Context: an optimization exercise on an open-source flow, tuned for small area. The choices shown serve that exercise and are no tape-out recipe. At most, simulation tests tie the RTL to the original design; equivalence was not proved. The series may have gaps, and a smaller design here may also do less where the tests do not look. No functional check of the RTL was part of run 10.

**flow/config.mk**
```make
export PLATFORM = sky130hd
export DESIGN_NAME = NEO
export DESIGN_NICKNAME = NEO
export VERILOG_FILES = /design/flow/design.v
export SDC_FILE = /design/flow/constraint.sdc
export NUM_CORES = 4
export LEC_CHECK = 0
export CAP_MARGIN = 20
export CORE_MARGIN = 2
export CORE_UTILIZATION = 40
export SLEW_MARGIN = 20
export SYNTH_HIERARCHICAL = 1
```
**flow/constraint.sdc**
```tcl
create_clock -name core_clock -period 9.0 [get_ports {clk}]
set_input_delay 1.8000 -clock core_clock [delete_from_list [all_inputs] [get_ports {clk}]]
set_output_delay 1.8000 -clock core_clock [all_outputs]
set_load 0.01 [all_outputs]
```
**flow/design.v**
```verilog
module NEO (Enable, Load, clk, rst, Full, Data_out, Data_in, write_en);
  input Enable, Load, clk, Full, rst;
  input signed [15:0] Data_in;
  output signed [31:0] Data_out;
  output write_en;
  reg state;
  wire start = state & ~Full;
  assign write_en = start & Load;
  always @(posedge clk or posedge rst)
    if (rst) state <= 1'b0;
    else if (state) state <= ~Full;
    else state <= Enable;
  reg signed [15:0] PP, Prev, Current, Ahead;
  wire [31:0] psi;
  always @(posedge clk)
    if (rst) begin
      PP <= 0; Prev <= 0; Current <= 0; Ahead <= 0;
    end else if (start) begin
      PP <= Prev; Prev <= Current; Current <= Ahead; Ahead <= Data_in;
    end
  assign Data_out = psi;
  wire n0 = Prev[1] & ~Prev[0];
  wire n1 = Prev[2] ^ Prev[1];
  wire n2 = (Prev[3] & ~Prev[2] & ~Prev[1]) | (~Prev[3] & Prev[2] & Prev[1]);
  wire n3 = ~(~Prev[3] & (Prev[2] | Prev[1]));
  wire n4 = ~(Prev[0] ^ n3);
  wire n5 = ~(Prev[1] ^ n3);
  wire n6 = ~n3;
  wire n7 = Prev[4] ^ Prev[3];
  wire n8 = (Prev[5] & ~Prev[4] & ~Prev[3]) | (~Prev[5] & Prev[4] & Prev[3]);
  wire n9 = ~(~Prev[5] & (Prev[4] | Prev[3]));
  wire n10 = ~(Prev[0] ^ n9);
  wire n11 = ~(Prev[1] ^ n9);
  wire n12 = ~(Prev[2] ^ n9);
  wire n13 = ~(Prev[3] ^ n9);
  wire n14 = ~n9;
  wire n15 = Prev[6] ^ Prev[5];
  wire n16 = (Prev[7] & ~Prev[6] & ~Prev[5]) | (~Prev[7] & Prev[6] & Prev[5]);
  wire n17 = ~(~Prev[7] & (Prev[6] | Prev[5]));
  wire n18 = ~(Prev[0] ^ n17);
  wire n19 = ~(Prev[1] ^ n17);
  wire n20 = ~(Prev[2] ^ n17);
  wire n21 = ~(Prev[3] ^ n17);
  wire n22 = ~(Prev[4] ^ n17);
  wire n23 = ~(Prev[5] ^ n17);
  wire n24 = ~n17;
  wire n25 = Prev[8] ^ Prev[7];
  wire n26 = (Prev[9] & ~Prev[8] & ~Prev[7]) | (~Prev[9] & Prev[8] & Prev[7]);
  wire n27 = ~(~Prev[9] & (Prev[8] | Prev[7]));
  wire n28 = ~(Prev[0] ^ n27);
  wire n29 = ~(Prev[1] ^ n27);
  wire n30 = ~(Prev[2] ^ n27);
  wire n31 = ~(Prev[3] ^ n27);
  wire n32 = ~(Prev[4] ^ n27);
  wire n33 = ~(Prev[5] ^ n27);
  wire n34 = ~(Prev[6] ^ n27);
  wire n35 = ~(Prev[7] ^ n27);
  wire n36 = ~n27;
  wire n37 = Prev[10] ^ Prev[9];
  wire n38 = (Prev[11] & ~Prev[10] & ~Prev[9]) | (~Prev[11] & Prev[10] & Prev[9]);
  wire n39 = ~(~Prev[11] & (Prev[10] | Prev[9]));
  wire n40 = ~(Prev[0] ^ n39);
  wire n41 = ~(Prev[1] ^ n39);
  wire n42 = ~(Prev[2] ^ n39);
  wire n43 = ~(Prev[3] ^ n39);
  wire n44 = ~(Prev[4] ^ n39);
  wire n45 = ~(Prev[5] ^ n39);
  wire n46 = ~(Prev[6] ^ n39);
  wire n47 = ~(Prev[7] ^ n39);
  wire n48 = ~(Prev[8] ^ n39);
  wire n49 = ~(Prev[9] ^ n39);
  wire n50 = ~n39;
  wire n51 = Prev[12] ^ Prev[11];
  wire n52 = (Prev[13] & ~Prev[12] & ~Prev[11]) | (~Prev[13] & Prev[12] & Prev[11]);
  wire n53 = ~(~Prev[13] & (Prev[12] | Prev[11]));
  wire n54 = ~(Prev[0] ^ n53);
  wire n55 = ~(Prev[1] ^ n53);
  wire n56 = ~(Prev[2] ^ n53);
  wire n57 = ~(Prev[3] ^ n53);
  wire n58 = ~(Prev[4] ^ n53);
  wire n59 = ~(Prev[5] ^ n53);
  wire n60 = ~(Prev[6] ^ n53);
  wire n61 = ~(Prev[7] ^ n53);
  wire n62 = ~(Prev[8] ^ n53);
  wire n63 = ~(Prev[9] ^ n53);
  wire n64 = ~(Prev[10] ^ n53);
  wire n65 = ~(Prev[11] ^ n53);
  wire n66 = ~n53;
  wire n67 = Prev[14] ^ Prev[13];
  wire n68 = (Prev[15] & ~Prev[14] & ~Prev[13]) | (~Prev[15] & Prev[14] & Prev[13]);
  wire n69 = ~(~Prev[15] & (Prev[14] | Prev[13]));
  wire n70 = ~(Prev[0] ^ n69);
  wire n71 = ~(Prev[1] ^ n69);
  wire n72 = ~(Prev[2] ^ n69);
  wire n73 = ~(Prev[3] ^ n69);
  wire n74 = ~(Prev[4] ^ n69);
  wire n75 = ~(Prev[5] ^ n69);
  wire n76 = ~(Prev[6] ^ n69);
  wire n77 = ~(Prev[7] ^ n69);
  wire n78 = ~(Prev[8] ^ n69);
  wire n79 = ~(Prev[9] ^ n69);
  wire n80 = ~(Prev[10] ^ n69);
  wire n81 = ~(Prev[11] ^ n69);
  wire n82 = ~(Prev[12] ^ n69);
  wire n83 = ~(Prev[13] ^ n69);
  wire n84 = ~n69;
  wire n85 = Current[0] ^ 1'b0;
  wire n86 = (Current[1] & ~Current[0] & ~1'b0) | (~Current[1] & Current[0] & 1'b0);
  wire n87 = ~(Current[1] & ~(Current[0] & 1'b0));
  wire n88 = ~(PP[0] ^ n87);
  wire n89 = ~(PP[1] ^ n87);
  wire n90 = ~(PP[2] ^ n87);
  wire n91 = ~(PP[3] ^ n87);
  wire n92 = ~(PP[4] ^ n87);
  wire n93 = ~(PP[5] ^ n87);
  wire n94 = ~(PP[6] ^ n87);
  wire n95 = ~(PP[7] ^ n87);
  wire n96 = ~(PP[8] ^ n87);
  wire n97 = ~(PP[9] ^ n87);
  wire n98 = ~(PP[10] ^ n87);
  wire n99 = ~(PP[11] ^ n87);
  wire n100 = ~(PP[12] ^ n87);
  wire n101 = ~(PP[13] ^ n87);
  wire n102 = ~(PP[14] ^ n87);
  wire n103 = ~(PP[15] ^ n87);
  wire n104 = ~n87;
  wire n105 = Current[2] ^ Current[1];
  wire n106 = (Current[3] & ~Current[2] & ~Current[1]) | (~Current[3] & Current[2] & Current[1]);
  wire n107 = ~(Current[3] & ~(Current[2] & Current[1]));
  wire n108 = ~(PP[0] ^ n107);
  wire n109 = ~(PP[1] ^ n107);
  wire n110 = ~(PP[2] ^ n107);
  wire n111 = ~(PP[3] ^ n107);
  wire n112 = ~(PP[4] ^ n107);
  wire n113 = ~(PP[5] ^ n107);
  wire n114 = ~(PP[6] ^ n107);
  wire n115 = ~(PP[7] ^ n107);
  wire n116 = ~(PP[8] ^ n107);
  wire n117 = ~(PP[9] ^ n107);
  wire n118 = ~(PP[10] ^ n107);
  wire n119 = ~(PP[11] ^ n107);
  wire n120 = ~(PP[12] ^ n107);
  wire n121 = ~(PP[13] ^ n107);
  wire n122 = ~(PP[14] ^ n107);
  wire n123 = ~(PP[15] ^ n107);
  wire n124 = ~n107;
  wire n125 = Current[4] ^ Current[3];
  wire n126 = (Current[5] & ~Current[4] & ~Current[3]) | (~Current[5] & Current[4] & Current[3]);
  wire n127 = ~(Current[5] & ~(Current[4] & Current[3]));
  wire n128 = ~(PP[0] ^ n127);
  wire n129 = ~(PP[1] ^ n127);
  wire n130 = ~(PP[2] ^ n127);
  wire n131 = ~(PP[3] ^ n127);
  wire n132 = ~(PP[4] ^ n127);
  wire n133 = ~(PP[5] ^ n127);
  wire n134 = ~(PP[6] ^ n127);
  wire n135 = ~(PP[7] ^ n127);
  wire n136 = ~(PP[8] ^ n127);
  wire n137 = ~(PP[9] ^ n127);
  wire n138 = ~(PP[10] ^ n127);
  wire n139 = ~(PP[11] ^ n127);
  wire n140 = ~(PP[12] ^ n127);
  wire n141 = ~(PP[13] ^ n127);
  wire n142 = ~(PP[14] ^ n127);
  wire n143 = ~(PP[15] ^ n127);
  wire n144 = ~n127;
  wire n145 = Current[6] ^ Current[5];
  wire n146 = (Current[7] & ~Current[6] & ~Current[5]) | (~Current[7] & Current[6] & Current[5]);
  wire n147 = ~(Current[7] & ~(Current[6] & Current[5]));
  wire n148 = ~(PP[0] ^ n147);
  wire n149 = ~(PP[1] ^ n147);
  wire n150 = ~(PP[2] ^ n147);
  wire n151 = ~(PP[3] ^ n147);
  wire n152 = ~(PP[4] ^ n147);
  wire n153 = ~(PP[5] ^ n147);
  wire n154 = ~(PP[6] ^ n147);
  wire n155 = ~(PP[7] ^ n147);
  wire n156 = ~(PP[8] ^ n147);
  wire n157 = ~(PP[9] ^ n147);
  wire n158 = ~(PP[10] ^ n147);
  wire n159 = ~(PP[11] ^ n147);
  wire n160 = ~(PP[12] ^ n147);
  wire n161 = ~(PP[13] ^ n147);
  wire n162 = ~(PP[14] ^ n147);
  wire n163 = ~(PP[15] ^ n147);
  wire n164 = ~n147;
  wire n165 = Current[8] ^ Current[7];
  wire n166 = (Current[9] & ~Current[8] & ~Current[7]) | (~Current[9] & Current[8] & Current[7]);
  wire n167 = ~(Current[9] & ~(Current[8] & Current[7]));
  wire n168 = ~(PP[0] ^ n167);
  wire n169 = ~(PP[1] ^ n167);
  wire n170 = ~(PP[2] ^ n167);
  wire n171 = ~(PP[3] ^ n167);
  wire n172 = ~(PP[4] ^ n167);
  wire n173 = ~(PP[5] ^ n167);
  wire n174 = ~(PP[6] ^ n167);
  wire n175 = ~(PP[7] ^ n167);
  wire n176 = ~(PP[8] ^ n167);
  wire n177 = ~(PP[9] ^ n167);
  wire n178 = ~(PP[10] ^ n167);
  wire n179 = ~(PP[11] ^ n167);
  wire n180 = ~(PP[12] ^ n167);
  wire n181 = ~(PP[13] ^ n167);
  wire n182 = ~(PP[14] ^ n167);
  wire n183 = ~(PP[15] ^ n167);
  wire n184 = ~n167;
  wire n185 = Current[10] ^ Current[9];
  wire n186 = (Current[11] & ~Current[10] & ~Current[9]) | (~Current[11] & Current[10] & Current[9]);
  wire n187 = ~(Current[11] & ~(Current[10] & Current[9]));
  wire n188 = ~(PP[0] ^ n187);
  wire n189 = ~(PP[1] ^ n187);
  wire n190 = ~(PP[2] ^ n187);
  wire n191 = ~(PP[3] ^ n187);
  wire n192 = ~(PP[4] ^ n187);
  wire n193 = ~(PP[5] ^ n187);
  wire n194 = ~(PP[6] ^ n187);
  wire n195 = ~(PP[7] ^ n187);
  wire n196 = ~(PP[8] ^ n187);
  wire n197 = ~(PP[9] ^ n187);
  wire n198 = ~(PP[10] ^ n187);
  wire n199 = ~(PP[11] ^ n187);
  wire n200 = ~(PP[12] ^ n187);
  wire n201 = ~(PP[13] ^ n187);
  wire n202 = ~(PP[14] ^ n187);
  wire n203 = ~(PP[15] ^ n187);
  wire n204 = ~n187;
  wire n205 = Current[12] ^ Current[11];
  wire n206 = (Current[13] & ~Current[12] & ~Current[11]) | (~Current[13] & Current[12] & Current[11]);
  wire n207 = ~(Current[13] & ~(Current[12] & Current[11]));
  wire n208 = ~(PP[0] ^ n207);
  wire n209 = ~(PP[1] ^ n207);
  wire n210 = ~(PP[2] ^ n207);
  wire n211 = ~(PP[3] ^ n207);
  wire n212 = ~(PP[4] ^ n207);
  wire n213 = ~(PP[5] ^ n207);
  wire n214 = ~(PP[6] ^ n207);
  wire n215 = ~(PP[7] ^ n207);
  wire n216 = ~(PP[8] ^ n207);
  wire n217 = ~(PP[9] ^ n207);
  wire n218 = ~(PP[10] ^ n207);
  wire n219 = ~(PP[11] ^ n207);
  wire n220 = ~(PP[12] ^ n207);
  wire n221 = ~(PP[13] ^ n207);
  wire n222 = ~(PP[14] ^ n207);
  wire n223 = ~(PP[15] ^ n207);
  wire n224 = ~n207;
  wire n225 = Current[14] ^ Current[13];
  wire n226 = (Current[15] & ~Current[14] & ~Current[13]) | (~Current[15] & Current[14] & Current[13]);
  wire n227 = ~(Current[15] & ~(Current[14] & Current[13]));
  wire n228 = ~(PP[0] ^ n227);
  wire n229 = ~(PP[1] ^ n227);
  wire n230 = ~(PP[2] ^ n227);
  wire n231 = ~(PP[3] ^ n227);
  wire n232 = ~(PP[4] ^ n227);
  wire n233 = ~(PP[5] ^ n227);
  wire n234 = ~(PP[6] ^ n227);
  wire n235 = ~(PP[7] ^ n227);
  wire n236 = ~(PP[8] ^ n227);
  wire n237 = ~(PP[9] ^ n227);
  wire n238 = ~(PP[10] ^ n227);
  wire n239 = ~(PP[11] ^ n227);
  wire n240 = ~(PP[12] ^ n227);
  wire n241 = ~(PP[13] ^ n227);
  wire n242 = ~(PP[14] ^ n227);
  wire n243 = ~(PP[15] ^ n227);
  wire n244 = ~n227;
  wire n245 = 1'b1 ^ n16;
  wire n246 = 1'b1 & n16;
  wire n247, n248;
  FA un247 (.a(1'b1), .b(n69), .c(~((n25 & n34) | (n26 & n33))), .s(n247), .co(n248));
  wire n249 = n25 ^ ~((n25 & n35) | (n26 & n34));
  wire n250 = n25 & ~((n25 & n35) | (n26 & n34));
  wire n251 = 1'b1 ^ n7;
  wire n252 = 1'b1 & n7;
  wire n253 = n27 ^ ((n7 | n8) & n13);
  wire n254 = n27 & ((n7 | n8) & n13);
  wire n255, n256;
  FA un255 (.a(1'b1), .b(n8), .c(n187), .s(n255), .co(n256));
  wire n257 = ~((n15 & n21) | (n16 & n20)) ^ ~((n25 & n29) | (n26 & n28));
  wire n258 = ~((n15 & n21) | (n16 & n20)) & ~((n25 & n29) | (n26 & n28));
  wire n259, n260;
  FA un259 (.a(1'b1), .b(n39), .c(~((n15 & n22) | (n16 & n21))), .s(n259), .co(n260));
  wire n261, n262;
  FA un261 (.a(~((n25 & n30) | (n26 & n29))), .b(~((n37 & n40) | (n38 & n50))), .c(~((n85 & n99) | (n86 & n98))), .s(n261), .co(n262));
  wire n263, n264;
  FA un263 (.a(1'b1), .b(n15), .c(n207), .s(n263), .co(n264));
  wire n265, n266;
  FA un265 (.a(~((n15 & n23) | (n16 & n22))), .b(~((n25 & n31) | (n26 & n30))), .c(~((n37 & n41) | (n38 & n40))), .s(n265), .co(n266));
  wire n267, n268;
  FA un267 (.a(~((n85 & n100) | (n86 & n99))), .b(~((n105 & n118) | (n106 & n117))), .c(~((n125 & n136) | (n126 & n135))), .s(n267), .co(n268));
  wire n269, n270;
  FA un269 (.a(n53), .b(((n15 | n16) & n23)), .c(~((n25 & n32) | (n26 & n31))), .s(n269), .co(n270));
  wire n271, n272;
  FA un271 (.a(~((n37 & n42) | (n38 & n41))), .b(~((n51 & n54) | (n52 & n66))), .c(~((n85 & n101) | (n86 & n100))), .s(n271), .co(n272));
  wire n273, n274;
  FA un273 (.a(~((n105 & n119) | (n106 & n118))), .b(~((n125 & n137) | (n126 & n136))), .c(~((n145 & n155) | (n146 & n154))), .s(n273), .co(n274));
  wire n275, n276;
  FA un275 (.a(n227), .b(n245), .c(~((n25 & n33) | (n26 & n32))), .s(n275), .co(n276));
  wire n277, n278;
  FA un277 (.a(~((n37 & n43) | (n38 & n42))), .b(~((n51 & n55) | (n52 & n54))), .c(~((n85 & n102) | (n86 & n101))), .s(n277), .co(n278));
  wire n279, n280;
  FA un279 (.a(~((n105 & n120) | (n106 & n119))), .b(~((n125 & n138) | (n126 & n137))), .c(~((n145 & n156) | (n146 & n155))), .s(n279), .co(n280));
  wire n281 = ~((n165 & n174) | (n166 & n173)) ^ ~((n185 & n192) | (n186 & n191));
  wire n282 = ~((n165 & n174) | (n166 & n173)) & ~((n185 & n192) | (n186 & n191));
  wire n283, n284;
  FA un283 (.a(n246), .b(~((n37 & n44) | (n38 & n43))), .c(~((n51 & n56) | (n52 & n55))), .s(n283), .co(n284));
  wire n285, n286;
  FA un285 (.a(~((n67 & n70) | (n68 & n84))), .b(~((n85 & n103) | (n86 & n102))), .c(~((n105 & n121) | (n106 & n120))), .s(n285), .co(n286));
  wire n287, n288;
  FA un287 (.a(~((n125 & n139) | (n126 & n138))), .b(~((n145 & n157) | (n146 & n156))), .c(~((n165 & n175) | (n166 & n174))), .s(n287), .co(n288));
  wire n289, n290;
  FA un289 (.a(~((n185 & n193) | (n186 & n192))), .b(~((n205 & n211) | (n206 & n210))), .c(~((n225 & n229) | (n226 & n228))), .s(n289), .co(n290));
  wire n291, n292;
  FA un291 (.a(~((n37 & n45) | (n38 & n44))), .b(~((n51 & n57) | (n52 & n56))), .c(~((n67 & n71) | (n68 & n70))), .s(n291), .co(n292));
  wire n293, n294;
  FA un293 (.a(((n85 & n103) | (n86 & n103))), .b(~((n105 & n122) | (n106 & n121))), .c(~((n125 & n140) | (n126 & n139))), .s(n293), .co(n294));
  wire n295, n296;
  FA un295 (.a(~((n145 & n158) | (n146 & n157))), .b(~((n165 & n176) | (n166 & n175))), .c(~((n185 & n194) | (n186 & n193))), .s(n295), .co(n296));
  wire n297, n298;
  FA un297 (.a(~((n205 & n212) | (n206 & n211))), .b(~((n225 & n230) | (n226 & n229))), .c(n249), .s(n297), .co(n298));
  wire n299, n300;
  FA un299 (.a(((n25 | n26) & n35)), .b(~((n37 & n46) | (n38 & n45))), .c(~((n51 & n58) | (n52 & n57))), .s(n299), .co(n300));
  wire n301, n302;
  FA un301 (.a(~((n67 & n72) | (n68 & n71))), .b(~((n105 & n123) | (n106 & n122))), .c(~((n125 & n141) | (n126 & n140))), .s(n301), .co(n302));
  wire n303, n304;
  FA un303 (.a(~((n145 & n159) | (n146 & n158))), .b(~((n165 & n177) | (n166 & n176))), .c(~((n185 & n195) | (n186 & n194))), .s(n303), .co(n304));
  wire n305 = ~((n205 & n213) | (n206 & n212)) ^ ~((n225 & n231) | (n226 & n230));
  wire n306 = ~((n205 & n213) | (n206 & n212)) & ~((n225 & n231) | (n226 & n230));
  wire n307, n308;
  FA un307 (.a(n26), .b(~((n37 & n47) | (n38 & n46))), .c(~((n51 & n59) | (n52 & n58))), .s(n307), .co(n308));
  wire n309, n310;
  FA un309 (.a(~((n67 & n73) | (n68 & n72))), .b(((n105 & n123) | (n106 & n123))), .c(~((n125 & n142) | (n126 & n141))), .s(n309), .co(n310));
  wire n311, n312;
  FA un311 (.a(~((n145 & n160) | (n146 & n159))), .b(~((n165 & n178) | (n166 & n177))), .c(~((n185 & n196) | (n186 & n195))), .s(n311), .co(n312));
  wire n313, n314;
  FA un313 (.a(1'b1), .b(~((n37 & n48) | (n38 & n47))), .c(~((n51 & n60) | (n52 & n59))), .s(n313), .co(n314));
  wire n315, n316;
  FA un315 (.a(~((n67 & n74) | (n68 & n73))), .b(~((n125 & n143) | (n126 & n142))), .c(~((n145 & n161) | (n146 & n160))), .s(n315), .co(n316));
  wire n317, n318;
  FA un317 (.a(n37), .b(~((n37 & n49) | (n38 & n48))), .c(~((n51 & n61) | (n52 & n60))), .s(n317), .co(n318));
  wire n319 = ~((n67 & n75) | (n68 & n74)) ^ ((n125 & n143) | (n126 & n143));
  wire n320 = ~((n67 & n75) | (n68 & n74)) & ((n125 & n143) | (n126 & n143));
  wire n321 = ((n37 | n38) & n49) ^ ~((n51 & n62) | (n52 & n61));
  wire n322 = ((n37 | n38) & n49) & ~((n51 & n62) | (n52 & n61));
  wire n323 = 1'b1 ^ n9;
  wire n324 = 1'b1 & n9;
  wire n325, n326;
  FA un325 (.a(1'b1), .b(n2), .c(n147), .s(n325), .co(n326));
  wire n327 = ~((n7 & n11) | (n8 & n10)) ^ ~((n85 & n94) | (n86 & n93));
  wire n328 = ~((n7 & n11) | (n8 & n10)) & ~((n85 & n94) | (n86 & n93));
  wire n329, n330;
  FA un329 (.a(1'b1), .b(n17), .c(~((n7 & n12) | (n8 & n11))), .s(n329), .co(n330));
  wire n331, n332;
  FA un331 (.a(~((n15 & n18) | (n16 & n24))), .b(~((n85 & n95) | (n86 & n94))), .c(~((n105 & n113) | (n106 & n112))), .s(n331), .co(n332));
  wire n333, n334;
  FA un333 (.a(n167), .b(n251), .c(~((n7 & n13) | (n8 & n12))), .s(n333), .co(n334));
  wire n335, n336;
  FA un335 (.a(~((n15 & n19) | (n16 & n18))), .b(~((n85 & n96) | (n86 & n95))), .c(~((n105 & n114) | (n106 & n113))), .s(n335), .co(n336));
  wire n337 = ~((n125 & n132) | (n126 & n131)) ^ ~((n145 & n150) | (n146 & n149));
  wire n338 = ~((n125 & n132) | (n126 & n131)) & ~((n145 & n150) | (n146 & n149));
  wire n339, n340;
  FA un339 (.a(n252), .b(~((n15 & n20) | (n16 & n19))), .c(~((n25 & n28) | (n26 & n36))), .s(n339), .co(n340));
  wire n341, n342;
  FA un341 (.a(~((n85 & n97) | (n86 & n96))), .b(~((n105 & n115) | (n106 & n114))), .c(~((n125 & n133) | (n126 & n132))), .s(n341), .co(n342));
  wire n343, n344;
  FA un343 (.a(~((n145 & n151) | (n146 & n150))), .b(~((n165 & n169) | (n166 & n168))), .c(n253), .s(n343), .co(n344));
  wire n345, n346;
  FA un345 (.a(~((n85 & n98) | (n86 & n97))), .b(~((n105 & n116) | (n106 & n115))), .c(~((n125 & n134) | (n126 & n133))), .s(n345), .co(n346));
  wire n347, n348;
  FA un347 (.a(~((n145 & n152) | (n146 & n151))), .b(~((n165 & n170) | (n166 & n169))), .c(~((n185 & n188) | (n186 & n204))), .s(n347), .co(n348));
  wire n349, n350;
  FA un349 (.a(n255), .b(n254), .c(n257), .s(n349), .co(n350));
  wire n351, n352;
  FA un351 (.a(~((n105 & n117) | (n106 & n116))), .b(~((n125 & n135) | (n126 & n134))), .c(~((n145 & n153) | (n146 & n152))), .s(n351), .co(n352));
  wire n353, n354;
  FA un353 (.a(~((n165 & n171) | (n166 & n170))), .b(~((n185 & n189) | (n186 & n188))), .c(n256), .s(n353), .co(n354));
  wire n355, n356;
  FA un355 (.a(n258), .b(n259), .c(n261), .s(n355), .co(n356));
  wire n357, n358;
  FA un357 (.a(~((n145 & n154) | (n146 & n153))), .b(~((n165 & n172) | (n166 & n171))), .c(~((n185 & n190) | (n186 & n189))), .s(n357), .co(n358));
  wire n359, n360;
  FA un359 (.a(~((n205 & n208) | (n206 & n224))), .b(n263), .c(n260), .s(n359), .co(n360));
  wire n361, n362;
  FA un361 (.a(n262), .b(n265), .c(n267), .s(n361), .co(n362));
  wire n363, n364;
  FA un363 (.a(~((n165 & n173) | (n166 & n172))), .b(~((n185 & n191) | (n186 & n190))), .c(~((n205 & n209) | (n206 & n208))), .s(n363), .co(n364));
  wire n365, n366;
  FA un365 (.a(n264), .b(n266), .c(n268), .s(n365), .co(n366));
  wire n367, n368;
  FA un367 (.a(n269), .b(n271), .c(n273), .s(n367), .co(n368));
  wire n369, n370;
  FA un369 (.a(~((n205 & n210) | (n206 & n209))), .b(~((n225 & n228) | (n226 & n244))), .c(n281), .s(n369), .co(n370));
  wire n371, n372;
  FA un371 (.a(n270), .b(n272), .c(n274), .s(n371), .co(n372));
  wire n373, n374;
  FA un373 (.a(n275), .b(n277), .c(n279), .s(n373), .co(n374));
  wire n375, n376;
  FA un375 (.a(n282), .b(n276), .c(n278), .s(n375), .co(n376));
  wire n377, n378;
  FA un377 (.a(n280), .b(n247), .c(n283), .s(n377), .co(n378));
  wire n379, n380;
  FA un379 (.a(n285), .b(n287), .c(n289), .s(n379), .co(n380));
  wire n381, n382;
  FA un381 (.a(n248), .b(n284), .c(n286), .s(n381), .co(n382));
  wire n383, n384;
  FA un383 (.a(n288), .b(n290), .c(n291), .s(n383), .co(n384));
  wire n385, n386;
  FA un385 (.a(n293), .b(n295), .c(n297), .s(n385), .co(n386));
  wire n387, n388;
  FA un387 (.a(n250), .b(n305), .c(n292), .s(n387), .co(n388));
  wire n389, n390;
  FA un389 (.a(n294), .b(n296), .c(n299), .s(n389), .co(n390));
  wire n391, n392;
  FA un391 (.a(n301), .b(n303), .c(n298), .s(n391), .co(n392));
  wire n393, n394;
  FA un393 (.a(~((n205 & n214) | (n206 & n213))), .b(~((n225 & n232) | (n226 & n231))), .c(n306), .s(n393), .co(n394));
  wire n395, n396;
  FA un395 (.a(n300), .b(n302), .c(n304), .s(n395), .co(n396));
  wire n397, n398;
  FA un397 (.a(n307), .b(n309), .c(n311), .s(n397), .co(n398));
  wire n399, n400;
  FA un399 (.a(~((n165 & n179) | (n166 & n178))), .b(~((n185 & n197) | (n186 & n196))), .c(~((n205 & n215) | (n206 & n214))), .s(n399), .co(n400));
  wire n401, n402;
  FA un401 (.a(~((n225 & n233) | (n226 & n232))), .b(n308), .c(n310), .s(n401), .co(n402));
  wire n403, n404;
  FA un403 (.a(n312), .b(n313), .c(n315), .s(n403), .co(n404));
  wire n405, n406;
  FA un405 (.a(~((n145 & n162) | (n146 & n161))), .b(~((n165 & n180) | (n166 & n179))), .c(~((n185 & n198) | (n186 & n197))), .s(n405), .co(n406));
  wire n407, n408;
  FA un407 (.a(~((n205 & n216) | (n206 & n215))), .b(~((n225 & n234) | (n226 & n233))), .c(n319), .s(n407), .co(n408));
  wire n409, n410;
  FA un409 (.a(n314), .b(n316), .c(n317), .s(n409), .co(n410));
  wire n411, n412;
  FA un411 (.a(~((n67 & n76) | (n68 & n75))), .b(~((n145 & n163) | (n146 & n162))), .c(~((n165 & n181) | (n166 & n180))), .s(n411), .co(n412));
  wire n413, n414;
  FA un413 (.a(~((n185 & n199) | (n186 & n198))), .b(~((n205 & n217) | (n206 & n216))), .c(~((n225 & n235) | (n226 & n234))), .s(n413), .co(n414));
  wire n415, n416;
  FA un415 (.a(n320), .b(n321), .c(n318), .s(n415), .co(n416));
  wire n417, n418;
  FA un417 (.a(n38), .b(~((n51 & n63) | (n52 & n62))), .c(~((n67 & n77) | (n68 & n76))), .s(n417), .co(n418));
  wire n419, n420;
  FA un419 (.a(((n145 & n163) | (n146 & n163))), .b(~((n165 & n182) | (n166 & n181))), .c(~((n185 & n200) | (n186 & n199))), .s(n419), .co(n420));
  wire n421, n422;
  FA un421 (.a(~((n205 & n218) | (n206 & n217))), .b(~((n225 & n236) | (n226 & n235))), .c(n322), .s(n421), .co(n422));
  wire n423, n424;
  FA un423 (.a(1'b1), .b(~((n51 & n64) | (n52 & n63))), .c(~((n67 & n78) | (n68 & n77))), .s(n423), .co(n424));
  wire n425, n426;
  FA un425 (.a(~((n165 & n183) | (n166 & n182))), .b(~((n185 & n201) | (n186 & n200))), .c(~((n205 & n219) | (n206 & n218))), .s(n425), .co(n426));
  wire n427, n428;
  FA un427 (.a(n51), .b(~((n51 & n65) | (n52 & n64))), .c(~((n67 & n79) | (n68 & n78))), .s(n427), .co(n428));
  wire n429 = ((n165 & n183) | (n166 & n183)) ^ ~((n185 & n202) | (n186 & n201));
  wire n430 = ((n165 & n183) | (n166 & n183)) & ~((n185 & n202) | (n186 & n201));
  wire n431 = ((n51 | n52) & n65) ^ ~((n67 & n80) | (n68 & n79));
  wire n432 = ((n51 | n52) & n65) & ~((n67 & n80) | (n68 & n79));
  wire n433, n434;
  FA un433 (.a(n1), .b(n127), .c(~((n1 & n5) | (n2 & n4))), .s(n433), .co(n434));
  wire n435, n436;
  FA un435 (.a(n323), .b(((n1 | n2) & n5)), .c(~((n7 & n10) | (n8 & n14))), .s(n435), .co(n436));
  wire n437 = ~((n85 & n93) | (n86 & n92)) ^ ~((n105 & n111) | (n106 & n110));
  wire n438 = ~((n85 & n93) | (n86 & n92)) & ~((n105 & n111) | (n106 & n110));
  wire n439, n440;
  FA un439 (.a(n324), .b(~((n105 & n112) | (n106 & n111))), .c(~((n125 & n130) | (n126 & n129))), .s(n439), .co(n440));
  wire n441, n442;
  FA un441 (.a(~((n145 & n148) | (n146 & n164))), .b(n325), .c(n327), .s(n441), .co(n442));
  wire n443, n444;
  FA un443 (.a(~((n125 & n131) | (n126 & n130))), .b(~((n145 & n149) | (n146 & n148))), .c(n326), .s(n443), .co(n444));
  wire n445, n446;
  FA un445 (.a(n328), .b(n329), .c(n331), .s(n445), .co(n446));
  wire n447, n448;
  FA un447 (.a(~((n165 & n168) | (n166 & n184))), .b(n337), .c(n330), .s(n447), .co(n448));
  wire n449, n450;
  FA un449 (.a(n332), .b(n333), .c(n335), .s(n449), .co(n450));
  wire n451, n452;
  FA un451 (.a(n338), .b(n334), .c(n336), .s(n451), .co(n452));
  wire n453, n454;
  FA un453 (.a(n339), .b(n341), .c(n343), .s(n453), .co(n454));
  wire n455, n456;
  FA un455 (.a(n340), .b(n342), .c(n345), .s(n455), .co(n456));
  wire n457, n458;
  FA un457 (.a(n347), .b(n344), .c(n349), .s(n457), .co(n458));
  wire n459, n460;
  FA un459 (.a(n346), .b(n348), .c(n351), .s(n459), .co(n460));
  wire n461, n462;
  FA un461 (.a(n353), .b(n350), .c(n355), .s(n461), .co(n462));
  wire n463, n464;
  FA un463 (.a(n352), .b(n354), .c(n357), .s(n463), .co(n464));
  wire n465, n466;
  FA un465 (.a(n356), .b(n359), .c(n361), .s(n465), .co(n466));
  wire n467, n468;
  FA un467 (.a(n358), .b(n363), .c(n360), .s(n467), .co(n468));
  wire n469, n470;
  FA un469 (.a(n362), .b(n365), .c(n367), .s(n469), .co(n470));
  wire n471, n472;
  FA un471 (.a(n364), .b(n369), .c(n366), .s(n471), .co(n472));
  wire n473, n474;
  FA un473 (.a(n368), .b(n371), .c(n373), .s(n473), .co(n474));
  wire n475, n476;
  FA un475 (.a(n370), .b(n372), .c(n374), .s(n475), .co(n476));
  wire n477, n478;
  FA un477 (.a(n375), .b(n377), .c(n379), .s(n477), .co(n478));
  wire n479, n480;
  FA un479 (.a(n376), .b(n378), .c(n380), .s(n479), .co(n480));
  wire n481, n482;
  FA un481 (.a(n381), .b(n383), .c(n385), .s(n481), .co(n482));
  wire n483, n484;
  FA un483 (.a(n382), .b(n384), .c(n387), .s(n483), .co(n484));
  wire n485, n486;
  FA un485 (.a(n389), .b(n391), .c(n386), .s(n485), .co(n486));
  wire n487, n488;
  FA un487 (.a(n393), .b(n388), .c(n390), .s(n487), .co(n488));
  wire n489, n490;
  FA un489 (.a(n395), .b(n397), .c(n392), .s(n489), .co(n490));
  wire n491, n492;
  FA un491 (.a(n399), .b(n394), .c(n396), .s(n491), .co(n492));
  wire n493, n494;
  FA un493 (.a(n398), .b(n401), .c(n403), .s(n493), .co(n494));
  wire n495, n496;
  FA un495 (.a(n400), .b(n405), .c(n407), .s(n495), .co(n496));
  wire n497, n498;
  FA un497 (.a(n402), .b(n404), .c(n409), .s(n497), .co(n498));
  wire n499, n500;
  FA un499 (.a(n406), .b(n411), .c(n413), .s(n499), .co(n500));
  wire n501, n502;
  FA un501 (.a(n408), .b(n410), .c(n415), .s(n501), .co(n502));
  wire n503, n504;
  FA un503 (.a(n412), .b(n414), .c(n417), .s(n503), .co(n504));
  wire n505, n506;
  FA un505 (.a(n419), .b(n421), .c(n416), .s(n505), .co(n506));
  wire n507, n508;
  FA un507 (.a(~((n225 & n237) | (n226 & n236))), .b(n418), .c(n420), .s(n507), .co(n508));
  wire n509, n510;
  FA un509 (.a(n423), .b(n425), .c(n422), .s(n509), .co(n510));
  wire n511, n512;
  FA un511 (.a(~((n205 & n220) | (n206 & n219))), .b(~((n225 & n238) | (n226 & n237))), .c(n429), .s(n511), .co(n512));
  wire n513, n514;
  FA un513 (.a(n424), .b(n426), .c(n427), .s(n513), .co(n514));
  wire n515, n516;
  FA un515 (.a(~((n185 & n203) | (n186 & n202))), .b(~((n205 & n221) | (n206 & n220))), .c(~((n225 & n239) | (n226 & n238))), .s(n515), .co(n516));
  wire n517, n518;
  FA un517 (.a(n430), .b(n431), .c(n428), .s(n517), .co(n518));
  wire n519, n520;
  FA un519 (.a(n52), .b(~((n67 & n81) | (n68 & n80))), .c(((n185 & n203) | (n186 & n203))), .s(n519), .co(n520));
  wire n521, n522;
  FA un521 (.a(~((n205 & n222) | (n206 & n221))), .b(~((n225 & n240) | (n226 & n239))), .c(n432), .s(n521), .co(n522));
  wire n523, n524;
  FA un523 (.a(1'b1), .b(~((n67 & n82) | (n68 & n81))), .c(~((n205 & n223) | (n206 & n222))), .s(n523), .co(n524));
  wire n525 = n67 ^ ~((n67 & n83) | (n68 & n82));
  wire n526 = n67 & ~((n67 & n83) | (n68 & n82));
  wire n527 = n0 ^ n107;
  wire n528 = n0 & n107;
  wire n529, n530;
  FA un529 (.a(n3), .b(~((n1 & n4) | (n2 & n6))), .c(~((n85 & n91) | (n86 & n90))), .s(n529), .co(n530));
  wire n531, n532;
  FA un531 (.a(~((n85 & n92) | (n86 & n91))), .b(~((n105 & n110) | (n106 & n109))), .c(~((n125 & n128) | (n126 & n144))), .s(n531), .co(n532));
  wire n533, n534;
  FA un533 (.a(~((n125 & n129) | (n126 & n128))), .b(n437), .c(n434), .s(n533), .co(n534));
  wire n535, n536;
  FA un535 (.a(n438), .b(n436), .c(n439), .s(n535), .co(n536));
  wire n537, n538;
  FA un537 (.a(n440), .b(n443), .c(n442), .s(n537), .co(n538));
  wire n539, n540;
  FA un539 (.a(n444), .b(n446), .c(n447), .s(n539), .co(n540));
  wire n541, n542;
  FA un541 (.a(n448), .b(n450), .c(n451), .s(n541), .co(n542));
  wire n543, n544;
  FA un543 (.a(n452), .b(n455), .c(n454), .s(n543), .co(n544));
  wire n545, n546;
  FA un545 (.a(n456), .b(n459), .c(n458), .s(n545), .co(n546));
  wire n547, n548;
  FA un547 (.a(n460), .b(n463), .c(n462), .s(n547), .co(n548));
  wire n549, n550;
  FA un549 (.a(n464), .b(n467), .c(n466), .s(n549), .co(n550));
  wire n551, n552;
  FA un551 (.a(n468), .b(n471), .c(n470), .s(n551), .co(n552));
  wire n553, n554;
  FA un553 (.a(n472), .b(n475), .c(n474), .s(n553), .co(n554));
  wire n555, n556;
  FA un555 (.a(n476), .b(n479), .c(n478), .s(n555), .co(n556));
  wire n557, n558;
  FA un557 (.a(n480), .b(n483), .c(n482), .s(n557), .co(n558));
  wire n559, n560;
  FA un559 (.a(n484), .b(n487), .c(n489), .s(n559), .co(n560));
  wire n561, n562;
  FA un561 (.a(n488), .b(n491), .c(n493), .s(n561), .co(n562));
  wire n563, n564;
  FA un563 (.a(n495), .b(n492), .c(n494), .s(n563), .co(n564));
  wire n565, n566;
  FA un565 (.a(n499), .b(n496), .c(n501), .s(n565), .co(n566));
  wire n567, n568;
  FA un567 (.a(n500), .b(n503), .c(n505), .s(n567), .co(n568));
  wire n569, n570;
  FA un569 (.a(n504), .b(n507), .c(n509), .s(n569), .co(n570));
  wire n571, n572;
  FA un571 (.a(n511), .b(n508), .c(n513), .s(n571), .co(n572));
  wire n573, n574;
  FA un573 (.a(n515), .b(n512), .c(n514), .s(n573), .co(n574));
  wire n575, n576;
  FA un575 (.a(n516), .b(n519), .c(n521), .s(n575), .co(n576));
  wire n577, n578;
  FA un577 (.a(~((n225 & n241) | (n226 & n240))), .b(n520), .c(n523), .s(n577), .co(n578));
  wire n579, n580;
  FA un579 (.a(((n205 & n223) | (n206 & n223))), .b(~((n225 & n242) | (n226 & n241))), .c(n525), .s(n579), .co(n580));
  wire n581 = ((n67 | n68) & n83) ^ ~((n225 & n243) | (n226 & n242));
  wire n582 = ((n67 | n68) & n83) & ~((n225 & n243) | (n226 & n242));
  wire n583 = Prev[0] ^ n87;
  wire n584 = Prev[0] & n87;
  wire n585 = n527 ^ ~((n85 & n90) | (n86 & n89));
  wire n586 = n527 & ~((n85 & n90) | (n86 & n89));
  wire n587, n588;
  FA un587 (.a(n528), .b(~((n105 & n109) | (n106 & n108))), .c(n529), .s(n587), .co(n588));
  wire n589, n590;
  FA un589 (.a(n530), .b(n433), .c(n531), .s(n589), .co(n590));
  wire n591, n592;
  FA un591 (.a(n532), .b(n435), .c(n533), .s(n591), .co(n592));
  wire n593, n594;
  FA un593 (.a(n441), .b(n534), .c(n535), .s(n593), .co(n594));
  wire n595, n596;
  FA un595 (.a(n536), .b(n445), .c(n537), .s(n595), .co(n596));
  wire n597, n598;
  FA un597 (.a(n449), .b(n538), .c(n539), .s(n597), .co(n598));
  wire n599, n600;
  FA un599 (.a(n453), .b(n540), .c(n541), .s(n599), .co(n600));
  wire n601, n602;
  FA un601 (.a(n457), .b(n542), .c(n543), .s(n601), .co(n602));
  wire n603, n604;
  FA un603 (.a(n461), .b(n544), .c(n545), .s(n603), .co(n604));
  wire n605, n606;
  FA un605 (.a(n465), .b(n546), .c(n547), .s(n605), .co(n606));
  wire n607, n608;
  FA un607 (.a(n469), .b(n548), .c(n549), .s(n607), .co(n608));
  wire n609, n610;
  FA un609 (.a(n473), .b(n550), .c(n551), .s(n609), .co(n610));
  wire n611, n612;
  FA un611 (.a(n477), .b(n552), .c(n553), .s(n611), .co(n612));
  wire n613, n614;
  FA un613 (.a(n481), .b(n554), .c(n555), .s(n613), .co(n614));
  wire n615, n616;
  FA un615 (.a(n485), .b(n556), .c(n557), .s(n615), .co(n616));
  wire n617, n618;
  FA un617 (.a(n486), .b(n558), .c(n559), .s(n617), .co(n618));
  wire n619, n620;
  FA un619 (.a(n490), .b(n561), .c(n560), .s(n619), .co(n620));
  wire n621, n622;
  FA un621 (.a(n497), .b(n562), .c(n563), .s(n621), .co(n622));
  wire n623, n624;
  FA un623 (.a(n498), .b(n564), .c(n565), .s(n623), .co(n624));
  wire n625, n626;
  FA un625 (.a(n502), .b(n567), .c(n566), .s(n625), .co(n626));
  wire n627, n628;
  FA un627 (.a(n506), .b(n569), .c(n568), .s(n627), .co(n628));
  wire n629, n630;
  FA un629 (.a(n510), .b(n571), .c(n570), .s(n629), .co(n630));
  wire n631, n632;
  FA un631 (.a(n517), .b(n573), .c(n572), .s(n631), .co(n632));
  wire n633, n634;
  FA un633 (.a(n518), .b(n575), .c(n574), .s(n633), .co(n634));
  wire n635, n636;
  FA un635 (.a(n522), .b(n577), .c(n576), .s(n635), .co(n636));
  wire n637, n638;
  FA un637 (.a(n524), .b(n579), .c(n578), .s(n637), .co(n638));
  wire n639, n640;
  FA un639 (.a(n526), .b(n581), .c(n580), .s(n639), .co(n640));
  wire n641, n642;
  FA un641 (.a(n68), .b(((n225 & n243) | (n226 & n243))), .c(n582), .s(n641), .co(n642));
  wire n643 = ~((n85 & n88) | (n86 & n104)) ^ n583;
  wire n644 = ~((n85 & n88) | (n86 & n104)) & n583;
  wire n645, n646;
  FA un645 (.a(~((n85 & n89) | (n86 & n88))), .b(n584), .c(n644), .s(n645), .co(n646));
  wire n647, n648;
  FA un647 (.a(~((n105 & n108) | (n106 & n124))), .b(n585), .c(n646), .s(n647), .co(n648));
  wire n649, n650;
  FA un649 (.a(n587), .b(n586), .c(n648), .s(n649), .co(n650));
  wire n651, n652;
  FA un651 (.a(n589), .b(n588), .c(n650), .s(n651), .co(n652));
  wire n653, n654;
  FA un653 (.a(n591), .b(n590), .c(n652), .s(n653), .co(n654));
  wire n655, n656;
  FA un655 (.a(n593), .b(n592), .c(n654), .s(n655), .co(n656));
  wire n657, n658;
  FA un657 (.a(n595), .b(n594), .c(n656), .s(n657), .co(n658));
  wire [23:0] fa0 = {1'b1, n641, n639, n637, n635, n633, n631, n629, n627, n625, n623, n621, n619, n617, n615, n613, n611, n609, n607, n605, n603, n601, n599, n597};
  wire [23:0] fa1 = {n642, n640, n638, n636, n634, n632, n630, n628, n626, n624, n622, n620, n618, n616, n614, n612, n610, n608, n606, n604, n602, n600, n598, n596};
  wire [23:0] g0 = fa0 & fa1;
  wire [23:0] p0 = fa0 ^ fa1;
  wire n659 = g0[0] | (p0[0] & n658);
  wire n660 = g0[1] | (p0[1] & n659);
  wire n661 = p0[1] & p0[0];
  wire n662 = g0[3] | (p0[3] & g0[2]);
  wire n663 = p0[3] & p0[2];
  wire n664 = g0[5] | (p0[5] & g0[4]);
  wire n665 = p0[5] & p0[4];
  wire n666 = g0[7] | (p0[7] & g0[6]);
  wire n667 = p0[7] & p0[6];
  wire n668 = g0[9] | (p0[9] & g0[8]);
  wire n669 = p0[9] & p0[8];
  wire n670 = g0[11] | (p0[11] & g0[10]);
  wire n671 = p0[11] & p0[10];
  wire n672 = g0[13] | (p0[13] & g0[12]);
  wire n673 = p0[13] & p0[12];
  wire n674 = g0[15] | (p0[15] & g0[14]);
  wire n675 = p0[15] & p0[14];
  wire n676 = g0[17] | (p0[17] & g0[16]);
  wire n677 = p0[17] & p0[16];
  wire n678 = g0[19] | (p0[19] & g0[18]);
  wire n679 = p0[19] & p0[18];
  wire n680 = g0[21] | (p0[21] & g0[20]);
  wire n681 = p0[21] & p0[20];
  wire n682 = g0[23] | (p0[23] & g0[22]);
  wire n683 = p0[23] & p0[22];
  wire n684 = n662 | (n663 & n660);
  wire n685 = n663 & n661;
  wire n686 = n666 | (n667 & n664);
  wire n687 = n667 & n665;
  wire n688 = n670 | (n671 & n668);
  wire n689 = n671 & n669;
  wire n690 = n674 | (n675 & n672);
  wire n691 = n675 & n673;
  wire n692 = n678 | (n679 & n676);
  wire n693 = n679 & n677;
  wire n694 = n682 | (n683 & n680);
  wire n695 = n683 & n681;
  wire n696 = n686 | (n687 & n684);
  wire n697 = n687 & n685;
  wire n698 = n690 | (n691 & n688);
  wire n699 = n691 & n689;
  wire n700 = n694 | (n695 & n692);
  wire n701 = n695 & n693;
  wire n702 = n698 | (n699 & n696);
  wire n703 = n699 & n697;
  wire n704 = n700 | (n701 & n702);
  wire n705 = n701 & n703;
  wire n706 = n688 | (n689 & n696);
  wire n707 = n689 & n697;
  wire n708 = n692 | (n693 & n702);
  wire n709 = n693 & n703;
  wire n710 = n664 | (n665 & n684);
  wire n711 = n665 & n685;
  wire n712 = n668 | (n669 & n696);
  wire n713 = n669 & n697;
  wire n714 = n672 | (n673 & n706);
  wire n715 = n673 & n707;
  wire n716 = n676 | (n677 & n702);
  wire n717 = n677 & n703;
  wire n718 = n680 | (n681 & n708);
  wire n719 = n681 & n709;
  wire n720 = g0[2] | (p0[2] & n660);
  wire n721 = p0[2] & n661;
  wire n722 = g0[4] | (p0[4] & n684);
  wire n723 = p0[4] & n685;
  wire n724 = g0[6] | (p0[6] & n710);
  wire n725 = p0[6] & n711;
  wire n726 = g0[8] | (p0[8] & n696);
  wire n727 = p0[8] & n697;
  wire n728 = g0[10] | (p0[10] & n712);
  wire n729 = p0[10] & n713;
  wire n730 = g0[12] | (p0[12] & n706);
  wire n731 = p0[12] & n707;
  wire n732 = g0[14] | (p0[14] & n714);
  wire n733 = p0[14] & n715;
  wire n734 = g0[16] | (p0[16] & n702);
  wire n735 = p0[16] & n703;
  wire n736 = g0[18] | (p0[18] & n716);
  wire n737 = p0[18] & n717;
  wire n738 = g0[20] | (p0[20] & n708);
  wire n739 = p0[20] & n709;
  wire n740 = g0[22] | (p0[22] & n718);
  wire n741 = p0[22] & n719;
  wire n742 = p0[0] ^ n658;
  wire n743 = p0[1] ^ n659;
  wire n744 = p0[2] ^ n660;
  wire n745 = p0[3] ^ n720;
  wire n746 = p0[4] ^ n684;
  wire n747 = p0[5] ^ n722;
  wire n748 = p0[6] ^ n710;
  wire n749 = p0[7] ^ n724;
  wire n750 = p0[8] ^ n696;
  wire n751 = p0[9] ^ n726;
  wire n752 = p0[10] ^ n712;
  wire n753 = p0[11] ^ n728;
  wire n754 = p0[12] ^ n706;
  wire n755 = p0[13] ^ n730;
  wire n756 = p0[14] ^ n714;
  wire n757 = p0[15] ^ n732;
  wire n758 = p0[16] ^ n702;
  wire n759 = p0[17] ^ n734;
  wire n760 = p0[18] ^ n716;
  wire n761 = p0[19] ^ n736;
  wire n762 = p0[20] ^ n708;
  wire n763 = p0[21] ^ n738;
  wire n764 = p0[22] ^ n718;
  wire n765 = p0[23] ^ n740;
  wire [23:0] fsum = {n765, n764, n763, n762, n761, n760, n759, n758, n757, n756, n755, n754, n753, n752, n751, n750, n749, n748, n747, n746, n745, n744, n743, n742};
  assign psi = {fsum, n657, n655, n653, n651, n649, n647, n645, n643};
endmodule
module FA (a, b, c, s, co);
  input a, b, c;
  output s, co;
  assign s = a ^ b ^ c;
  assign co = (a & b) | (a & c) | (b & c);
endmodule
```
**flow/flow/run.sh**
```bash
#!/bin/bash
# Own layout flow: the standard ORFS flow (standard.sh, unchanged
# synthesis), with these changes to the layout steps:
#  - port buffers use the smallest buffer cell (every port still gets one);
#  - ABC's buffers are removed at floorplan and global placement is not
#    timing driven (no gain-based rebuffering; timing repair still runs);
#  - clock tree built from small clock buffers, without dummy loads.
# Each step's output goes to its own log here; ORFS's own logs are under orfs/logs.
set -euo pipefail
export BUFFER_PORTS_ARGS="-buffer_cell sky130_fd_sc_hd__buf_1"
export REMOVE_ABC_BUFFERS=1
export GPL_TIMING_DRIVEN=0
export CTS_ARGS="-sink_clustering_enable -repair_clock_nets -dont_use_dummy_load -buf_list sky130_fd_sc_hd__clkbuf_4 -root_buf sky130_fd_sc_hd__clkbuf_8"
bash standard.sh synth > synth.log 2>&1
bash standard.sh finish > layout.log 2>&1
```
**flow/standard.sh**
```bash
#!/bin/bash
# synth_recipe.tcl (not shown) runs the flow's synth.tcl, then flattens the netlist and writes it again
# the make line also repeats each setting of config.mk as NAME=value (left out here)
make -C /OpenROAD-flow-scripts/flow DESIGN_CONFIG=/design/flow/config.mk WORK_HOME=/design/flow/orfs CLKGATE_MAP_FILE= SYNTH_SCRIPT=/design/flow/synth_recipe.tcl "${@:-finish}"
```
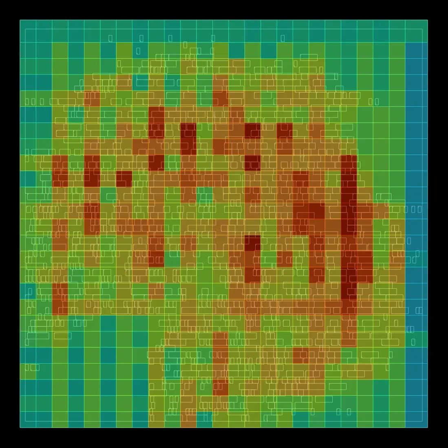
Run 1: track usage over the die
Core Util, Final: 41.75%
most congested layer reported by global routing: met2
GR Util All Layers: 19.15%
global-route track usage on met1: 25.86%
average routed wire per standard cell: 18.01 um

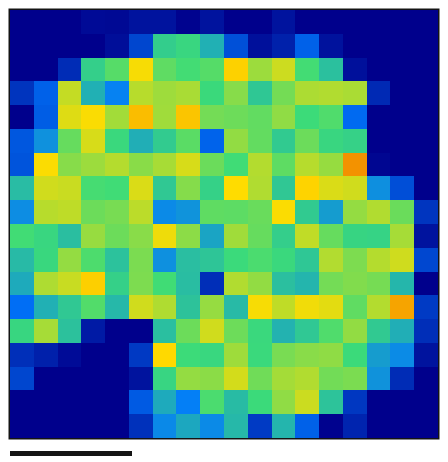
Run 1: local utilization
The bar under the picture is 50 um long. The die is cut into 18 by 18 equal tiles; dark blue is low, red is high, 0 to 100% covered.
- tiles over 75% full: 2.5%
- emptiest ninth of the die: lower left
- fullest tile: 83%
- mean over tiles: 38%
- nearly empty tiles: 20%

==> run summary, run 1 <==
Clock tree:
- The number of hold-repair buffers added at the cts stage is 0.
- The maximum level of the CTS H-tree is 3.
- The clock tree from TritonCTS is done.

Critical path:
- The maximum fanout along the worst path is 9.
- The number of buffers and inverters on the critical path is 5.
- The worst reg-to-reg path cell count is 5.

Timing:
- Of the available clock period, the critical path in the final layout requires 96.60%.
- The maximum clock skew at final layout is 0.01865 ns.
- The final number of setup-violating endpoints is 0.

Synth:
- In the post-synthesis netlist, the cell with the most instances is fa_1.
- The fraction of registers with async set or reset after synthesis is 1.538%.
- The synthesized netlist devotes approximately 13% of its cell area to XOR and XNOR gates.
- For this run, the number of Yosys warnings is 7.
- Summing the areas of all compound-gate instances in the mapped netlist gives 18.53% of the synthesized area.
- The average cell area after synthesis is 9.346 um^2.
- The top cell type by total area after synthesis is fa_1.

Floorplan:
- The floorplan step defined a core boundary enclosing about 29000 um^2.

Final layout:
- Summing all multi-input logic gate instances after layout gives 9550 um^2.
- The library cells used most frequently in the layout, excluding fill and tap cells, are fa_1, xnor2_1, nand2_1.
- Compared with the post-synthesis result, the final layout area differs by 2.443%.

Placed design:
- The quantity of I/O buffers inserted on ports is 53.

Min path:
- In this run the most critical hold path is launched from Ahead[1].
- The path with the worst hold slack has its endpoint at Current[1].

Routing:
- For this run, design rule violations remaining after detail routing come to 0.

Run status:
- The run finished with no timing, DRC or antenna violations.
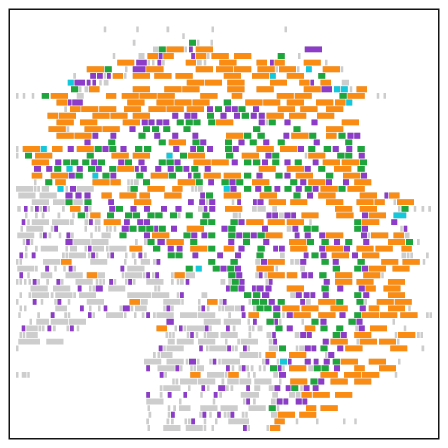
Run 1: gate-type map
- inverting AOI/OAI gates: purple (cells 307)
- AND-OR and OR-AND gates: cyan (cells 15)
- XOR/XNOR gates: green (cells 180)
- adder and majority cells: orange (cells 251; where all over the die)

[run 1: area by class of cell]
class / instances / share of cell area, %
multi-input cells: 998 / 79.49
flip-flops and latches: 65 / 10.93
well taps: 384 / 3.999
repair buffers: 61 / 2.499
inverters: 62 / 2.010
clock buffers: 9 / 1.031
repair inverters: 1 / 0.04165
[run 1: cells by family after synthesis]
family / after synthesis
multiplexers: 1
AND/OR/NAND/NOR: 235
flip-flops: 65
XOR/XNOR: 180
other: 1
adder cells (fa/ha/maj): 251
AO/OA/AOI/OAI: 322
buffers and inverters: 200
[run 1: worst reg2reg max path, cell delays in order, from the launching register on]
cell and delay, ns:
dfrtp_1 0.40, nor2b_4 0.44, buf_8 0.23, buf_16 0.19
nand2_1 0.08, a21oi_1 0.15
[run 1: routing by layer]
layer  vias to the layer above  track usage, %  share of wire [%]
met4                         0           5.451                2.5
met5                         -               0                  0
met2                       201           32.53                 48
met3                        45           2.067                3.4
met1                      4221           25.86                 46
li1                       4070               -                  -
[run 1: worst max path at each step]
stage | to | from | cells past startpoint | slack (ns)
after floorplan | Data_out[29] | Current[0] | 20 | 1.0
after global placement | Data_out[29] | Current[0] | 21 | 0.03
after detailed placement | Data_out[29] | Prev[9] | 20 | 0.09
after global routing | Data_out[31] | Prev[1] | 25 | 0.01
final | Data_out[30] | Prev[5] | 21 | 0.31
after CTS | Data_out[29] | Prev[2] | 24 | 0.004
[run 1: per-stage QoR]
| stage | std cells |
|---|---|
| after floorplan | 1125 |
| final | 1580 |
| after detailed placement | 1566 |
| after CTS | 1576 |
| after global placement | 1562 |
| after global routing | 1580 |
[run 1: registers in the layout, indices dropped and copies added, names as in the netlist]
signal,flops
Ahead,16
Current,16
state,1
Prev,16
PP,16
[run 1: per-module statistics from Yosys (local to each module, per instance)]
module | flops+latches | cells inside | times used | area, um^2
NEO | 65 | 1069 | 1 | 8005
FA | 0 | 1 | 186 | 20.02
--- run 2 (changed files replaced; the others as in run 1) ---
==> flow/design.v <==
module NEO (Enable, Load, clk, rst, Full, Data_out, Data_in, write_en);
  input Enable, Load, clk, Full, rst;
  input signed [15:0] Data_in;
  output signed [31:0] Data_out;
  output write_en;
  reg state;
  wire start = state & ~Full;
  assign write_en = start & Load;
  always @(posedge clk or posedge rst)
    if (rst) state <= 1'b0;
    else if (state) state <= ~Full;
    else state <= Enable;
  reg signed [15:0] PP, Prev, Current, Ahead;
  wire [31:0] psi;
  always @(posedge clk)
    if (rst) begin
      PP <= 0; Prev <= 0; Current <= 0; Ahead <= 0;
    end else if (start) begin
      PP <= Prev; Prev <= Current; Current <= Ahead; Ahead <= Data_in;
    end
  assign Data_out = psi;
  wire n0 = Prev[1] & ~Prev[0];
  wire n1 = Prev[2] ^ Prev[1];
  wire n2 = (Prev[3] & ~Prev[2] & ~Prev[1]) | (~Prev[3] & Prev[2] & Prev[1]);
  wire n3 = ~(~Prev[3] & (Prev[2] | Prev[1]));
  wire n4 = ~(Prev[0] ^ n3);
  wire n5 = ~(Prev[1] ^ n3);
  wire n6 = ~n3;
  wire n7 = Prev[4] ^ Prev[3];
  wire n8 = (Prev[5] & ~Prev[4] & ~Prev[3]) | (~Prev[5] & Prev[4] & Prev[3]);
  wire n9 = ~(~Prev[5] & (Prev[4] | Prev[3]));
  wire n10 = ~(Prev[0] ^ n9);
  wire n11 = ~(Prev[1] ^ n9);
  wire n12 = ~(Prev[2] ^ n9);
  wire n13 = ~(Prev[3] ^ n9);
  wire n14 = ~n9;
  wire n15 = Prev[6] ^ Prev[5];
  wire n16 = (Prev[7] & ~Prev[6] & ~Prev[5]) | (~Prev[7] & Prev[6] & Prev[5]);
  wire n17 = ~(~Prev[7] & (Prev[6] | Prev[5]));
  wire n18 = ~(Prev[0] ^ n17);
  wire n19 = ~(Prev[1] ^ n17);
  wire n20 = ~(Prev[2] ^ n17);
  wire n21 = ~(Prev[3] ^ n17);
  wire n22 = ~(Prev[4] ^ n17);
  wire n23 = ~(Prev[5] ^ n17);
  wire n24 = ~n17;
  wire n25 = Prev[8] ^ Prev[7];
  wire n26 = (Prev[9] & ~Prev[8] & ~Prev[7]) | (~Prev[9] & Prev[8] & Prev[7]);
  wire n27 = ~(~Prev[9] & (Prev[8] | Prev[7]));
  wire n28 = ~(Prev[0] ^ n27);
  wire n29 = ~(Prev[1] ^ n27);
  wire n30 = ~(Prev[2] ^ n27);
  wire n31 = ~(Prev[3] ^ n27);
  wire n32 = ~(Prev[4] ^ n27);
  wire n33 = ~(Prev[5] ^ n27);
  wire n34 = ~(Prev[6] ^ n27);
  wire n35 = ~(Prev[7] ^ n27);
  wire n36 = ~n27;
  wire n37 = Prev[10] ^ Prev[9];
  wire n38 = (Prev[11] & ~Prev[10] & ~Prev[9]) | (~Prev[11] & Prev[10] & Prev[9]);
  wire n39 = ~(~Prev[11] & (Prev[10] | Prev[9]));
  wire n40 = ~(Prev[0] ^ n39);
  wire n41 = ~(Prev[1] ^ n39);
  wire n42 = ~(Prev[2] ^ n39);
  wire n43 = ~(Prev[3] ^ n39);
  wire n44 = ~(Prev[4] ^ n39);
  wire n45 = ~(Prev[5] ^ n39);
  wire n46 = ~(Prev[6] ^ n39);
  wire n47 = ~(Prev[7] ^ n39);
  wire n48 = ~(Prev[8] ^ n39);
  wire n49 = ~(Prev[9] ^ n39);
  wire n50 = ~n39;
  wire n51 = Prev[12] ^ Prev[11];
  wire n52 = (Prev[13] & ~Prev[12] & ~Prev[11]) | (~Prev[13] & Prev[12] & Prev[11]);
  wire n53 = ~(~Prev[13] & (Prev[12] | Prev[11]));
  wire n54 = ~(Prev[0] ^ n53);
  wire n55 = ~(Prev[1] ^ n53);
  wire n56 = ~(Prev[2] ^ n53);
  wire n57 = ~(Prev[3] ^ n53);
  wire n58 = ~(Prev[4] ^ n53);
  wire n59 = ~(Prev[5] ^ n53);
  wire n60 = ~(Prev[6] ^ n53);
  wire n61 = ~(Prev[7] ^ n53);
  wire n62 = ~(Prev[8] ^ n53);
  wire n63 = ~(Prev[9] ^ n53);
  wire n64 = ~(Prev[10] ^ n53);
  wire n65 = ~(Prev[11] ^ n53);
  wire n66 = ~n53;
  wire n67 = Prev[14] ^ Prev[13];
  wire n68 = (Prev[15] & ~Prev[14] & ~Prev[13]) | (~Prev[15] & Prev[14] & Prev[13]);
  wire n69 = ~(~Prev[15] & (Prev[14] | Prev[13]));
  wire n70 = ~(Prev[0] ^ n69);
  wire n71 = ~(Prev[1] ^ n69);
  wire n72 = ~(Prev[2] ^ n69);
  wire n73 = ~(Prev[3] ^ n69);
  wire n74 = ~(Prev[4] ^ n69);
  wire n75 = ~(Prev[5] ^ n69);
  wire n76 = ~(Prev[6] ^ n69);
  wire n77 = ~(Prev[7] ^ n69);
  wire n78 = ~(Prev[8] ^ n69);
  wire n79 = ~(Prev[9] ^ n69);
  wire n80 = ~(Prev[10] ^ n69);
  wire n81 = ~(Prev[11] ^ n69);
  wire n82 = ~(Prev[12] ^ n69);
  wire n83 = ~(Prev[13] ^ n69);
  wire n84 = ~n69;
  wire n85 = Current[0] ^ 1'b0;
  wire n86 = (Current[1] & ~Current[0] & ~1'b0) | (~Current[1] & Current[0] & 1'b0);
  wire n87 = ~(Current[1] & ~(Current[0] & 1'b0));
  wire n88 = ~(PP[0] ^ n87);
  wire n89 = ~(PP[1] ^ n87);
  wire n90 = ~(PP[2] ^ n87);
  wire n91 = ~(PP[3] ^ n87);
  wire n92 = ~(PP[4] ^ n87);
  wire n93 = ~(PP[5] ^ n87);
  wire n94 = ~(PP[6] ^ n87);
  wire n95 = ~(PP[7] ^ n87);
  wire n96 = ~(PP[8] ^ n87);
  wire n97 = ~(PP[9] ^ n87);
  wire n98 = ~(PP[10] ^ n87);
  wire n99 = ~(PP[11] ^ n87);
  wire n100 = ~(PP[12] ^ n87);
  wire n101 = ~(PP[13] ^ n87);
  wire n102 = ~(PP[14] ^ n87);
  wire n103 = ~(PP[15] ^ n87);
  wire n104 = ~n87;
  wire n105 = Current[2] ^ Current[1];
  wire n106 = (Current[3] & ~Current[2] & ~Current[1]) | (~Current[3] & Current[2] & Current[1]);
  wire n107 = ~(Current[3] & ~(Current[2] & Current[1]));
  wire n108 = ~(PP[0] ^ n107);
  wire n109 = ~(PP[1] ^ n107);
  wire n110 = ~(PP[2] ^ n107);
  wire n111 = ~(PP[3] ^ n107);
  wire n112 = ~(PP[4] ^ n107);
  wire n113 = ~(PP[5] ^ n107);
  wire n114 = ~(PP[6] ^ n107);
  wire n115 = ~(PP[7] ^ n107);
  wire n116 = ~(PP[8] ^ n107);
  wire n117 = ~(PP[9] ^ n107);
  wire n118 = ~(PP[10] ^ n107);
  wire n119 = ~(PP[11] ^ n107);
  wire n120 = ~(PP[12] ^ n107);
  wire n121 = ~(PP[13] ^ n107);
  wire n122 = ~(PP[14] ^ n107);
  wire n123 = ~(PP[15] ^ n107);
  wire n124 = ~n107;
  wire n125 = Current[4] ^ Current[3];
  wire n126 = (Current[5] & ~Current[4] & ~Current[3]) | (~Current[5] & Current[4] & Current[3]);
  wire n127 = ~(Current[5] & ~(Current[4] & Current[3]));
  wire n128 = ~(PP[0] ^ n127);
  wire n129 = ~(PP[1] ^ n127);
  wire n130 = ~(PP[2] ^ n127);
  wire n131 = ~(PP[3] ^ n127);
  wire n132 = ~(PP[4] ^ n127);
  wire n133 = ~(PP[5] ^ n127);
  wire n134 = ~(PP[6] ^ n127);
  wire n135 = ~(PP[7] ^ n127);
  wire n136 = ~(PP[8] ^ n127);
  wire n137 = ~(PP[9] ^ n127);
  wire n138 = ~(PP[10] ^ n127);
  wire n139 = ~(PP[11] ^ n127);
  wire n140 = ~(PP[12] ^ n127);
  wire n141 = ~(PP[13] ^ n127);
  wire n142 = ~(PP[14] ^ n127);
  wire n143 = ~(PP[15] ^ n127);
  wire n144 = ~n127;
  wire n145 = Current[6] ^ Current[5];
  wire n146 = (Current[7] & ~Current[6] & ~Current[5]) | (~Current[7] & Current[6] & Current[5]);
  wire n147 = ~(Current[7] & ~(Current[6] & Current[5]));
  wire n148 = ~(PP[0] ^ n147);
  wire n149 = ~(PP[1] ^ n147);
  wire n150 = ~(PP[2] ^ n147);
  wire n151 = ~(PP[3] ^ n147);
  wire n152 = ~(PP[4] ^ n147);
  wire n153 = ~(PP[5] ^ n147);
  wire n154 = ~(PP[6] ^ n147);
  wire n155 = ~(PP[7] ^ n147);
  wire n156 = ~(PP[8] ^ n147);
  wire n157 = ~(PP[9] ^ n147);
  wire n158 = ~(PP[10] ^ n147);
  wire n159 = ~(PP[11] ^ n147);
  wire n160 = ~(PP[12] ^ n147);
  wire n161 = ~(PP[13] ^ n147);
  wire n162 = ~(PP[14] ^ n147);
  wire n163 = ~(PP[15] ^ n147);
  wire n164 = ~n147;
  wire n165 = Current[8] ^ Current[7];
  wire n166 = (Current[9] & ~Current[8] & ~Current[7]) | (~Current[9] & Current[8] & Current[7]);
  wire n167 = ~(Current[9] & ~(Current[8] & Current[7]));
  wire n168 = ~(PP[0] ^ n167);
  wire n169 = ~(PP[1] ^ n167);
  wire n170 = ~(PP[2] ^ n167);
  wire n171 = ~(PP[3] ^ n167);
  wire n172 = ~(PP[4] ^ n167);
  wire n173 = ~(PP[5] ^ n167);
  wire n174 = ~(PP[6] ^ n167);
  wire n175 = ~(PP[7] ^ n167);
  wire n176 = ~(PP[8] ^ n167);
  wire n177 = ~(PP[9] ^ n167);
  wire n178 = ~(PP[10] ^ n167);
  wire n179 = ~(PP[11] ^ n167);
  wire n180 = ~(PP[12] ^ n167);
  wire n181 = ~(PP[13] ^ n167);
  wire n182 = ~(PP[14] ^ n167);
  wire n183 = ~(PP[15] ^ n167);
  wire n184 = ~n167;
  wire n185 = Current[10] ^ Current[9];
  wire n186 = (Current[11] & ~Current[10] & ~Current[9]) | (~Current[11] & Current[10] & Current[9]);
  wire n187 = ~(Current[11] & ~(Current[10] & Current[9]));
  wire n188 = ~(PP[0] ^ n187);
  wire n189 = ~(PP[1] ^ n187);
  wire n190 = ~(PP[2] ^ n187);
  wire n191 = ~(PP[3] ^ n187);
  wire n192 = ~(PP[4] ^ n187);
  wire n193 = ~(PP[5] ^ n187);
  wire n194 = ~(PP[6] ^ n187);
  wire n195 = ~(PP[7] ^ n187);
  wire n196 = ~(PP[8] ^ n187);
  wire n197 = ~(PP[9] ^ n187);
  wire n198 = ~(PP[10] ^ n187);
  wire n199 = ~(PP[11] ^ n187);
  wire n200 = ~(PP[12] ^ n187);
  wire n201 = ~(PP[13] ^ n187);
  wire n202 = ~(PP[14] ^ n187);
  wire n203 = ~(PP[15] ^ n187);
  wire n204 = ~n187;
  wire n205 = Current[12] ^ Current[11];
  wire n206 = (Current[13] & ~Current[12] & ~Current[11]) | (~Current[13] & Current[12] & Current[11]);
  wire n207 = ~(Current[13] & ~(Current[12] & Current[11]));
  wire n208 = ~(PP[0] ^ n207);
  wire n209 = ~(PP[1] ^ n207);
  wire n210 = ~(PP[2] ^ n207);
  wire n211 = ~(PP[3] ^ n207);
  wire n212 = ~(PP[4] ^ n207);
  wire n213 = ~(PP[5] ^ n207);
  wire n214 = ~(PP[6] ^ n207);
  wire n215 = ~(PP[7] ^ n207);
  wire n216 = ~(PP[8] ^ n207);
  wire n217 = ~(PP[9] ^ n207);
  wire n218 = ~(PP[10] ^ n207);
  wire n219 = ~(PP[11] ^ n207);
  wire n220 = ~(PP[12] ^ n207);
  wire n221 = ~(PP[13] ^ n207);
  wire n222 = ~(PP[14] ^ n207);
  wire n223 = ~(PP[15] ^ n207);
  wire n224 = ~n207;
  wire n225 = Current[14] ^ Current[13];
  wire n226 = (Current[15] & ~Current[14] & ~Current[13]) | (~Current[15] & Current[14] & Current[13]);
  wire n227 = ~(Current[15] & ~(Current[14] & Current[13]));
  wire n228 = ~(PP[0] ^ n227);
  wire n229 = ~(PP[1] ^ n227);
  wire n230 = ~(PP[2] ^ n227);
  wire n231 = ~(PP[3] ^ n227);
  wire n232 = ~(PP[4] ^ n227);
  wire n233 = ~(PP[5] ^ n227);
  wire n234 = ~(PP[6] ^ n227);
  wire n235 = ~(PP[7] ^ n227);
  wire n236 = ~(PP[8] ^ n227);
  wire n237 = ~(PP[9] ^ n227);
  wire n238 = ~(PP[10] ^ n227);
  wire n239 = ~(PP[11] ^ n227);
  wire n240 = ~(PP[12] ^ n227);
  wire n241 = ~(PP[13] ^ n227);
  wire n242 = ~(PP[14] ^ n227);
  wire n243 = ~(PP[15] ^ n227);
  wire n244 = ~n227;
  wire n245 = ~n16;
  wire n246;
  XNOR2 un246 (.a(n69), .b(~((n25 & n34) | (n26 & n33))), .y(n246));
  wire n247 = n69 | ~((n25 & n34) | (n26 & n33));
  wire n248 = n25 ^ ~((n25 & n35) | (n26 & n34));
  wire n249 = n25 & ~((n25 & n35) | (n26 & n34));
  wire n250 = ~n7;
  wire n251 = n27 ^ ((n7 | n8) & n13);
  wire n252 = n27 & ((n7 | n8) & n13);
  wire n253;
  XNOR2 un253 (.a(n8), .b(n187), .y(n253));
  wire n254 = n8 | n187;
  wire n255 = ~((n15 & n21) | (n16 & n20)) ^ ~((n25 & n29) | (n26 & n28));
  wire n256 = ~((n15 & n21) | (n16 & n20)) & ~((n25 & n29) | (n26 & n28));
  wire n257;
  XNOR2 un257 (.a(n39), .b(~((n15 & n22) | (n16 & n21))), .y(n257));
  wire n258 = n39 | ~((n15 & n22) | (n16 & n21));
  wire n259, n260;
  FA un259 (.a(~((n25 & n30) | (n26 & n29))), .b(~((n37 & n40) | (n38 & n50))), .c(~((n85 & n99) | (n86 & n98))), .s(n259), .co(n260));
  wire n261;
  XNOR2 un261 (.a(n15), .b(n207), .y(n261));
  wire n262 = n15 | n207;
  wire n263, n264;
  FA un263 (.a(~((n15 & n23) | (n16 & n22))), .b(~((n25 & n31) | (n26 & n30))), .c(~((n37 & n41) | (n38 & n40))), .s(n263), .co(n264));
  wire n265, n266;
  FA un265 (.a(~((n85 & n100) | (n86 & n99))), .b(~((n105 & n118) | (n106 & n117))), .c(~((n125 & n136) | (n126 & n135))), .s(n265), .co(n266));
  wire n267, n268;
  FA un267 (.a(n53), .b(((n15 | n16) & n23)), .c(~((n25 & n32) | (n26 & n31))), .s(n267), .co(n268));
  wire n269, n270;
  FA un269 (.a(~((n37 & n42) | (n38 & n41))), .b(~((n51 & n54) | (n52 & n66))), .c(~((n85 & n101) | (n86 & n100))), .s(n269), .co(n270));
  wire n271, n272;
  FA un271 (.a(~((n105 & n119) | (n106 & n118))), .b(~((n125 & n137) | (n126 & n136))), .c(~((n145 & n155) | (n146 & n154))), .s(n271), .co(n272));
  wire n273, n274;
  FA un273 (.a(n227), .b(n245), .c(~((n25 & n33) | (n26 & n32))), .s(n273), .co(n274));
  wire n275, n276;
  FA un275 (.a(~((n37 & n43) | (n38 & n42))), .b(~((n51 & n55) | (n52 & n54))), .c(~((n85 & n102) | (n86 & n101))), .s(n275), .co(n276));
  wire n277, n278;
  FA un277 (.a(~((n105 & n120) | (n106 & n119))), .b(~((n125 & n138) | (n126 & n137))), .c(~((n145 & n156) | (n146 & n155))), .s(n277), .co(n278));
  wire n279 = ~((n165 & n174) | (n166 & n173)) ^ ~((n185 & n192) | (n186 & n191));
  wire n280 = ~((n165 & n174) | (n166 & n173)) & ~((n185 & n192) | (n186 & n191));
  wire n281, n282;
  FA un281 (.a(n16), .b(~((n37 & n44) | (n38 & n43))), .c(~((n51 & n56) | (n52 & n55))), .s(n281), .co(n282));
  wire n283, n284;
  FA un283 (.a(~((n67 & n70) | (n68 & n84))), .b(~((n85 & n103) | (n86 & n102))), .c(~((n105 & n121) | (n106 & n120))), .s(n283), .co(n284));
  wire n285, n286;
  FA un285 (.a(~((n125 & n139) | (n126 & n138))), .b(~((n145 & n157) | (n146 & n156))), .c(~((n165 & n175) | (n166 & n174))), .s(n285), .co(n286));
  wire n287, n288;
  FA un287 (.a(~((n185 & n193) | (n186 & n192))), .b(~((n205 & n211) | (n206 & n210))), .c(~((n225 & n229) | (n226 & n228))), .s(n287), .co(n288));
  wire n289, n290;
  FA un289 (.a(~((n37 & n45) | (n38 & n44))), .b(~((n51 & n57) | (n52 & n56))), .c(~((n67 & n71) | (n68 & n70))), .s(n289), .co(n290));
  wire n291, n292;
  FA un291 (.a(((n85 & n103) | (n86 & n103))), .b(~((n105 & n122) | (n106 & n121))), .c(~((n125 & n140) | (n126 & n139))), .s(n291), .co(n292));
  wire n293, n294;
  FA un293 (.a(~((n145 & n158) | (n146 & n157))), .b(~((n165 & n176) | (n166 & n175))), .c(~((n185 & n194) | (n186 & n193))), .s(n293), .co(n294));
  wire n295, n296;
  FA un295 (.a(~((n205 & n212) | (n206 & n211))), .b(~((n225 & n230) | (n226 & n229))), .c(n248), .s(n295), .co(n296));
  wire n297, n298;
  FA un297 (.a(((n25 | n26) & n35)), .b(~((n37 & n46) | (n38 & n45))), .c(~((n51 & n58) | (n52 & n57))), .s(n297), .co(n298));
  wire n299, n300;
  FA un299 (.a(~((n67 & n72) | (n68 & n71))), .b(~((n105 & n123) | (n106 & n122))), .c(~((n125 & n141) | (n126 & n140))), .s(n299), .co(n300));
  wire n301, n302;
  FA un301 (.a(~((n145 & n159) | (n146 & n158))), .b(~((n165 & n177) | (n166 & n176))), .c(~((n185 & n195) | (n186 & n194))), .s(n301), .co(n302));
  wire n303 = ~((n205 & n213) | (n206 & n212)) ^ ~((n225 & n231) | (n226 & n230));
  wire n304 = ~((n205 & n213) | (n206 & n212)) & ~((n225 & n231) | (n226 & n230));
  wire n305, n306;
  FA un305 (.a(n26), .b(~((n37 & n47) | (n38 & n46))), .c(~((n51 & n59) | (n52 & n58))), .s(n305), .co(n306));
  wire n307, n308;
  FA un307 (.a(~((n67 & n73) | (n68 & n72))), .b(((n105 & n123) | (n106 & n123))), .c(~((n125 & n142) | (n126 & n141))), .s(n307), .co(n308));
  wire n309, n310;
  FA un309 (.a(~((n145 & n160) | (n146 & n159))), .b(~((n165 & n178) | (n166 & n177))), .c(~((n185 & n196) | (n186 & n195))), .s(n309), .co(n310));
  wire n311;
  XNOR2 un311 (.a(~((n37 & n48) | (n38 & n47))), .b(~((n51 & n60) | (n52 & n59))), .y(n311));
  wire n312 = ~((n37 & n48) | (n38 & n47)) | ~((n51 & n60) | (n52 & n59));
  wire n313, n314;
  FA un313 (.a(~((n67 & n74) | (n68 & n73))), .b(~((n125 & n143) | (n126 & n142))), .c(~((n145 & n161) | (n146 & n160))), .s(n313), .co(n314));
  wire n315, n316;
  FA un315 (.a(n37), .b(~((n37 & n49) | (n38 & n48))), .c(~((n51 & n61) | (n52 & n60))), .s(n315), .co(n316));
  wire n317 = ~((n67 & n75) | (n68 & n74)) ^ ((n125 & n143) | (n126 & n143));
  wire n318 = ~((n67 & n75) | (n68 & n74)) & ((n125 & n143) | (n126 & n143));
  wire n319 = ((n37 | n38) & n49) ^ ~((n51 & n62) | (n52 & n61));
  wire n320 = ((n37 | n38) & n49) & ~((n51 & n62) | (n52 & n61));
  wire n321 = ~n9;
  wire n322;
  XNOR2 un322 (.a(n2), .b(n147), .y(n322));
  wire n323 = n2 | n147;
  wire n324 = ~((n7 & n11) | (n8 & n10)) ^ ~((n85 & n94) | (n86 & n93));
  wire n325 = ~((n7 & n11) | (n8 & n10)) & ~((n85 & n94) | (n86 & n93));
  wire n326;
  XNOR2 un326 (.a(n17), .b(~((n7 & n12) | (n8 & n11))), .y(n326));
  wire n327 = n17 | ~((n7 & n12) | (n8 & n11));
  wire n328, n329;
  FA un328 (.a(~((n15 & n18) | (n16 & n24))), .b(~((n85 & n95) | (n86 & n94))), .c(~((n105 & n113) | (n106 & n112))), .s(n328), .co(n329));
  wire n330, n331;
  FA un330 (.a(n167), .b(n250), .c(~((n7 & n13) | (n8 & n12))), .s(n330), .co(n331));
  wire n332, n333;
  FA un332 (.a(~((n15 & n19) | (n16 & n18))), .b(~((n85 & n96) | (n86 & n95))), .c(~((n105 & n114) | (n106 & n113))), .s(n332), .co(n333));
  wire n334 = ~((n125 & n132) | (n126 & n131)) ^ ~((n145 & n150) | (n146 & n149));
  wire n335 = ~((n125 & n132) | (n126 & n131)) & ~((n145 & n150) | (n146 & n149));
  wire n336, n337;
  FA un336 (.a(n7), .b(~((n15 & n20) | (n16 & n19))), .c(~((n25 & n28) | (n26 & n36))), .s(n336), .co(n337));
  wire n338, n339;
  FA un338 (.a(~((n85 & n97) | (n86 & n96))), .b(~((n105 & n115) | (n106 & n114))), .c(~((n125 & n133) | (n126 & n132))), .s(n338), .co(n339));
  wire n340, n341;
  FA un340 (.a(~((n145 & n151) | (n146 & n150))), .b(~((n165 & n169) | (n166 & n168))), .c(n251), .s(n340), .co(n341));
  wire n342, n343;
  FA un342 (.a(~((n85 & n98) | (n86 & n97))), .b(~((n105 & n116) | (n106 & n115))), .c(~((n125 & n134) | (n126 & n133))), .s(n342), .co(n343));
  wire n344, n345;
  FA un344 (.a(~((n145 & n152) | (n146 & n151))), .b(~((n165 & n170) | (n166 & n169))), .c(~((n185 & n188) | (n186 & n204))), .s(n344), .co(n345));
  wire n346, n347;
  FA un346 (.a(n253), .b(n252), .c(n255), .s(n346), .co(n347));
  wire n348, n349;
  FA un348 (.a(~((n105 & n117) | (n106 & n116))), .b(~((n125 & n135) | (n126 & n134))), .c(~((n145 & n153) | (n146 & n152))), .s(n348), .co(n349));
  wire n350, n351;
  FA un350 (.a(~((n165 & n171) | (n166 & n170))), .b(~((n185 & n189) | (n186 & n188))), .c(n254), .s(n350), .co(n351));
  wire n352, n353;
  FA un352 (.a(n256), .b(n257), .c(n259), .s(n352), .co(n353));
  wire n354, n355;
  FA un354 (.a(~((n145 & n154) | (n146 & n153))), .b(~((n165 & n172) | (n166 & n171))), .c(~((n185 & n190) | (n186 & n189))), .s(n354), .co(n355));
  wire n356, n357;
  FA un356 (.a(~((n205 & n208) | (n206 & n224))), .b(n261), .c(n258), .s(n356), .co(n357));
  wire n358, n359;
  FA un358 (.a(n260), .b(n263), .c(n265), .s(n358), .co(n359));
  wire n360, n361;
  FA un360 (.a(~((n165 & n173) | (n166 & n172))), .b(~((n185 & n191) | (n186 & n190))), .c(~((n205 & n209) | (n206 & n208))), .s(n360), .co(n361));
  wire n362, n363;
  FA un362 (.a(n262), .b(n264), .c(n266), .s(n362), .co(n363));
  wire n364, n365;
  FA un364 (.a(n267), .b(n269), .c(n271), .s(n364), .co(n365));
  wire n366, n367;
  FA un366 (.a(~((n205 & n210) | (n206 & n209))), .b(~((n225 & n228) | (n226 & n244))), .c(n279), .s(n366), .co(n367));
  wire n368, n369;
  FA un368 (.a(n268), .b(n270), .c(n272), .s(n368), .co(n369));
  wire n370, n371;
  FA un370 (.a(n273), .b(n275), .c(n277), .s(n370), .co(n371));
  wire n372, n373;
  FA un372 (.a(n280), .b(n274), .c(n276), .s(n372), .co(n373));
  wire n374, n375;
  FA un374 (.a(n278), .b(n246), .c(n281), .s(n374), .co(n375));
  wire n376, n377;
  FA un376 (.a(n283), .b(n285), .c(n287), .s(n376), .co(n377));
  wire n378, n379;
  FA un378 (.a(n247), .b(n282), .c(n284), .s(n378), .co(n379));
  wire n380, n381;
  FA un380 (.a(n286), .b(n288), .c(n289), .s(n380), .co(n381));
  wire n382, n383;
  FA un382 (.a(n291), .b(n293), .c(n295), .s(n382), .co(n383));
  wire n384, n385;
  FA un384 (.a(n249), .b(n303), .c(n290), .s(n384), .co(n385));
  wire n386, n387;
  FA un386 (.a(n292), .b(n294), .c(n297), .s(n386), .co(n387));
  wire n388, n389;
  FA un388 (.a(n299), .b(n301), .c(n296), .s(n388), .co(n389));
  wire n390, n391;
  FA un390 (.a(~((n205 & n214) | (n206 & n213))), .b(~((n225 & n232) | (n226 & n231))), .c(n304), .s(n390), .co(n391));
  wire n392, n393;
  FA un392 (.a(n298), .b(n300), .c(n302), .s(n392), .co(n393));
  wire n394, n395;
  FA un394 (.a(n305), .b(n307), .c(n309), .s(n394), .co(n395));
  wire n396, n397;
  FA un396 (.a(~((n165 & n179) | (n166 & n178))), .b(~((n185 & n197) | (n186 & n196))), .c(~((n205 & n215) | (n206 & n214))), .s(n396), .co(n397));
  wire n398, n399;
  FA un398 (.a(~((n225 & n233) | (n226 & n232))), .b(n306), .c(n308), .s(n398), .co(n399));
  wire n400, n401;
  FA un400 (.a(n310), .b(n311), .c(n313), .s(n400), .co(n401));
  wire n402, n403;
  FA un402 (.a(~((n145 & n162) | (n146 & n161))), .b(~((n165 & n180) | (n166 & n179))), .c(~((n185 & n198) | (n186 & n197))), .s(n402), .co(n403));
  wire n404, n405;
  FA un404 (.a(~((n205 & n216) | (n206 & n215))), .b(~((n225 & n234) | (n226 & n233))), .c(n317), .s(n404), .co(n405));
  wire n406, n407;
  FA un406 (.a(n312), .b(n314), .c(n315), .s(n406), .co(n407));
  wire n408, n409;
  FA un408 (.a(~((n67 & n76) | (n68 & n75))), .b(~((n145 & n163) | (n146 & n162))), .c(~((n165 & n181) | (n166 & n180))), .s(n408), .co(n409));
  wire n410, n411;
  FA un410 (.a(~((n185 & n199) | (n186 & n198))), .b(~((n205 & n217) | (n206 & n216))), .c(~((n225 & n235) | (n226 & n234))), .s(n410), .co(n411));
  wire n412, n413;
  FA un412 (.a(n318), .b(n319), .c(n316), .s(n412), .co(n413));
  wire n414, n415;
  FA un414 (.a(n38), .b(~((n51 & n63) | (n52 & n62))), .c(~((n67 & n77) | (n68 & n76))), .s(n414), .co(n415));
  wire n416, n417;
  FA un416 (.a(((n145 & n163) | (n146 & n163))), .b(~((n165 & n182) | (n166 & n181))), .c(~((n185 & n200) | (n186 & n199))), .s(n416), .co(n417));
  wire n418, n419;
  FA un418 (.a(~((n205 & n218) | (n206 & n217))), .b(~((n225 & n236) | (n226 & n235))), .c(n320), .s(n418), .co(n419));
  wire n420;
  XNOR2 un420 (.a(~((n51 & n64) | (n52 & n63))), .b(~((n67 & n78) | (n68 & n77))), .y(n420));
  wire n421 = ~((n51 & n64) | (n52 & n63)) | ~((n67 & n78) | (n68 & n77));
  wire n422, n423;
  FA un422 (.a(~((n165 & n183) | (n166 & n182))), .b(~((n185 & n201) | (n186 & n200))), .c(~((n205 & n219) | (n206 & n218))), .s(n422), .co(n423));
  wire n424, n425;
  FA un424 (.a(n51), .b(~((n51 & n65) | (n52 & n64))), .c(~((n67 & n79) | (n68 & n78))), .s(n424), .co(n425));
  wire n426 = ((n165 & n183) | (n166 & n183)) ^ ~((n185 & n202) | (n186 & n201));
  wire n427 = ((n165 & n183) | (n166 & n183)) & ~((n185 & n202) | (n186 & n201));
  wire n428 = ((n51 | n52) & n65) ^ ~((n67 & n80) | (n68 & n79));
  wire n429 = ((n51 | n52) & n65) & ~((n67 & n80) | (n68 & n79));
  wire n430, n431;
  FA un430 (.a(n1), .b(n127), .c(~((n1 & n5) | (n2 & n4))), .s(n430), .co(n431));
  wire n432, n433;
  FA un432 (.a(n321), .b(((n1 | n2) & n5)), .c(~((n7 & n10) | (n8 & n14))), .s(n432), .co(n433));
  wire n434 = ~((n85 & n93) | (n86 & n92)) ^ ~((n105 & n111) | (n106 & n110));
  wire n435 = ~((n85 & n93) | (n86 & n92)) & ~((n105 & n111) | (n106 & n110));
  wire n436, n437;
  FA un436 (.a(n9), .b(~((n105 & n112) | (n106 & n111))), .c(~((n125 & n130) | (n126 & n129))), .s(n436), .co(n437));
  wire n438, n439;
  FA un438 (.a(~((n145 & n148) | (n146 & n164))), .b(n322), .c(n324), .s(n438), .co(n439));
  wire n440, n441;
  FA un440 (.a(~((n125 & n131) | (n126 & n130))), .b(~((n145 & n149) | (n146 & n148))), .c(n323), .s(n440), .co(n441));
  wire n442, n443;
  FA un442 (.a(n325), .b(n326), .c(n328), .s(n442), .co(n443));
  wire n444, n445;
  FA un444 (.a(~((n165 & n168) | (n166 & n184))), .b(n334), .c(n327), .s(n444), .co(n445));
  wire n446, n447;
  FA un446 (.a(n329), .b(n330), .c(n332), .s(n446), .co(n447));
  wire n448, n449;
  FA un448 (.a(n335), .b(n331), .c(n333), .s(n448), .co(n449));
  wire n450, n451;
  FA un450 (.a(n336), .b(n338), .c(n340), .s(n450), .co(n451));
  wire n452, n453;
  FA un452 (.a(n337), .b(n339), .c(n342), .s(n452), .co(n453));
  wire n454, n455;
  FA un454 (.a(n344), .b(n341), .c(n346), .s(n454), .co(n455));
  wire n456, n457;
  FA un456 (.a(n343), .b(n345), .c(n348), .s(n456), .co(n457));
  wire n458, n459;
  FA un458 (.a(n350), .b(n347), .c(n352), .s(n458), .co(n459));
  wire n460, n461;
  FA un460 (.a(n349), .b(n351), .c(n354), .s(n460), .co(n461));
  wire n462, n463;
  FA un462 (.a(n353), .b(n356), .c(n358), .s(n462), .co(n463));
  wire n464, n465;
  FA un464 (.a(n355), .b(n360), .c(n357), .s(n464), .co(n465));
  wire n466, n467;
  FA un466 (.a(n359), .b(n362), .c(n364), .s(n466), .co(n467));
  wire n468, n469;
  FA un468 (.a(n361), .b(n366), .c(n363), .s(n468), .co(n469));
  wire n470, n471;
  FA un470 (.a(n365), .b(n368), .c(n370), .s(n470), .co(n471));
  wire n472, n473;
  FA un472 (.a(n367), .b(n369), .c(n371), .s(n472), .co(n473));
  wire n474, n475;
  FA un474 (.a(n372), .b(n374), .c(n376), .s(n474), .co(n475));
  wire n476, n477;
  FA un476 (.a(n373), .b(n375), .c(n377), .s(n476), .co(n477));
  wire n478, n479;
  FA un478 (.a(n378), .b(n380), .c(n382), .s(n478), .co(n479));
  wire n480, n481;
  FA un480 (.a(n379), .b(n381), .c(n384), .s(n480), .co(n481));
  wire n482, n483;
  FA un482 (.a(n386), .b(n388), .c(n383), .s(n482), .co(n483));
  wire n484, n485;
  FA un484 (.a(n390), .b(n385), .c(n387), .s(n484), .co(n485));
  wire n486, n487;
  FA un486 (.a(n392), .b(n394), .c(n389), .s(n486), .co(n487));
  wire n488, n489;
  FA un488 (.a(n396), .b(n391), .c(n393), .s(n488), .co(n489));
  wire n490, n491;
  FA un490 (.a(n395), .b(n398), .c(n400), .s(n490), .co(n491));
  wire n492, n493;
  FA un492 (.a(n397), .b(n402), .c(n404), .s(n492), .co(n493));
  wire n494, n495;
  FA un494 (.a(n399), .b(n401), .c(n406), .s(n494), .co(n495));
  wire n496, n497;
  FA un496 (.a(n403), .b(n408), .c(n410), .s(n496), .co(n497));
  wire n498, n499;
  FA un498 (.a(n405), .b(n407), .c(n412), .s(n498), .co(n499));
  wire n500, n501;
  FA un500 (.a(n409), .b(n411), .c(n414), .s(n500), .co(n501));
  wire n502, n503;
  FA un502 (.a(n416), .b(n418), .c(n413), .s(n502), .co(n503));
  wire n504, n505;
  FA un504 (.a(~((n225 & n237) | (n226 & n236))), .b(n415), .c(n417), .s(n504), .co(n505));
  wire n506, n507;
  FA un506 (.a(n420), .b(n422), .c(n419), .s(n506), .co(n507));
  wire n508, n509;
  FA un508 (.a(~((n205 & n220) | (n206 & n219))), .b(~((n225 & n238) | (n226 & n237))), .c(n426), .s(n508), .co(n509));
  wire n510, n511;
  FA un510 (.a(n421), .b(n423), .c(n424), .s(n510), .co(n511));
  wire n512, n513;
  FA un512 (.a(~((n185 & n203) | (n186 & n202))), .b(~((n205 & n221) | (n206 & n220))), .c(~((n225 & n239) | (n226 & n238))), .s(n512), .co(n513));
  wire n514, n515;
  FA un514 (.a(n427), .b(n428), .c(n425), .s(n514), .co(n515));
  wire n516, n517;
  FA un516 (.a(n52), .b(~((n67 & n81) | (n68 & n80))), .c(((n185 & n203) | (n186 & n203))), .s(n516), .co(n517));
  wire n518, n519;
  FA un518 (.a(~((n205 & n222) | (n206 & n221))), .b(~((n225 & n240) | (n226 & n239))), .c(n429), .s(n518), .co(n519));
  wire n520;
  XNOR2 un520 (.a(~((n67 & n82) | (n68 & n81))), .b(~((n205 & n223) | (n206 & n222))), .y(n520));
  wire n521 = ~((n67 & n82) | (n68 & n81)) | ~((n205 & n223) | (n206 & n222));
  wire n522 = n67 ^ ~((n67 & n83) | (n68 & n82));
  wire n523 = n67 & ~((n67 & n83) | (n68 & n82));
  wire n524 = n0 ^ n107;
  wire n525 = n0 & n107;
  wire n526, n527;
  FA un526 (.a(n3), .b(~((n1 & n4) | (n2 & n6))), .c(~((n85 & n91) | (n86 & n90))), .s(n526), .co(n527));
  wire n528, n529;
  FA un528 (.a(~((n85 & n92) | (n86 & n91))), .b(~((n105 & n110) | (n106 & n109))), .c(~((n125 & n128) | (n126 & n144))), .s(n528), .co(n529));
  wire n530, n531;
  FA un530 (.a(~((n125 & n129) | (n126 & n128))), .b(n434), .c(n431), .s(n530), .co(n531));
  wire n532, n533;
  FA un532 (.a(n435), .b(n433), .c(n436), .s(n532), .co(n533));
  wire n534, n535;
  FA un534 (.a(n437), .b(n440), .c(n439), .s(n534), .co(n535));
  wire n536, n537;
  FA un536 (.a(n441), .b(n443), .c(n444), .s(n536), .co(n537));
  wire n538, n539;
  FA un538 (.a(n445), .b(n447), .c(n448), .s(n538), .co(n539));
  wire n540, n541;
  FA un540 (.a(n449), .b(n452), .c(n451), .s(n540), .co(n541));
  wire n542, n543;
  FA un542 (.a(n453), .b(n456), .c(n455), .s(n542), .co(n543));
  wire n544, n545;
  FA un544 (.a(n457), .b(n460), .c(n459), .s(n544), .co(n545));
  wire n546, n547;
  FA un546 (.a(n461), .b(n464), .c(n463), .s(n546), .co(n547));
  wire n548, n549;
  FA un548 (.a(n465), .b(n468), .c(n467), .s(n548), .co(n549));
  wire n550, n551;
  FA un550 (.a(n469), .b(n472), .c(n471), .s(n550), .co(n551));
  wire n552, n553;
  FA un552 (.a(n473), .b(n476), .c(n475), .s(n552), .co(n553));
  wire n554, n555;
  FA un554 (.a(n477), .b(n480), .c(n479), .s(n554), .co(n555));
  wire n556, n557;
  FA un556 (.a(n481), .b(n484), .c(n486), .s(n556), .co(n557));
  wire n558, n559;
  FA un558 (.a(n485), .b(n488), .c(n490), .s(n558), .co(n559));
  wire n560, n561;
  FA un560 (.a(n492), .b(n489), .c(n491), .s(n560), .co(n561));
  wire n562, n563;
  FA un562 (.a(n496), .b(n493), .c(n498), .s(n562), .co(n563));
  wire n564, n565;
  FA un564 (.a(n497), .b(n500), .c(n502), .s(n564), .co(n565));
  wire n566, n567;
  FA un566 (.a(n501), .b(n504), .c(n506), .s(n566), .co(n567));
  wire n568, n569;
  FA un568 (.a(n508), .b(n505), .c(n510), .s(n568), .co(n569));
  wire n570, n571;
  FA un570 (.a(n512), .b(n509), .c(n511), .s(n570), .co(n571));
  wire n572, n573;
  FA un572 (.a(n513), .b(n516), .c(n518), .s(n572), .co(n573));
  wire n574, n575;
  FA un574 (.a(~((n225 & n241) | (n226 & n240))), .b(n517), .c(n520), .s(n574), .co(n575));
  wire n576, n577;
  FA un576 (.a(((n205 & n223) | (n206 & n223))), .b(~((n225 & n242) | (n226 & n241))), .c(n522), .s(n576), .co(n577));
  wire n578 = ((n67 | n68) & n83) ^ ~((n225 & n243) | (n226 & n242));
  wire n579 = ((n67 | n68) & n83) & ~((n225 & n243) | (n226 & n242));
  wire n580 = Prev[0] ^ n87;
  wire n581 = Prev[0] & n87;
  wire n582 = n524 ^ ~((n85 & n90) | (n86 & n89));
  wire n583 = n524 & ~((n85 & n90) | (n86 & n89));
  wire n584, n585;
  FA un584 (.a(n525), .b(~((n105 & n109) | (n106 & n108))), .c(n526), .s(n584), .co(n585));
  wire n586, n587;
  FA un586 (.a(n527), .b(n430), .c(n528), .s(n586), .co(n587));
  wire n588, n589;
  FA un588 (.a(n529), .b(n432), .c(n530), .s(n588), .co(n589));
  wire n590, n591;
  FA un590 (.a(n438), .b(n531), .c(n532), .s(n590), .co(n591));
  wire n592, n593;
  FA un592 (.a(n533), .b(n442), .c(n534), .s(n592), .co(n593));
  wire n594, n595;
  FA un594 (.a(n446), .b(n535), .c(n536), .s(n594), .co(n595));
  wire n596, n597;
  FA un596 (.a(n450), .b(n537), .c(n538), .s(n596), .co(n597));
  wire n598, n599;
  FA un598 (.a(n454), .b(n539), .c(n540), .s(n598), .co(n599));
  wire n600, n601;
  FA un600 (.a(n458), .b(n541), .c(n542), .s(n600), .co(n601));
  wire n602, n603;
  FA un602 (.a(n462), .b(n543), .c(n544), .s(n602), .co(n603));
  wire n604, n605;
  FA un604 (.a(n466), .b(n545), .c(n546), .s(n604), .co(n605));
  wire n606, n607;
  FA un606 (.a(n470), .b(n547), .c(n548), .s(n606), .co(n607));
  wire n608, n609;
  FA un608 (.a(n474), .b(n549), .c(n550), .s(n608), .co(n609));
  wire n610, n611;
  FA un610 (.a(n478), .b(n551), .c(n552), .s(n610), .co(n611));
  wire n612, n613;
  FA un612 (.a(n482), .b(n553), .c(n554), .s(n612), .co(n613));
  wire n614, n615;
  FA un614 (.a(n483), .b(n555), .c(n556), .s(n614), .co(n615));
  wire n616, n617;
  FA un616 (.a(n487), .b(n558), .c(n557), .s(n616), .co(n617));
  wire n618, n619;
  FA un618 (.a(n494), .b(n559), .c(n560), .s(n618), .co(n619));
  wire n620, n621;
  FA un620 (.a(n495), .b(n561), .c(n562), .s(n620), .co(n621));
  wire n622, n623;
  FA un622 (.a(n499), .b(n564), .c(n563), .s(n622), .co(n623));
  wire n624, n625;
  FA un624 (.a(n503), .b(n566), .c(n565), .s(n624), .co(n625));
  wire n626, n627;
  FA un626 (.a(n507), .b(n568), .c(n567), .s(n626), .co(n627));
  wire n628, n629;
  FA un628 (.a(n514), .b(n570), .c(n569), .s(n628), .co(n629));
  wire n630, n631;
  FA un630 (.a(n515), .b(n572), .c(n571), .s(n630), .co(n631));
  wire n632, n633;
  FA un632 (.a(n519), .b(n574), .c(n573), .s(n632), .co(n633));
  wire n634, n635;
  FA un634 (.a(n521), .b(n576), .c(n575), .s(n634), .co(n635));
  wire n636, n637;
  FA un636 (.a(n523), .b(n578), .c(n577), .s(n636), .co(n637));
  wire n638, n639;
  FA un638 (.a(n68), .b(((n225 & n243) | (n226 & n243))), .c(n579), .s(n638), .co(n639));
  wire n640 = ~((n85 & n88) | (n86 & n104)) ^ n580;
  wire n641 = ~((n85 & n88) | (n86 & n104)) & n580;
  wire n642, n643;
  FA un642 (.a(~((n85 & n89) | (n86 & n88))), .b(n581), .c(n641), .s(n642), .co(n643));
  wire n644, n645;
  FA un644 (.a(~((n105 & n108) | (n106 & n124))), .b(n582), .c(n643), .s(n644), .co(n645));
  wire n646, n647;
  FA un646 (.a(n584), .b(n583), .c(n645), .s(n646), .co(n647));
  wire n648, n649;
  FA un648 (.a(n586), .b(n585), .c(n647), .s(n648), .co(n649));
  wire n650, n651;
  FA un650 (.a(n588), .b(n587), .c(n649), .s(n650), .co(n651));
  wire n652, n653;
  FA un652 (.a(n590), .b(n589), .c(n651), .s(n652), .co(n653));
  wire n654, n655;
  FA un654 (.a(n592), .b(n591), .c(n653), .s(n654), .co(n655));
  wire [23:0] fa0 = {1'b1, n638, n636, n634, n632, n630, n628, n626, n624, n622, n620, n618, n616, n614, n612, n610, n608, n606, n604, n602, n600, n598, n596, n594};
  wire [23:0] fa1 = {n639, n637, n635, n633, n631, n629, n627, n625, n623, n621, n619, n617, n615, n613, n611, n609, n607, n605, n603, n601, n599, n597, n595, n593};
  wire [23:0] g0 = fa0 & fa1;
  wire [23:0] p0 = fa0 ^ fa1;
  wire n656 = g0[0] | (p0[0] & n655);
  wire n657 = g0[1] | (p0[1] & n656);
  wire n658 = p0[1] & p0[0];
  wire n659 = g0[3] | (p0[3] & g0[2]);
  wire n660 = p0[3] & p0[2];
  wire n661 = g0[5] | (p0[5] & g0[4]);
  wire n662 = p0[5] & p0[4];
  wire n663 = g0[7] | (p0[7] & g0[6]);
  wire n664 = p0[7] & p0[6];
  wire n665 = g0[9] | (p0[9] & g0[8]);
  wire n666 = p0[9] & p0[8];
  wire n667 = g0[11] | (p0[11] & g0[10]);
  wire n668 = p0[11] & p0[10];
  wire n669 = g0[13] | (p0[13] & g0[12]);
  wire n670 = p0[13] & p0[12];
  wire n671 = g0[15] | (p0[15] & g0[14]);
  wire n672 = p0[15] & p0[14];
  wire n673 = g0[17] | (p0[17] & g0[16]);
  wire n674 = p0[17] & p0[16];
  wire n675 = g0[19] | (p0[19] & g0[18]);
  wire n676 = p0[19] & p0[18];
  wire n677 = g0[21] | (p0[21] & g0[20]);
  wire n678 = p0[21] & p0[20];
  wire n679 = g0[23] | (p0[23] & g0[22]);
  wire n680 = p0[23] & p0[22];
  wire n681 = n659 | (n660 & n657);
  wire n682 = n660 & n658;
  wire n683 = n663 | (n664 & n661);
  wire n684 = n664 & n662;
  wire n685 = n667 | (n668 & n665);
  wire n686 = n668 & n666;
  wire n687 = n671 | (n672 & n669);
  wire n688 = n672 & n670;
  wire n689 = n675 | (n676 & n673);
  wire n690 = n676 & n674;
  wire n691 = n679 | (n680 & n677);
  wire n692 = n680 & n678;
  wire n693 = n683 | (n684 & n681);
  wire n694 = n684 & n682;
  wire n695 = n687 | (n688 & n685);
  wire n696 = n688 & n686;
  wire n697 = n691 | (n692 & n689);
  wire n698 = n692 & n690;
  wire n699 = n695 | (n696 & n693);
  wire n700 = n696 & n694;
  wire n701 = n697 | (n698 & n699);
  wire n702 = n698 & n700;
  wire n703 = n685 | (n686 & n693);
  wire n704 = n686 & n694;
  wire n705 = n689 | (n690 & n699);
  wire n706 = n690 & n700;
  wire n707 = n661 | (n662 & n681);
  wire n708 = n662 & n682;
  wire n709 = n665 | (n666 & n693);
  wire n710 = n666 & n694;
  wire n711 = n669 | (n670 & n703);
  wire n712 = n670 & n704;
  wire n713 = n673 | (n674 & n699);
  wire n714 = n674 & n700;
  wire n715 = n677 | (n678 & n705);
  wire n716 = n678 & n706;
  wire n717 = g0[2] | (p0[2] & n657);
  wire n718 = p0[2] & n658;
  wire n719 = g0[4] | (p0[4] & n681);
  wire n720 = p0[4] & n682;
  wire n721 = g0[6] | (p0[6] & n707);
  wire n722 = p0[6] & n708;
  wire n723 = g0[8] | (p0[8] & n693);
  wire n724 = p0[8] & n694;
  wire n725 = g0[10] | (p0[10] & n709);
  wire n726 = p0[10] & n710;
  wire n727 = g0[12] | (p0[12] & n703);
  wire n728 = p0[12] & n704;
  wire n729 = g0[14] | (p0[14] & n711);
  wire n730 = p0[14] & n712;
  wire n731 = g0[16] | (p0[16] & n699);
  wire n732 = p0[16] & n700;
  wire n733 = g0[18] | (p0[18] & n713);
  wire n734 = p0[18] & n714;
  wire n735 = g0[20] | (p0[20] & n705);
  wire n736 = p0[20] & n706;
  wire n737 = g0[22] | (p0[22] & n715);
  wire n738 = p0[22] & n716;
  wire n739 = p0[0] ^ n655;
  wire n740 = p0[1] ^ n656;
  wire n741 = p0[2] ^ n657;
  wire n742 = p0[3] ^ n717;
  wire n743 = p0[4] ^ n681;
  wire n744 = p0[5] ^ n719;
  wire n745 = p0[6] ^ n707;
  wire n746 = p0[7] ^ n721;
  wire n747 = p0[8] ^ n693;
  wire n748 = p0[9] ^ n723;
  wire n749 = p0[10] ^ n709;
  wire n750 = p0[11] ^ n725;
  wire n751 = p0[12] ^ n703;
  wire n752 = p0[13] ^ n727;
  wire n753 = p0[14] ^ n711;
  wire n754 = p0[15] ^ n729;
  wire n755 = p0[16] ^ n699;
  wire n756 = p0[17] ^ n731;
  wire n757 = p0[18] ^ n713;
  wire n758 = p0[19] ^ n733;
  wire n759 = p0[20] ^ n705;
  wire n760 = p0[21] ^ n735;
  wire n761 = p0[22] ^ n715;
  wire n762 = p0[23] ^ n737;
  wire [23:0] fsum = {n762, n761, n760, n759, n758, n757, n756, n755, n754, n753, n752, n751, n750, n749, n748, n747, n746, n745, n744, n743, n742, n741, n740, n739};
  assign psi = {fsum, n654, n652, n650, n648, n646, n644, n642, n640};
endmodule
module FA (a, b, c, s, co);
  input a, b, c;
  output s, co;
  assign s = a ^ b ^ c;
  assign co = (a & b) | (a & c) | (b & c);
endmodule
module XNOR2 (a, b, y);
  input a, b;
  output y;
  assign y = ~(a ^ b);
endmodule
==> flow/flow/run.sh <==
#!/bin/bash
# Own layout flow: the standard ORFS flow (standard.sh, unchanged
# synthesis), with these changes to the layout steps:
#  - port buffers use the smallest buffer cell (every port still gets one);
#  - ABC's buffers are removed at floorplan and global placement is not
#    timing driven (no gain-based rebuffering; timing repair still runs);
#  - clock tree built from small clock buffers, without dummy loads.
# Each step's output goes to its own log here; ORFS's own logs are under orfs/logs.
set -euo pipefail
export BUFFER_PORTS_ARGS="-buffer_cell sky130_fd_sc_hd__buf_1"
export REMOVE_ABC_BUFFERS=1
export GPL_TIMING_DRIVEN=0
export SKIP_INCREMENTAL_REPAIR=1
export SKIP_CTS_REPAIR_TIMING=1
export CTS_ARGS="-sink_clustering_enable -repair_clock_nets -dont_use_dummy_load -buf_list sky130_fd_sc_hd__clkbuf_4 -root_buf sky130_fd_sc_hd__clkbuf_8"
bash standard.sh synth > synth.log 2>&1
bash standard.sh finish > layout.log 2>&1
==> run summary, run 2 <==
Synth:
- The cell count after synthesis is roughly 1300.
- Of all flip-flops after synthesis, the portion carrying an async set or reset was 1.538%.
- The average cell area after synthesis is 9.167 um^2.
- By instance count, the leading cell after synthesis is fa_1.
- The post-synthesis share of cell area spent on xor and xnor gates is 15.23%.
- After synthesis, the largest family of logic cells by area is adder cells.
- The top cell type by total area after synthesis is fa_1.
- For this run, the number of Yosys warnings is 7.
- The synthesized netlist devotes 17.51% of its cell area to compound gates.
- In the synthesized netlist, the cells that appear most often are fa_1, nand2_1, a22oi_1, xnor2_1, a21oi_1.
- In this run the cell area of the synthesized design comes to 11730 um^2.
- Sequential elements use 11.13% of the synthesized area.
- The leading register cell type out of synthesis is dfxtp_1.

Placed design:
- In this run the tool buffered the top-level ports with 53 buffer cells.
- The routability-driven placement congestion ratio is 0.9229.
- The instance count after placement with tap cells included is roughly 1600.

Final layout:
- The top cell types in the final layout, fill and taps aside, are fa_1, nand2_1, xnor2_1, a22oi_1, a21oi_1.
- At the end of the flow the core is filled with cells to roughly two fifths.
- The growth of design area from synthesis to finish is 0.7146%.

Timing:
- Across the routed clock network, the largest skew measured is 0.01985 ns.
- The minimum setup slack in the final design is -0.7192 ns.
- The final critical-path required period is 9.719 ns.
- After layout, the worst path uses 108.0% of the clock period.
- The timing-limited maximum frequency is 102.9 MHz.
- The final number of setup-violating endpoints is 16.
- The max-slew violation count was 0.

Routing:
- Wires add up to 28370 um.
- The antenna violation net count after detailed routing is 0.
- For this block, the initial DRC count from the detailed router was 470.
- In the final routed layout, each cell accounts on average for ~18 um.
- After detailed routing, the number of remaining DRC violations is 0.

Critical path:
- The cell repeated most along the worst path is fa_1.
- The maximum fanout along the worst path is 22.
- Together, buffers and inverters on the worst path number 2.
- The slowest stage of the critical path is the dfxtp_1 cell.

Run status:
- The run finished, with violations left.
- The layout checks failed on negative setup slack.

Clock tree:
- The maximum level of the CTS H-tree is 3.
- After clock tree synthesis, the clock-pin slew on the worst setup and hold paths is roughly 0.070 ns.
- The later pin in the worst-skew pair is clocked with a latency of 0.34 ns.
- TritonCTS built the clock tree.
- The clock root buffer is clkbuf_8.

Floorplan:
- The core region is 28780 um^2.

Job:
- Across the run, the number of max-cap violations was 0.

GRT:
- The pin count of the biggest net entering global routing is 66.
- The global-route total usage across every layer is 19.18%.
## run 2: cell types whose count changed after synthesis, moves of 9 or more
cell / change
xnor2_1: -37
xor2_1: +61
a211oi_1: -14
a21oi_1: +21
nor2_1: +9
o22a_1: +9
nor2b_1: -13
inv_1: +13
fa_1: -9
a31oi_1: -14
a22oi_1: -17
## run 2: kinds of logic (layout without fill, tap and decap cells)
| family | Yosys count | in the layout |
|---|---|---|
| XOR/XNOR | 204 | 204 |
| adder cells (fa/ha/maj) | 242 | 242 |
| flip-flops | 65 | 65 |
| AND/OR/NAND/NOR | 250 | 250 |
| buffers and inverters | 208 | 137 |
| AO/OA/AOI/OAI | 311 | 311 |
## run 2: per-module statistics from Yosys, one instance, submodules excluded
module,cells inside,times used
XNOR2,1,9
FA,1,177
NEO,1094,1
## run 2: final cells by class
type	count	area [um^2]
Sequential cell	65	1306
Tap cell	384	480.5
Clock buffer	9	123.9
Timing Repair Buffer	55	240.2
Multi-Input combinational cell	1007	9392
Fill cell	2874	16960
Inverter	73	275.3
## run 2: final timing paths
check / start / endpoint / slack [ns] / depth (start not counted)
max in group asynchronous: rst / state / 7.37 / 2
worst max register to register: state / Prev[1] / 7.35 / 4
worst min register to register: Ahead[7] / Current[7] / 0.45 / 2
worst max-delay path: Current[1] / Data_out[27] / -0.72 / 21
worst min-delay path: Ahead[7] / Current[7] / 0.45 / 2
min in group asynchronous: rst / state / 1.52 / 2
## run 2: stage by stage
stage          area, um^2  hold WS, ns  setup slack (ns)
2_1_floorplan       10960       0.4260            0.6582
6_report            11820       0.4541           -0.7192
4_1_cts             11820       0.4562           -0.8929
5_1_grt             11820       0.4728            -1.353
3_5_place_dp        11690       0.4474           -0.4794
3_3_place_gp        11630       0.4370           -0.4757
## run 2: routing by layer
layer  wire, um  vias to the layer above  GRT usage (%)
met5          0                        -              0
met4        723                        0          5.347
met3       1287                       48          2.468
met2      13530                      207          32.82
met1      12820                     4275          25.52
li1           -                     4094              -
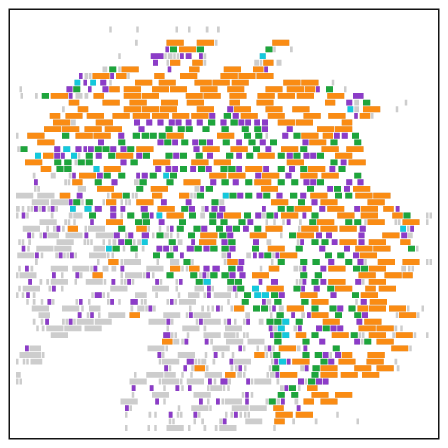
Run 2: gate-type map
leading cell type in the layout, fill and taps excluded: fa_1
final non-filler cell total: 1593
share of cell area taken by multi-input logic gates: 79.47%

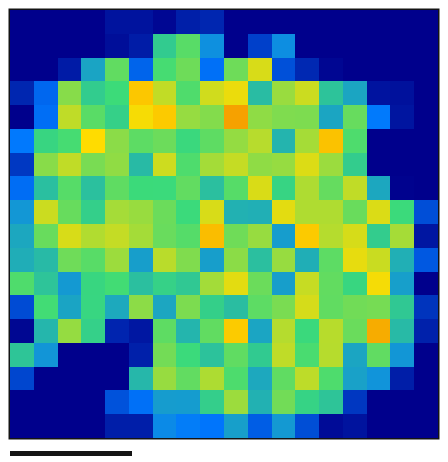
Run 2: local utilization
The bar under the picture is 50 um long. The die is cut into 18 by 18 equal tiles; dark blue is low, red is high, 0 to 100% covered.
- nearly empty tiles: 21%
- mean over tiles: 37%
- densest ninth of the die: centre

## Run 3: what changed since run 2
--- a/flow/flow/run.sh
+++ b/flow/flow/run.sh
@@ -13,3 +13,3 @@
 export SKIP_INCREMENTAL_REPAIR=1
-export SKIP_CTS_REPAIR_TIMING=1
+export SETUP_SLACK_MARGIN=0.1
 export CTS_ARGS="-sink_clustering_enable -repair_clock_nets -dont_use_dummy_load -buf_list sky130_fd_sc_hd__clkbuf_4 -root_buf sky130_fd_sc_hd__clkbuf_8"
==> run summary, run 3 <==
Synth:
- The Yosys warning count is 7.
- Synthesis handed over a netlist of 1280 instances.
- By count the netlist is led by fa_1, nand2_1, a22oi_1, xnor2_1, a21oi_1.
- The biggest area contributor in the post-synthesis netlist is fa_1.
- The leading register cell type out of synthesis is dfxtp_1.
- Summing the sequential cell areas from Yosys gives 11.13% of the chip area.
- The fraction of registers with async set or reset after synthesis is 1.538%.
- After synthesis, the mean cell area works out to between 9 and 10 um^2.

Run status:
- The run finished with no timing, DRC or antenna violations.

Placed design:
- At the placement stage, the worst setup path has a slack of -0.4794 ns.
- The instance count after placement with tap cells included is 1584.
- The routability-driven placement congestion ratio is ~0.92.

Timing:
- Across all setup checks in the final design, the least slack found is 0.2112 ns.
- Setup violations remaining at the end of the flow were counted as 0.
- The final cycle utilization of the critical path is 97.65%.
- Derived from the worst setup path, the maximum achievable clock frequency is 113.8 MHz.
- The final critical-path required period is 8.789 ns.
- The final-layout worst hold slack is 0.4508 ns.
- The max-slew violation count was 0.
- The clock arrives with 0.02010 ns of skew.

Critical path:
- For flop-to-flop paths, the worst setup slack is 7.37 ns.
- The most critical setup path has its endpoint at Data_out[31].
- The startpoint of the most critical register-to-register path is state.
- The endpoint identified for the worst register-to-register timing path is Prev[2].
- The critical-path cell with the highest stage delay is fa_1.
- Measured in cells, the most critical reg-to-reg path has a length of 4.
- In this run the number of cells on the critical path is 25.
- The startpoint of the most critical setup path is Prev[1].

Final layout:
- Fill cells in the final layout number 2867.
- The post-route cell area is ~12000 um^2.
- The area taken by multi-input logic gates is 9420 um^2.

Clock tree:
- After clock tree synthesis, the flow added hold-fix buffers numbering 0.
- The clock root buffer is clkbuf_8.
- The maximum level of the CTS H-tree is 3.

Routing:
- Wires add up to 28430 um.
- The detail route stage leaves a number of antenna-violating nets equal to 0.

GRT:
- The pin count of the biggest net entering global routing is 66.

Floorplan:
- The core region is 28780 um^2.
-- run 3: cell counts after synthesis --
No cell type changed its count.
-- run 3: cell families (layout without fill, tap and decap cells) --
| logic type | count (synthesis) | in the layout | synth area share [%] |
|---|---|---|---|
| compound gates | 311 | 311 | 17.51 |
| simple gates | 250 | 250 | 9.192 |
| fa+ha+maj | 242 | 242 | 37.96 |
| buf+inv | 208 | 138 | 8.978 |
| xor+xnor | 204 | 204 | 15.23 |
| flops | 65 | 65 | 11.13 |
| other cells | 0 | 1 | 0 |
-- run 3: routing by layer --
| layer | up-vias | global-route usage, % | wire [um] |
|---|---|---|---|
| li1 | 4087 | - | - |
| met1 | 4310 | 25.62 | 12860 |
| met2 | 213 | 32.82 | 13650 |
| met3 | 42 | 2.468 | 1238 |
| met4 | 0 | 5.347 | 685 |
| met5 | - | 0 | 0 |
-- run 3: final cells by class --
class / count / area share [%]
Timing Repair Buffer: 56 / 2.087
Multi-Input combinational cell: 1007 / 79.37
Inverter: 73 / 2.361
Antenna cell: 1 / 0.02108
Sequential cell: 65 / 11.07
Clock buffer: 9 / 1.044
Tap cell: 384 / 4.048
-- run 3: worst min-delay path, cell delays in order (launching register included) --
cell and delay (ns):
dfxtp_1 0.31, nand2_1 0.05, a21oi_1 0.05
-- run 3: worst min-delay path by stage --
stage | slack [ns] | cells past startpoint | start | to
finish | 0.45 | 2 | Ahead[1] | Current[1]
global route | 0.47 | 2 | Ahead[15] | Current[15]
CTS | 0.45 | 2 | Ahead[1] | Current[1]
detailed placement | 0.45 | 2 | Ahead[7] | Current[7]
global placement | 0.44 | 2 | Ahead[0] | Current[0]
floorplan | 0.43 | 2 | Ahead[0] | Current[0]
-- run 3: modules after synthesis, one instance, submodules excluded --
module	flip-flops and latches	times used	cells inside
FA	0	177	1
NEO	65	1	1094
XNOR2	0	9	1
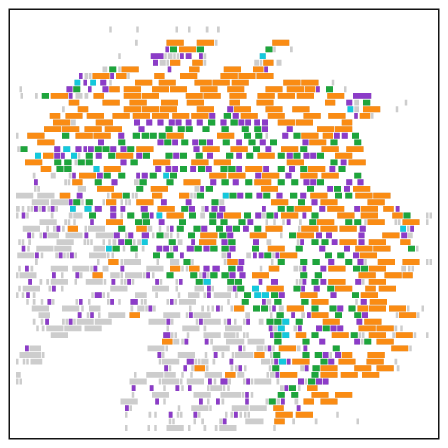
Run 3: gate-type map
final non-filler cell total: 1595
share of cell area taken by multi-input logic gates: 79.37%

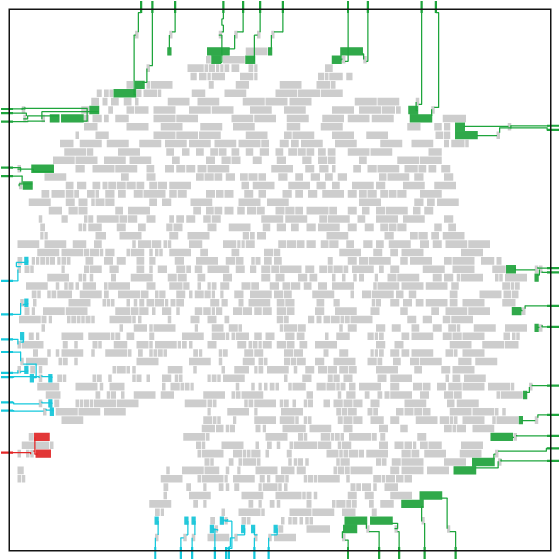
Run 3: I/O nets highlighted
- Data_in: cyan (direction input; edge 8 bottom, 8 left; end cells 16; buffers 16; wire 162 um)
- Data_out: green (direction output; edge 11 right, 11 top, 5 bottom, 5 left; end cells 32; buffers 32; wire 560 um)
- Full: red (direction input; edge left; end cells 2; buffers 1; wire 13.5 um)

## Run 4: what changed since run 3
--- a/flow/flow/run.sh
+++ b/flow/flow/run.sh
@@ -13,3 +13,3 @@
 export SKIP_INCREMENTAL_REPAIR=1
-export SETUP_SLACK_MARGIN=0.1
+export SETUP_SLACK_MARGIN=0.2
 export CTS_ARGS="-sink_clustering_enable -repair_clock_nets -dont_use_dummy_load -buf_list sky130_fd_sc_hd__clkbuf_4 -root_buf sky130_fd_sc_hd__clkbuf_8"
==> run summary, run 4 <==
Job:
- The reported max-cap violation count is 0.

Timing:
- The final cycle utilization of the critical path is 97.29%.
- The final-layout worst hold slack is 0.4493 ns.
- Setup violations remaining at the end of the flow were counted as 0.
- The timing-limited maximum frequency is 114.2 MHz.
- The final critical-path required period is 8.756 ns.

Clock tree:
- TritonCTS built the clock tree.
- The clock network latency to the later pin of the worst-skew pair is 0.34 ns.
- The clock root buffer is clkbuf_8.
- The H-tree was split into 3 levels.

Final layout:
- With fillers left out, the area of the finished cells amounts to 11880 um^2.
- The growth of design area from synthesis to finish is 1.280%.

Critical path:
- The setup slack of the most critical reg-to-reg path is 7.37 ns.
- The number of buffers and inverters on the critical path is 5.
- For this design, the slowest cell found on the critical path is fa_1.
- Of all nets on the critical path, the largest fanout is 7.

Floorplan:
- The area of the core is around 29000 um^2.

Placed design:
- Routability-driven placement finished with a final weighted congestion of 0.9229.
- After detailed placement, the total cell area comes to 11690 um^2.
- In this run the tool buffered the top-level ports with 53 buffer cells.

Synth:
- The top cell type by total area after synthesis is fa_1.
- The sequential share of the synthesized area is 11.13%.
- The most common cell in the synthesized netlist is fa_1.
- The commonest cells after synthesis are fa_1, nand2_1, a22oi_1, xnor2_1, a21oi_1.
- The mapped cell area is ~12000 um^2.
- After synthesis, the share of flip-flops with an asynchronous set or reset is 1.538%.
- Synthesis handed over a netlist of 1280 instances.
- A synthesized cell averages around 9.2 um^2.

Routing:
- After detailed routing, the total wire length is 28490 um.
- After detailed routing, the number of remaining DRC violations is 0.
- The first routing iteration left 483 violations.
- In this run the remaining antenna-violating nets after routing total 0.
- For this run, the detailed router's first-pass iteration total came to 5.

GRT:
- The first-pass GRT wire length is 46930 um.
- Entering global routing, the biggest net connects 66 pins.

Run status:
- The flow ran to the end and the layout has no timing, DRC or antenna violations.
## run 4: cell counts after synthesis
Identical to the previous run, type by type.
## run 4: stage by stage
step                      TNS [ns]  setup slack (ns)  std cells
after floorplan                  0            0.6582       1145
after global placement      -3.019           -0.4757       1582
after detailed placement    -3.132           -0.4794       1584
after CTS                        0            0.1475       1594
after global routing       -0.6945           -0.2283       1594
final                            0            0.2441       1595
## run 4: layer usage
layer  global-route usage, %  part of all wire [%]  vias to the layer above
met5                       0                     0                        -
met1                   25.61                    45                     4290
met3                   2.468                   4.3                       46
met4                   5.347                   2.5                        0
met2                   32.91                    48                      206
li1                        -                     -                     4090
## run 4: final cells by class
cell class | instances | area (um^2)
tap | 384 | 480.5
inverter | 73 | 281.5
timing repair buffer | 56 | 249.0
clock buffer | 9 | 123.9
multi-input combinational | 1007 | 9428
antenna | 1 | 2.502
fill | 2865 | 16900
sequential | 65 | 1319
## run 4: logic make-up (layout without fill, tap and decap cells)
kind of cell | Yosys count | after routing | share of synthesized area (%)
and+or+nand+nor | 250 | 250 | 9.192
buffers and inverters | 208 | 138 | 8.978
AOI/OAI and AO/OA | 311 | 311 | 17.51
adders and majority gates | 242 | 242 | 37.96
other | 0 | 1 | 0
xor gates and xnor gates | 204 | 204 | 15.23
DFF | 65 | 65 | 11.13
## run 4: worst register-to-register path, cell delays in order (launching register included)
cell     delay [ns]
dfrtp_1        0.40
nor2b_4        0.66
buf_12         0.28
nand2_1        0.09
a21oi_1        0.13
## run 4: modules after synthesis (local to each module, per instance)
module / cell area (um^2) / copies in the design
FA: 20.02 / 177
NEO: 8112 / 1
XNOR2: 8.758 / 9
## run 4: final timing paths
kind,from,end,cells past startpoint
setup / recovery,Prev[1],Data_out[31],25
hold / removal,Ahead[1],Current[1],2
setup reg to reg,state,Prev[1],4
hold reg to reg,Ahead[1],Current[1],2
max in group asynchronous,rst,state,2
min in group asynchronous,rst,state,2
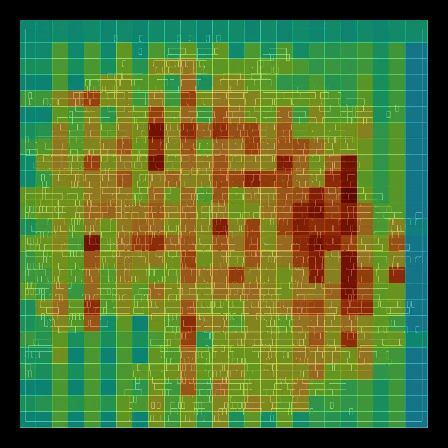
Run 4: track usage over the die
met3 Track Usage GR: 2.468%
global-route track usage on met1: 25.61%
GR Util All Layers: 19.23%
Core Util, Final: 41.29%

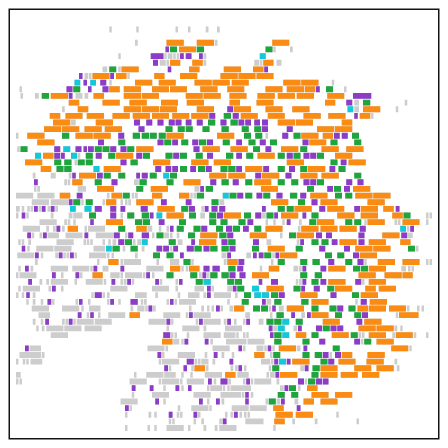
Run 4: gate-type map
- adder and majority cells: orange (cells 242; where all over the die)
- inverting AOI/OAI gates: purple (cells 287)
- AND-OR and OR-AND gates: cyan (cells 24)
- XOR/XNOR gates: green (cells 204)

## Run 5: what changed since run 4
--- a/flow/flow/run.sh
+++ b/flow/flow/run.sh
@@ -6,3 +6,5 @@
 #    timing driven (no gain-based rebuffering; timing repair still runs);
-#  - clock tree built from small clock buffers, without dummy loads.
+#  - clock tree built from small clock buffers, without dummy loads;
+#  - no repair after global routing (its parasitic estimate is pessimistic);
+#    instead the post-CTS timing repair aims 0.1 ns above zero slack.
 # Each step's output goes to its own log here; ORFS's own logs are under orfs/logs.
@@ -13,3 +15,3 @@
 export SKIP_INCREMENTAL_REPAIR=1
-export SETUP_SLACK_MARGIN=0.2
+export SETUP_SLACK_MARGIN=0.1
 export CTS_ARGS="-sink_clustering_enable -repair_clock_nets -dont_use_dummy_load -buf_list sky130_fd_sc_hd__clkbuf_4 -root_buf sky130_fd_sc_hd__clkbuf_8"
==> run summary, run 5 <==
Synth:
- fa_1 is the most common cell in the netlist.
- The mapped netlist covers 11730 um^2.
- The sequential share of the synthesized area is 11.13%.
- For this run, the leading register cell type out of synthesis is dfxtp_1.
- Summed over all instances, the cell type with the most area after synthesis is fa_1.
- Of all flip-flops after synthesis, the portion carrying an async set or reset was 1.538%.
- Sorting the synthesized cells by how often they occur yields fa_1, nand2_1, a22oi_1, xnor2_1, a21oi_1.
- The average cell area after synthesis is ~9.2 um^2.
- The cell count after synthesis is 1280.
- Yosys printed 7 warnings.

Timing:
- The setup TNS is 0 ns.
- On the final layout, the worst hold slack is about 0.45 ns.
- The max-slew violation count is 0.
- The timing-limited maximum frequency is 113.8 MHz.
- The maximum clock skew at final layout is 0.02010 ns.
- The worst path needs 8.789 ns of the cycle, external delays included.

Final layout:
- The top cell types in the final layout, fill and taps aside, are fa_1, nand2_1, xnor2_1, a22oi_1, a21oi_1.
- The number of nets in the layout is roughly 1500.
- The area taken by multi-input logic gates is approximately 9400 um^2.
- The total of fill cells in the finished design is 2867.
- The sequential cell area is 1314 um^2.
- The library cell used most frequently in the layout, excluding fill and tap cells, is fa_1.
- The growth of design area from synthesis to finish is 1.152%.

GRT:
- The initial antenna violation count is 0.
- The first global-routing pass estimated about 47000 um of wire.
- Across every metal layer, demand over resource in global routing totals between 15 and 20%.
- Entering global routing, the biggest net connects 66 pins.

Floorplan:
- The area of the core is 28780 um^2.

Job:
- The tool flagged a number of max-cap violations equal to 0.

Critical path:
- On the critical path, the stage with the largest delay is an instance of fa_1.
- The cell repeated most along the worst path is fa_1.
- Along the worst path, the maximum fanout reaches 7.
- The worst setup path is of the register to output pin kind.

Run status:
- The run finished with no timing, DRC or antenna violations.

Placed design:
- The routability-driven placement congestion ratio is 0.9229.
- Port buffering added 53 buffers.

Clock tree:
- The H-tree was split into 3 levels.
- For this design, the CTS-stage hold fixing added 0 buffers.
- TritonCTS built the clock tree.
- The clock-pin slew on the worst setup and hold paths is 0.06 ns.
- The clock network latency to the later pin of the worst-skew pair is 0.34 ns.

Routing:
- The final layout contains routed wiring with a total length of 28430 um.
- The detail route stage leaves a number of antenna-violating nets equal to 0.
- For this block, the initial DRC count from the detailed router was 511.
- The pre-antenna-repair detailed-routing pass consisted of 5 iterations.
- The number of vias per cell after detailed routing is 5.424.
==> run 5: cell counts after synthesis <==
Identical to the previous run, type by type.
==> run 5: final timing paths <==
| check | start | to | slack [ns] | depth (start not counted) |
|---|---|---|---|---|
| min | Ahead[1] | Current[1] | 0.45 | 2 |
| min reg2reg | Ahead[1] | Current[1] | 0.45 | 2 |
| max reg2reg | state | Prev[2] | 7.37 | 4 |
| max | Prev[1] | Data_out[31] | 0.21 | 25 |
| min in group asynchronous | rst | state | 1.52 | 2 |
| max in group asynchronous | rst | state | 7.37 | 2 |
==> run 5: cell type report <==
| type | count | area share, % |
|---|---|---|
| repair buffers | 56 | 2.087 |
| inverters | 73 | 2.361 |
| diodes | 1 | 0.02108 |
| flip-flops and latches | 65 | 11.07 |
| clock buffers | 9 | 1.044 |
| multi-input cells | 1007 | 79.37 |
| well taps | 384 | 4.048 |
==> run 5: logic make-up after synthesis <==
| kind of cell | synth area share [%] |
|---|---|
| AO/OA/AOI/OAI | 17.51 |
| AND/OR/NAND/NOR | 9.192 |
| adder cells (fa/ha/maj) | 37.96 |
| buffers and inverters | 8.978 |
| XOR/XNOR | 15.23 |
| flip-flops | 11.13 |
==> run 5: worst max-delay path, delay by kind of cell (launching register included) <==
family | cells | cell delay, ns
compound gates | 5 | 0.97
xor+xnor | 1 | 0.16
fa+ha+maj | 11 | 4.02
buf+inv | 5 | 0.63
flops | 1 | 0.40
simple gates | 3 | 0.47
==> run 5: through the flow <==
stage / instance area [um^2] / util [%] / cells / worst slack [ns]
finish: 11870 / 41.24 / 1595 / 0.2112
global route: 11870 / 41.23 / 1594 / -0.2638
CTS: 11870 / 41.23 / 1594 / 0.1062
detailed placement: 11690 / 40.63 / 1584 / -0.4794
global placement: 11630 / 40.43 / 1582 / -0.4757
floorplan: 10960 / - / 1145 / 0.6582
==> run 5: metal layers <==
metal  up-vias  share of wire [%]  global-route usage, %
met5         -                  0                      0
met2       213                 48                  32.82
li1       4087                  -                      -
met4         0                2.4                  5.347
met1      4310                 45                  25.62
met3        42                4.4                  2.468
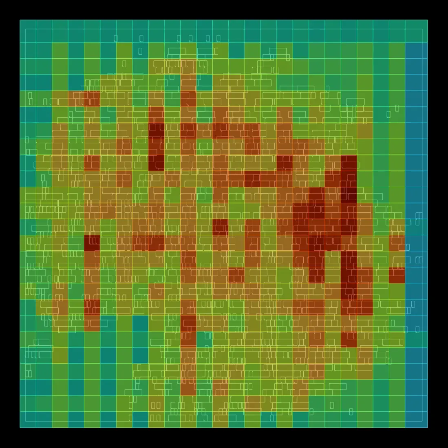
Run 5: track usage over the die
Core Util, Final: 41.24%
average routed wire per standard cell: 17.83 um
met2 routing resource usage after global routing: 32.82%
global-route track usage on met1: 25.62%

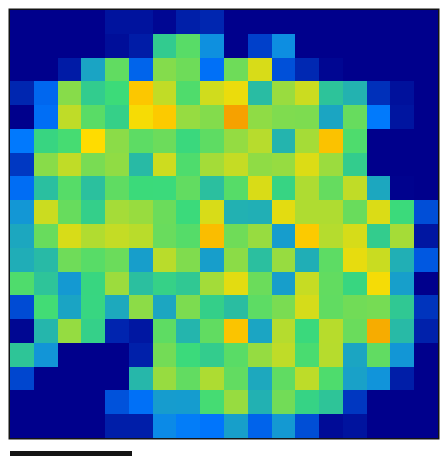
Run 5: local utilization
The bar under the picture is 50 um long. The die is cut into 18 by 18 equal tiles; dark blue is low, red is high, 0 to 100% covered.
- densest ninth of the die: centre
- fullest tile: 82%
- mean over tiles: 37%
- tiles over 75% full: 2.8%
- nearly empty tiles: 21%

## Run 6: what changed since run 5
--- a/flow/config.mk
+++ b/flow/config.mk
@@ -9,3 +9,4 @@
 export CORE_MARGIN = 2
-export CORE_UTILIZATION = 40
+export CORE_UTILIZATION = 60
+export PLACE_DENSITY = 0.75
 export SLEW_MARGIN = 20
==> run summary, run 6 <==
Routing:
- The wire length reported by the detailed router is ~28000 um.
- The highest layer touched by signal routing is met4.
- After detailed routing, the wire length on met1 is 11900 um.
- After detailed routing, the number of remaining DRC violations is 0.

Synth:
- The leading register cell type out of synthesis is dfxtp_1.
- The biggest area contributor in the post-synthesis netlist is fa_1.
- The most common cell in the synthesized netlist is fa_1.
- The area fraction in compound gates after synthesis is 17.51%.
- After synthesis, the largest family of logic cells by area is adder cells.
- The Yosys warning count is 7.
- The arithmetic-cell share of the synthesized area counting full adders, half adders and majority gates is between 30 and 40%.
- After synthesis, flip-flops and latches occupy 11.13% of the total area.
- Synthesis handed over a netlist of 1280 instances.

Placed design:
- The number of placed instances, taps included, is about 1500.

Final layout:
- The post-layout instance count excluding filler cells is around 1500.

Min path:
- For hold timing, the worst endpoint is Current[3].
- The worst hold path stage count is 2.
- In this run the most critical hold path is launched from Ahead[3].

Timing:
- The maximum clock skew at final layout is 0.02401 ns.
- The setup TNS is 0 ns.
- The final number of setup-violating endpoints is 0.
- The max-slew violation count is 0.

Clock tree:
- The maximum level of the CTS H-tree is 3.
- TritonCTS built the clock tree.

Critical path:
- The maximum fanout along the worst path is 7.
- The startpoint identified for the worst register-to-register timing path is state.
- The critical path is of the register to output pin type.
- The endpoint identified for the worst register-to-register timing path is Prev[2].

GRT:
- The met1 track demand over resource is 37.83%.
- Global routing used 28.25% of the available tracks.
- The initial antenna violation count is 0.
- The first-pass GRT wire length is 45240 um.

Run status:
- The run finished with no timing, DRC or antenna violations.
## run 6: cell counts after synthesis
No cell type changed its count.
## run 6: layout make-up
class / instances / area [um^2] / share of cell area [%]
clock buffers: 9 / 123.9 / 1.056
flip-flops and latches: 65 / 1314 / 11.20
repair buffers: 56 / 247.7 / 2.112
well taps: 265 / 331.6 / 2.827
multi-input cells: 1007 / 9432 / 80.41
inverters: 73 / 280.3 / 2.390
## run 6: cell families (layout without fill, tap and decap cells)
group | after synthesis | after routing
and+or+nand+nor | 250 | 250
adders and majority gates | 242 | 242
DFF | 65 | 65
xor gates and xnor gates | 204 | 204
buffers and inverters | 208 | 138
AOI/OAI and AO/OA | 311 | 311
## run 6: critical path, stage by stage, from the launching register on
cell	delay, ns
dfxtp_2	0.41
inv_2	0.14
ha_1	0.26
nor2_4	0.14
inv_1	0.09
and3_1	0.18
a21oi_1	0.17
fa_1	0.47
fa_1	0.47
fa_1	0.44
fa_1	0.40
fa_1	0.43
fa_1	0.42
fa_1	0.37
inv_1	0.07
fa_1	0.18
fa_1	0.22
nand2b_1	0.14
a21o_1	0.21
a31oi_4	0.16
a311oi_4	0.42
o211ai_1	0.18
fa_1	0.40
xnor2_1	0.15
buf_1	0.16
## run 6: modules after synthesis (local to each module, per instance)
module | copies in the design | cell area, um^2
XNOR2 | 9 | 8.758
NEO | 1 | 8112
FA | 177 | 20.02
## run 6: worst max-delay path by stage
stage          startpoint            to
6_report          Prev[1]  Data_out[31]
5_1_grt           Prev[9]  Data_out[23]
4_1_cts           Prev[1]  Data_out[31]
3_5_place_dp   Current[1]  Data_out[31]
3_3_place_gp   Current[1]  Data_out[31]
2_1_floorplan  Current[1]  Data_out[31]
## run 6: metrics by stage
stage | hold WS (ns) | cell area (um^2) | worst slack [ns] | util (%)
detailed placement | 0.4447 | 11540 | -0.4923 | 59.71
global placement | 0.4367 | 11490 | -0.4055 | 59.41
finish | 0.4274 | 11730 | 0.1553 | 60.66
floorplan | 0.4260 | 10960 | 0.6582 | -
global route | 0.4455 | 11730 | -0.2921 | 60.66
CTS | 0.4337 | 11730 | 0.1089 | 60.66
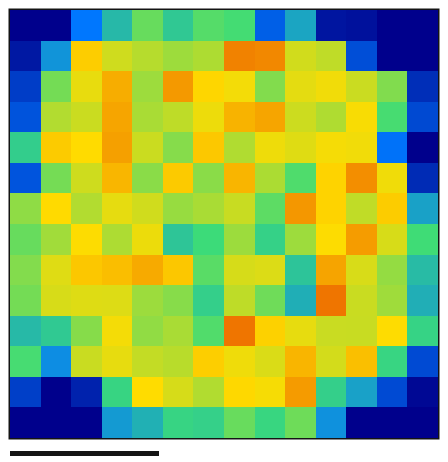
Run 6: local utilization
The bar under the picture is 50 um long. The die is cut into 14 by 14 equal tiles; dark blue is low, red is high, 0 to 100% covered.
Core Util, Final: 60.66%
area of the core region: 19330 um^2
effective utilization at floorplan: 60.69%

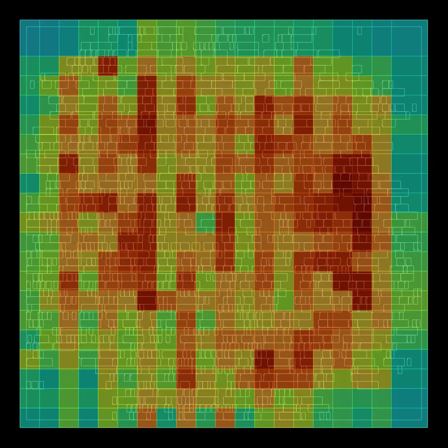
Run 6: track usage over the die
met3 Track Usage GR: 3.532%
met2 routing resource usage after global routing: 46.57%

## Run 7: what changed since run 6
--- a/flow/design.v
+++ b/flow/design.v
@@ -14,8 +14,12 @@
   wire [31:0] psi;
-  always @(posedge clk)
-    if (rst) begin
-      PP <= 0; Prev <= 0; Current <= 0; Ahead <= 0;
-    end else if (start) begin
-      PP <= Prev; Prev <= Current; Current <= Ahead; Ahead <= Data_in;
-    end
+  wire ld = start & ~rst;
+  wire hold = ~start & ~rst;
+  wire [15:0] ldv = {16{ld}};
+  wire [15:0] holdv = {16{hold}};
+  always @(posedge clk) begin
+    PP <= (ldv & Prev) | (holdv & PP);
+    Prev <= (ldv & Current) | (holdv & Prev);
+    Current <= (ldv & Ahead) | (holdv & Current);
+    Ahead <= (ldv & Data_in) | (holdv & Ahead);
+  end
   assign Data_out = psi;
--- a/flow/config.mk
+++ b/flow/config.mk
@@ -9,4 +9,3 @@
 export CORE_MARGIN = 2
-export CORE_UTILIZATION = 60
-export PLACE_DENSITY = 0.75
+export CORE_UTILIZATION = 40
 export SLEW_MARGIN = 20
==> run summary, run 7 <==
Run status:
- The flow ran to the end and the layout has no timing, DRC or antenna violations.

Placed design:
- The instance count after placement with tap cells included is 1485.
- Prior to clock tree synthesis, the placed netlist has a worst setup slack of -0.3953 ns.
- Port buffering added 53 buffers.
- The placed cell area is around 12000 um^2.

Clock tree:
- The maximum level of the CTS H-tree is 3.
- The number of hold-repair buffers added at the cts stage is 0.
- TritonCTS built the clock tree.
- After clock tree synthesis, the clock-pin slew on the worst setup and hold paths is 0.08 ns.
- The clock network latency to the later pin of the worst-skew pair is 0.33 ns.
- CTS placed an instance of clkbuf_8 at the clock tree root.

Final layout:
- The top cell types in the final layout, fill and taps aside, are fa_1, a22oi_1, xnor2_1.
- Leaving out filler cells and counting taps, the final layout contains approximately 1500.
- The fraction of the core area covered by cells at the end of the flow is approximately 41%.
- The most common library cell in the layout ignoring fill and taps is fa_1.
- The growth of design area from synthesis to finish is 2.690%.
- The post-route cell area is between 10000 and 15000 um^2.

Synth:
- The sequential share of the synthesized area is 11.32%.
- Summing every instance area after synthesis gives 11540 um^2.
- The cell count after synthesis is 1175.
- The leading register cell type out of synthesis is dfxtp_1.
- Ranked by total cell area, the synthesized netlist is headed by fa_1, dfxtp_1, xnor2_1.
- The Yosys warning count is 7.
- In the synthesized netlist, the cells that appear most often are fa_1, a22oi_1, xnor2_1.
- fa_1 takes more of the synthesized area than any other cell.
- The most common cell in the synthesized netlist is fa_1.
- The average cell area after synthesis is 9.818 um^2.

Min path:
- The end point of the worst hold path is Current[2].
- The hold path startpoint is Ahead[2].
- Along the worst hold path, the cell count comes to 1.

Timing:
- The setup TNS is 0 ns.
- Across all setup checks in the final design, the least slack found is approximately 0.26 ns.
- Based on the critical path, the design can be clocked at up to 114.4 MHz.
- The final critical-path required period is 8.738 ns.
- The final-layout worst hold slack is 0.4511 ns.
- In the finished design, the share of the clock period the worst path needs comes to 97.09%.
- Setup violations remaining at the end of the flow were counted as 0.
- The max-slew violation count is 0.

Routing:
- The wire length per cell is 19.32 um.
- The initial DRC count is ~570.
- Wires add up to 28890 um.
- In the routed layout, each cell is associated on average with a via count of 5.630.
- The first detailed-routing pass ran for 5 iterations.
- In the routed design, unresolved DRC markers number 0.

Critical path:
- The highest cell delay on the worst timing path is 0.60 ns.
- Traced cell by cell, the critical path runs through inv_1 -> ha_1 -> nor2_4 -> inv_1 -> and3_1 -> a21oi_1 -> fa_1 -> fa_1 -> fa_1 -> fa_1 -> fa_1 -> ha_1 -> and4_1 -> o21ai_0 -> a21oi_2 -> a21oi_4 -> o31ai_1 -> fa_1 -> buf_1.
- For flop-to-flop paths, the worst setup slack is about 7.5 ns.
- Data on the critical path arrives at its endpoint at 6.94 ns.
- Among all stages on the critical path, the largest delay is contributed by dfxtp_1.
- The startpoint of the most critical register-to-register path is state.
- The cell repeated most along the worst path is fa_1.
- The maximum fanout along the worst path is 15.
- Counting cells, the worst reg-to-reg path comes to 5.
- The capturing point of the worst reg2reg path is Prev[1].

Floorplan:
- The area of the core is 28550 um^2.
- The effective utilization at floorplan is 40.41%.

GRT:
- The initial antenna violation count is 0.
==> run 7: how the worst max path moves through the flow <==
stage / startpoint / end / slack, ns / depth (start not counted)
2_1_floorplan: Current[0] / Data_out[31] / 1.01 / 20
3_3_place_gp: Prev[2] / Data_out[27] / -0.40 / 24
3_5_place_dp: Prev[2] / Data_out[27] / -0.40 / 24
4_1_cts: Prev[2] / Data_out[31] / 0.15 / 24
5_1_grt: Prev[0] / Data_out[29] / -0.18 / 21
6_report: Prev[13] / Data_out[30] / 0.26 / 19
==> run 7: worst max-delay path: cells and delay by family, from the launching register on <==
family	cells	cell delay (ns)
fa+ha+maj	8	3.50
compound gates	5	1.14
simple gates	3	0.84
flops	1	0.60
buf+inv	3	0.51
==> run 7: per-layer routing <==
layer / vias to the layer above / global-route usage, % / share of wire (%)
met3: 38 / 2.149 / 4.9
met1: 4213 / 26.21 / 44
met4: 0 / 4.342 / 2.0
met2: 245 / 33.58 / 49
met5: - / 0 / 0
li1: 3921 / - / -
==> run 7: cells by family (layout without fill, tap and decap cells) <==
group	after synthesis	in the layout	synth area share, %
adder cells (fa/ha/maj)	242	242	38.61
XOR/XNOR	189	189	14.35
buffers and inverters	207	143	8.612
AO/OA/AOI/OAI	333	333	21.19
multiplexers	1	1	0.08677
AND/OR/NAND/NOR	138	138	5.824
flip-flops	65	65	11.32
==> run 7: per-module statistics from Yosys (local to each module, per instance) <==
module,flops+latches,cells inside,times used,cell area (um^2)
FA,0,1,177,20.02
NEO,65,989,1,7914
XNOR2,0,1,9,8.758
==> run 7: final cells by class <==
cell class	count	area [um^2]
fillers	2858	16700
well taps	384	480.5
multi-input cells	903	9338
repair buffers	57	296.5
flip-flops and latches	65	1313
repair inverters	1	5.005
inverters	76	290.3
clock buffers	9	123.9
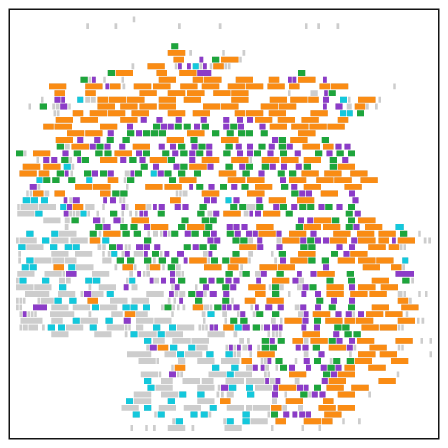
Run 7: gate-type map
- inverting AOI/OAI gates: purple (cells 250)
- XOR/XNOR gates: green (cells 189)
- AND-OR and OR-AND gates: cyan (cells 83)
- adder and majority cells: orange (cells 242; where all over the die)

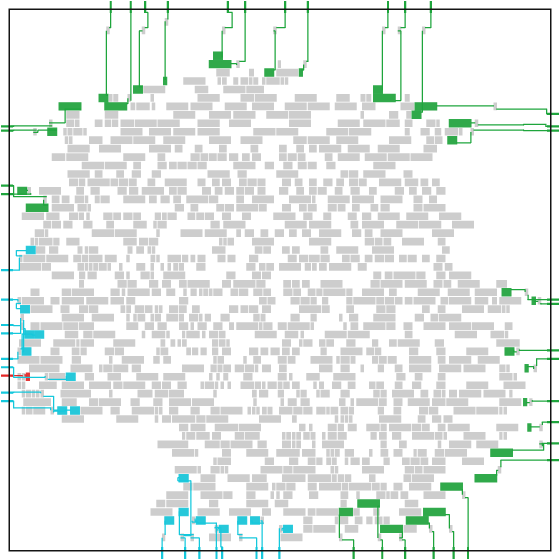
Run 7: I/O nets highlighted
- Data_in: cyan (direction input; edge 8 bottom, 8 left; end cells 16; buffers 16; wire 243 um)
- Data_out: green (direction output; edge 11 right, 11 top, 6 bottom, 4 left; end cells 32; buffers 32; wire 601 um)
- Full: red (direction input; edge left; end cells 1; buffers 1; wire 4.90 um)

--- run 8 (changed files replaced; the others as in run 7) ---
==> flow/design.v <==
module NEO (Enable, Load, clk, rst, Full, Data_out, Data_in, write_en);
  input Enable, Load, clk, Full, rst;
  input signed [15:0] Data_in;
  output signed [31:0] Data_out;
  output write_en;
  reg state;
  wire start = state & ~Full;
  assign write_en = start & Load;
  always @(posedge clk or posedge rst)
    if (rst) state <= 1'b0;
    else if (state) state <= ~Full;
    else state <= Enable;
  reg signed [15:0] PP, Prev, Current, Ahead;
  wire [31:0] psi;
  wire ld = start & ~rst;
  wire hold = ~start & ~rst;
  wire [15:0] ldv = {16{ld}};
  wire [15:0] holdv = {16{hold}};
  always @(posedge clk) begin
    PP <= (ldv & Prev) | (holdv & PP);
    Prev <= (ldv & Current) | (holdv & Prev);
    Current <= (ldv & Ahead) | (holdv & Current);
    Ahead <= (ldv & Data_in) | (holdv & Ahead);
  end
  assign Data_out = psi;
  wire n0 = Prev[1] & ~Prev[0];
  wire n1 = Prev[2] ^ Prev[1];
  wire n2 = (Prev[3] & ~Prev[2] & ~Prev[1]) | (~Prev[3] & Prev[2] & Prev[1]);
  wire n3 = ~(~Prev[3] & (Prev[2] | Prev[1]));
  wire n4 = ~(Prev[0] ^ n3);
  wire n5 = ~(Prev[2] ^ n3);
  wire n6 = ~(Prev[3] ^ n3);
  wire n7 = ~n3;
  wire n8 = Prev[4] ^ Prev[3];
  wire n9 = (Prev[5] & ~Prev[4] & ~Prev[3]) | (~Prev[5] & Prev[4] & Prev[3]);
  wire n10 = ~(~Prev[5] & (Prev[4] | Prev[3]));
  wire n11 = ~(Prev[0] ^ n10);
  wire n12 = ~(Prev[1] ^ n10);
  wire n13 = ~(Prev[2] ^ n10);
  wire n14 = ~(Prev[4] ^ n10);
  wire n15 = ~(Prev[5] ^ n10);
  wire n16 = ~n10;
  wire n17 = Prev[6] ^ Prev[5];
  wire n18 = (Prev[7] & ~Prev[6] & ~Prev[5]) | (~Prev[7] & Prev[6] & Prev[5]);
  wire n19 = ~(~Prev[7] & (Prev[6] | Prev[5]));
  wire n20 = ~(Prev[0] ^ n19);
  wire n21 = ~(Prev[1] ^ n19);
  wire n22 = ~(Prev[2] ^ n19);
  wire n23 = ~(Prev[3] ^ n19);
  wire n24 = ~(Prev[4] ^ n19);
  wire n25 = ~(Prev[6] ^ n19);
  wire n26 = ~(Prev[7] ^ n19);
  wire n27 = ~n19;
  wire n28 = Prev[8] ^ Prev[7];
  wire n29 = (Prev[9] & ~Prev[8] & ~Prev[7]) | (~Prev[9] & Prev[8] & Prev[7]);
  wire n30 = ~(~Prev[9] & (Prev[8] | Prev[7]));
  wire n31 = ~(Prev[0] ^ n30);
  wire n32 = ~(Prev[1] ^ n30);
  wire n33 = ~(Prev[2] ^ n30);
  wire n34 = ~(Prev[3] ^ n30);
  wire n35 = ~(Prev[4] ^ n30);
  wire n36 = ~(Prev[5] ^ n30);
  wire n37 = ~(Prev[6] ^ n30);
  wire n38 = ~(Prev[8] ^ n30);
  wire n39 = ~(Prev[9] ^ n30);
  wire n40 = ~n30;
  wire n41 = Prev[10] ^ Prev[9];
  wire n42 = (Prev[11] & ~Prev[10] & ~Prev[9]) | (~Prev[11] & Prev[10] & Prev[9]);
  wire n43 = ~(~Prev[11] & (Prev[10] | Prev[9]));
  wire n44 = ~(Prev[0] ^ n43);
  wire n45 = ~(Prev[1] ^ n43);
  wire n46 = ~(Prev[2] ^ n43);
  wire n47 = ~(Prev[3] ^ n43);
  wire n48 = ~(Prev[4] ^ n43);
  wire n49 = ~(Prev[5] ^ n43);
  wire n50 = ~(Prev[6] ^ n43);
  wire n51 = ~(Prev[7] ^ n43);
  wire n52 = ~(Prev[8] ^ n43);
  wire n53 = ~(Prev[10] ^ n43);
  wire n54 = ~(Prev[11] ^ n43);
  wire n55 = ~n43;
  wire n56 = Prev[12] ^ Prev[11];
  wire n57 = (Prev[13] & ~Prev[12] & ~Prev[11]) | (~Prev[13] & Prev[12] & Prev[11]);
  wire n58 = ~(~Prev[13] & (Prev[12] | Prev[11]));
  wire n59 = ~(Prev[0] ^ n58);
  wire n60 = ~(Prev[1] ^ n58);
  wire n61 = ~(Prev[2] ^ n58);
  wire n62 = ~(Prev[3] ^ n58);
  wire n63 = ~(Prev[4] ^ n58);
  wire n64 = ~(Prev[5] ^ n58);
  wire n65 = ~(Prev[6] ^ n58);
  wire n66 = ~(Prev[7] ^ n58);
  wire n67 = ~(Prev[8] ^ n58);
  wire n68 = ~(Prev[9] ^ n58);
  wire n69 = ~(Prev[10] ^ n58);
  wire n70 = ~(Prev[12] ^ n58);
  wire n71 = ~(Prev[13] ^ n58);
  wire n72 = ~n58;
  wire n73 = Prev[14] ^ Prev[13];
  wire n74 = (Prev[15] & ~Prev[14] & ~Prev[13]) | (~Prev[15] & Prev[14] & Prev[13]);
  wire n75 = ~(~Prev[15] & (Prev[14] | Prev[13]));
  wire n76 = ~(Prev[0] ^ n75);
  wire n77 = ~(Prev[1] ^ n75);
  wire n78 = ~(Prev[2] ^ n75);
  wire n79 = ~(Prev[3] ^ n75);
  wire n80 = ~(Prev[4] ^ n75);
  wire n81 = ~(Prev[5] ^ n75);
  wire n82 = ~(Prev[6] ^ n75);
  wire n83 = ~(Prev[7] ^ n75);
  wire n84 = ~(Prev[8] ^ n75);
  wire n85 = ~(Prev[9] ^ n75);
  wire n86 = ~(Prev[10] ^ n75);
  wire n87 = ~(Prev[11] ^ n75);
  wire n88 = ~(Prev[12] ^ n75);
  wire n89 = ~(Prev[14] ^ n75);
  wire n90 = ~(Prev[15] ^ n75);
  wire n91 = ~n75;
  wire n92 = Current[0] ^ 1'b0;
  wire n93 = (Current[1] & ~Current[0] & ~1'b0) | (~Current[1] & Current[0] & 1'b0);
  wire n94 = ~(Current[1] & ~(Current[0] & 1'b0));
  wire n95 = ~(PP[0] ^ n94);
  wire n96 = ~(PP[1] ^ n94);
  wire n97 = ~(PP[2] ^ n94);
  wire n98 = ~(PP[3] ^ n94);
  wire n99 = ~(PP[4] ^ n94);
  wire n100 = ~(PP[5] ^ n94);
  wire n101 = ~(PP[6] ^ n94);
  wire n102 = ~(PP[7] ^ n94);
  wire n103 = ~(PP[8] ^ n94);
  wire n104 = ~(PP[9] ^ n94);
  wire n105 = ~(PP[10] ^ n94);
  wire n106 = ~(PP[11] ^ n94);
  wire n107 = ~(PP[12] ^ n94);
  wire n108 = ~(PP[13] ^ n94);
  wire n109 = ~(PP[14] ^ n94);
  wire n110 = ~(PP[15] ^ n94);
  wire n111 = ~n94;
  wire n112 = Current[2] ^ Current[1];
  wire n113 = (Current[3] & ~Current[2] & ~Current[1]) | (~Current[3] & Current[2] & Current[1]);
  wire n114 = ~(Current[3] & ~(Current[2] & Current[1]));
  wire n115 = ~(PP[0] ^ n114);
  wire n116 = ~(PP[1] ^ n114);
  wire n117 = ~(PP[2] ^ n114);
  wire n118 = ~(PP[3] ^ n114);
  wire n119 = ~(PP[4] ^ n114);
  wire n120 = ~(PP[5] ^ n114);
  wire n121 = ~(PP[6] ^ n114);
  wire n122 = ~(PP[7] ^ n114);
  wire n123 = ~(PP[8] ^ n114);
  wire n124 = ~(PP[9] ^ n114);
  wire n125 = ~(PP[10] ^ n114);
  wire n126 = ~(PP[11] ^ n114);
  wire n127 = ~(PP[12] ^ n114);
  wire n128 = ~(PP[13] ^ n114);
  wire n129 = ~(PP[14] ^ n114);
  wire n130 = ~(PP[15] ^ n114);
  wire n131 = ~n114;
  wire n132 = Current[4] ^ Current[3];
  wire n133 = (Current[5] & ~Current[4] & ~Current[3]) | (~Current[5] & Current[4] & Current[3]);
  wire n134 = ~(Current[5] & ~(Current[4] & Current[3]));
  wire n135 = ~(PP[0] ^ n134);
  wire n136 = ~(PP[1] ^ n134);
  wire n137 = ~(PP[2] ^ n134);
  wire n138 = ~(PP[3] ^ n134);
  wire n139 = ~(PP[4] ^ n134);
  wire n140 = ~(PP[5] ^ n134);
  wire n141 = ~(PP[6] ^ n134);
  wire n142 = ~(PP[7] ^ n134);
  wire n143 = ~(PP[8] ^ n134);
  wire n144 = ~(PP[9] ^ n134);
  wire n145 = ~(PP[10] ^ n134);
  wire n146 = ~(PP[11] ^ n134);
  wire n147 = ~(PP[12] ^ n134);
  wire n148 = ~(PP[13] ^ n134);
  wire n149 = ~(PP[14] ^ n134);
  wire n150 = ~(PP[15] ^ n134);
  wire n151 = ~n134;
  wire n152 = Current[6] ^ Current[5];
  wire n153 = (Current[7] & ~Current[6] & ~Current[5]) | (~Current[7] & Current[6] & Current[5]);
  wire n154 = ~(Current[7] & ~(Current[6] & Current[5]));
  wire n155 = ~(PP[0] ^ n154);
  wire n156 = ~(PP[1] ^ n154);
  wire n157 = ~(PP[2] ^ n154);
  wire n158 = ~(PP[3] ^ n154);
  wire n159 = ~(PP[4] ^ n154);
  wire n160 = ~(PP[5] ^ n154);
  wire n161 = ~(PP[6] ^ n154);
  wire n162 = ~(PP[7] ^ n154);
  wire n163 = ~(PP[8] ^ n154);
  wire n164 = ~(PP[9] ^ n154);
  wire n165 = ~(PP[10] ^ n154);
  wire n166 = ~(PP[11] ^ n154);
  wire n167 = ~(PP[12] ^ n154);
  wire n168 = ~(PP[13] ^ n154);
  wire n169 = ~(PP[14] ^ n154);
  wire n170 = ~(PP[15] ^ n154);
  wire n171 = ~n154;
  wire n172 = Current[8] ^ Current[7];
  wire n173 = (Current[9] & ~Current[8] & ~Current[7]) | (~Current[9] & Current[8] & Current[7]);
  wire n174 = ~(Current[9] & ~(Current[8] & Current[7]));
  wire n175 = ~(PP[0] ^ n174);
  wire n176 = ~(PP[1] ^ n174);
  wire n177 = ~(PP[2] ^ n174);
  wire n178 = ~(PP[3] ^ n174);
  wire n179 = ~(PP[4] ^ n174);
  wire n180 = ~(PP[5] ^ n174);
  wire n181 = ~(PP[6] ^ n174);
  wire n182 = ~(PP[7] ^ n174);
  wire n183 = ~(PP[8] ^ n174);
  wire n184 = ~(PP[9] ^ n174);
  wire n185 = ~(PP[10] ^ n174);
  wire n186 = ~(PP[11] ^ n174);
  wire n187 = ~(PP[12] ^ n174);
  wire n188 = ~(PP[13] ^ n174);
  wire n189 = ~(PP[14] ^ n174);
  wire n190 = ~(PP[15] ^ n174);
  wire n191 = ~n174;
  wire n192 = Current[10] ^ Current[9];
  wire n193 = (Current[11] & ~Current[10] & ~Current[9]) | (~Current[11] & Current[10] & Current[9]);
  wire n194 = ~(Current[11] & ~(Current[10] & Current[9]));
  wire n195 = ~(PP[0] ^ n194);
  wire n196 = ~(PP[1] ^ n194);
  wire n197 = ~(PP[2] ^ n194);
  wire n198 = ~(PP[3] ^ n194);
  wire n199 = ~(PP[4] ^ n194);
  wire n200 = ~(PP[5] ^ n194);
  wire n201 = ~(PP[6] ^ n194);
  wire n202 = ~(PP[7] ^ n194);
  wire n203 = ~(PP[8] ^ n194);
  wire n204 = ~(PP[9] ^ n194);
  wire n205 = ~(PP[10] ^ n194);
  wire n206 = ~(PP[11] ^ n194);
  wire n207 = ~(PP[12] ^ n194);
  wire n208 = ~(PP[13] ^ n194);
  wire n209 = ~(PP[14] ^ n194);
  wire n210 = ~(PP[15] ^ n194);
  wire n211 = ~n194;
  wire n212 = Current[12] ^ Current[11];
  wire n213 = (Current[13] & ~Current[12] & ~Current[11]) | (~Current[13] & Current[12] & Current[11]);
  wire n214 = ~(Current[13] & ~(Current[12] & Current[11]));
  wire n215 = ~(PP[0] ^ n214);
  wire n216 = ~(PP[1] ^ n214);
  wire n217 = ~(PP[2] ^ n214);
  wire n218 = ~(PP[3] ^ n214);
  wire n219 = ~(PP[4] ^ n214);
  wire n220 = ~(PP[5] ^ n214);
  wire n221 = ~(PP[6] ^ n214);
  wire n222 = ~(PP[7] ^ n214);
  wire n223 = ~(PP[8] ^ n214);
  wire n224 = ~(PP[9] ^ n214);
  wire n225 = ~(PP[10] ^ n214);
  wire n226 = ~(PP[11] ^ n214);
  wire n227 = ~(PP[12] ^ n214);
  wire n228 = ~(PP[13] ^ n214);
  wire n229 = ~(PP[14] ^ n214);
  wire n230 = ~(PP[15] ^ n214);
  wire n231 = ~n214;
  wire n232 = Current[14] ^ Current[13];
  wire n233 = (Current[15] & ~Current[14] & ~Current[13]) | (~Current[15] & Current[14] & Current[13]);
  wire n234 = ~(Current[15] & ~(Current[14] & Current[13]));
  wire n235 = ~(PP[0] ^ n234);
  wire n236 = ~(PP[1] ^ n234);
  wire n237 = ~(PP[2] ^ n234);
  wire n238 = ~(PP[3] ^ n234);
  wire n239 = ~(PP[4] ^ n234);
  wire n240 = ~(PP[5] ^ n234);
  wire n241 = ~(PP[6] ^ n234);
  wire n242 = ~(PP[7] ^ n234);
  wire n243 = ~(PP[8] ^ n234);
  wire n244 = ~(PP[9] ^ n234);
  wire n245 = ~(PP[10] ^ n234);
  wire n246 = ~(PP[11] ^ n234);
  wire n247 = ~(PP[12] ^ n234);
  wire n248 = ~(PP[13] ^ n234);
  wire n249 = ~(PP[14] ^ n234);
  wire n250 = ~(PP[15] ^ n234);
  wire n251 = ~n234;
  wire n252 = ~n75;
  wire n253 = ~n30;
  wire n254, n255;
  FA un254 (.a(n194), .b(((n8 | n9) & n15)), .c(~((n17 & n23) | (n18 & n22))), .s(n254), .co(n255));
  wire n256;
  XNOR2 un256 (.a(n43), .b(~((n17 & n24) | (n18 & n23))), .y(n256));
  wire n257 = n43 | ~((n17 & n24) | (n18 & n23));
  wire n258 = ~((n28 & n33) | (n29 & n32)) ^ ~((n41 & n44) | (n42 & n55));
  wire n259 = ~((n28 & n33) | (n29 & n32)) & ~((n41 & n44) | (n42 & n55));
  wire n260;
  XNOR2 un260 (.a(n214), .b(~((n17 & n25) | (n18 & n24))), .y(n260));
  wire n261 = n214 | ~((n17 & n25) | (n18 & n24));
  wire n262, n263;
  FA un262 (.a(~((n28 & n34) | (n29 & n33))), .b(~((n41 & n45) | (n42 & n44))), .c(~((n92 & n107) | (n93 & n106))), .s(n262), .co(n263));
  wire n264 = ~((n112 & n125) | (n113 & n124)) ^ ~((n132 & n143) | (n133 & n142));
  wire n265 = ~((n112 & n125) | (n113 & n124)) & ~((n132 & n143) | (n133 & n142));
  wire n266;
  XNOR2 un266 (.a(n58), .b(~((n17 & n26) | (n18 & n25))), .y(n266));
  wire n267 = n58 | ~((n17 & n26) | (n18 & n25));
  wire n268, n269;
  FA un268 (.a(~((n28 & n35) | (n29 & n34))), .b(~((n41 & n46) | (n42 & n45))), .c(~((n56 & n59) | (n57 & n72))), .s(n268), .co(n269));
  wire n270, n271;
  FA un270 (.a(~((n92 & n108) | (n93 & n107))), .b(~((n112 & n126) | (n113 & n125))), .c(~((n132 & n144) | (n133 & n143))), .s(n270), .co(n271));
  wire n272 = ~((n152 & n162) | (n153 & n161)) ^ ~((n172 & n180) | (n173 & n179));
  wire n273 = ~((n152 & n162) | (n153 & n161)) & ~((n172 & n180) | (n173 & n179));
  wire n274, n275;
  FA un274 (.a(n234), .b(((n17 | n18) & n26)), .c(~((n28 & n36) | (n29 & n35))), .s(n274), .co(n275));
  wire n276, n277;
  FA un276 (.a(~((n41 & n47) | (n42 & n46))), .b(~((n56 & n60) | (n57 & n59))), .c(~((n92 & n109) | (n93 & n108))), .s(n276), .co(n277));
  wire n278, n279;
  FA un278 (.a(~((n112 & n127) | (n113 & n126))), .b(~((n132 & n145) | (n133 & n144))), .c(~((n152 & n163) | (n153 & n162))), .s(n278), .co(n279));
  wire n280, n281;
  FA un280 (.a(~((n172 & n181) | (n173 & n180))), .b(~((n192 & n199) | (n193 & n198))), .c(~((n212 & n217) | (n213 & n216))), .s(n280), .co(n281));
  wire n282, n283;
  FA un282 (.a(n252), .b(~((n28 & n37) | (n29 & n36))), .c(~((n41 & n48) | (n42 & n47))), .s(n282), .co(n283));
  wire n284, n285;
  FA un284 (.a(~((n56 & n61) | (n57 & n60))), .b(~((n73 & n76) | (n74 & n91))), .c(~((n92 & n110) | (n93 & n109))), .s(n284), .co(n285));
  wire n286, n287;
  FA un286 (.a(~((n112 & n128) | (n113 & n127))), .b(~((n132 & n146) | (n133 & n145))), .c(~((n152 & n164) | (n153 & n163))), .s(n286), .co(n287));
  wire n288, n289;
  FA un288 (.a(~((n172 & n182) | (n173 & n181))), .b(~((n192 & n200) | (n193 & n199))), .c(~((n212 & n218) | (n213 & n217))), .s(n288), .co(n289));
  wire n290, n291;
  FA un290 (.a(n75), .b(~((n28 & n38) | (n29 & n37))), .c(~((n41 & n49) | (n42 & n48))), .s(n290), .co(n291));
  wire n292, n293;
  FA un292 (.a(~((n56 & n62) | (n57 & n61))), .b(~((n73 & n77) | (n74 & n76))), .c(((n92 & n110) | (n93 & n110))), .s(n292), .co(n293));
  wire n294, n295;
  FA un294 (.a(~((n112 & n129) | (n113 & n128))), .b(~((n132 & n147) | (n133 & n146))), .c(~((n152 & n165) | (n153 & n164))), .s(n294), .co(n295));
  wire n296, n297;
  FA un296 (.a(~((n172 & n183) | (n173 & n182))), .b(~((n192 & n201) | (n193 & n200))), .c(~((n212 & n219) | (n213 & n218))), .s(n296), .co(n297));
  wire n298;
  XNOR2 un298 (.a(~((n28 & n39) | (n29 & n38))), .b(~((n41 & n50) | (n42 & n49))), .y(n298));
  wire n299 = ~((n28 & n39) | (n29 & n38)) | ~((n41 & n50) | (n42 & n49));
  wire n300, n301;
  FA un300 (.a(~((n56 & n63) | (n57 & n62))), .b(~((n73 & n78) | (n74 & n77))), .c(~((n112 & n130) | (n113 & n129))), .s(n300), .co(n301));
  wire n302, n303;
  FA un302 (.a(~((n132 & n148) | (n133 & n147))), .b(~((n152 & n166) | (n153 & n165))), .c(~((n172 & n184) | (n173 & n183))), .s(n302), .co(n303));
  wire n304 = ~((n192 & n202) | (n193 & n201)) ^ ~((n212 & n220) | (n213 & n219));
  wire n305 = ~((n192 & n202) | (n193 & n201)) & ~((n212 & n220) | (n213 & n219));
  wire n306;
  XNOR2 un306 (.a(((n28 | n29) & n39)), .b(~((n41 & n51) | (n42 & n50))), .y(n306));
  wire n307 = ((n28 | n29) & n39) | ~((n41 & n51) | (n42 & n50));
  wire n308, n309;
  FA un308 (.a(~((n56 & n64) | (n57 & n63))), .b(~((n73 & n79) | (n74 & n78))), .c(((n112 & n130) | (n113 & n130))), .s(n308), .co(n309));
  wire n310, n311;
  FA un310 (.a(~((n132 & n149) | (n133 & n148))), .b(~((n152 & n167) | (n153 & n166))), .c(~((n172 & n185) | (n173 & n184))), .s(n310), .co(n311));
  wire n312 = ~((n192 & n203) | (n193 & n202)) ^ ~((n212 & n221) | (n213 & n220));
  wire n313 = ~((n192 & n203) | (n193 & n202)) & ~((n212 & n221) | (n213 & n220));
  wire n314, n315;
  FA un314 (.a(~((n41 & n52) | (n42 & n51))), .b(~((n56 & n65) | (n57 & n64))), .c(~((n73 & n80) | (n74 & n79))), .s(n314), .co(n315));
  wire n316, n317;
  FA un316 (.a(~((n132 & n150) | (n133 & n149))), .b(~((n152 & n168) | (n153 & n167))), .c(~((n172 & n186) | (n173 & n185))), .s(n316), .co(n317));
  wire n318, n319;
  FA un318 (.a(~((n41 & n53) | (n42 & n52))), .b(~((n56 & n66) | (n57 & n65))), .c(~((n73 & n81) | (n74 & n80))), .s(n318), .co(n319));
  wire n320 = ~(~((n41 & n54) | (n42 & n53)));
  wire n321 = ~(((n41 | n42) & n54));
  wire n322;
  XNOR2 un322 (.a(n154), .b(((n1 | n2) & n6)), .y(n322));
  wire n323 = n154 | ((n1 | n2) & n6);
  wire n324;
  XNOR2 un324 (.a(n19), .b(~((n8 & n13) | (n9 & n12))), .y(n324));
  wire n325 = n19 | ~((n8 & n13) | (n9 & n12));
  wire n326 = ~((n17 & n20) | (n18 & n27)) ^ ~((n92 & n102) | (n93 & n101));
  wire n327 = ~((n17 & n20) | (n18 & n27)) & ~((n92 & n102) | (n93 & n101));
  wire n328;
  XNOR2 un328 (.a(n174), .b(~((n8 & n14) | (n9 & n13))), .y(n328));
  wire n329 = n174 | ~((n8 & n14) | (n9 & n13));
  wire n330, n331;
  FA un330 (.a(~((n17 & n21) | (n18 & n20))), .b(~((n92 & n103) | (n93 & n102))), .c(~((n112 & n121) | (n113 & n120))), .s(n330), .co(n331));
  wire n332 = ~((n132 & n139) | (n133 & n138)) ^ ~((n152 & n157) | (n153 & n156));
  wire n333 = ~((n132 & n139) | (n133 & n138)) & ~((n152 & n157) | (n153 & n156));
  wire n334, n335;
  FA un334 (.a(n253), .b(~((n8 & n15) | (n9 & n14))), .c(~((n17 & n22) | (n18 & n21))), .s(n334), .co(n335));
  wire n336, n337;
  FA un336 (.a(~((n28 & n31) | (n29 & n40))), .b(~((n92 & n104) | (n93 & n103))), .c(~((n112 & n122) | (n113 & n121))), .s(n336), .co(n337));
  wire n338, n339;
  FA un338 (.a(~((n132 & n140) | (n133 & n139))), .b(~((n152 & n158) | (n153 & n157))), .c(~((n172 & n176) | (n173 & n175))), .s(n338), .co(n339));
  wire n340, n341;
  FA un340 (.a(n30), .b(~((n28 & n32) | (n29 & n31))), .c(~((n92 & n105) | (n93 & n104))), .s(n340), .co(n341));
  wire n342, n343;
  FA un342 (.a(~((n112 & n123) | (n113 & n122))), .b(~((n132 & n141) | (n133 & n140))), .c(~((n152 & n159) | (n153 & n158))), .s(n342), .co(n343));
  wire n344, n345;
  FA un344 (.a(~((n172 & n177) | (n173 & n176))), .b(~((n192 & n195) | (n193 & n211))), .c(n254), .s(n344), .co(n345));
  wire n346, n347;
  FA un346 (.a(~((n92 & n106) | (n93 & n105))), .b(~((n112 & n124) | (n113 & n123))), .c(~((n132 & n142) | (n133 & n141))), .s(n346), .co(n347));
  wire n348, n349;
  FA un348 (.a(~((n152 & n160) | (n153 & n159))), .b(~((n172 & n178) | (n173 & n177))), .c(~((n192 & n196) | (n193 & n195))), .s(n348), .co(n349));
  wire n350, n351;
  FA un350 (.a(n258), .b(n255), .c(n256), .s(n350), .co(n351));
  wire n352, n353;
  FA un352 (.a(~((n152 & n161) | (n153 & n160))), .b(~((n172 & n179) | (n173 & n178))), .c(~((n192 & n197) | (n193 & n196))), .s(n352), .co(n353));
  wire n354, n355;
  FA un354 (.a(~((n212 & n215) | (n213 & n231))), .b(n259), .c(n264), .s(n354), .co(n355));
  wire n356, n357;
  FA un356 (.a(n257), .b(n260), .c(n262), .s(n356), .co(n357));
  wire n358, n359;
  FA un358 (.a(~((n192 & n198) | (n193 & n197))), .b(~((n212 & n216) | (n213 & n215))), .c(n265), .s(n358), .co(n359));
  wire n360, n361;
  FA un360 (.a(n272), .b(n261), .c(n263), .s(n360), .co(n361));
  wire n362, n363;
  FA un362 (.a(n266), .b(n268), .c(n270), .s(n362), .co(n363));
  wire n364, n365;
  FA un364 (.a(~((n232 & n235) | (n233 & n251))), .b(n273), .c(n267), .s(n364), .co(n365));
  wire n366, n367;
  FA un366 (.a(n269), .b(n271), .c(n274), .s(n366), .co(n367));
  wire n368, n369;
  FA un368 (.a(n276), .b(n278), .c(n280), .s(n368), .co(n369));
  wire n370, n371;
  FA un370 (.a(~((n232 & n236) | (n233 & n235))), .b(n275), .c(n277), .s(n370), .co(n371));
  wire n372, n373;
  FA un372 (.a(n279), .b(n281), .c(n282), .s(n372), .co(n373));
  wire n374, n375;
  FA un374 (.a(n284), .b(n286), .c(n288), .s(n374), .co(n375));
  wire n376, n377;
  FA un376 (.a(~((n232 & n237) | (n233 & n236))), .b(n283), .c(n285), .s(n376), .co(n377));
  wire n378, n379;
  FA un378 (.a(n287), .b(n289), .c(n290), .s(n378), .co(n379));
  wire n380, n381;
  FA un380 (.a(n292), .b(n294), .c(n296), .s(n380), .co(n381));
  wire n382, n383;
  FA un382 (.a(~((n232 & n238) | (n233 & n237))), .b(n304), .c(n291), .s(n382), .co(n383));
  wire n384, n385;
  FA un384 (.a(n293), .b(n295), .c(n297), .s(n384), .co(n385));
  wire n386, n387;
  FA un386 (.a(n298), .b(n300), .c(n302), .s(n386), .co(n387));
  wire n388, n389;
  FA un388 (.a(~((n232 & n239) | (n233 & n238))), .b(n305), .c(n312), .s(n388), .co(n389));
  wire n390, n391;
  FA un390 (.a(n299), .b(n301), .c(n303), .s(n390), .co(n391));
  wire n392, n393;
  FA un392 (.a(n306), .b(n308), .c(n310), .s(n392), .co(n393));
  wire n394, n395;
  FA un394 (.a(~((n192 & n204) | (n193 & n203))), .b(~((n212 & n222) | (n213 & n221))), .c(~((n232 & n240) | (n233 & n239))), .s(n394), .co(n395));
  wire n396, n397;
  FA un396 (.a(n313), .b(n307), .c(n309), .s(n396), .co(n397));
  wire n398, n399;
  FA un398 (.a(n311), .b(n314), .c(n316), .s(n398), .co(n399));
  wire n400, n401;
  FA un400 (.a(((n132 & n150) | (n133 & n150))), .b(~((n152 & n169) | (n153 & n168))), .c(~((n172 & n187) | (n173 & n186))), .s(n400), .co(n401));
  wire n402, n403;
  FA un402 (.a(~((n192 & n205) | (n193 & n204))), .b(~((n212 & n223) | (n213 & n222))), .c(~((n232 & n241) | (n233 & n240))), .s(n402), .co(n403));
  wire n404, n405;
  FA un404 (.a(n315), .b(n317), .c(n318), .s(n404), .co(n405));
  wire n406, n407;
  FA un406 (.a(~((n56 & n67) | (n57 & n66))), .b(~((n73 & n82) | (n74 & n81))), .c(~((n152 & n170) | (n153 & n169))), .s(n406), .co(n407));
  wire n408, n409;
  FA un408 (.a(~((n172 & n188) | (n173 & n187))), .b(~((n192 & n206) | (n193 & n205))), .c(~((n212 & n224) | (n213 & n223))), .s(n408), .co(n409));
  wire n410, n411;
  FA un410 (.a(~((n232 & n242) | (n233 & n241))), .b(n320), .c(n319), .s(n410), .co(n411));
  wire n412, n413;
  FA un412 (.a(~((n56 & n68) | (n57 & n67))), .b(~((n73 & n83) | (n74 & n82))), .c(((n152 & n170) | (n153 & n170))), .s(n412), .co(n413));
  wire n414, n415;
  FA un414 (.a(~((n172 & n189) | (n173 & n188))), .b(~((n192 & n207) | (n193 & n206))), .c(~((n212 & n225) | (n213 & n224))), .s(n414), .co(n415));
  wire n416, n417;
  FA un416 (.a(~((n232 & n243) | (n233 & n242))), .b(~((n41 & n54) | (n42 & n53))), .c(n321), .s(n416), .co(n417));
  wire n418, n419;
  FA un418 (.a(~((n56 & n69) | (n57 & n68))), .b(~((n73 & n84) | (n74 & n83))), .c(~((n172 & n190) | (n173 & n189))), .s(n418), .co(n419));
  wire n420, n421;
  FA un420 (.a(~((n192 & n208) | (n193 & n207))), .b(~((n212 & n226) | (n213 & n225))), .c(~((n232 & n244) | (n233 & n243))), .s(n420), .co(n421));
  wire n422, n423;
  FA un422 (.a(~((n56 & n70) | (n57 & n69))), .b(~((n73 & n85) | (n74 & n84))), .c(((n172 & n190) | (n173 & n190))), .s(n422), .co(n423));
  wire n424 = ~(~((n56 & n71) | (n57 & n70)));
  wire n425 = ~(((n56 | n57) & n71));
  wire n426 = n134 ^ ~((n1 & n5) | (n2 & n4));
  wire n427 = n134 & ~((n1 & n5) | (n2 & n4));
  wire n428, n429;
  FA un428 (.a(n10), .b(~((n1 & n6) | (n2 & n5))), .c(~((n8 & n11) | (n9 & n16))), .s(n428), .co(n429));
  wire n430 = ~((n92 & n100) | (n93 & n99)) ^ ~((n112 & n118) | (n113 & n117));
  wire n431 = ~((n92 & n100) | (n93 & n99)) & ~((n112 & n118) | (n113 & n117));
  wire n432, n433;
  FA un432 (.a(~((n8 & n12) | (n9 & n11))), .b(~((n92 & n101) | (n93 & n100))), .c(~((n112 & n119) | (n113 & n118))), .s(n432), .co(n433));
  wire n434, n435;
  FA un434 (.a(~((n132 & n137) | (n133 & n136))), .b(~((n152 & n155) | (n153 & n171))), .c(n322), .s(n434), .co(n435));
  wire n436, n437;
  FA un436 (.a(~((n112 & n120) | (n113 & n119))), .b(~((n132 & n138) | (n133 & n137))), .c(~((n152 & n156) | (n153 & n155))), .s(n436), .co(n437));
  wire n438, n439;
  FA un438 (.a(n326), .b(n323), .c(n324), .s(n438), .co(n439));
  wire n440, n441;
  FA un440 (.a(~((n172 & n175) | (n173 & n191))), .b(n327), .c(n332), .s(n440), .co(n441));
  wire n442, n443;
  FA un442 (.a(n325), .b(n328), .c(n330), .s(n442), .co(n443));
  wire n444, n445;
  FA un444 (.a(n333), .b(n329), .c(n331), .s(n444), .co(n445));
  wire n446, n447;
  FA un446 (.a(n334), .b(n336), .c(n338), .s(n446), .co(n447));
  wire n448, n449;
  FA un448 (.a(n335), .b(n337), .c(n339), .s(n448), .co(n449));
  wire n450, n451;
  FA un450 (.a(n340), .b(n342), .c(n344), .s(n450), .co(n451));
  wire n452, n453;
  FA un452 (.a(n341), .b(n343), .c(n346), .s(n452), .co(n453));
  wire n454, n455;
  FA un454 (.a(n348), .b(n345), .c(n350), .s(n454), .co(n455));
  wire n456, n457;
  FA un456 (.a(n347), .b(n349), .c(n352), .s(n456), .co(n457));
  wire n458, n459;
  FA un458 (.a(n354), .b(n351), .c(n356), .s(n458), .co(n459));
  wire n460, n461;
  FA un460 (.a(n353), .b(n358), .c(n355), .s(n460), .co(n461));
  wire n462, n463;
  FA un462 (.a(n357), .b(n360), .c(n362), .s(n462), .co(n463));
  wire n464, n465;
  FA un464 (.a(n359), .b(n361), .c(n363), .s(n464), .co(n465));
  wire n466, n467;
  FA un466 (.a(n364), .b(n366), .c(n368), .s(n466), .co(n467));
  wire n468, n469;
  FA un468 (.a(n365), .b(n367), .c(n369), .s(n468), .co(n469));
  wire n470, n471;
  FA un470 (.a(n370), .b(n372), .c(n374), .s(n470), .co(n471));
  wire n472, n473;
  FA un472 (.a(n371), .b(n373), .c(n375), .s(n472), .co(n473));
  wire n474, n475;
  FA un474 (.a(n376), .b(n378), .c(n380), .s(n474), .co(n475));
  wire n476, n477;
  FA un476 (.a(n377), .b(n379), .c(n381), .s(n476), .co(n477));
  wire n478, n479;
  FA un478 (.a(n382), .b(n384), .c(n386), .s(n478), .co(n479));
  wire n480, n481;
  FA un480 (.a(n388), .b(n383), .c(n385), .s(n480), .co(n481));
  wire n482, n483;
  FA un482 (.a(n387), .b(n390), .c(n392), .s(n482), .co(n483));
  wire n484, n485;
  FA un484 (.a(n394), .b(n389), .c(n391), .s(n484), .co(n485));
  wire n486, n487;
  FA un486 (.a(n393), .b(n396), .c(n398), .s(n486), .co(n487));
  wire n488, n489;
  FA un488 (.a(n395), .b(n400), .c(n402), .s(n488), .co(n489));
  wire n490, n491;
  FA un490 (.a(n397), .b(n399), .c(n404), .s(n490), .co(n491));
  wire n492, n493;
  FA un492 (.a(n401), .b(n403), .c(n406), .s(n492), .co(n493));
  wire n494, n495;
  FA un494 (.a(n408), .b(n405), .c(n410), .s(n494), .co(n495));
  wire n496, n497;
  FA un496 (.a(n407), .b(n409), .c(n412), .s(n496), .co(n497));
  wire n498, n499;
  FA un498 (.a(n414), .b(n416), .c(n411), .s(n498), .co(n499));
  wire n500, n501;
  FA un500 (.a(((n41 | n42) & n54)), .b(n413), .c(n415), .s(n500), .co(n501));
  wire n502, n503;
  FA un502 (.a(n418), .b(n420), .c(n417), .s(n502), .co(n503));
  wire n504, n505;
  FA un504 (.a(~((n192 & n209) | (n193 & n208))), .b(~((n212 & n227) | (n213 & n226))), .c(~((n232 & n245) | (n233 & n244))), .s(n504), .co(n505));
  wire n506, n507;
  FA un506 (.a(n419), .b(n421), .c(n422), .s(n506), .co(n507));
  wire n508, n509;
  FA un508 (.a(~((n73 & n86) | (n74 & n85))), .b(~((n192 & n210) | (n193 & n209))), .c(~((n212 & n228) | (n213 & n227))), .s(n508), .co(n509));
  wire n510, n511;
  FA un510 (.a(~((n232 & n246) | (n233 & n245))), .b(n424), .c(n423), .s(n510), .co(n511));
  wire n512, n513;
  FA un512 (.a(~((n73 & n87) | (n74 & n86))), .b(((n192 & n210) | (n193 & n210))), .c(~((n212 & n229) | (n213 & n228))), .s(n512), .co(n513));
  wire n514, n515;
  FA un514 (.a(~((n232 & n247) | (n233 & n246))), .b(~((n56 & n71) | (n57 & n70))), .c(n425), .s(n514), .co(n515));
  wire n516, n517;
  FA un516 (.a(~((n73 & n88) | (n74 & n87))), .b(~((n212 & n230) | (n213 & n229))), .c(~((n232 & n248) | (n233 & n247))), .s(n516), .co(n517));
  wire n518 = n0 ^ n114;
  wire n519 = n0 & n114;
  wire n520, n521;
  FA un520 (.a(n3), .b(~((n1 & n4) | (n2 & n7))), .c(~((n92 & n98) | (n93 & n97))), .s(n520), .co(n521));
  wire n522, n523;
  FA un522 (.a(~((n92 & n99) | (n93 & n98))), .b(~((n112 & n117) | (n113 & n116))), .c(~((n132 & n135) | (n133 & n151))), .s(n522), .co(n523));
  wire n524, n525;
  FA un524 (.a(~((n132 & n136) | (n133 & n135))), .b(n427), .c(n430), .s(n524), .co(n525));
  wire n526, n527;
  FA un526 (.a(n431), .b(n429), .c(n432), .s(n526), .co(n527));
  wire n528, n529;
  FA un528 (.a(n433), .b(n436), .c(n435), .s(n528), .co(n529));
  wire n530, n531;
  FA un530 (.a(n437), .b(n440), .c(n439), .s(n530), .co(n531));
  wire n532, n533;
  FA un532 (.a(n441), .b(n443), .c(n444), .s(n532), .co(n533));
  wire n534, n535;
  FA un534 (.a(n445), .b(n447), .c(n448), .s(n534), .co(n535));
  wire n536, n537;
  FA un536 (.a(n449), .b(n452), .c(n451), .s(n536), .co(n537));
  wire n538, n539;
  FA un538 (.a(n453), .b(n456), .c(n455), .s(n538), .co(n539));
  wire n540, n541;
  FA un540 (.a(n457), .b(n460), .c(n459), .s(n540), .co(n541));
  wire n542, n543;
  FA un542 (.a(n461), .b(n464), .c(n463), .s(n542), .co(n543));
  wire n544, n545;
  FA un544 (.a(n465), .b(n468), .c(n467), .s(n544), .co(n545));
  wire n546, n547;
  FA un546 (.a(n469), .b(n472), .c(n471), .s(n546), .co(n547));
  wire n548, n549;
  FA un548 (.a(n473), .b(n476), .c(n475), .s(n548), .co(n549));
  wire n550, n551;
  FA un550 (.a(n477), .b(n480), .c(n479), .s(n550), .co(n551));
  wire n552, n553;
  FA un552 (.a(n481), .b(n484), .c(n483), .s(n552), .co(n553));
  wire n554, n555;
  FA un554 (.a(n488), .b(n485), .c(n487), .s(n554), .co(n555));
  wire n556, n557;
  FA un556 (.a(n489), .b(n492), .c(n494), .s(n556), .co(n557));
  wire n558, n559;
  FA un558 (.a(n493), .b(n496), .c(n498), .s(n558), .co(n559));
  wire n560, n561;
  FA un560 (.a(n497), .b(n500), .c(n502), .s(n560), .co(n561));
  wire n562, n563;
  FA un562 (.a(n504), .b(n501), .c(n506), .s(n562), .co(n563));
  wire n564, n565;
  FA un564 (.a(n505), .b(n508), .c(n507), .s(n564), .co(n565));
  wire n566, n567;
  FA un566 (.a(n509), .b(n512), .c(n514), .s(n566), .co(n567));
  wire n568, n569;
  FA un568 (.a(((n56 | n57) & n71)), .b(n513), .c(n516), .s(n568), .co(n569));
  wire n570, n571;
  FA un570 (.a(~((n73 & n89) | (n74 & n88))), .b(((n212 & n230) | (n213 & n230))), .c(~((n232 & n249) | (n233 & n248))), .s(n570), .co(n571));
  wire n572 = ~(~((n73 & n90) | (n74 & n89)));
  wire n573 = ~(((n73 | n74) & n90));
  wire n574 = Prev[0] ^ n94;
  wire n575 = Prev[0] & n94;
  wire n576 = n518 ^ ~((n92 & n97) | (n93 & n96));
  wire n577 = n518 & ~((n92 & n97) | (n93 & n96));
  wire n578, n579;
  FA un578 (.a(n519), .b(~((n112 & n116) | (n113 & n115))), .c(n520), .s(n578), .co(n579));
  wire n580, n581;
  FA un580 (.a(n426), .b(n521), .c(n522), .s(n580), .co(n581));
  wire n582, n583;
  FA un582 (.a(n523), .b(n428), .c(n524), .s(n582), .co(n583));
  wire n584, n585;
  FA un584 (.a(n525), .b(n434), .c(n526), .s(n584), .co(n585));
  wire n586, n587;
  FA un586 (.a(n527), .b(n438), .c(n528), .s(n586), .co(n587));
  wire n588, n589;
  FA un588 (.a(n442), .b(n529), .c(n530), .s(n588), .co(n589));
  wire n590, n591;
  FA un590 (.a(n446), .b(n531), .c(n532), .s(n590), .co(n591));
  wire n592, n593;
  FA un592 (.a(n533), .b(n534), .c(n450), .s(n592), .co(n593));
  wire n594, n595;
  FA un594 (.a(n535), .b(n454), .c(n536), .s(n594), .co(n595));
  wire n596, n597;
  FA un596 (.a(n458), .b(n537), .c(n538), .s(n596), .co(n597));
  wire n598, n599;
  FA un598 (.a(n462), .b(n539), .c(n540), .s(n598), .co(n599));
  wire n600, n601;
  FA un600 (.a(n466), .b(n541), .c(n542), .s(n600), .co(n601));
  wire n602, n603;
  FA un602 (.a(n470), .b(n543), .c(n544), .s(n602), .co(n603));
  wire n604, n605;
  FA un604 (.a(n474), .b(n545), .c(n546), .s(n604), .co(n605));
  wire n606, n607;
  FA un606 (.a(n478), .b(n547), .c(n548), .s(n606), .co(n607));
  wire n608, n609;
  FA un608 (.a(n482), .b(n549), .c(n550), .s(n608), .co(n609));
  wire n610, n611;
  FA un610 (.a(n486), .b(n551), .c(n552), .s(n610), .co(n611));
  wire n612, n613;
  FA un612 (.a(n490), .b(n553), .c(n554), .s(n612), .co(n613));
  wire n614, n615;
  FA un614 (.a(n491), .b(n555), .c(n556), .s(n614), .co(n615));
  wire n616, n617;
  FA un616 (.a(n495), .b(n558), .c(n557), .s(n616), .co(n617));
  wire n618, n619;
  FA un618 (.a(n499), .b(n560), .c(n559), .s(n618), .co(n619));
  wire n620, n621;
  FA un620 (.a(n503), .b(n562), .c(n561), .s(n620), .co(n621));
  wire n622, n623;
  FA un622 (.a(n510), .b(n564), .c(n563), .s(n622), .co(n623));
  wire n624, n625;
  FA un624 (.a(n511), .b(n566), .c(n565), .s(n624), .co(n625));
  wire n626, n627;
  FA un626 (.a(n515), .b(n568), .c(n567), .s(n626), .co(n627));
  wire n628, n629;
  FA un628 (.a(n517), .b(n570), .c(n569), .s(n628), .co(n629));
  wire n630, n631;
  FA un630 (.a(~((n232 & n250) | (n233 & n249))), .b(n572), .c(n571), .s(n630), .co(n631));
  wire n632, n633;
  FA un632 (.a(((n232 & n250) | (n233 & n250))), .b(~((n73 & n90) | (n74 & n89))), .c(n573), .s(n632), .co(n633));
  wire n634 = ~((n92 & n95) | (n93 & n111)) ^ n574;
  wire n635 = ~((n92 & n95) | (n93 & n111)) & n574;
  wire n636, n637;
  FA un636 (.a(~((n92 & n96) | (n93 & n95))), .b(n575), .c(n635), .s(n636), .co(n637));
  wire n638, n639;
  FA un638 (.a(~((n112 & n115) | (n113 & n131))), .b(n576), .c(n637), .s(n638), .co(n639));
  wire n640, n641;
  FA un640 (.a(n578), .b(n577), .c(n639), .s(n640), .co(n641));
  wire n642, n643;
  FA un642 (.a(n580), .b(n579), .c(n641), .s(n642), .co(n643));
  wire n644, n645;
  FA un644 (.a(n582), .b(n581), .c(n643), .s(n644), .co(n645));
  wire n646, n647;
  FA un646 (.a(n584), .b(n583), .c(n645), .s(n646), .co(n647));
  wire n648, n649;
  FA un648 (.a(n586), .b(n585), .c(n647), .s(n648), .co(n649));
  wire [23:0] fa0 = {((n73 | n74) & n90), n632, n630, n628, n626, n624, n622, n620, n618, n616, n614, n612, n610, n608, n606, n604, n602, n600, n598, n596, n594, n592, n590, n588};
  wire [23:0] fa1 = {n633, n631, n629, n627, n625, n623, n621, n619, n617, n615, n613, n611, n609, n607, n605, n603, n601, n599, n597, n595, n593, n591, n589, n587};
  wire [23:0] g0 = fa0 & fa1;
  wire [23:0] p0 = fa0 ^ fa1;
  wire n650 = g0[0] | (p0[0] & n649);
  wire n651 = g0[1] | (p0[1] & n650);
  wire n652 = p0[1] & p0[0];
  wire n653 = g0[3] | (p0[3] & g0[2]);
  wire n654 = p0[3] & p0[2];
  wire n655 = g0[5] | (p0[5] & g0[4]);
  wire n656 = p0[5] & p0[4];
  wire n657 = g0[7] | (p0[7] & g0[6]);
  wire n658 = p0[7] & p0[6];
  wire n659 = g0[9] | (p0[9] & g0[8]);
  wire n660 = p0[9] & p0[8];
  wire n661 = g0[11] | (p0[11] & g0[10]);
  wire n662 = p0[11] & p0[10];
  wire n663 = g0[13] | (p0[13] & g0[12]);
  wire n664 = p0[13] & p0[12];
  wire n665 = g0[15] | (p0[15] & g0[14]);
  wire n666 = p0[15] & p0[14];
  wire n667 = g0[17] | (p0[17] & g0[16]);
  wire n668 = p0[17] & p0[16];
  wire n669 = g0[19] | (p0[19] & g0[18]);
  wire n670 = p0[19] & p0[18];
  wire n671 = g0[21] | (p0[21] & g0[20]);
  wire n672 = p0[21] & p0[20];
  wire n673 = g0[23] | (p0[23] & g0[22]);
  wire n674 = p0[23] & p0[22];
  wire n675 = n653 | (n654 & n651);
  wire n676 = n654 & n652;
  wire n677 = n657 | (n658 & n655);
  wire n678 = n658 & n656;
  wire n679 = n661 | (n662 & n659);
  wire n680 = n662 & n660;
  wire n681 = n665 | (n666 & n663);
  wire n682 = n666 & n664;
  wire n683 = n669 | (n670 & n667);
  wire n684 = n670 & n668;
  wire n685 = n673 | (n674 & n671);
  wire n686 = n674 & n672;
  wire n687 = n677 | (n678 & n675);
  wire n688 = n678 & n676;
  wire n689 = n681 | (n682 & n679);
  wire n690 = n682 & n680;
  wire n691 = n685 | (n686 & n683);
  wire n692 = n686 & n684;
  wire n693 = n689 | (n690 & n687);
  wire n694 = n690 & n688;
  wire n695 = n691 | (n692 & n693);
  wire n696 = n692 & n694;
  wire n697 = n679 | (n680 & n687);
  wire n698 = n680 & n688;
  wire n699 = n683 | (n684 & n693);
  wire n700 = n684 & n694;
  wire n701 = n655 | (n656 & n675);
  wire n702 = n656 & n676;
  wire n703 = n659 | (n660 & n687);
  wire n704 = n660 & n688;
  wire n705 = n663 | (n664 & n697);
  wire n706 = n664 & n698;
  wire n707 = n667 | (n668 & n693);
  wire n708 = n668 & n694;
  wire n709 = n671 | (n672 & n699);
  wire n710 = n672 & n700;
  wire n711 = g0[2] | (p0[2] & n651);
  wire n712 = p0[2] & n652;
  wire n713 = g0[4] | (p0[4] & n675);
  wire n714 = p0[4] & n676;
  wire n715 = g0[6] | (p0[6] & n701);
  wire n716 = p0[6] & n702;
  wire n717 = g0[8] | (p0[8] & n687);
  wire n718 = p0[8] & n688;
  wire n719 = g0[10] | (p0[10] & n703);
  wire n720 = p0[10] & n704;
  wire n721 = g0[12] | (p0[12] & n697);
  wire n722 = p0[12] & n698;
  wire n723 = g0[14] | (p0[14] & n705);
  wire n724 = p0[14] & n706;
  wire n725 = g0[16] | (p0[16] & n693);
  wire n726 = p0[16] & n694;
  wire n727 = g0[18] | (p0[18] & n707);
  wire n728 = p0[18] & n708;
  wire n729 = g0[20] | (p0[20] & n699);
  wire n730 = p0[20] & n700;
  wire n731 = g0[22] | (p0[22] & n709);
  wire n732 = p0[22] & n710;
  wire n733 = p0[0] ^ n649;
  wire n734 = p0[1] ^ n650;
  wire n735 = p0[2] ^ n651;
  wire n736 = p0[3] ^ n711;
  wire n737 = p0[4] ^ n675;
  wire n738 = p0[5] ^ n713;
  wire n739 = p0[6] ^ n701;
  wire n740 = p0[7] ^ n715;
  wire n741 = p0[8] ^ n687;
  wire n742 = p0[9] ^ n717;
  wire n743 = p0[10] ^ n703;
  wire n744 = p0[11] ^ n719;
  wire n745 = p0[12] ^ n697;
  wire n746 = p0[13] ^ n721;
  wire n747 = p0[14] ^ n705;
  wire n748 = p0[15] ^ n723;
  wire n749 = p0[16] ^ n693;
  wire n750 = p0[17] ^ n725;
  wire n751 = p0[18] ^ n707;
  wire n752 = p0[19] ^ n727;
  wire n753 = p0[20] ^ n699;
  wire n754 = p0[21] ^ n729;
  wire n755 = p0[22] ^ n709;
  wire n756 = p0[23] ^ n731;
  wire [23:0] fsum = {n756, n755, n754, n753, n752, n751, n750, n749, n748, n747, n746, n745, n744, n743, n742, n741, n740, n739, n738, n737, n736, n735, n734, n733};
  assign psi = {fsum, n648, n646, n644, n642, n640, n638, n636, n634};
endmodule
module FA (a, b, c, s, co);
  input a, b, c;
  output s, co;
  assign s = a ^ b ^ c;
  assign co = (a & b) | (a & c) | (b & c);
endmodule
module XNOR2 (a, b, y);
  input a, b;
  output y;
  assign y = ~(a ^ b);
endmodule
==> run summary, run 8 <==
GRT:
- For this run, global-route usage on met1 was measured as between 20% and 30%.
- For this run, global-route usage on met2 was measured as 30.55%.
- Global routing consumed, over all layers together, 18.99% of the routing resources.
- The met3 demand-to-capacity share in global routing is under 10%.
- The first global-routing pass estimated 45550 um of wire.

Floorplan:
- The area of the core is about 28000 um^2.

Timing:
- The final number of setup-violating endpoints is 0.
- For this run, the top clock speed supported by timing is roughly 110 MHz.

Final layout:
- Once layout is done, the placed cells without fillers occupy 11650 um^2.
- In the layout the commonest cells are fa_1, a22oi_1, xnor2_1.
- The fraction of the core area covered by cells at the end of the flow is 41.72%.
- The library cell used most frequently in the layout, excluding fill and tap cells, is fa_1.
- The growth of design area from synthesis to finish is 2.004%.
- The number of nets in the layout is 1334.

Routing:
- The number of vias per cell after detailed routing is 5.663.
- After detailed routing, the average wire length per cell comes to 19.17 um.
- The total iterations of the first detailed-routing run is 5.
- The wire length reported by the detailed router is 27900 um.
- For this run, design rule violations remaining after detail routing come to 0.

Critical path:
- The largest single stage delay on the critical path is 0.60 ns.
- Traced cell by cell, the critical path runs through inv_1 -> ha_1 -> or2_1 -> inv_4 -> xnor2_1 -> a22oi_1 -> fa_1 -> fa_1 -> fa_1 -> fa_1 -> fa_1 -> ha_1 -> o21a_1 -> o211ai_1 -> a311oi_4 -> a21oi_2 -> o31ai_2 -> fa_1 -> xor2_1 -> xnor2_1 -> buf_1.
- Counting stages on the worst path, the most repeated cell is fa_1.
- Counting both buffers and inverters, the worst setup path holds a total of 3.
- The kind of cell with the highest combined delay along the critical path is adder cells.
- The maximum fanout along the worst path is 8.
- The critical-path cell with the highest stage delay is dfxtp_1.

Clock tree:
- The number of hold-repair buffers added at the cts stage is 0.
- CTS placed an instance of clkbuf_8 at the clock tree root.
- The maximum level of the CTS H-tree is 3.
- TritonCTS built the clock tree.

Placed design:
- The routability-driven placement congestion ratio is 0.9152.
- The placed cell area is between 10000 and 15000 um^2.

Synth:
- The top cell type by total area after synthesis is fa_1.
- Counting flops with an async set or reset pin after synthesis yields a share of 1.538%.
- Yosys printed 7 warnings.
- Of the synthesized area, sequential elements account for a little under an eighth.
- For this run, the leading register cell type out of synthesis is dfxtp_1.
- Ranked by total cell area, the synthesized netlist is headed by fa_1, dfxtp_1, xnor2_1.

Run status:
- The flow ran to the end and the layout has no timing, DRC or antenna violations.
## run 8: modules after synthesis (local to each module, per instance)
module / flip-flops and latches / times used
NEO: 65 / 1
FA: 0 / 174
XNOR2: 0 / 8
## run 8: final timing paths
path / slack [ns] / start / cells past startpoint / end
worst max-delay path: 0.13 / Prev[7] / 21 / Data_out[31]
worst min-delay path: 0.46 / Ahead[5] / 1 / Current[5]
worst max register to register: 7.35 / state / 4 / Ahead[3]
worst min register to register: 0.46 / Ahead[5] / 1 / Current[5]
max in group asynchronous: 7.53 / rst / 2 / state
min in group asynchronous: 1.37 / rst / 2 / state
## run 8: through the flow
| step | setup slack, ns | setup TNS [ns] | hold slack (ns) | std cells |
|---|---|---|---|---|
| after detailed placement | -0.03526 | -0.03526 | 0.4531 | 1444 |
| after CTS | 0.1043 | 0 | 0.4650 | 1455 |
| after floorplan | 0.9920 | 0 | 0.4428 | 1010 |
| after global placement | -0.3764 | -1.250 | 0.4492 | 1441 |
| final | 0.1330 | 0 | 0.4579 | 1455 |
| after global routing | -0.2637 | -1.038 | 0.4798 | 1455 |
## run 8: cell families (layout without fill, tap and decap cells)
family / Yosys count / count (layout) / synth area share (%)
flip-flops: 65 / 65 / 11.43
adder cells (fa/ha/maj): 234 / 234 / 37.91
AO/OA/AOI/OAI: 338 / 338 / 21.99
buffers and inverters: 196 / 133 / 8.926
AND/OR/NAND/NOR: 118 / 118 / 5.235
multiplexers: 1 / 1 / 0.08762
XOR/XNOR: 188 / 188 / 14.41
## run 8: per-layer routing
layer	vias to the layer above	wire length, um	share of wire (%)
met1	4117	12790	46
met2	257	12810	46
met3	40	1688	6.1
li1	3826	-	-
met4	0	603	2.2
met5	-	0	0
## run 8: cell type report
type | count | area, um^2 | area share, %
multi-input combinational | 879 | 9183 | 78.80
sequential | 65 | 1311 | 11.25
tap | 378 | 473.0 | 4.058
timing repair buffer | 57 | 289.0 | 2.480
inverter | 66 | 269.0 | 2.308
clock buffer | 9 | 123.9 | 1.063
timing repair inverter | 1 | 5.005 | 0.04295
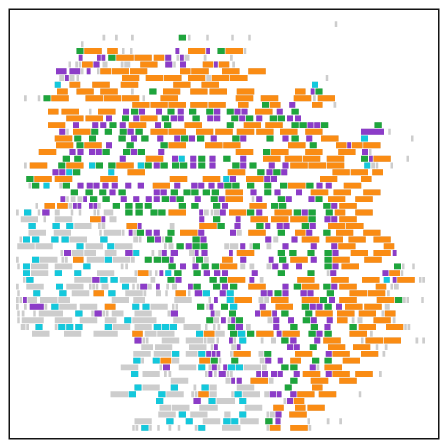
Run 8: gate-type map
share of cell area taken by multi-input logic gates: 78.80%
final non-filler cell total: 1455

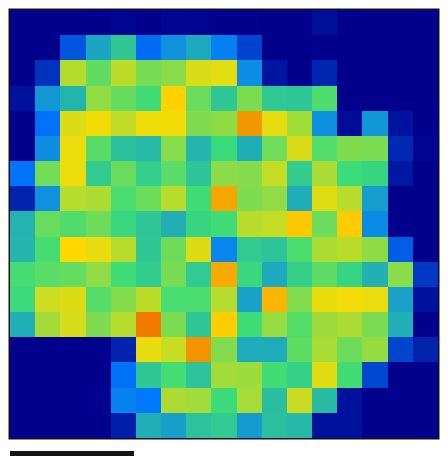
Run 8: local utilization
The bar under the picture is 50 um long. The die is cut into 17 by 17 equal tiles; dark blue is low, red is high, 0 to 100% covered.
- tiles over 75% full: 3.8%
- mean over tiles: 37%
- fullest tile: 86%
- nearly empty tiles: 24%
- emptiest ninth of the die: upper right

## Run 9: what changed since run 8
--- a/flow/flow/run.sh
+++ b/flow/flow/run.sh
@@ -8,3 +8,3 @@
 #  - no repair after global routing (its parasitic estimate is pessimistic);
-#    instead the post-CTS timing repair aims 0.1 ns above zero slack.
+#    instead the post-CTS timing repair aims 0.25 ns above zero slack.
 # Each step's output goes to its own log here; ORFS's own logs are under orfs/logs.
@@ -15,3 +15,3 @@
 export SKIP_INCREMENTAL_REPAIR=1
-export SETUP_SLACK_MARGIN=0.1
+export SETUP_SLACK_MARGIN=0.25
 export CTS_ARGS="-sink_clustering_enable -repair_clock_nets -dont_use_dummy_load -buf_list sky130_fd_sc_hd__clkbuf_4 -root_buf sky130_fd_sc_hd__clkbuf_8"
==> run summary, run 9 <==
Placed design:
- The count of buffers added on input and output ports is 53.

GRT:
- Global routing consumed, on the met1 layer, 27.20% of the routing resources.
- The met2 track demand over resource in global routing is 30.60%.
- The met3 demand-to-capacity share in global routing is 2.375%.
- Global routing used 19.01% of the available tracks across all layers.
- The initial antenna violation count is 0.
- The first-pass GRT wire length is 45600 um.

Routing:
- The total iterations of the first detailed-routing run is 5.
- The met3 wire length is 1659 um.
- The wire length reported by the detailed router is 27940 um.
- The final routed DRC violation total is 0.
- In the detailed route, the total length drawn on met2 is 12830 um.
- Routed signal wires occupy layers up through met4.
- The first routing iteration left 575 violations.
- In the routed layout, each cell is associated on average with a via count of 5.647.

Final layout:
- The final layout contains 1337 nets.
- In the final layout, the multi-input gates occupy 9188 um^2.
- Leaving out fill and tap cells, the most frequent cell in the layout is fa_1.
- The sequential cell area is 1318 um^2.
- The finished layout holds 1458 standard cells, fillers aside.
- The top cell types in the final layout, fill and taps aside, are fa_1, a22oi_1, xnor2_1.
- The total of fill cells in the finished design is 2809.

Run status:
- The flow ran to the end and the layout has no timing, DRC or antenna violations.

Synth:
- The most common cell in the synthesized netlist is fa_1.
- The leading register cell type out of synthesis is dfxtp_1.
- Sequential cells were found to cover a little under an eighth of the synthesized design area.
- For this run, the number of Yosys warnings is 7.
- The cell count after synthesis is 1140.
- A synthesized cell averages ~10 um^2.
- The mapped cell area is around 11000 um^2.
- The synthesized design spends more area on one cell type than any other, namely fa_1.

Timing:
- The max-slew violation count is 0.
- Of the available clock period, the critical path in the final layout requires 97.20%.
- Across the routed clock network, the largest skew measured is between 0.015 and 0.02 ns.
- The final critical-path required period is between 8 and 9 ns.
- Setup violations remaining at the end of the flow were counted as 0.
- The final-layout worst hold slack is 0.4607 ns.

Critical path:
- For this design, the slowest cell found on the critical path is nor2_2.
- For this run, the slowest stage of the critical path takes 0.51 ns.
- Of all nets on the critical path, the largest fanout is 12.
- Traced cell by cell, the critical path runs through inv_1 -> ha_1 -> nor2_2 -> inv_1 -> xnor2_1 -> a22oi_1 -> fa_1 -> fa_1 -> fa_1 -> fa_1 -> fa_1 -> ha_1 -> o211ai_1 -> a21o_1 -> a311oi_4 -> a21oi_2 -> o31ai_2 -> fa_1 -> xor2_1 -> xnor2_1 -> buf_2.
- The kind of critical path is register to output pin.

Clock tree:
- The number of hold-repair buffers added at the cts stage is 0.
- CTS built an H-tree with a depth of 3.
- The clock tree from TritonCTS is done.
- The clock network latency to the later pin of the worst-skew pair is 0.34 ns.

Job:
- The reported max-cap violation count is 0.
run 9: cell types whose count changed in the layout (fill, tap and decap cells not counted):
cell and delta:
buf_4 +3, dfxtp_4 +2, a211oi_1 -1, a211oi_2 +1
buf_1 -1, buf_2 +1, dfxtp_1 -1, dfxtp_2 -1
run 9: cells by family (layout without fill, tap and decap cells):
group / count (synthesis) / count (layout) / share of synthesized area (%)
AO/OA/AOI/OAI: 338 / 338 / 21.99
multiplexers: 1 / 1 / 0.08762
buffers and inverters: 196 / 136 / 8.926
XOR/XNOR: 188 / 188 / 14.41
flip-flops: 65 / 65 / 11.43
adder cells (fa/ha/maj): 234 / 234 / 37.91
AND/OR/NAND/NOR: 118 / 118 / 5.235
run 9: Yosys stat by module, one instance, submodules excluded:
| module | times used | flip-flops and latches |
|---|---|---|
| NEO | 1 | 65 |
| XNOR2 | 8 | 0 |
| FA | 174 | 0 |
run 9: path summary, 6_finish.rpt:
kind | from | slack, ns | cells past startpoint | endpoint
min reg2reg | Ahead[5] | 0.46 | 1 | Current[5]
max in group asynchronous | rst | 7.53 | 2 | state
max reg2reg | state | 7.35 | 4 | Ahead[3]
min in group asynchronous | rst | 1.38 | 2 | state
max | Prev[9] | 0.25 | 21 | Data_out[31]
min | Ahead[5] | 0.46 | 1 | Current[5]
run 9: worst max-delay path: cells and delay by family, from the launching register on:
kind,cells,cell delay (ns)
flip-flops,1,0.45
AND/OR/NAND/NOR,1,0.51
adder cells (fa/ha/maj),8,3.18
XOR/XNOR,3,0.45
AO/OA/AOI/OAI,6,1.50
buffers and inverters,3,0.53
run 9: layout make-up:
type	count	share of cell area (%)
clock buffer	9	1.060
inverter	66	2.301
multi-input combinational	879	78.60
sequential	65	11.27
tap	378	4.046
timing repair buffer	60	2.676
timing repair inverter	1	0.04282
run 9: per-stage QoR:
stage	TNS, ns	area [um^2]	setup WS (ns)
after floorplan	0	10660	0.9920
after global placement	-1.250	11330	-0.3764
after detailed placement	-0.03526	11480	-0.03526
after CTS	0	11690	0.2136
after global routing	-0.3343	11690	-0.1589
final	0	11690	0.2520
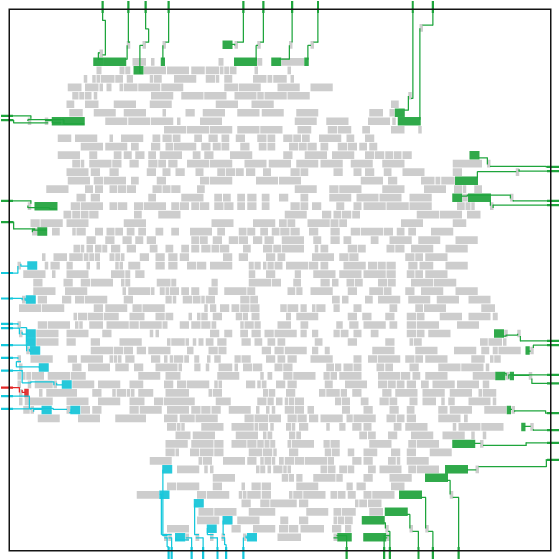
Run 9: I/O nets highlighted
- Full: red (direction input; edge left; end cells 1; buffers 1; wire 5.80 um)
- Data_in: cyan (direction input; edge 9 left, 7 bottom; end cells 16; buffers 16; wire 203 um)
- Data_out: green (direction output; edge 12 right, 10 top, 6 bottom, 4 left; end cells 32; buffers 32; wire 581 um)

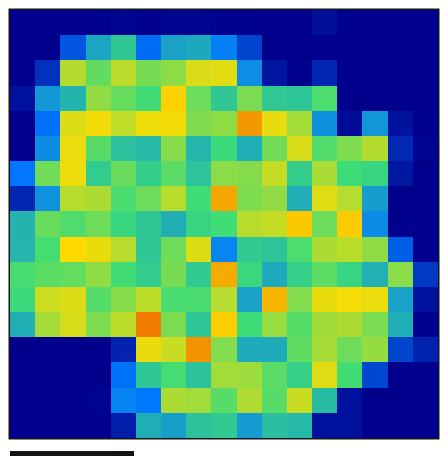
Run 9: local utilization
The bar under the picture is 50 um long. The die is cut into 17 by 17 equal tiles; dark blue is low, red is high, 0 to 100% covered.
Core Util, Final: 41.84%
area of the core region: 27930 um^2
effective utilization at floorplan: 40.90%

## Run 10: what changed since run 9
--- a/flow/design.v
+++ b/flow/design.v
@@ -683,33 +683,33 @@
   FA un648 (.a(n586), .b(n585), .c(n647), .s(n648), .co(n649));
-  wire [23:0] fa0 = {((n73 | n74) & n90), n632, n630, n628, n626, n624, n622, n620, n618, n616, n614, n612, n610, n608, n606, n604, n602, n600, n598, n596, n594, n592, n590, n588};
-  wire [23:0] fa1 = {n633, n631, n629, n627, n625, n623, n621, n619, n617, n615, n613, n611, n609, n607, n605, n603, n601, n599, n597, n595, n593, n591, n589, n587};
-  wire [23:0] g0 = fa0 & fa1;
-  wire [23:0] p0 = fa0 ^ fa1;
-  wire n650 = g0[0] | (p0[0] & n649);
-  wire n651 = g0[1] | (p0[1] & n650);
-  wire n652 = p0[1] & p0[0];
-  wire n653 = g0[3] | (p0[3] & g0[2]);
-  wire n654 = p0[3] & p0[2];
-  wire n655 = g0[5] | (p0[5] & g0[4]);
-  wire n656 = p0[5] & p0[4];
-  wire n657 = g0[7] | (p0[7] & g0[6]);
-  wire n658 = p0[7] & p0[6];
-  wire n659 = g0[9] | (p0[9] & g0[8]);
-  wire n660 = p0[9] & p0[8];
-  wire n661 = g0[11] | (p0[11] & g0[10]);
-  wire n662 = p0[11] & p0[10];
-  wire n663 = g0[13] | (p0[13] & g0[12]);
-  wire n664 = p0[13] & p0[12];
-  wire n665 = g0[15] | (p0[15] & g0[14]);
-  wire n666 = p0[15] & p0[14];
-  wire n667 = g0[17] | (p0[17] & g0[16]);
-  wire n668 = p0[17] & p0[16];
-  wire n669 = g0[19] | (p0[19] & g0[18]);
-  wire n670 = p0[19] & p0[18];
-  wire n671 = g0[21] | (p0[21] & g0[20]);
-  wire n672 = p0[21] & p0[20];
-  wire n673 = g0[23] | (p0[23] & g0[22]);
-  wire n674 = p0[23] & p0[22];
-  wire n675 = n653 | (n654 & n651);
-  wire n676 = n654 & n652;
+  wire n650, n651;
+  FA un650 (.a(n588), .b(n587), .c(n649), .s(n650), .co(n651));
+  wire n652, n653;
+  FA un652 (.a(n590), .b(n589), .c(n651), .s(n652), .co(n653));
+  wire [21:0] fa0 = {((n73 | n74) & n90), n632, n630, n628, n626, n624, n622, n620, n618, n616, n614, n612, n610, n608, n606, n604, n602, n600, n598, n596, n594, n592};
+  wire [21:0] fa1 = {n633, n631, n629, n627, n625, n623, n621, n619, n617, n615, n613, n611, n609, n607, n605, n603, n601, n599, n597, n595, n593, n591};
+  wire [21:0] g0 = fa0 & fa1;
+  wire [21:0] p0 = fa0 ^ fa1;
+  wire n654 = g0[0] | (p0[0] & n653);
+  wire n655 = g0[1] | (p0[1] & n654);
+  wire n656 = p0[1] & p0[0];
+  wire n657 = g0[3] | (p0[3] & g0[2]);
+  wire n658 = p0[3] & p0[2];
+  wire n659 = g0[5] | (p0[5] & g0[4]);
+  wire n660 = p0[5] & p0[4];
+  wire n661 = g0[7] | (p0[7] & g0[6]);
+  wire n662 = p0[7] & p0[6];
+  wire n663 = g0[9] | (p0[9] & g0[8]);
+  wire n664 = p0[9] & p0[8];
+  wire n665 = g0[11] | (p0[11] & g0[10]);
+  wire n666 = p0[11] & p0[10];
+  wire n667 = g0[13] | (p0[13] & g0[12]);
+  wire n668 = p0[13] & p0[12];
+  wire n669 = g0[15] | (p0[15] & g0[14]);
+  wire n670 = p0[15] & p0[14];
+  wire n671 = g0[17] | (p0[17] & g0[16]);
+  wire n672 = p0[17] & p0[16];
+  wire n673 = g0[19] | (p0[19] & g0[18]);
+  wire n674 = p0[19] & p0[18];
+  wire n675 = g0[21] | (p0[21] & g0[20]);
+  wire n676 = p0[21] & p0[20];
   wire n677 = n657 | (n658 & n655);
@@ -724,74 +724,66 @@
   wire n686 = n674 & n672;
-  wire n687 = n677 | (n678 & n675);
-  wire n688 = n678 & n676;
-  wire n689 = n681 | (n682 & n679);
-  wire n690 = n682 & n680;
-  wire n691 = n685 | (n686 & n683);
-  wire n692 = n686 & n684;
-  wire n693 = n689 | (n690 & n687);
-  wire n694 = n690 & n688;
-  wire n695 = n691 | (n692 & n693);
-  wire n696 = n692 & n694;
-  wire n697 = n679 | (n680 & n687);
-  wire n698 = n680 & n688;
-  wire n699 = n683 | (n684 & n693);
-  wire n700 = n684 & n694;
-  wire n701 = n655 | (n656 & n675);
-  wire n702 = n656 & n676;
-  wire n703 = n659 | (n660 & n687);
-  wire n704 = n660 & n688;
-  wire n705 = n663 | (n664 & n697);
-  wire n706 = n664 & n698;
-  wire n707 = n667 | (n668 & n693);
-  wire n708 = n668 & n694;
-  wire n709 = n671 | (n672 & n699);
-  wire n710 = n672 & n700;
-  wire n711 = g0[2] | (p0[2] & n651);
-  wire n712 = p0[2] & n652;
-  wire n713 = g0[4] | (p0[4] & n675);
-  wire n714 = p0[4] & n676;
-  wire n715 = g0[6] | (p0[6] & n701);
-  wire n716 = p0[6] & n702;
-  wire n717 = g0[8] | (p0[8] & n687);
-  wire n718 = p0[8] & n688;
-  wire n719 = g0[10] | (p0[10] & n703);
-  wire n720 = p0[10] & n704;
-  wire n721 = g0[12] | (p0[12] & n697);
-  wire n722 = p0[12] & n698;
-  wire n723 = g0[14] | (p0[14] & n705);
-  wire n724 = p0[14] & n706;
-  wire n725 = g0[16] | (p0[16] & n693);
-  wire n726 = p0[16] & n694;
-  wire n727 = g0[18] | (p0[18] & n707);
-  wire n728 = p0[18] & n708;
-  wire n729 = g0[20] | (p0[20] & n699);
-  wire n730 = p0[20] & n700;
-  wire n731 = g0[22] | (p0[22] & n709);
-  wire n732 = p0[22] & n710;
-  wire n733 = p0[0] ^ n649;
-  wire n734 = p0[1] ^ n650;
-  wire n735 = p0[2] ^ n651;
-  wire n736 = p0[3] ^ n711;
-  wire n737 = p0[4] ^ n675;
-  wire n738 = p0[5] ^ n713;
-  wire n739 = p0[6] ^ n701;
-  wire n740 = p0[7] ^ n715;
-  wire n741 = p0[8] ^ n687;
-  wire n742 = p0[9] ^ n717;
-  wire n743 = p0[10] ^ n703;
-  wire n744 = p0[11] ^ n719;
-  wire n745 = p0[12] ^ n697;
-  wire n746 = p0[13] ^ n721;
-  wire n747 = p0[14] ^ n705;
-  wire n748 = p0[15] ^ n723;
-  wire n749 = p0[16] ^ n693;
-  wire n750 = p0[17] ^ n725;
-  wire n751 = p0[18] ^ n707;
-  wire n752 = p0[19] ^ n727;
-  wire n753 = p0[20] ^ n699;
-  wire n754 = p0[21] ^ n729;
-  wire n755 = p0[22] ^ n709;
-  wire n756 = p0[23] ^ n731;
-  wire [23:0] fsum = {n756, n755, n754, n753, n752, n751, n750, n749, n748, n747, n746, n745, n744, n743, n742, n741, n740, n739, n738, n737, n736, n735, n734, n733};
-  assign psi = {fsum, n648, n646, n644, n642, n640, n638, n636, n634};
+  wire n687 = n679 | (n680 & n677);
+  wire n688 = n680 & n678;
+  wire n689 = n683 | (n684 & n681);
+  wire n690 = n684 & n682;
+  wire n691 = n689 | (n690 & n687);
+  wire n692 = n690 & n688;
+  wire n693 = n681 | (n682 & n687);
+  wire n694 = n682 & n688;
+  wire n695 = n685 | (n686 & n691);
+  wire n696 = n686 & n692;
+  wire n697 = n659 | (n660 & n677);
+  wire n698 = n660 & n678;
+  wire n699 = n663 | (n664 & n687);
+  wire n700 = n664 & n688;
+  wire n701 = n667 | (n668 & n693);
+  wire n702 = n668 & n694;
+  wire n703 = n671 | (n672 & n691);
+  wire n704 = n672 & n692;
+  wire n705 = n675 | (n676 & n695);
+  wire n706 = n676 & n696;
+  wire n707 = g0[2] | (p0[2] & n655);
+  wire n708 = p0[2] & n656;
+  wire n709 = g0[4] | (p0[4] & n677);
+  wire n710 = p0[4] & n678;
+  wire n711 = g0[6] | (p0[6] & n697);
+  wire n712 = p0[6] & n698;
+  wire n713 = g0[8] | (p0[8] & n687);
+  wire n714 = p0[8] & n688;
+  wire n715 = g0[10] | (p0[10] & n699);
+  wire n716 = p0[10] & n700;
+  wire n717 = g0[12] | (p0[12] & n693);
+  wire n718 = p0[12] & n694;
+  wire n719 = g0[14] | (p0[14] & n701);
+  wire n720 = p0[14] & n702;
+  wire n721 = g0[16] | (p0[16] & n691);
+  wire n722 = p0[16] & n692;
+  wire n723 = g0[18] | (p0[18] & n703);
+  wire n724 = p0[18] & n704;
+  wire n725 = g0[20] | (p0[20] & n695);
+  wire n726 = p0[20] & n696;
+  wire n727 = p0[0] ^ n653;
+  wire n728 = p0[1] ^ n654;
+  wire n729 = p0[2] ^ n655;
+  wire n730 = p0[3] ^ n707;
+  wire n731 = p0[4] ^ n677;
+  wire n732 = p0[5] ^ n709;
+  wire n733 = p0[6] ^ n697;
+  wire n734 = p0[7] ^ n711;
+  wire n735 = p0[8] ^ n687;
+  wire n736 = p0[9] ^ n713;
+  wire n737 = p0[10] ^ n699;
+  wire n738 = p0[11] ^ n715;
+  wire n739 = p0[12] ^ n693;
+  wire n740 = p0[13] ^ n717;
+  wire n741 = p0[14] ^ n701;
+  wire n742 = p0[15] ^ n719;
+  wire n743 = p0[16] ^ n691;
+  wire n744 = p0[17] ^ n721;
+  wire n745 = p0[18] ^ n703;
+  wire n746 = p0[19] ^ n723;
+  wire n747 = p0[20] ^ n695;
+  wire n748 = p0[21] ^ n725;
+  wire [21:0] fsum = {n748, n747, n746, n745, n744, n743, n742, n741, n740, n739, n738, n737, n736, n735, n734, n733, n732, n731, n730, n729, n728, n727};
+  assign psi = {fsum, n652, n650, n648, n646, n644, n642, n640, n638, n636, n634};
 endmodule
==> run summary, run 10 <==
Clock tree:
- At the later pin of the worst-skew pair, clock insertion delay measures 0.33 ns.
- The maximum level of the CTS H-tree is 3.
- CTS placed an instance of clkbuf_8 at the clock tree root.
- The clock tree from TritonCTS is done.
- After clock tree synthesis, the clock-pin slew on the worst setup and hold paths is 0.06 ns.

Critical path:
- For this design, the slowest cell found on the critical path is and2b_1.
- The most critical setup path has its startpoint at Current[11].
- Data on the critical path arrives at its endpoint at 6.93 ns.
- The cell family contributing the most delay on the critical path is adder cells.
- The end point of the critical path is Data_out[31].
- The setup path with the least slack is of type register to output pin.
- Along the worst path, the maximum fanout reaches 19.

Synth:
- Each instance of the synthesized netlist takes up on average 10.09 um^2.
- fa_1 is the most common cell in the netlist.
- After synthesis, the cell types taking the most area are fa_1, dfxtp_1, xnor2_1.
- The most used flip-flop cell after synthesis is dfxtp_1.
- For this run, the number of Yosys warnings is 7.
- The sequential share of the synthesized area is 11.45%.
- The mapped cell area is 11410 um^2.

Placed design:
- During placement, the flow inserted port buffers numbering 53.
- The routability-driven placement congestion ratio is 0.9011.

GRT:
- Entering global routing, the biggest net connects 48 pins.
- Across every metal layer, demand over resource in global routing totals 19.24%.

Final layout:
- The area growth from synthesis to layout is 3.575%.
- The number of nets in the layout is 1336.

Timing:
- The timing-limited maximum frequency is ~110 MHz.
- The final-layout worst hold slack is 0.4701 ns.
- The maximum clock skew at final layout is roughly 0.021 ns.
- The final critical-path required period is 8.725 ns.
- The final cycle utilization of the critical path is 96.95%.
- The max-slew violation count came to 0.

Routing:
- After detailed routing, the average wire length per cell comes to 19.36 um.
- The antenna violation net count after detailed routing is 0.
- The number of vias per cell after detailed routing is 5.621.

Floorplan:
- For this configuration, the core starts out at a cell density of 40.84%.
- The area of the core is between 20000 and 30000 um^2.

Run status:
- The run finished with no timing, DRC or antenna violations.

Job:
- Across the run, the number of max-cap violations was 0.
-- run 10: cell count changes in the layout (fill, tap and decap cells not counted), moves of 4 or more --
| cell | delta |
|---|---|
| nand2_1 | -5 |
| fa_1 | -10 |
| dfxtp_1 | -6 |
| buf_4 | +9 |
| inv_1 | -4 |
| dfxtp_2 | +4 |
| fa_2 | +11 |
-- run 10: worst min-delay path by stage --
stage	from	end	slack (ns)	depth (start not counted)
after floorplan	Ahead[0]	Current[0]	0.44	1
after global placement	Ahead[1]	Current[1]	0.45	1
after detailed placement	Ahead[5]	Current[5]	0.46	1
after CTS	Ahead[3]	Current[3]	0.47	1
after global routing	Ahead[8]	Current[8]	0.49	1
final	Ahead[0]	Current[0]	0.47	1
-- run 10: logic make-up (layout without fill, tap and decap cells) --
family                     count (synthesis)  count (layout)  share of synthesized area, %
AOI/OAI and AO/OA                        335             335                         21.87
xor gates and xnor gates                 187             187                         14.35
buffers and inverters                    193             142                         9.025
DFF                                       65              65                         11.45
and+or+nand+nor                          117             117                         5.297
adders and majority gates                233             233                         37.92
muxes                                      1               1                       0.08773
-- run 10: layout make-up --
type	instances	area, um^2	area share, %
Inverter	63	275.3	2.329
Sequential cell	65	1330	11.25
Timing Repair Buffer	69	382.9	3.240
Timing Repair inverter	1	5.005	0.04235
Tap cell	378	473.0	4.002
Clock buffer	9	123.9	1.048
Multi-Input combinational cell	873	9228	78.08
-- run 10: routing by layer --
metal  track usage (%)  share of wire, %  up-vias
li1                  -                 -     3810
met1             27.04                46     4107
met2             31.97                47      241
met3             2.001               5.0       38
met4             4.555               2.2        0
met5                 0                 0        -
-- run 10: worst register-to-register path, stage by stage, from the launching register on --
cell and delay (ns):
dfrtp_1 0.42, nand2_1 0.12, nor2_4 0.56, buf_12 0.28, a22o_1 0.16
-- run 10: per-stage QoR --
stage | util, % | setup TNS (ns) | area [um^2] | instances | worst slack, ns
floorplan | - | 0 | 10630 | 1001 | 0.2327
global placement | 40.45 | -6.062 | 11300 | 1432 | -0.8242
detailed placement | 40.83 | -6.797 | 11400 | 1436 | -0.8926
CTS | 42.30 | 0 | 11820 | 1458 | 0.2081
global route | 42.30 | -0.3686 | 11820 | 1458 | -0.1595
finish | 42.30 | 0 | 11820 | 1458 | 0.2745
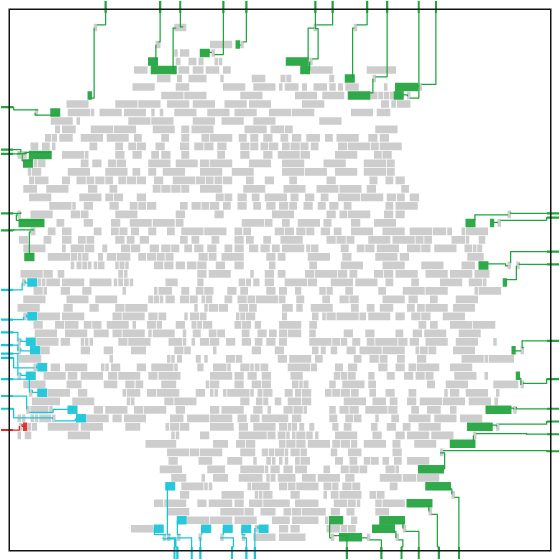
Run 10: I/O nets highlighted
- Data_out: green (direction output; edge 11 top, 10 right, 6 bottom, 5 left; end cells 32; buffers 32; wire 610 um)
- Data_in: cyan (direction input; edge 9 left, 7 bottom; end cells 16; buffers 16; wire 192 um)
- Full: red (direction input; edge left; end cells 1; buffers 1; wire 5.00 um)

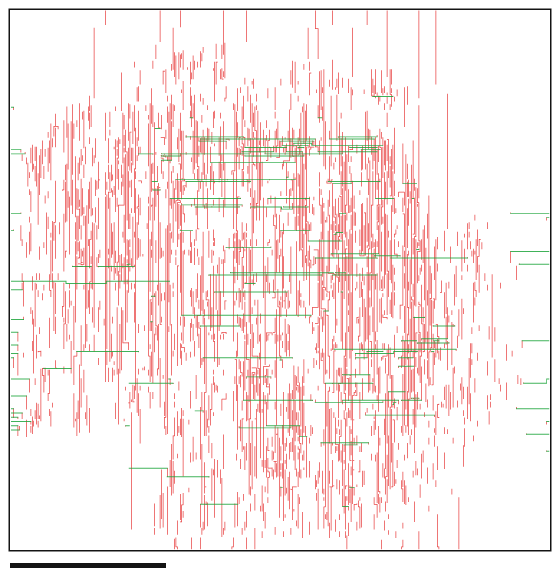
Run 10: routed metal, one colour a layer
The bar under the picture is 50 um long. Two of the layers only.
- metal 2: red (wire length 13200 um)
- metal 3: green (wire length 1400 um)

## Run 11: what changed since run 10
--- a/flow/design.v
+++ b/flow/design.v
@@ -679,37 +679,37 @@
   FA un644 (.a(n582), .b(n581), .c(n643), .s(n644), .co(n645));
-  wire n646, n647;
-  FA un646 (.a(n584), .b(n583), .c(n645), .s(n646), .co(n647));
-  wire n648, n649;
-  FA un648 (.a(n586), .b(n585), .c(n647), .s(n648), .co(n649));
-  wire n650, n651;
-  FA un650 (.a(n588), .b(n587), .c(n649), .s(n650), .co(n651));
-  wire n652, n653;
-  FA un652 (.a(n590), .b(n589), .c(n651), .s(n652), .co(n653));
-  wire [21:0] fa0 = {((n73 | n74) & n90), n632, n630, n628, n626, n624, n622, n620, n618, n616, n614, n612, n610, n608, n606, n604, n602, n600, n598, n596, n594, n592};
-  wire [21:0] fa1 = {n633, n631, n629, n627, n625, n623, n621, n619, n617, n615, n613, n611, n609, n607, n605, n603, n601, n599, n597, n595, n593, n591};
-  wire [21:0] g0 = fa0 & fa1;
-  wire [21:0] p0 = fa0 ^ fa1;
-  wire n654 = g0[0] | (p0[0] & n653);
-  wire n655 = g0[1] | (p0[1] & n654);
-  wire n656 = p0[1] & p0[0];
-  wire n657 = g0[3] | (p0[3] & g0[2]);
-  wire n658 = p0[3] & p0[2];
-  wire n659 = g0[5] | (p0[5] & g0[4]);
-  wire n660 = p0[5] & p0[4];
-  wire n661 = g0[7] | (p0[7] & g0[6]);
-  wire n662 = p0[7] & p0[6];
-  wire n663 = g0[9] | (p0[9] & g0[8]);
-  wire n664 = p0[9] & p0[8];
-  wire n665 = g0[11] | (p0[11] & g0[10]);
-  wire n666 = p0[11] & p0[10];
-  wire n667 = g0[13] | (p0[13] & g0[12]);
-  wire n668 = p0[13] & p0[12];
-  wire n669 = g0[15] | (p0[15] & g0[14]);
-  wire n670 = p0[15] & p0[14];
-  wire n671 = g0[17] | (p0[17] & g0[16]);
-  wire n672 = p0[17] & p0[16];
-  wire n673 = g0[19] | (p0[19] & g0[18]);
-  wire n674 = p0[19] & p0[18];
-  wire n675 = g0[21] | (p0[21] & g0[20]);
-  wire n676 = p0[21] & p0[20];
+  wire [25:0] fa0 = {((n73 | n74) & n90), n632, n630, n628, n626, n624, n622, n620, n618, n616, n614, n612, n610, n608, n606, n604, n602, n600, n598, n596, n594, n592, n590, n588, n586, n584};
+  wire [25:0] fa1 = {n633, n631, n629, n627, n625, n623, n621, n619, n617, n615, n613, n611, n609, n607, n605, n603, n601, n599, n597, n595, n593, n591, n589, n587, n585, n583};
+  wire [25:0] g0 = fa0 & fa1;
+  wire [25:0] p0 = fa0 ^ fa1;
+  wire n646 = g0[0] | (p0[0] & n645);
+  wire n647 = g0[1] | (p0[1] & n646);
+  wire n648 = p0[1] & p0[0];
+  wire n649 = g0[3] | (p0[3] & g0[2]);
+  wire n650 = p0[3] & p0[2];
+  wire n651 = g0[5] | (p0[5] & g0[4]);
+  wire n652 = p0[5] & p0[4];
+  wire n653 = g0[7] | (p0[7] & g0[6]);
+  wire n654 = p0[7] & p0[6];
+  wire n655 = g0[9] | (p0[9] & g0[8]);
+  wire n656 = p0[9] & p0[8];
+  wire n657 = g0[11] | (p0[11] & g0[10]);
+  wire n658 = p0[11] & p0[10];
+  wire n659 = g0[13] | (p0[13] & g0[12]);
+  wire n660 = p0[13] & p0[12];
+  wire n661 = g0[15] | (p0[15] & g0[14]);
+  wire n662 = p0[15] & p0[14];
+  wire n663 = g0[17] | (p0[17] & g0[16]);
+  wire n664 = p0[17] & p0[16];
+  wire n665 = g0[19] | (p0[19] & g0[18]);
+  wire n666 = p0[19] & p0[18];
+  wire n667 = g0[21] | (p0[21] & g0[20]);
+  wire n668 = p0[21] & p0[20];
+  wire n669 = g0[23] | (p0[23] & g0[22]);
+  wire n670 = p0[23] & p0[22];
+  wire n671 = g0[25] | (p0[25] & g0[24]);
+  wire n672 = p0[25] & p0[24];
+  wire n673 = n649 | (n650 & n647);
+  wire n674 = n650 & n648;
+  wire n675 = n653 | (n654 & n651);
+  wire n676 = n654 & n652;
   wire n677 = n657 | (n658 & n655);
@@ -722,4 +722,4 @@
   wire n684 = n670 & n668;
-  wire n685 = n673 | (n674 & n671);
-  wire n686 = n674 & n672;
+  wire n685 = n675 | (n676 & n673);
+  wire n686 = n676 & n674;
   wire n687 = n679 | (n680 & n677);
@@ -728,62 +728,74 @@
   wire n690 = n684 & n682;
-  wire n691 = n689 | (n690 & n687);
-  wire n692 = n690 & n688;
-  wire n693 = n681 | (n682 & n687);
-  wire n694 = n682 & n688;
-  wire n695 = n685 | (n686 & n691);
-  wire n696 = n686 & n692;
-  wire n697 = n659 | (n660 & n677);
-  wire n698 = n660 & n678;
-  wire n699 = n663 | (n664 & n687);
-  wire n700 = n664 & n688;
-  wire n701 = n667 | (n668 & n693);
-  wire n702 = n668 & n694;
-  wire n703 = n671 | (n672 & n691);
-  wire n704 = n672 & n692;
-  wire n705 = n675 | (n676 & n695);
-  wire n706 = n676 & n696;
-  wire n707 = g0[2] | (p0[2] & n655);
-  wire n708 = p0[2] & n656;
-  wire n709 = g0[4] | (p0[4] & n677);
-  wire n710 = p0[4] & n678;
-  wire n711 = g0[6] | (p0[6] & n697);
-  wire n712 = p0[6] & n698;
-  wire n713 = g0[8] | (p0[8] & n687);
-  wire n714 = p0[8] & n688;
-  wire n715 = g0[10] | (p0[10] & n699);
-  wire n716 = p0[10] & n700;
-  wire n717 = g0[12] | (p0[12] & n693);
-  wire n718 = p0[12] & n694;
-  wire n719 = g0[14] | (p0[14] & n701);
-  wire n720 = p0[14] & n702;
-  wire n721 = g0[16] | (p0[16] & n691);
-  wire n722 = p0[16] & n692;
-  wire n723 = g0[18] | (p0[18] & n703);
-  wire n724 = p0[18] & n704;
-  wire n725 = g0[20] | (p0[20] & n695);
-  wire n726 = p0[20] & n696;
-  wire n727 = p0[0] ^ n653;
-  wire n728 = p0[1] ^ n654;
-  wire n729 = p0[2] ^ n655;
-  wire n730 = p0[3] ^ n707;
-  wire n731 = p0[4] ^ n677;
-  wire n732 = p0[5] ^ n709;
-  wire n733 = p0[6] ^ n697;
-  wire n734 = p0[7] ^ n711;
-  wire n735 = p0[8] ^ n687;
-  wire n736 = p0[9] ^ n713;
-  wire n737 = p0[10] ^ n699;
-  wire n738 = p0[11] ^ n715;
-  wire n739 = p0[12] ^ n693;
-  wire n740 = p0[13] ^ n717;
-  wire n741 = p0[14] ^ n701;
-  wire n742 = p0[15] ^ n719;
-  wire n743 = p0[16] ^ n691;
-  wire n744 = p0[17] ^ n721;
-  wire n745 = p0[18] ^ n703;
-  wire n746 = p0[19] ^ n723;
-  wire n747 = p0[20] ^ n695;
-  wire n748 = p0[21] ^ n725;
-  wire [21:0] fsum = {n748, n747, n746, n745, n744, n743, n742, n741, n740, n739, n738, n737, n736, n735, n734, n733, n732, n731, n730, n729, n728, n727};
-  assign psi = {fsum, n652, n650, n648, n646, n644, n642, n640, n638, n636, n634};
+  wire n691 = n687 | (n688 & n685);
+  wire n692 = n688 & n686;
+  wire n693 = n689 | (n690 & n691);
+  wire n694 = n690 & n692;
+  wire n695 = n677 | (n678 & n685);
+  wire n696 = n678 & n686;
+  wire n697 = n681 | (n682 & n691);
+  wire n698 = n682 & n692;
+  wire n699 = n651 | (n652 & n673);
+  wire n700 = n652 & n674;
+  wire n701 = n655 | (n656 & n685);
+  wire n702 = n656 & n686;
+  wire n703 = n659 | (n660 & n695);
+  wire n704 = n660 & n696;
+  wire n705 = n663 | (n664 & n691);
+  wire n706 = n664 & n692;
+  wire n707 = n667 | (n668 & n697);
+  wire n708 = n668 & n698;
+  wire n709 = n671 | (n672 & n693);
+  wire n710 = n672 & n694;
+  wire n711 = g0[2] | (p0[2] & n647);
+  wire n712 = p0[2] & n648;
+  wire n713 = g0[4] | (p0[4] & n673);
+  wire n714 = p0[4] & n674;
+  wire n715 = g0[6] | (p0[6] & n699);
+  wire n716 = p0[6] & n700;
+  wire n717 = g0[8] | (p0[8] & n685);
+  wire n718 = p0[8] & n686;
+  wire n719 = g0[10] | (p0[10] & n701);
+  wire n720 = p0[10] & n702;
+  wire n721 = g0[12] | (p0[12] & n695);
+  wire n722 = p0[12] & n696;
+  wire n723 = g0[14] | (p0[14] & n703);
+  wire n724 = p0[14] & n704;
+  wire n725 = g0[16] | (p0[16] & n691);
+  wire n726 = p0[16] & n692;
+  wire n727 = g0[18] | (p0[18] & n705);
+  wire n728 = p0[18] & n706;
+  wire n729 = g0[20] | (p0[20] & n697);
+  wire n730 = p0[20] & n698;
+  wire n731 = g0[22] | (p0[22] & n707);
+  wire n732 = p0[22] & n708;
+  wire n733 = g0[24] | (p0[24] & n693);
+  wire n734 = p0[24] & n694;
+  wire n735 = p0[0] ^ n645;
+  wire n736 = p0[1] ^ n646;
+  wire n737 = p0[2] ^ n647;
+  wire n738 = p0[3] ^ n711;
+  wire n739 = p0[4] ^ n673;
+  wire n740 = p0[5] ^ n713;
+  wire n741 = p0[6] ^ n699;
+  wire n742 = p0[7] ^ n715;
+  wire n743 = p0[8] ^ n685;
+  wire n744 = p0[9] ^ n717;
+  wire n745 = p0[10] ^ n701;
+  wire n746 = p0[11] ^ n719;
+  wire n747 = p0[12] ^ n695;
+  wire n748 = p0[13] ^ n721;
+  wire n749 = p0[14] ^ n703;
+  wire n750 = p0[15] ^ n723;
+  wire n751 = p0[16] ^ n691;
+  wire n752 = p0[17] ^ n725;
+  wire n753 = p0[18] ^ n705;
+  wire n754 = p0[19] ^ n727;
+  wire n755 = p0[20] ^ n697;
+  wire n756 = p0[21] ^ n729;
+  wire n757 = p0[22] ^ n707;
+  wire n758 = p0[23] ^ n731;
+  wire n759 = p0[24] ^ n693;
+  wire n760 = p0[25] ^ n733;
+  wire [25:0] fsum = {n760, n759, n758, n757, n756, n755, n754, n753, n752, n751, n750, n749, n748, n747, n746, n745, n744, n743, n742, n741, n740, n739, n738, n737, n736, n735};
+  assign psi = {fsum, n644, n642, n640, n638, n636, n634};
 endmodule
==> run summary, run 11 <==
Critical path:
- The worst register-to-register path ends at PP[0].
- The startpoint identified for the worst register-to-register timing path is state.
- The kind of critical path is register to output pin.

Placed design:
- The minimum setup slack after placement is about 0.18 ns.

GRT:
- The pin count of the biggest net entering global routing is 48.

Timing:
- The max-slew violation count came to 0.
- After layout, the minimum clock period comes to 8.716 ns.
- After layout, the worst path uses roughly 97% of the clock period.
- The final-layout worst hold slack is between 0.4 and 0.5 ns.
- Setup slack on the critical path of the routed design comes to 0.2842 ns.
- The timing-limited maximum frequency is between 100 and 150 MHz.
- The setup TNS is 0 ns.

Clock tree:
- The clock-pin slew on the worst setup and hold paths is 0.07 ns.
- Buffers inserted to repair hold after CTS numbered 0.
- CTS placed an instance of clkbuf_8 at the clock tree root.
- The maximum level of the CTS H-tree is 3.

Final layout:
- Leaving out fill and tap cells, the most frequent cells in the layout are fa_1, a22oi_1, xnor2_1.
- The post-route cell area is approximately 12000 um^2.
- The number of nets in the layout is 1338.

Routing:
- After detailed routing, the number of vias per cell comes to 5.643.
- The first TritonRoute pass finished after 5 iterations.

Synth:
- In the synthesized netlist, the number of instances is 1142.
- The fraction of registers with async set or reset after synthesis is 1.538%.
- The leading register cell type out of synthesis is dfxtp_1.
- The average cell area after synthesis is 9.991 um^2.

Min path:
- The end point of the worst hold path is Current[1].
- Along the worst hold path, the cell count comes to 1.

Run status:
- The flow ran to the end and the layout has no timing, DRC or antenna violations.
-- run 11: cell types whose count changed after synthesis, moves of 3 or more --
cell	delta
a21oi_1	+12
clkbuf_1	-8
buf_2	+7
buf_4	+7
buf_6	-6
inv_1	-6
nor2b_1	+6
o21ai_1	+5
o21ai_2	-5
ha_1	+4
nand2_1	+4
a2bb2oi_1	-3
-- run 11: kinds of logic after synthesis --
logic type	share of synthesized area (%)
muxes	0.08773
and+or+nand+nor	5.933
buffers and inverters	8.773
xor gates and xnor gates	14.51
adders and majority gates	38.01
AOI/OAI and AO/OA	21.24
DFF	11.45
-- run 11: routing by layer --
layer / part of all wire, % / track usage, %
met1: 47 / 27.31
met2: 47 / 31.57
met4: 1.1 / 3.072
met5: 0 / 0
met3: 5.4 / 2.419
-- run 11: how the worst max path moves through the flow --
stage / start / to / slack, ns / cells after the start
2_1_floorplan: Prev[11] / Data_out[31] / 0.79 / 21
3_3_place_gp: Current[11] / Data_out[31] / -0.55 / 20
3_5_place_dp: Prev[11] / Data_out[31] / 0.18 / 23
4_1_cts: Prev[2] / Data_out[31] / 0.26 / 25
5_1_grt: Prev[2] / Data_out[31] / -0.14 / 25
6_report: Prev[7] / Data_out[31] / 0.28 / 22
-- run 11: final cells by class --
cell class,instances,area (um^2)
clock buffers,9,123.9
repair buffers,59,300.3
fillers,2797,16310
inverters,58,230.2
well taps,378,473.0
flip-flops and latches,65,1314
multi-input cells,889,9184
-- run 11: critical path, stage by stage (launching register included) --
cell,delay (ns)
dfxtp_4,0.42
inv_1,0.16
ha_1,0.25
or2_2,0.38
inv_6,0.14
xnor2_1,0.09
a22oi_1,0.29
fa_1,0.56
fa_1,0.42
fa_1,0.49
fa_1,0.57
fa_1,0.44
ha_1,0.33
a21oi_1,0.17
o21ai_0,0.19
a21oi_2,0.28
a21oi_2,0.11
o211ai_1,0.25
a31oi_1,0.16
fa_1,0.40
xor2_1,0.19
xnor2_1,0.14
buf_1,0.16
-- run 11: modules after synthesis, one instance, submodules excluded --
| module | copies in the design | cells inside | area (um^2) |
|---|---|---|---|
| FA | 172 | 1 | 20.02 |
| NEO | 1 | 962 | 7896 |
| XNOR2 | 8 | 1 | 8.758 |
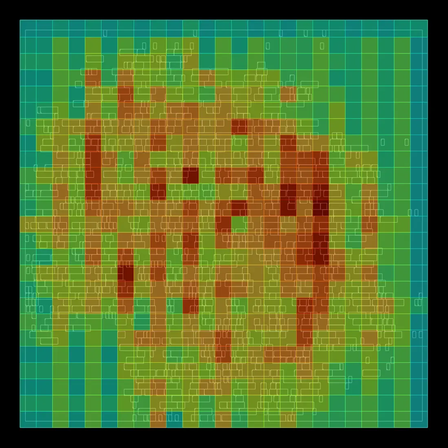
Run 11: track usage over the die
GR Util All Layers: 19.11%
met3 Track Usage GR: 2.419%
global-route track usage on met1: 27.31%

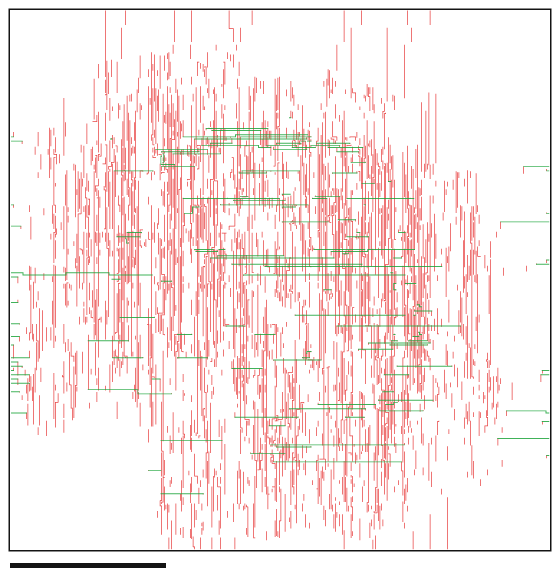
Run 11: routed metal, one colour a layer
The bar under the picture is 50 um long. Two of the layers only.
total wire length: 28240 um
average routed wire per standard cell: 19.37 um
total via count in the routed design: 8227


==> layout pictures side by side <==
Routed metal, one colour a layer.
The bar under the picture is 50 um long. Two of the layers only.
image #1
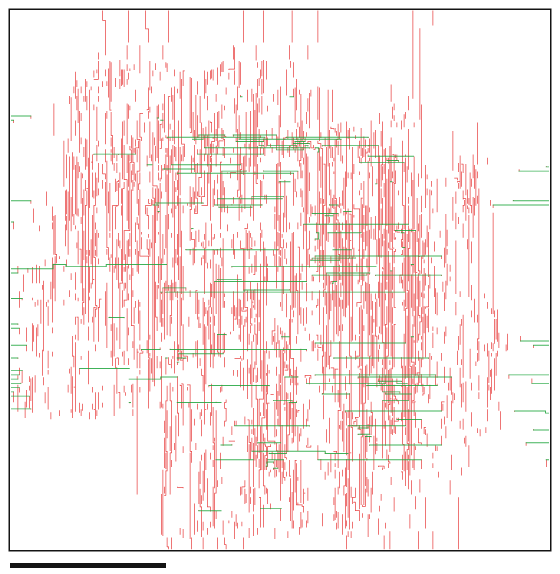
image #2
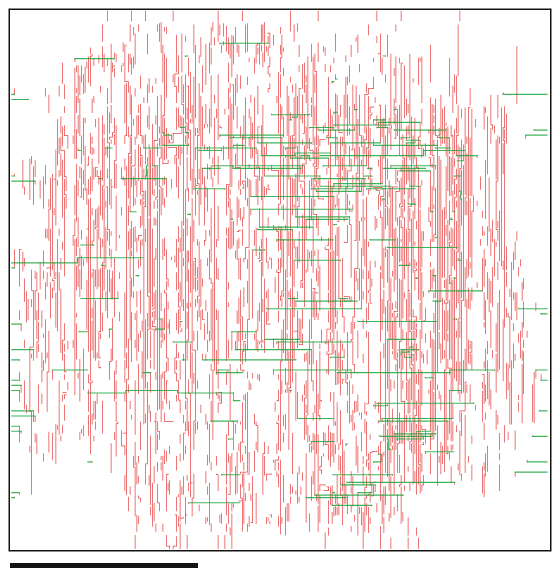
| from | picture |
|---|---|
| run 6 | image #2 |
| run 9 | image #1 |

Key to image #1:
- metal 3: green (wire length 1660 um)
- metal 2: red (wire length 12800 um)


==> screenshots <==
I/O nets highlighted.
shot_01.png
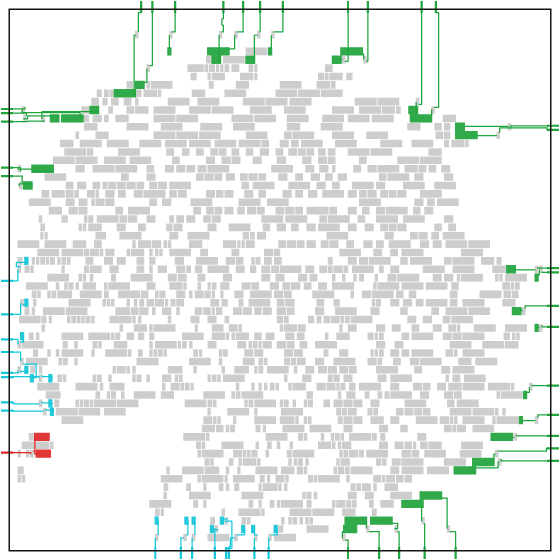
shot_02.png
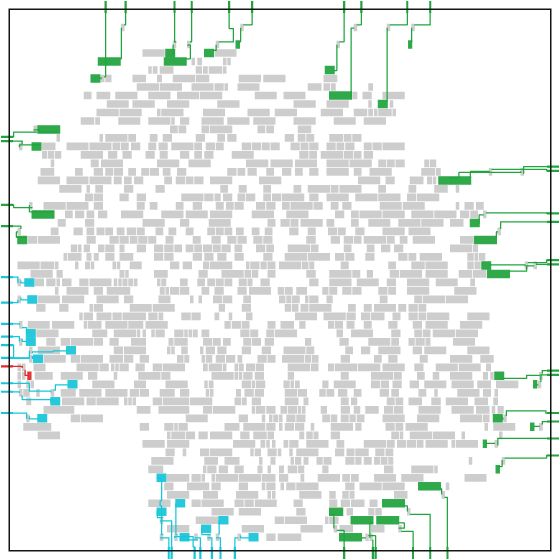
run 11 -> shot_02.png
run 2 -> shot_01.png

Key to shot_01.png:
- Data_in: cyan (direction input; edge 8 bottom, 8 left; end cells 16; buffers 16; wire 162 um)
- Data_out: green (direction output; edge 11 right, 11 top, 5 bottom, 5 left; end cells 32; buffers 32; wire 554 um)
- Full: red (direction input; edge left; end cells 2; buffers 1; wire 13.5 um)

static timing again, ports no longer ideal:
In the flow no input, the clock included, has a driving cell. The finished layouts below were timed again as built, in two steps. Step 1 sets driving cells, clkbuf_16 on the clock port and buf_2 on the other inputs (assumed; they add their load-dependent delay and slew). Step 2, shift: input delay + t, output delay - t, t = (earliest + latest rising clock arrival at the registers) / 2. This alone moves slack from input paths to output paths. Slacks: ideal / step 1 / step 2; pairs: ideal / step 1.
run | t, ns | setup WS [ns] | hold slack, ns | worst setup path after step 2 | cell pins on the clock port's net
run 1 | 0.378 | 0.306 / 0.271 / 0.649 | 0.438 / 0.438 / 0.438 | register to output | 1
run 2 | 0.367 | -0.719 / -0.753 / -0.385 | 0.454 / 0.454 / 0.454 | register to output | 1
run 3 | 0.369 | 0.211 / 0.178 / 0.547 | 0.451 / 0.451 / 0.451 | register to output | 1
run 4 | 0.370 | 0.244 / 0.211 / 0.582 | 0.449 / 0.449 / 0.449 | register to output | 1
run 5 | 0.369 | 0.211 / 0.178 / 0.547 | 0.451 / 0.451 / 0.451 | register to output | 1
run 6 | 0.374 | 0.155 / 0.124 / 0.498 | 0.427 / 0.427 / 0.427 | register to output | 1
run 7 | 0.359 | 0.262 / 0.225 / 0.584 | 0.451 / 0.451 / 0.451 | register to output | 1
run 8 | 0.359 | 0.133 / 0.101 / 0.460 | 0.458 / 0.458 / 0.458 | register to output | 1
run 9 | 0.360 | 0.252 / 0.220 / 0.580 | 0.461 / 0.461 / 0.461 | register to output | 1
run 10 | 0.354 | 0.275 / 0.242 / 0.595 | 0.470 / 0.470 / 0.470 | register to output | 1
run 11 | 0.358 | 0.284 / 0.252 / 0.610 | 0.454 / 0.454 / 0.454 | register to output | 1
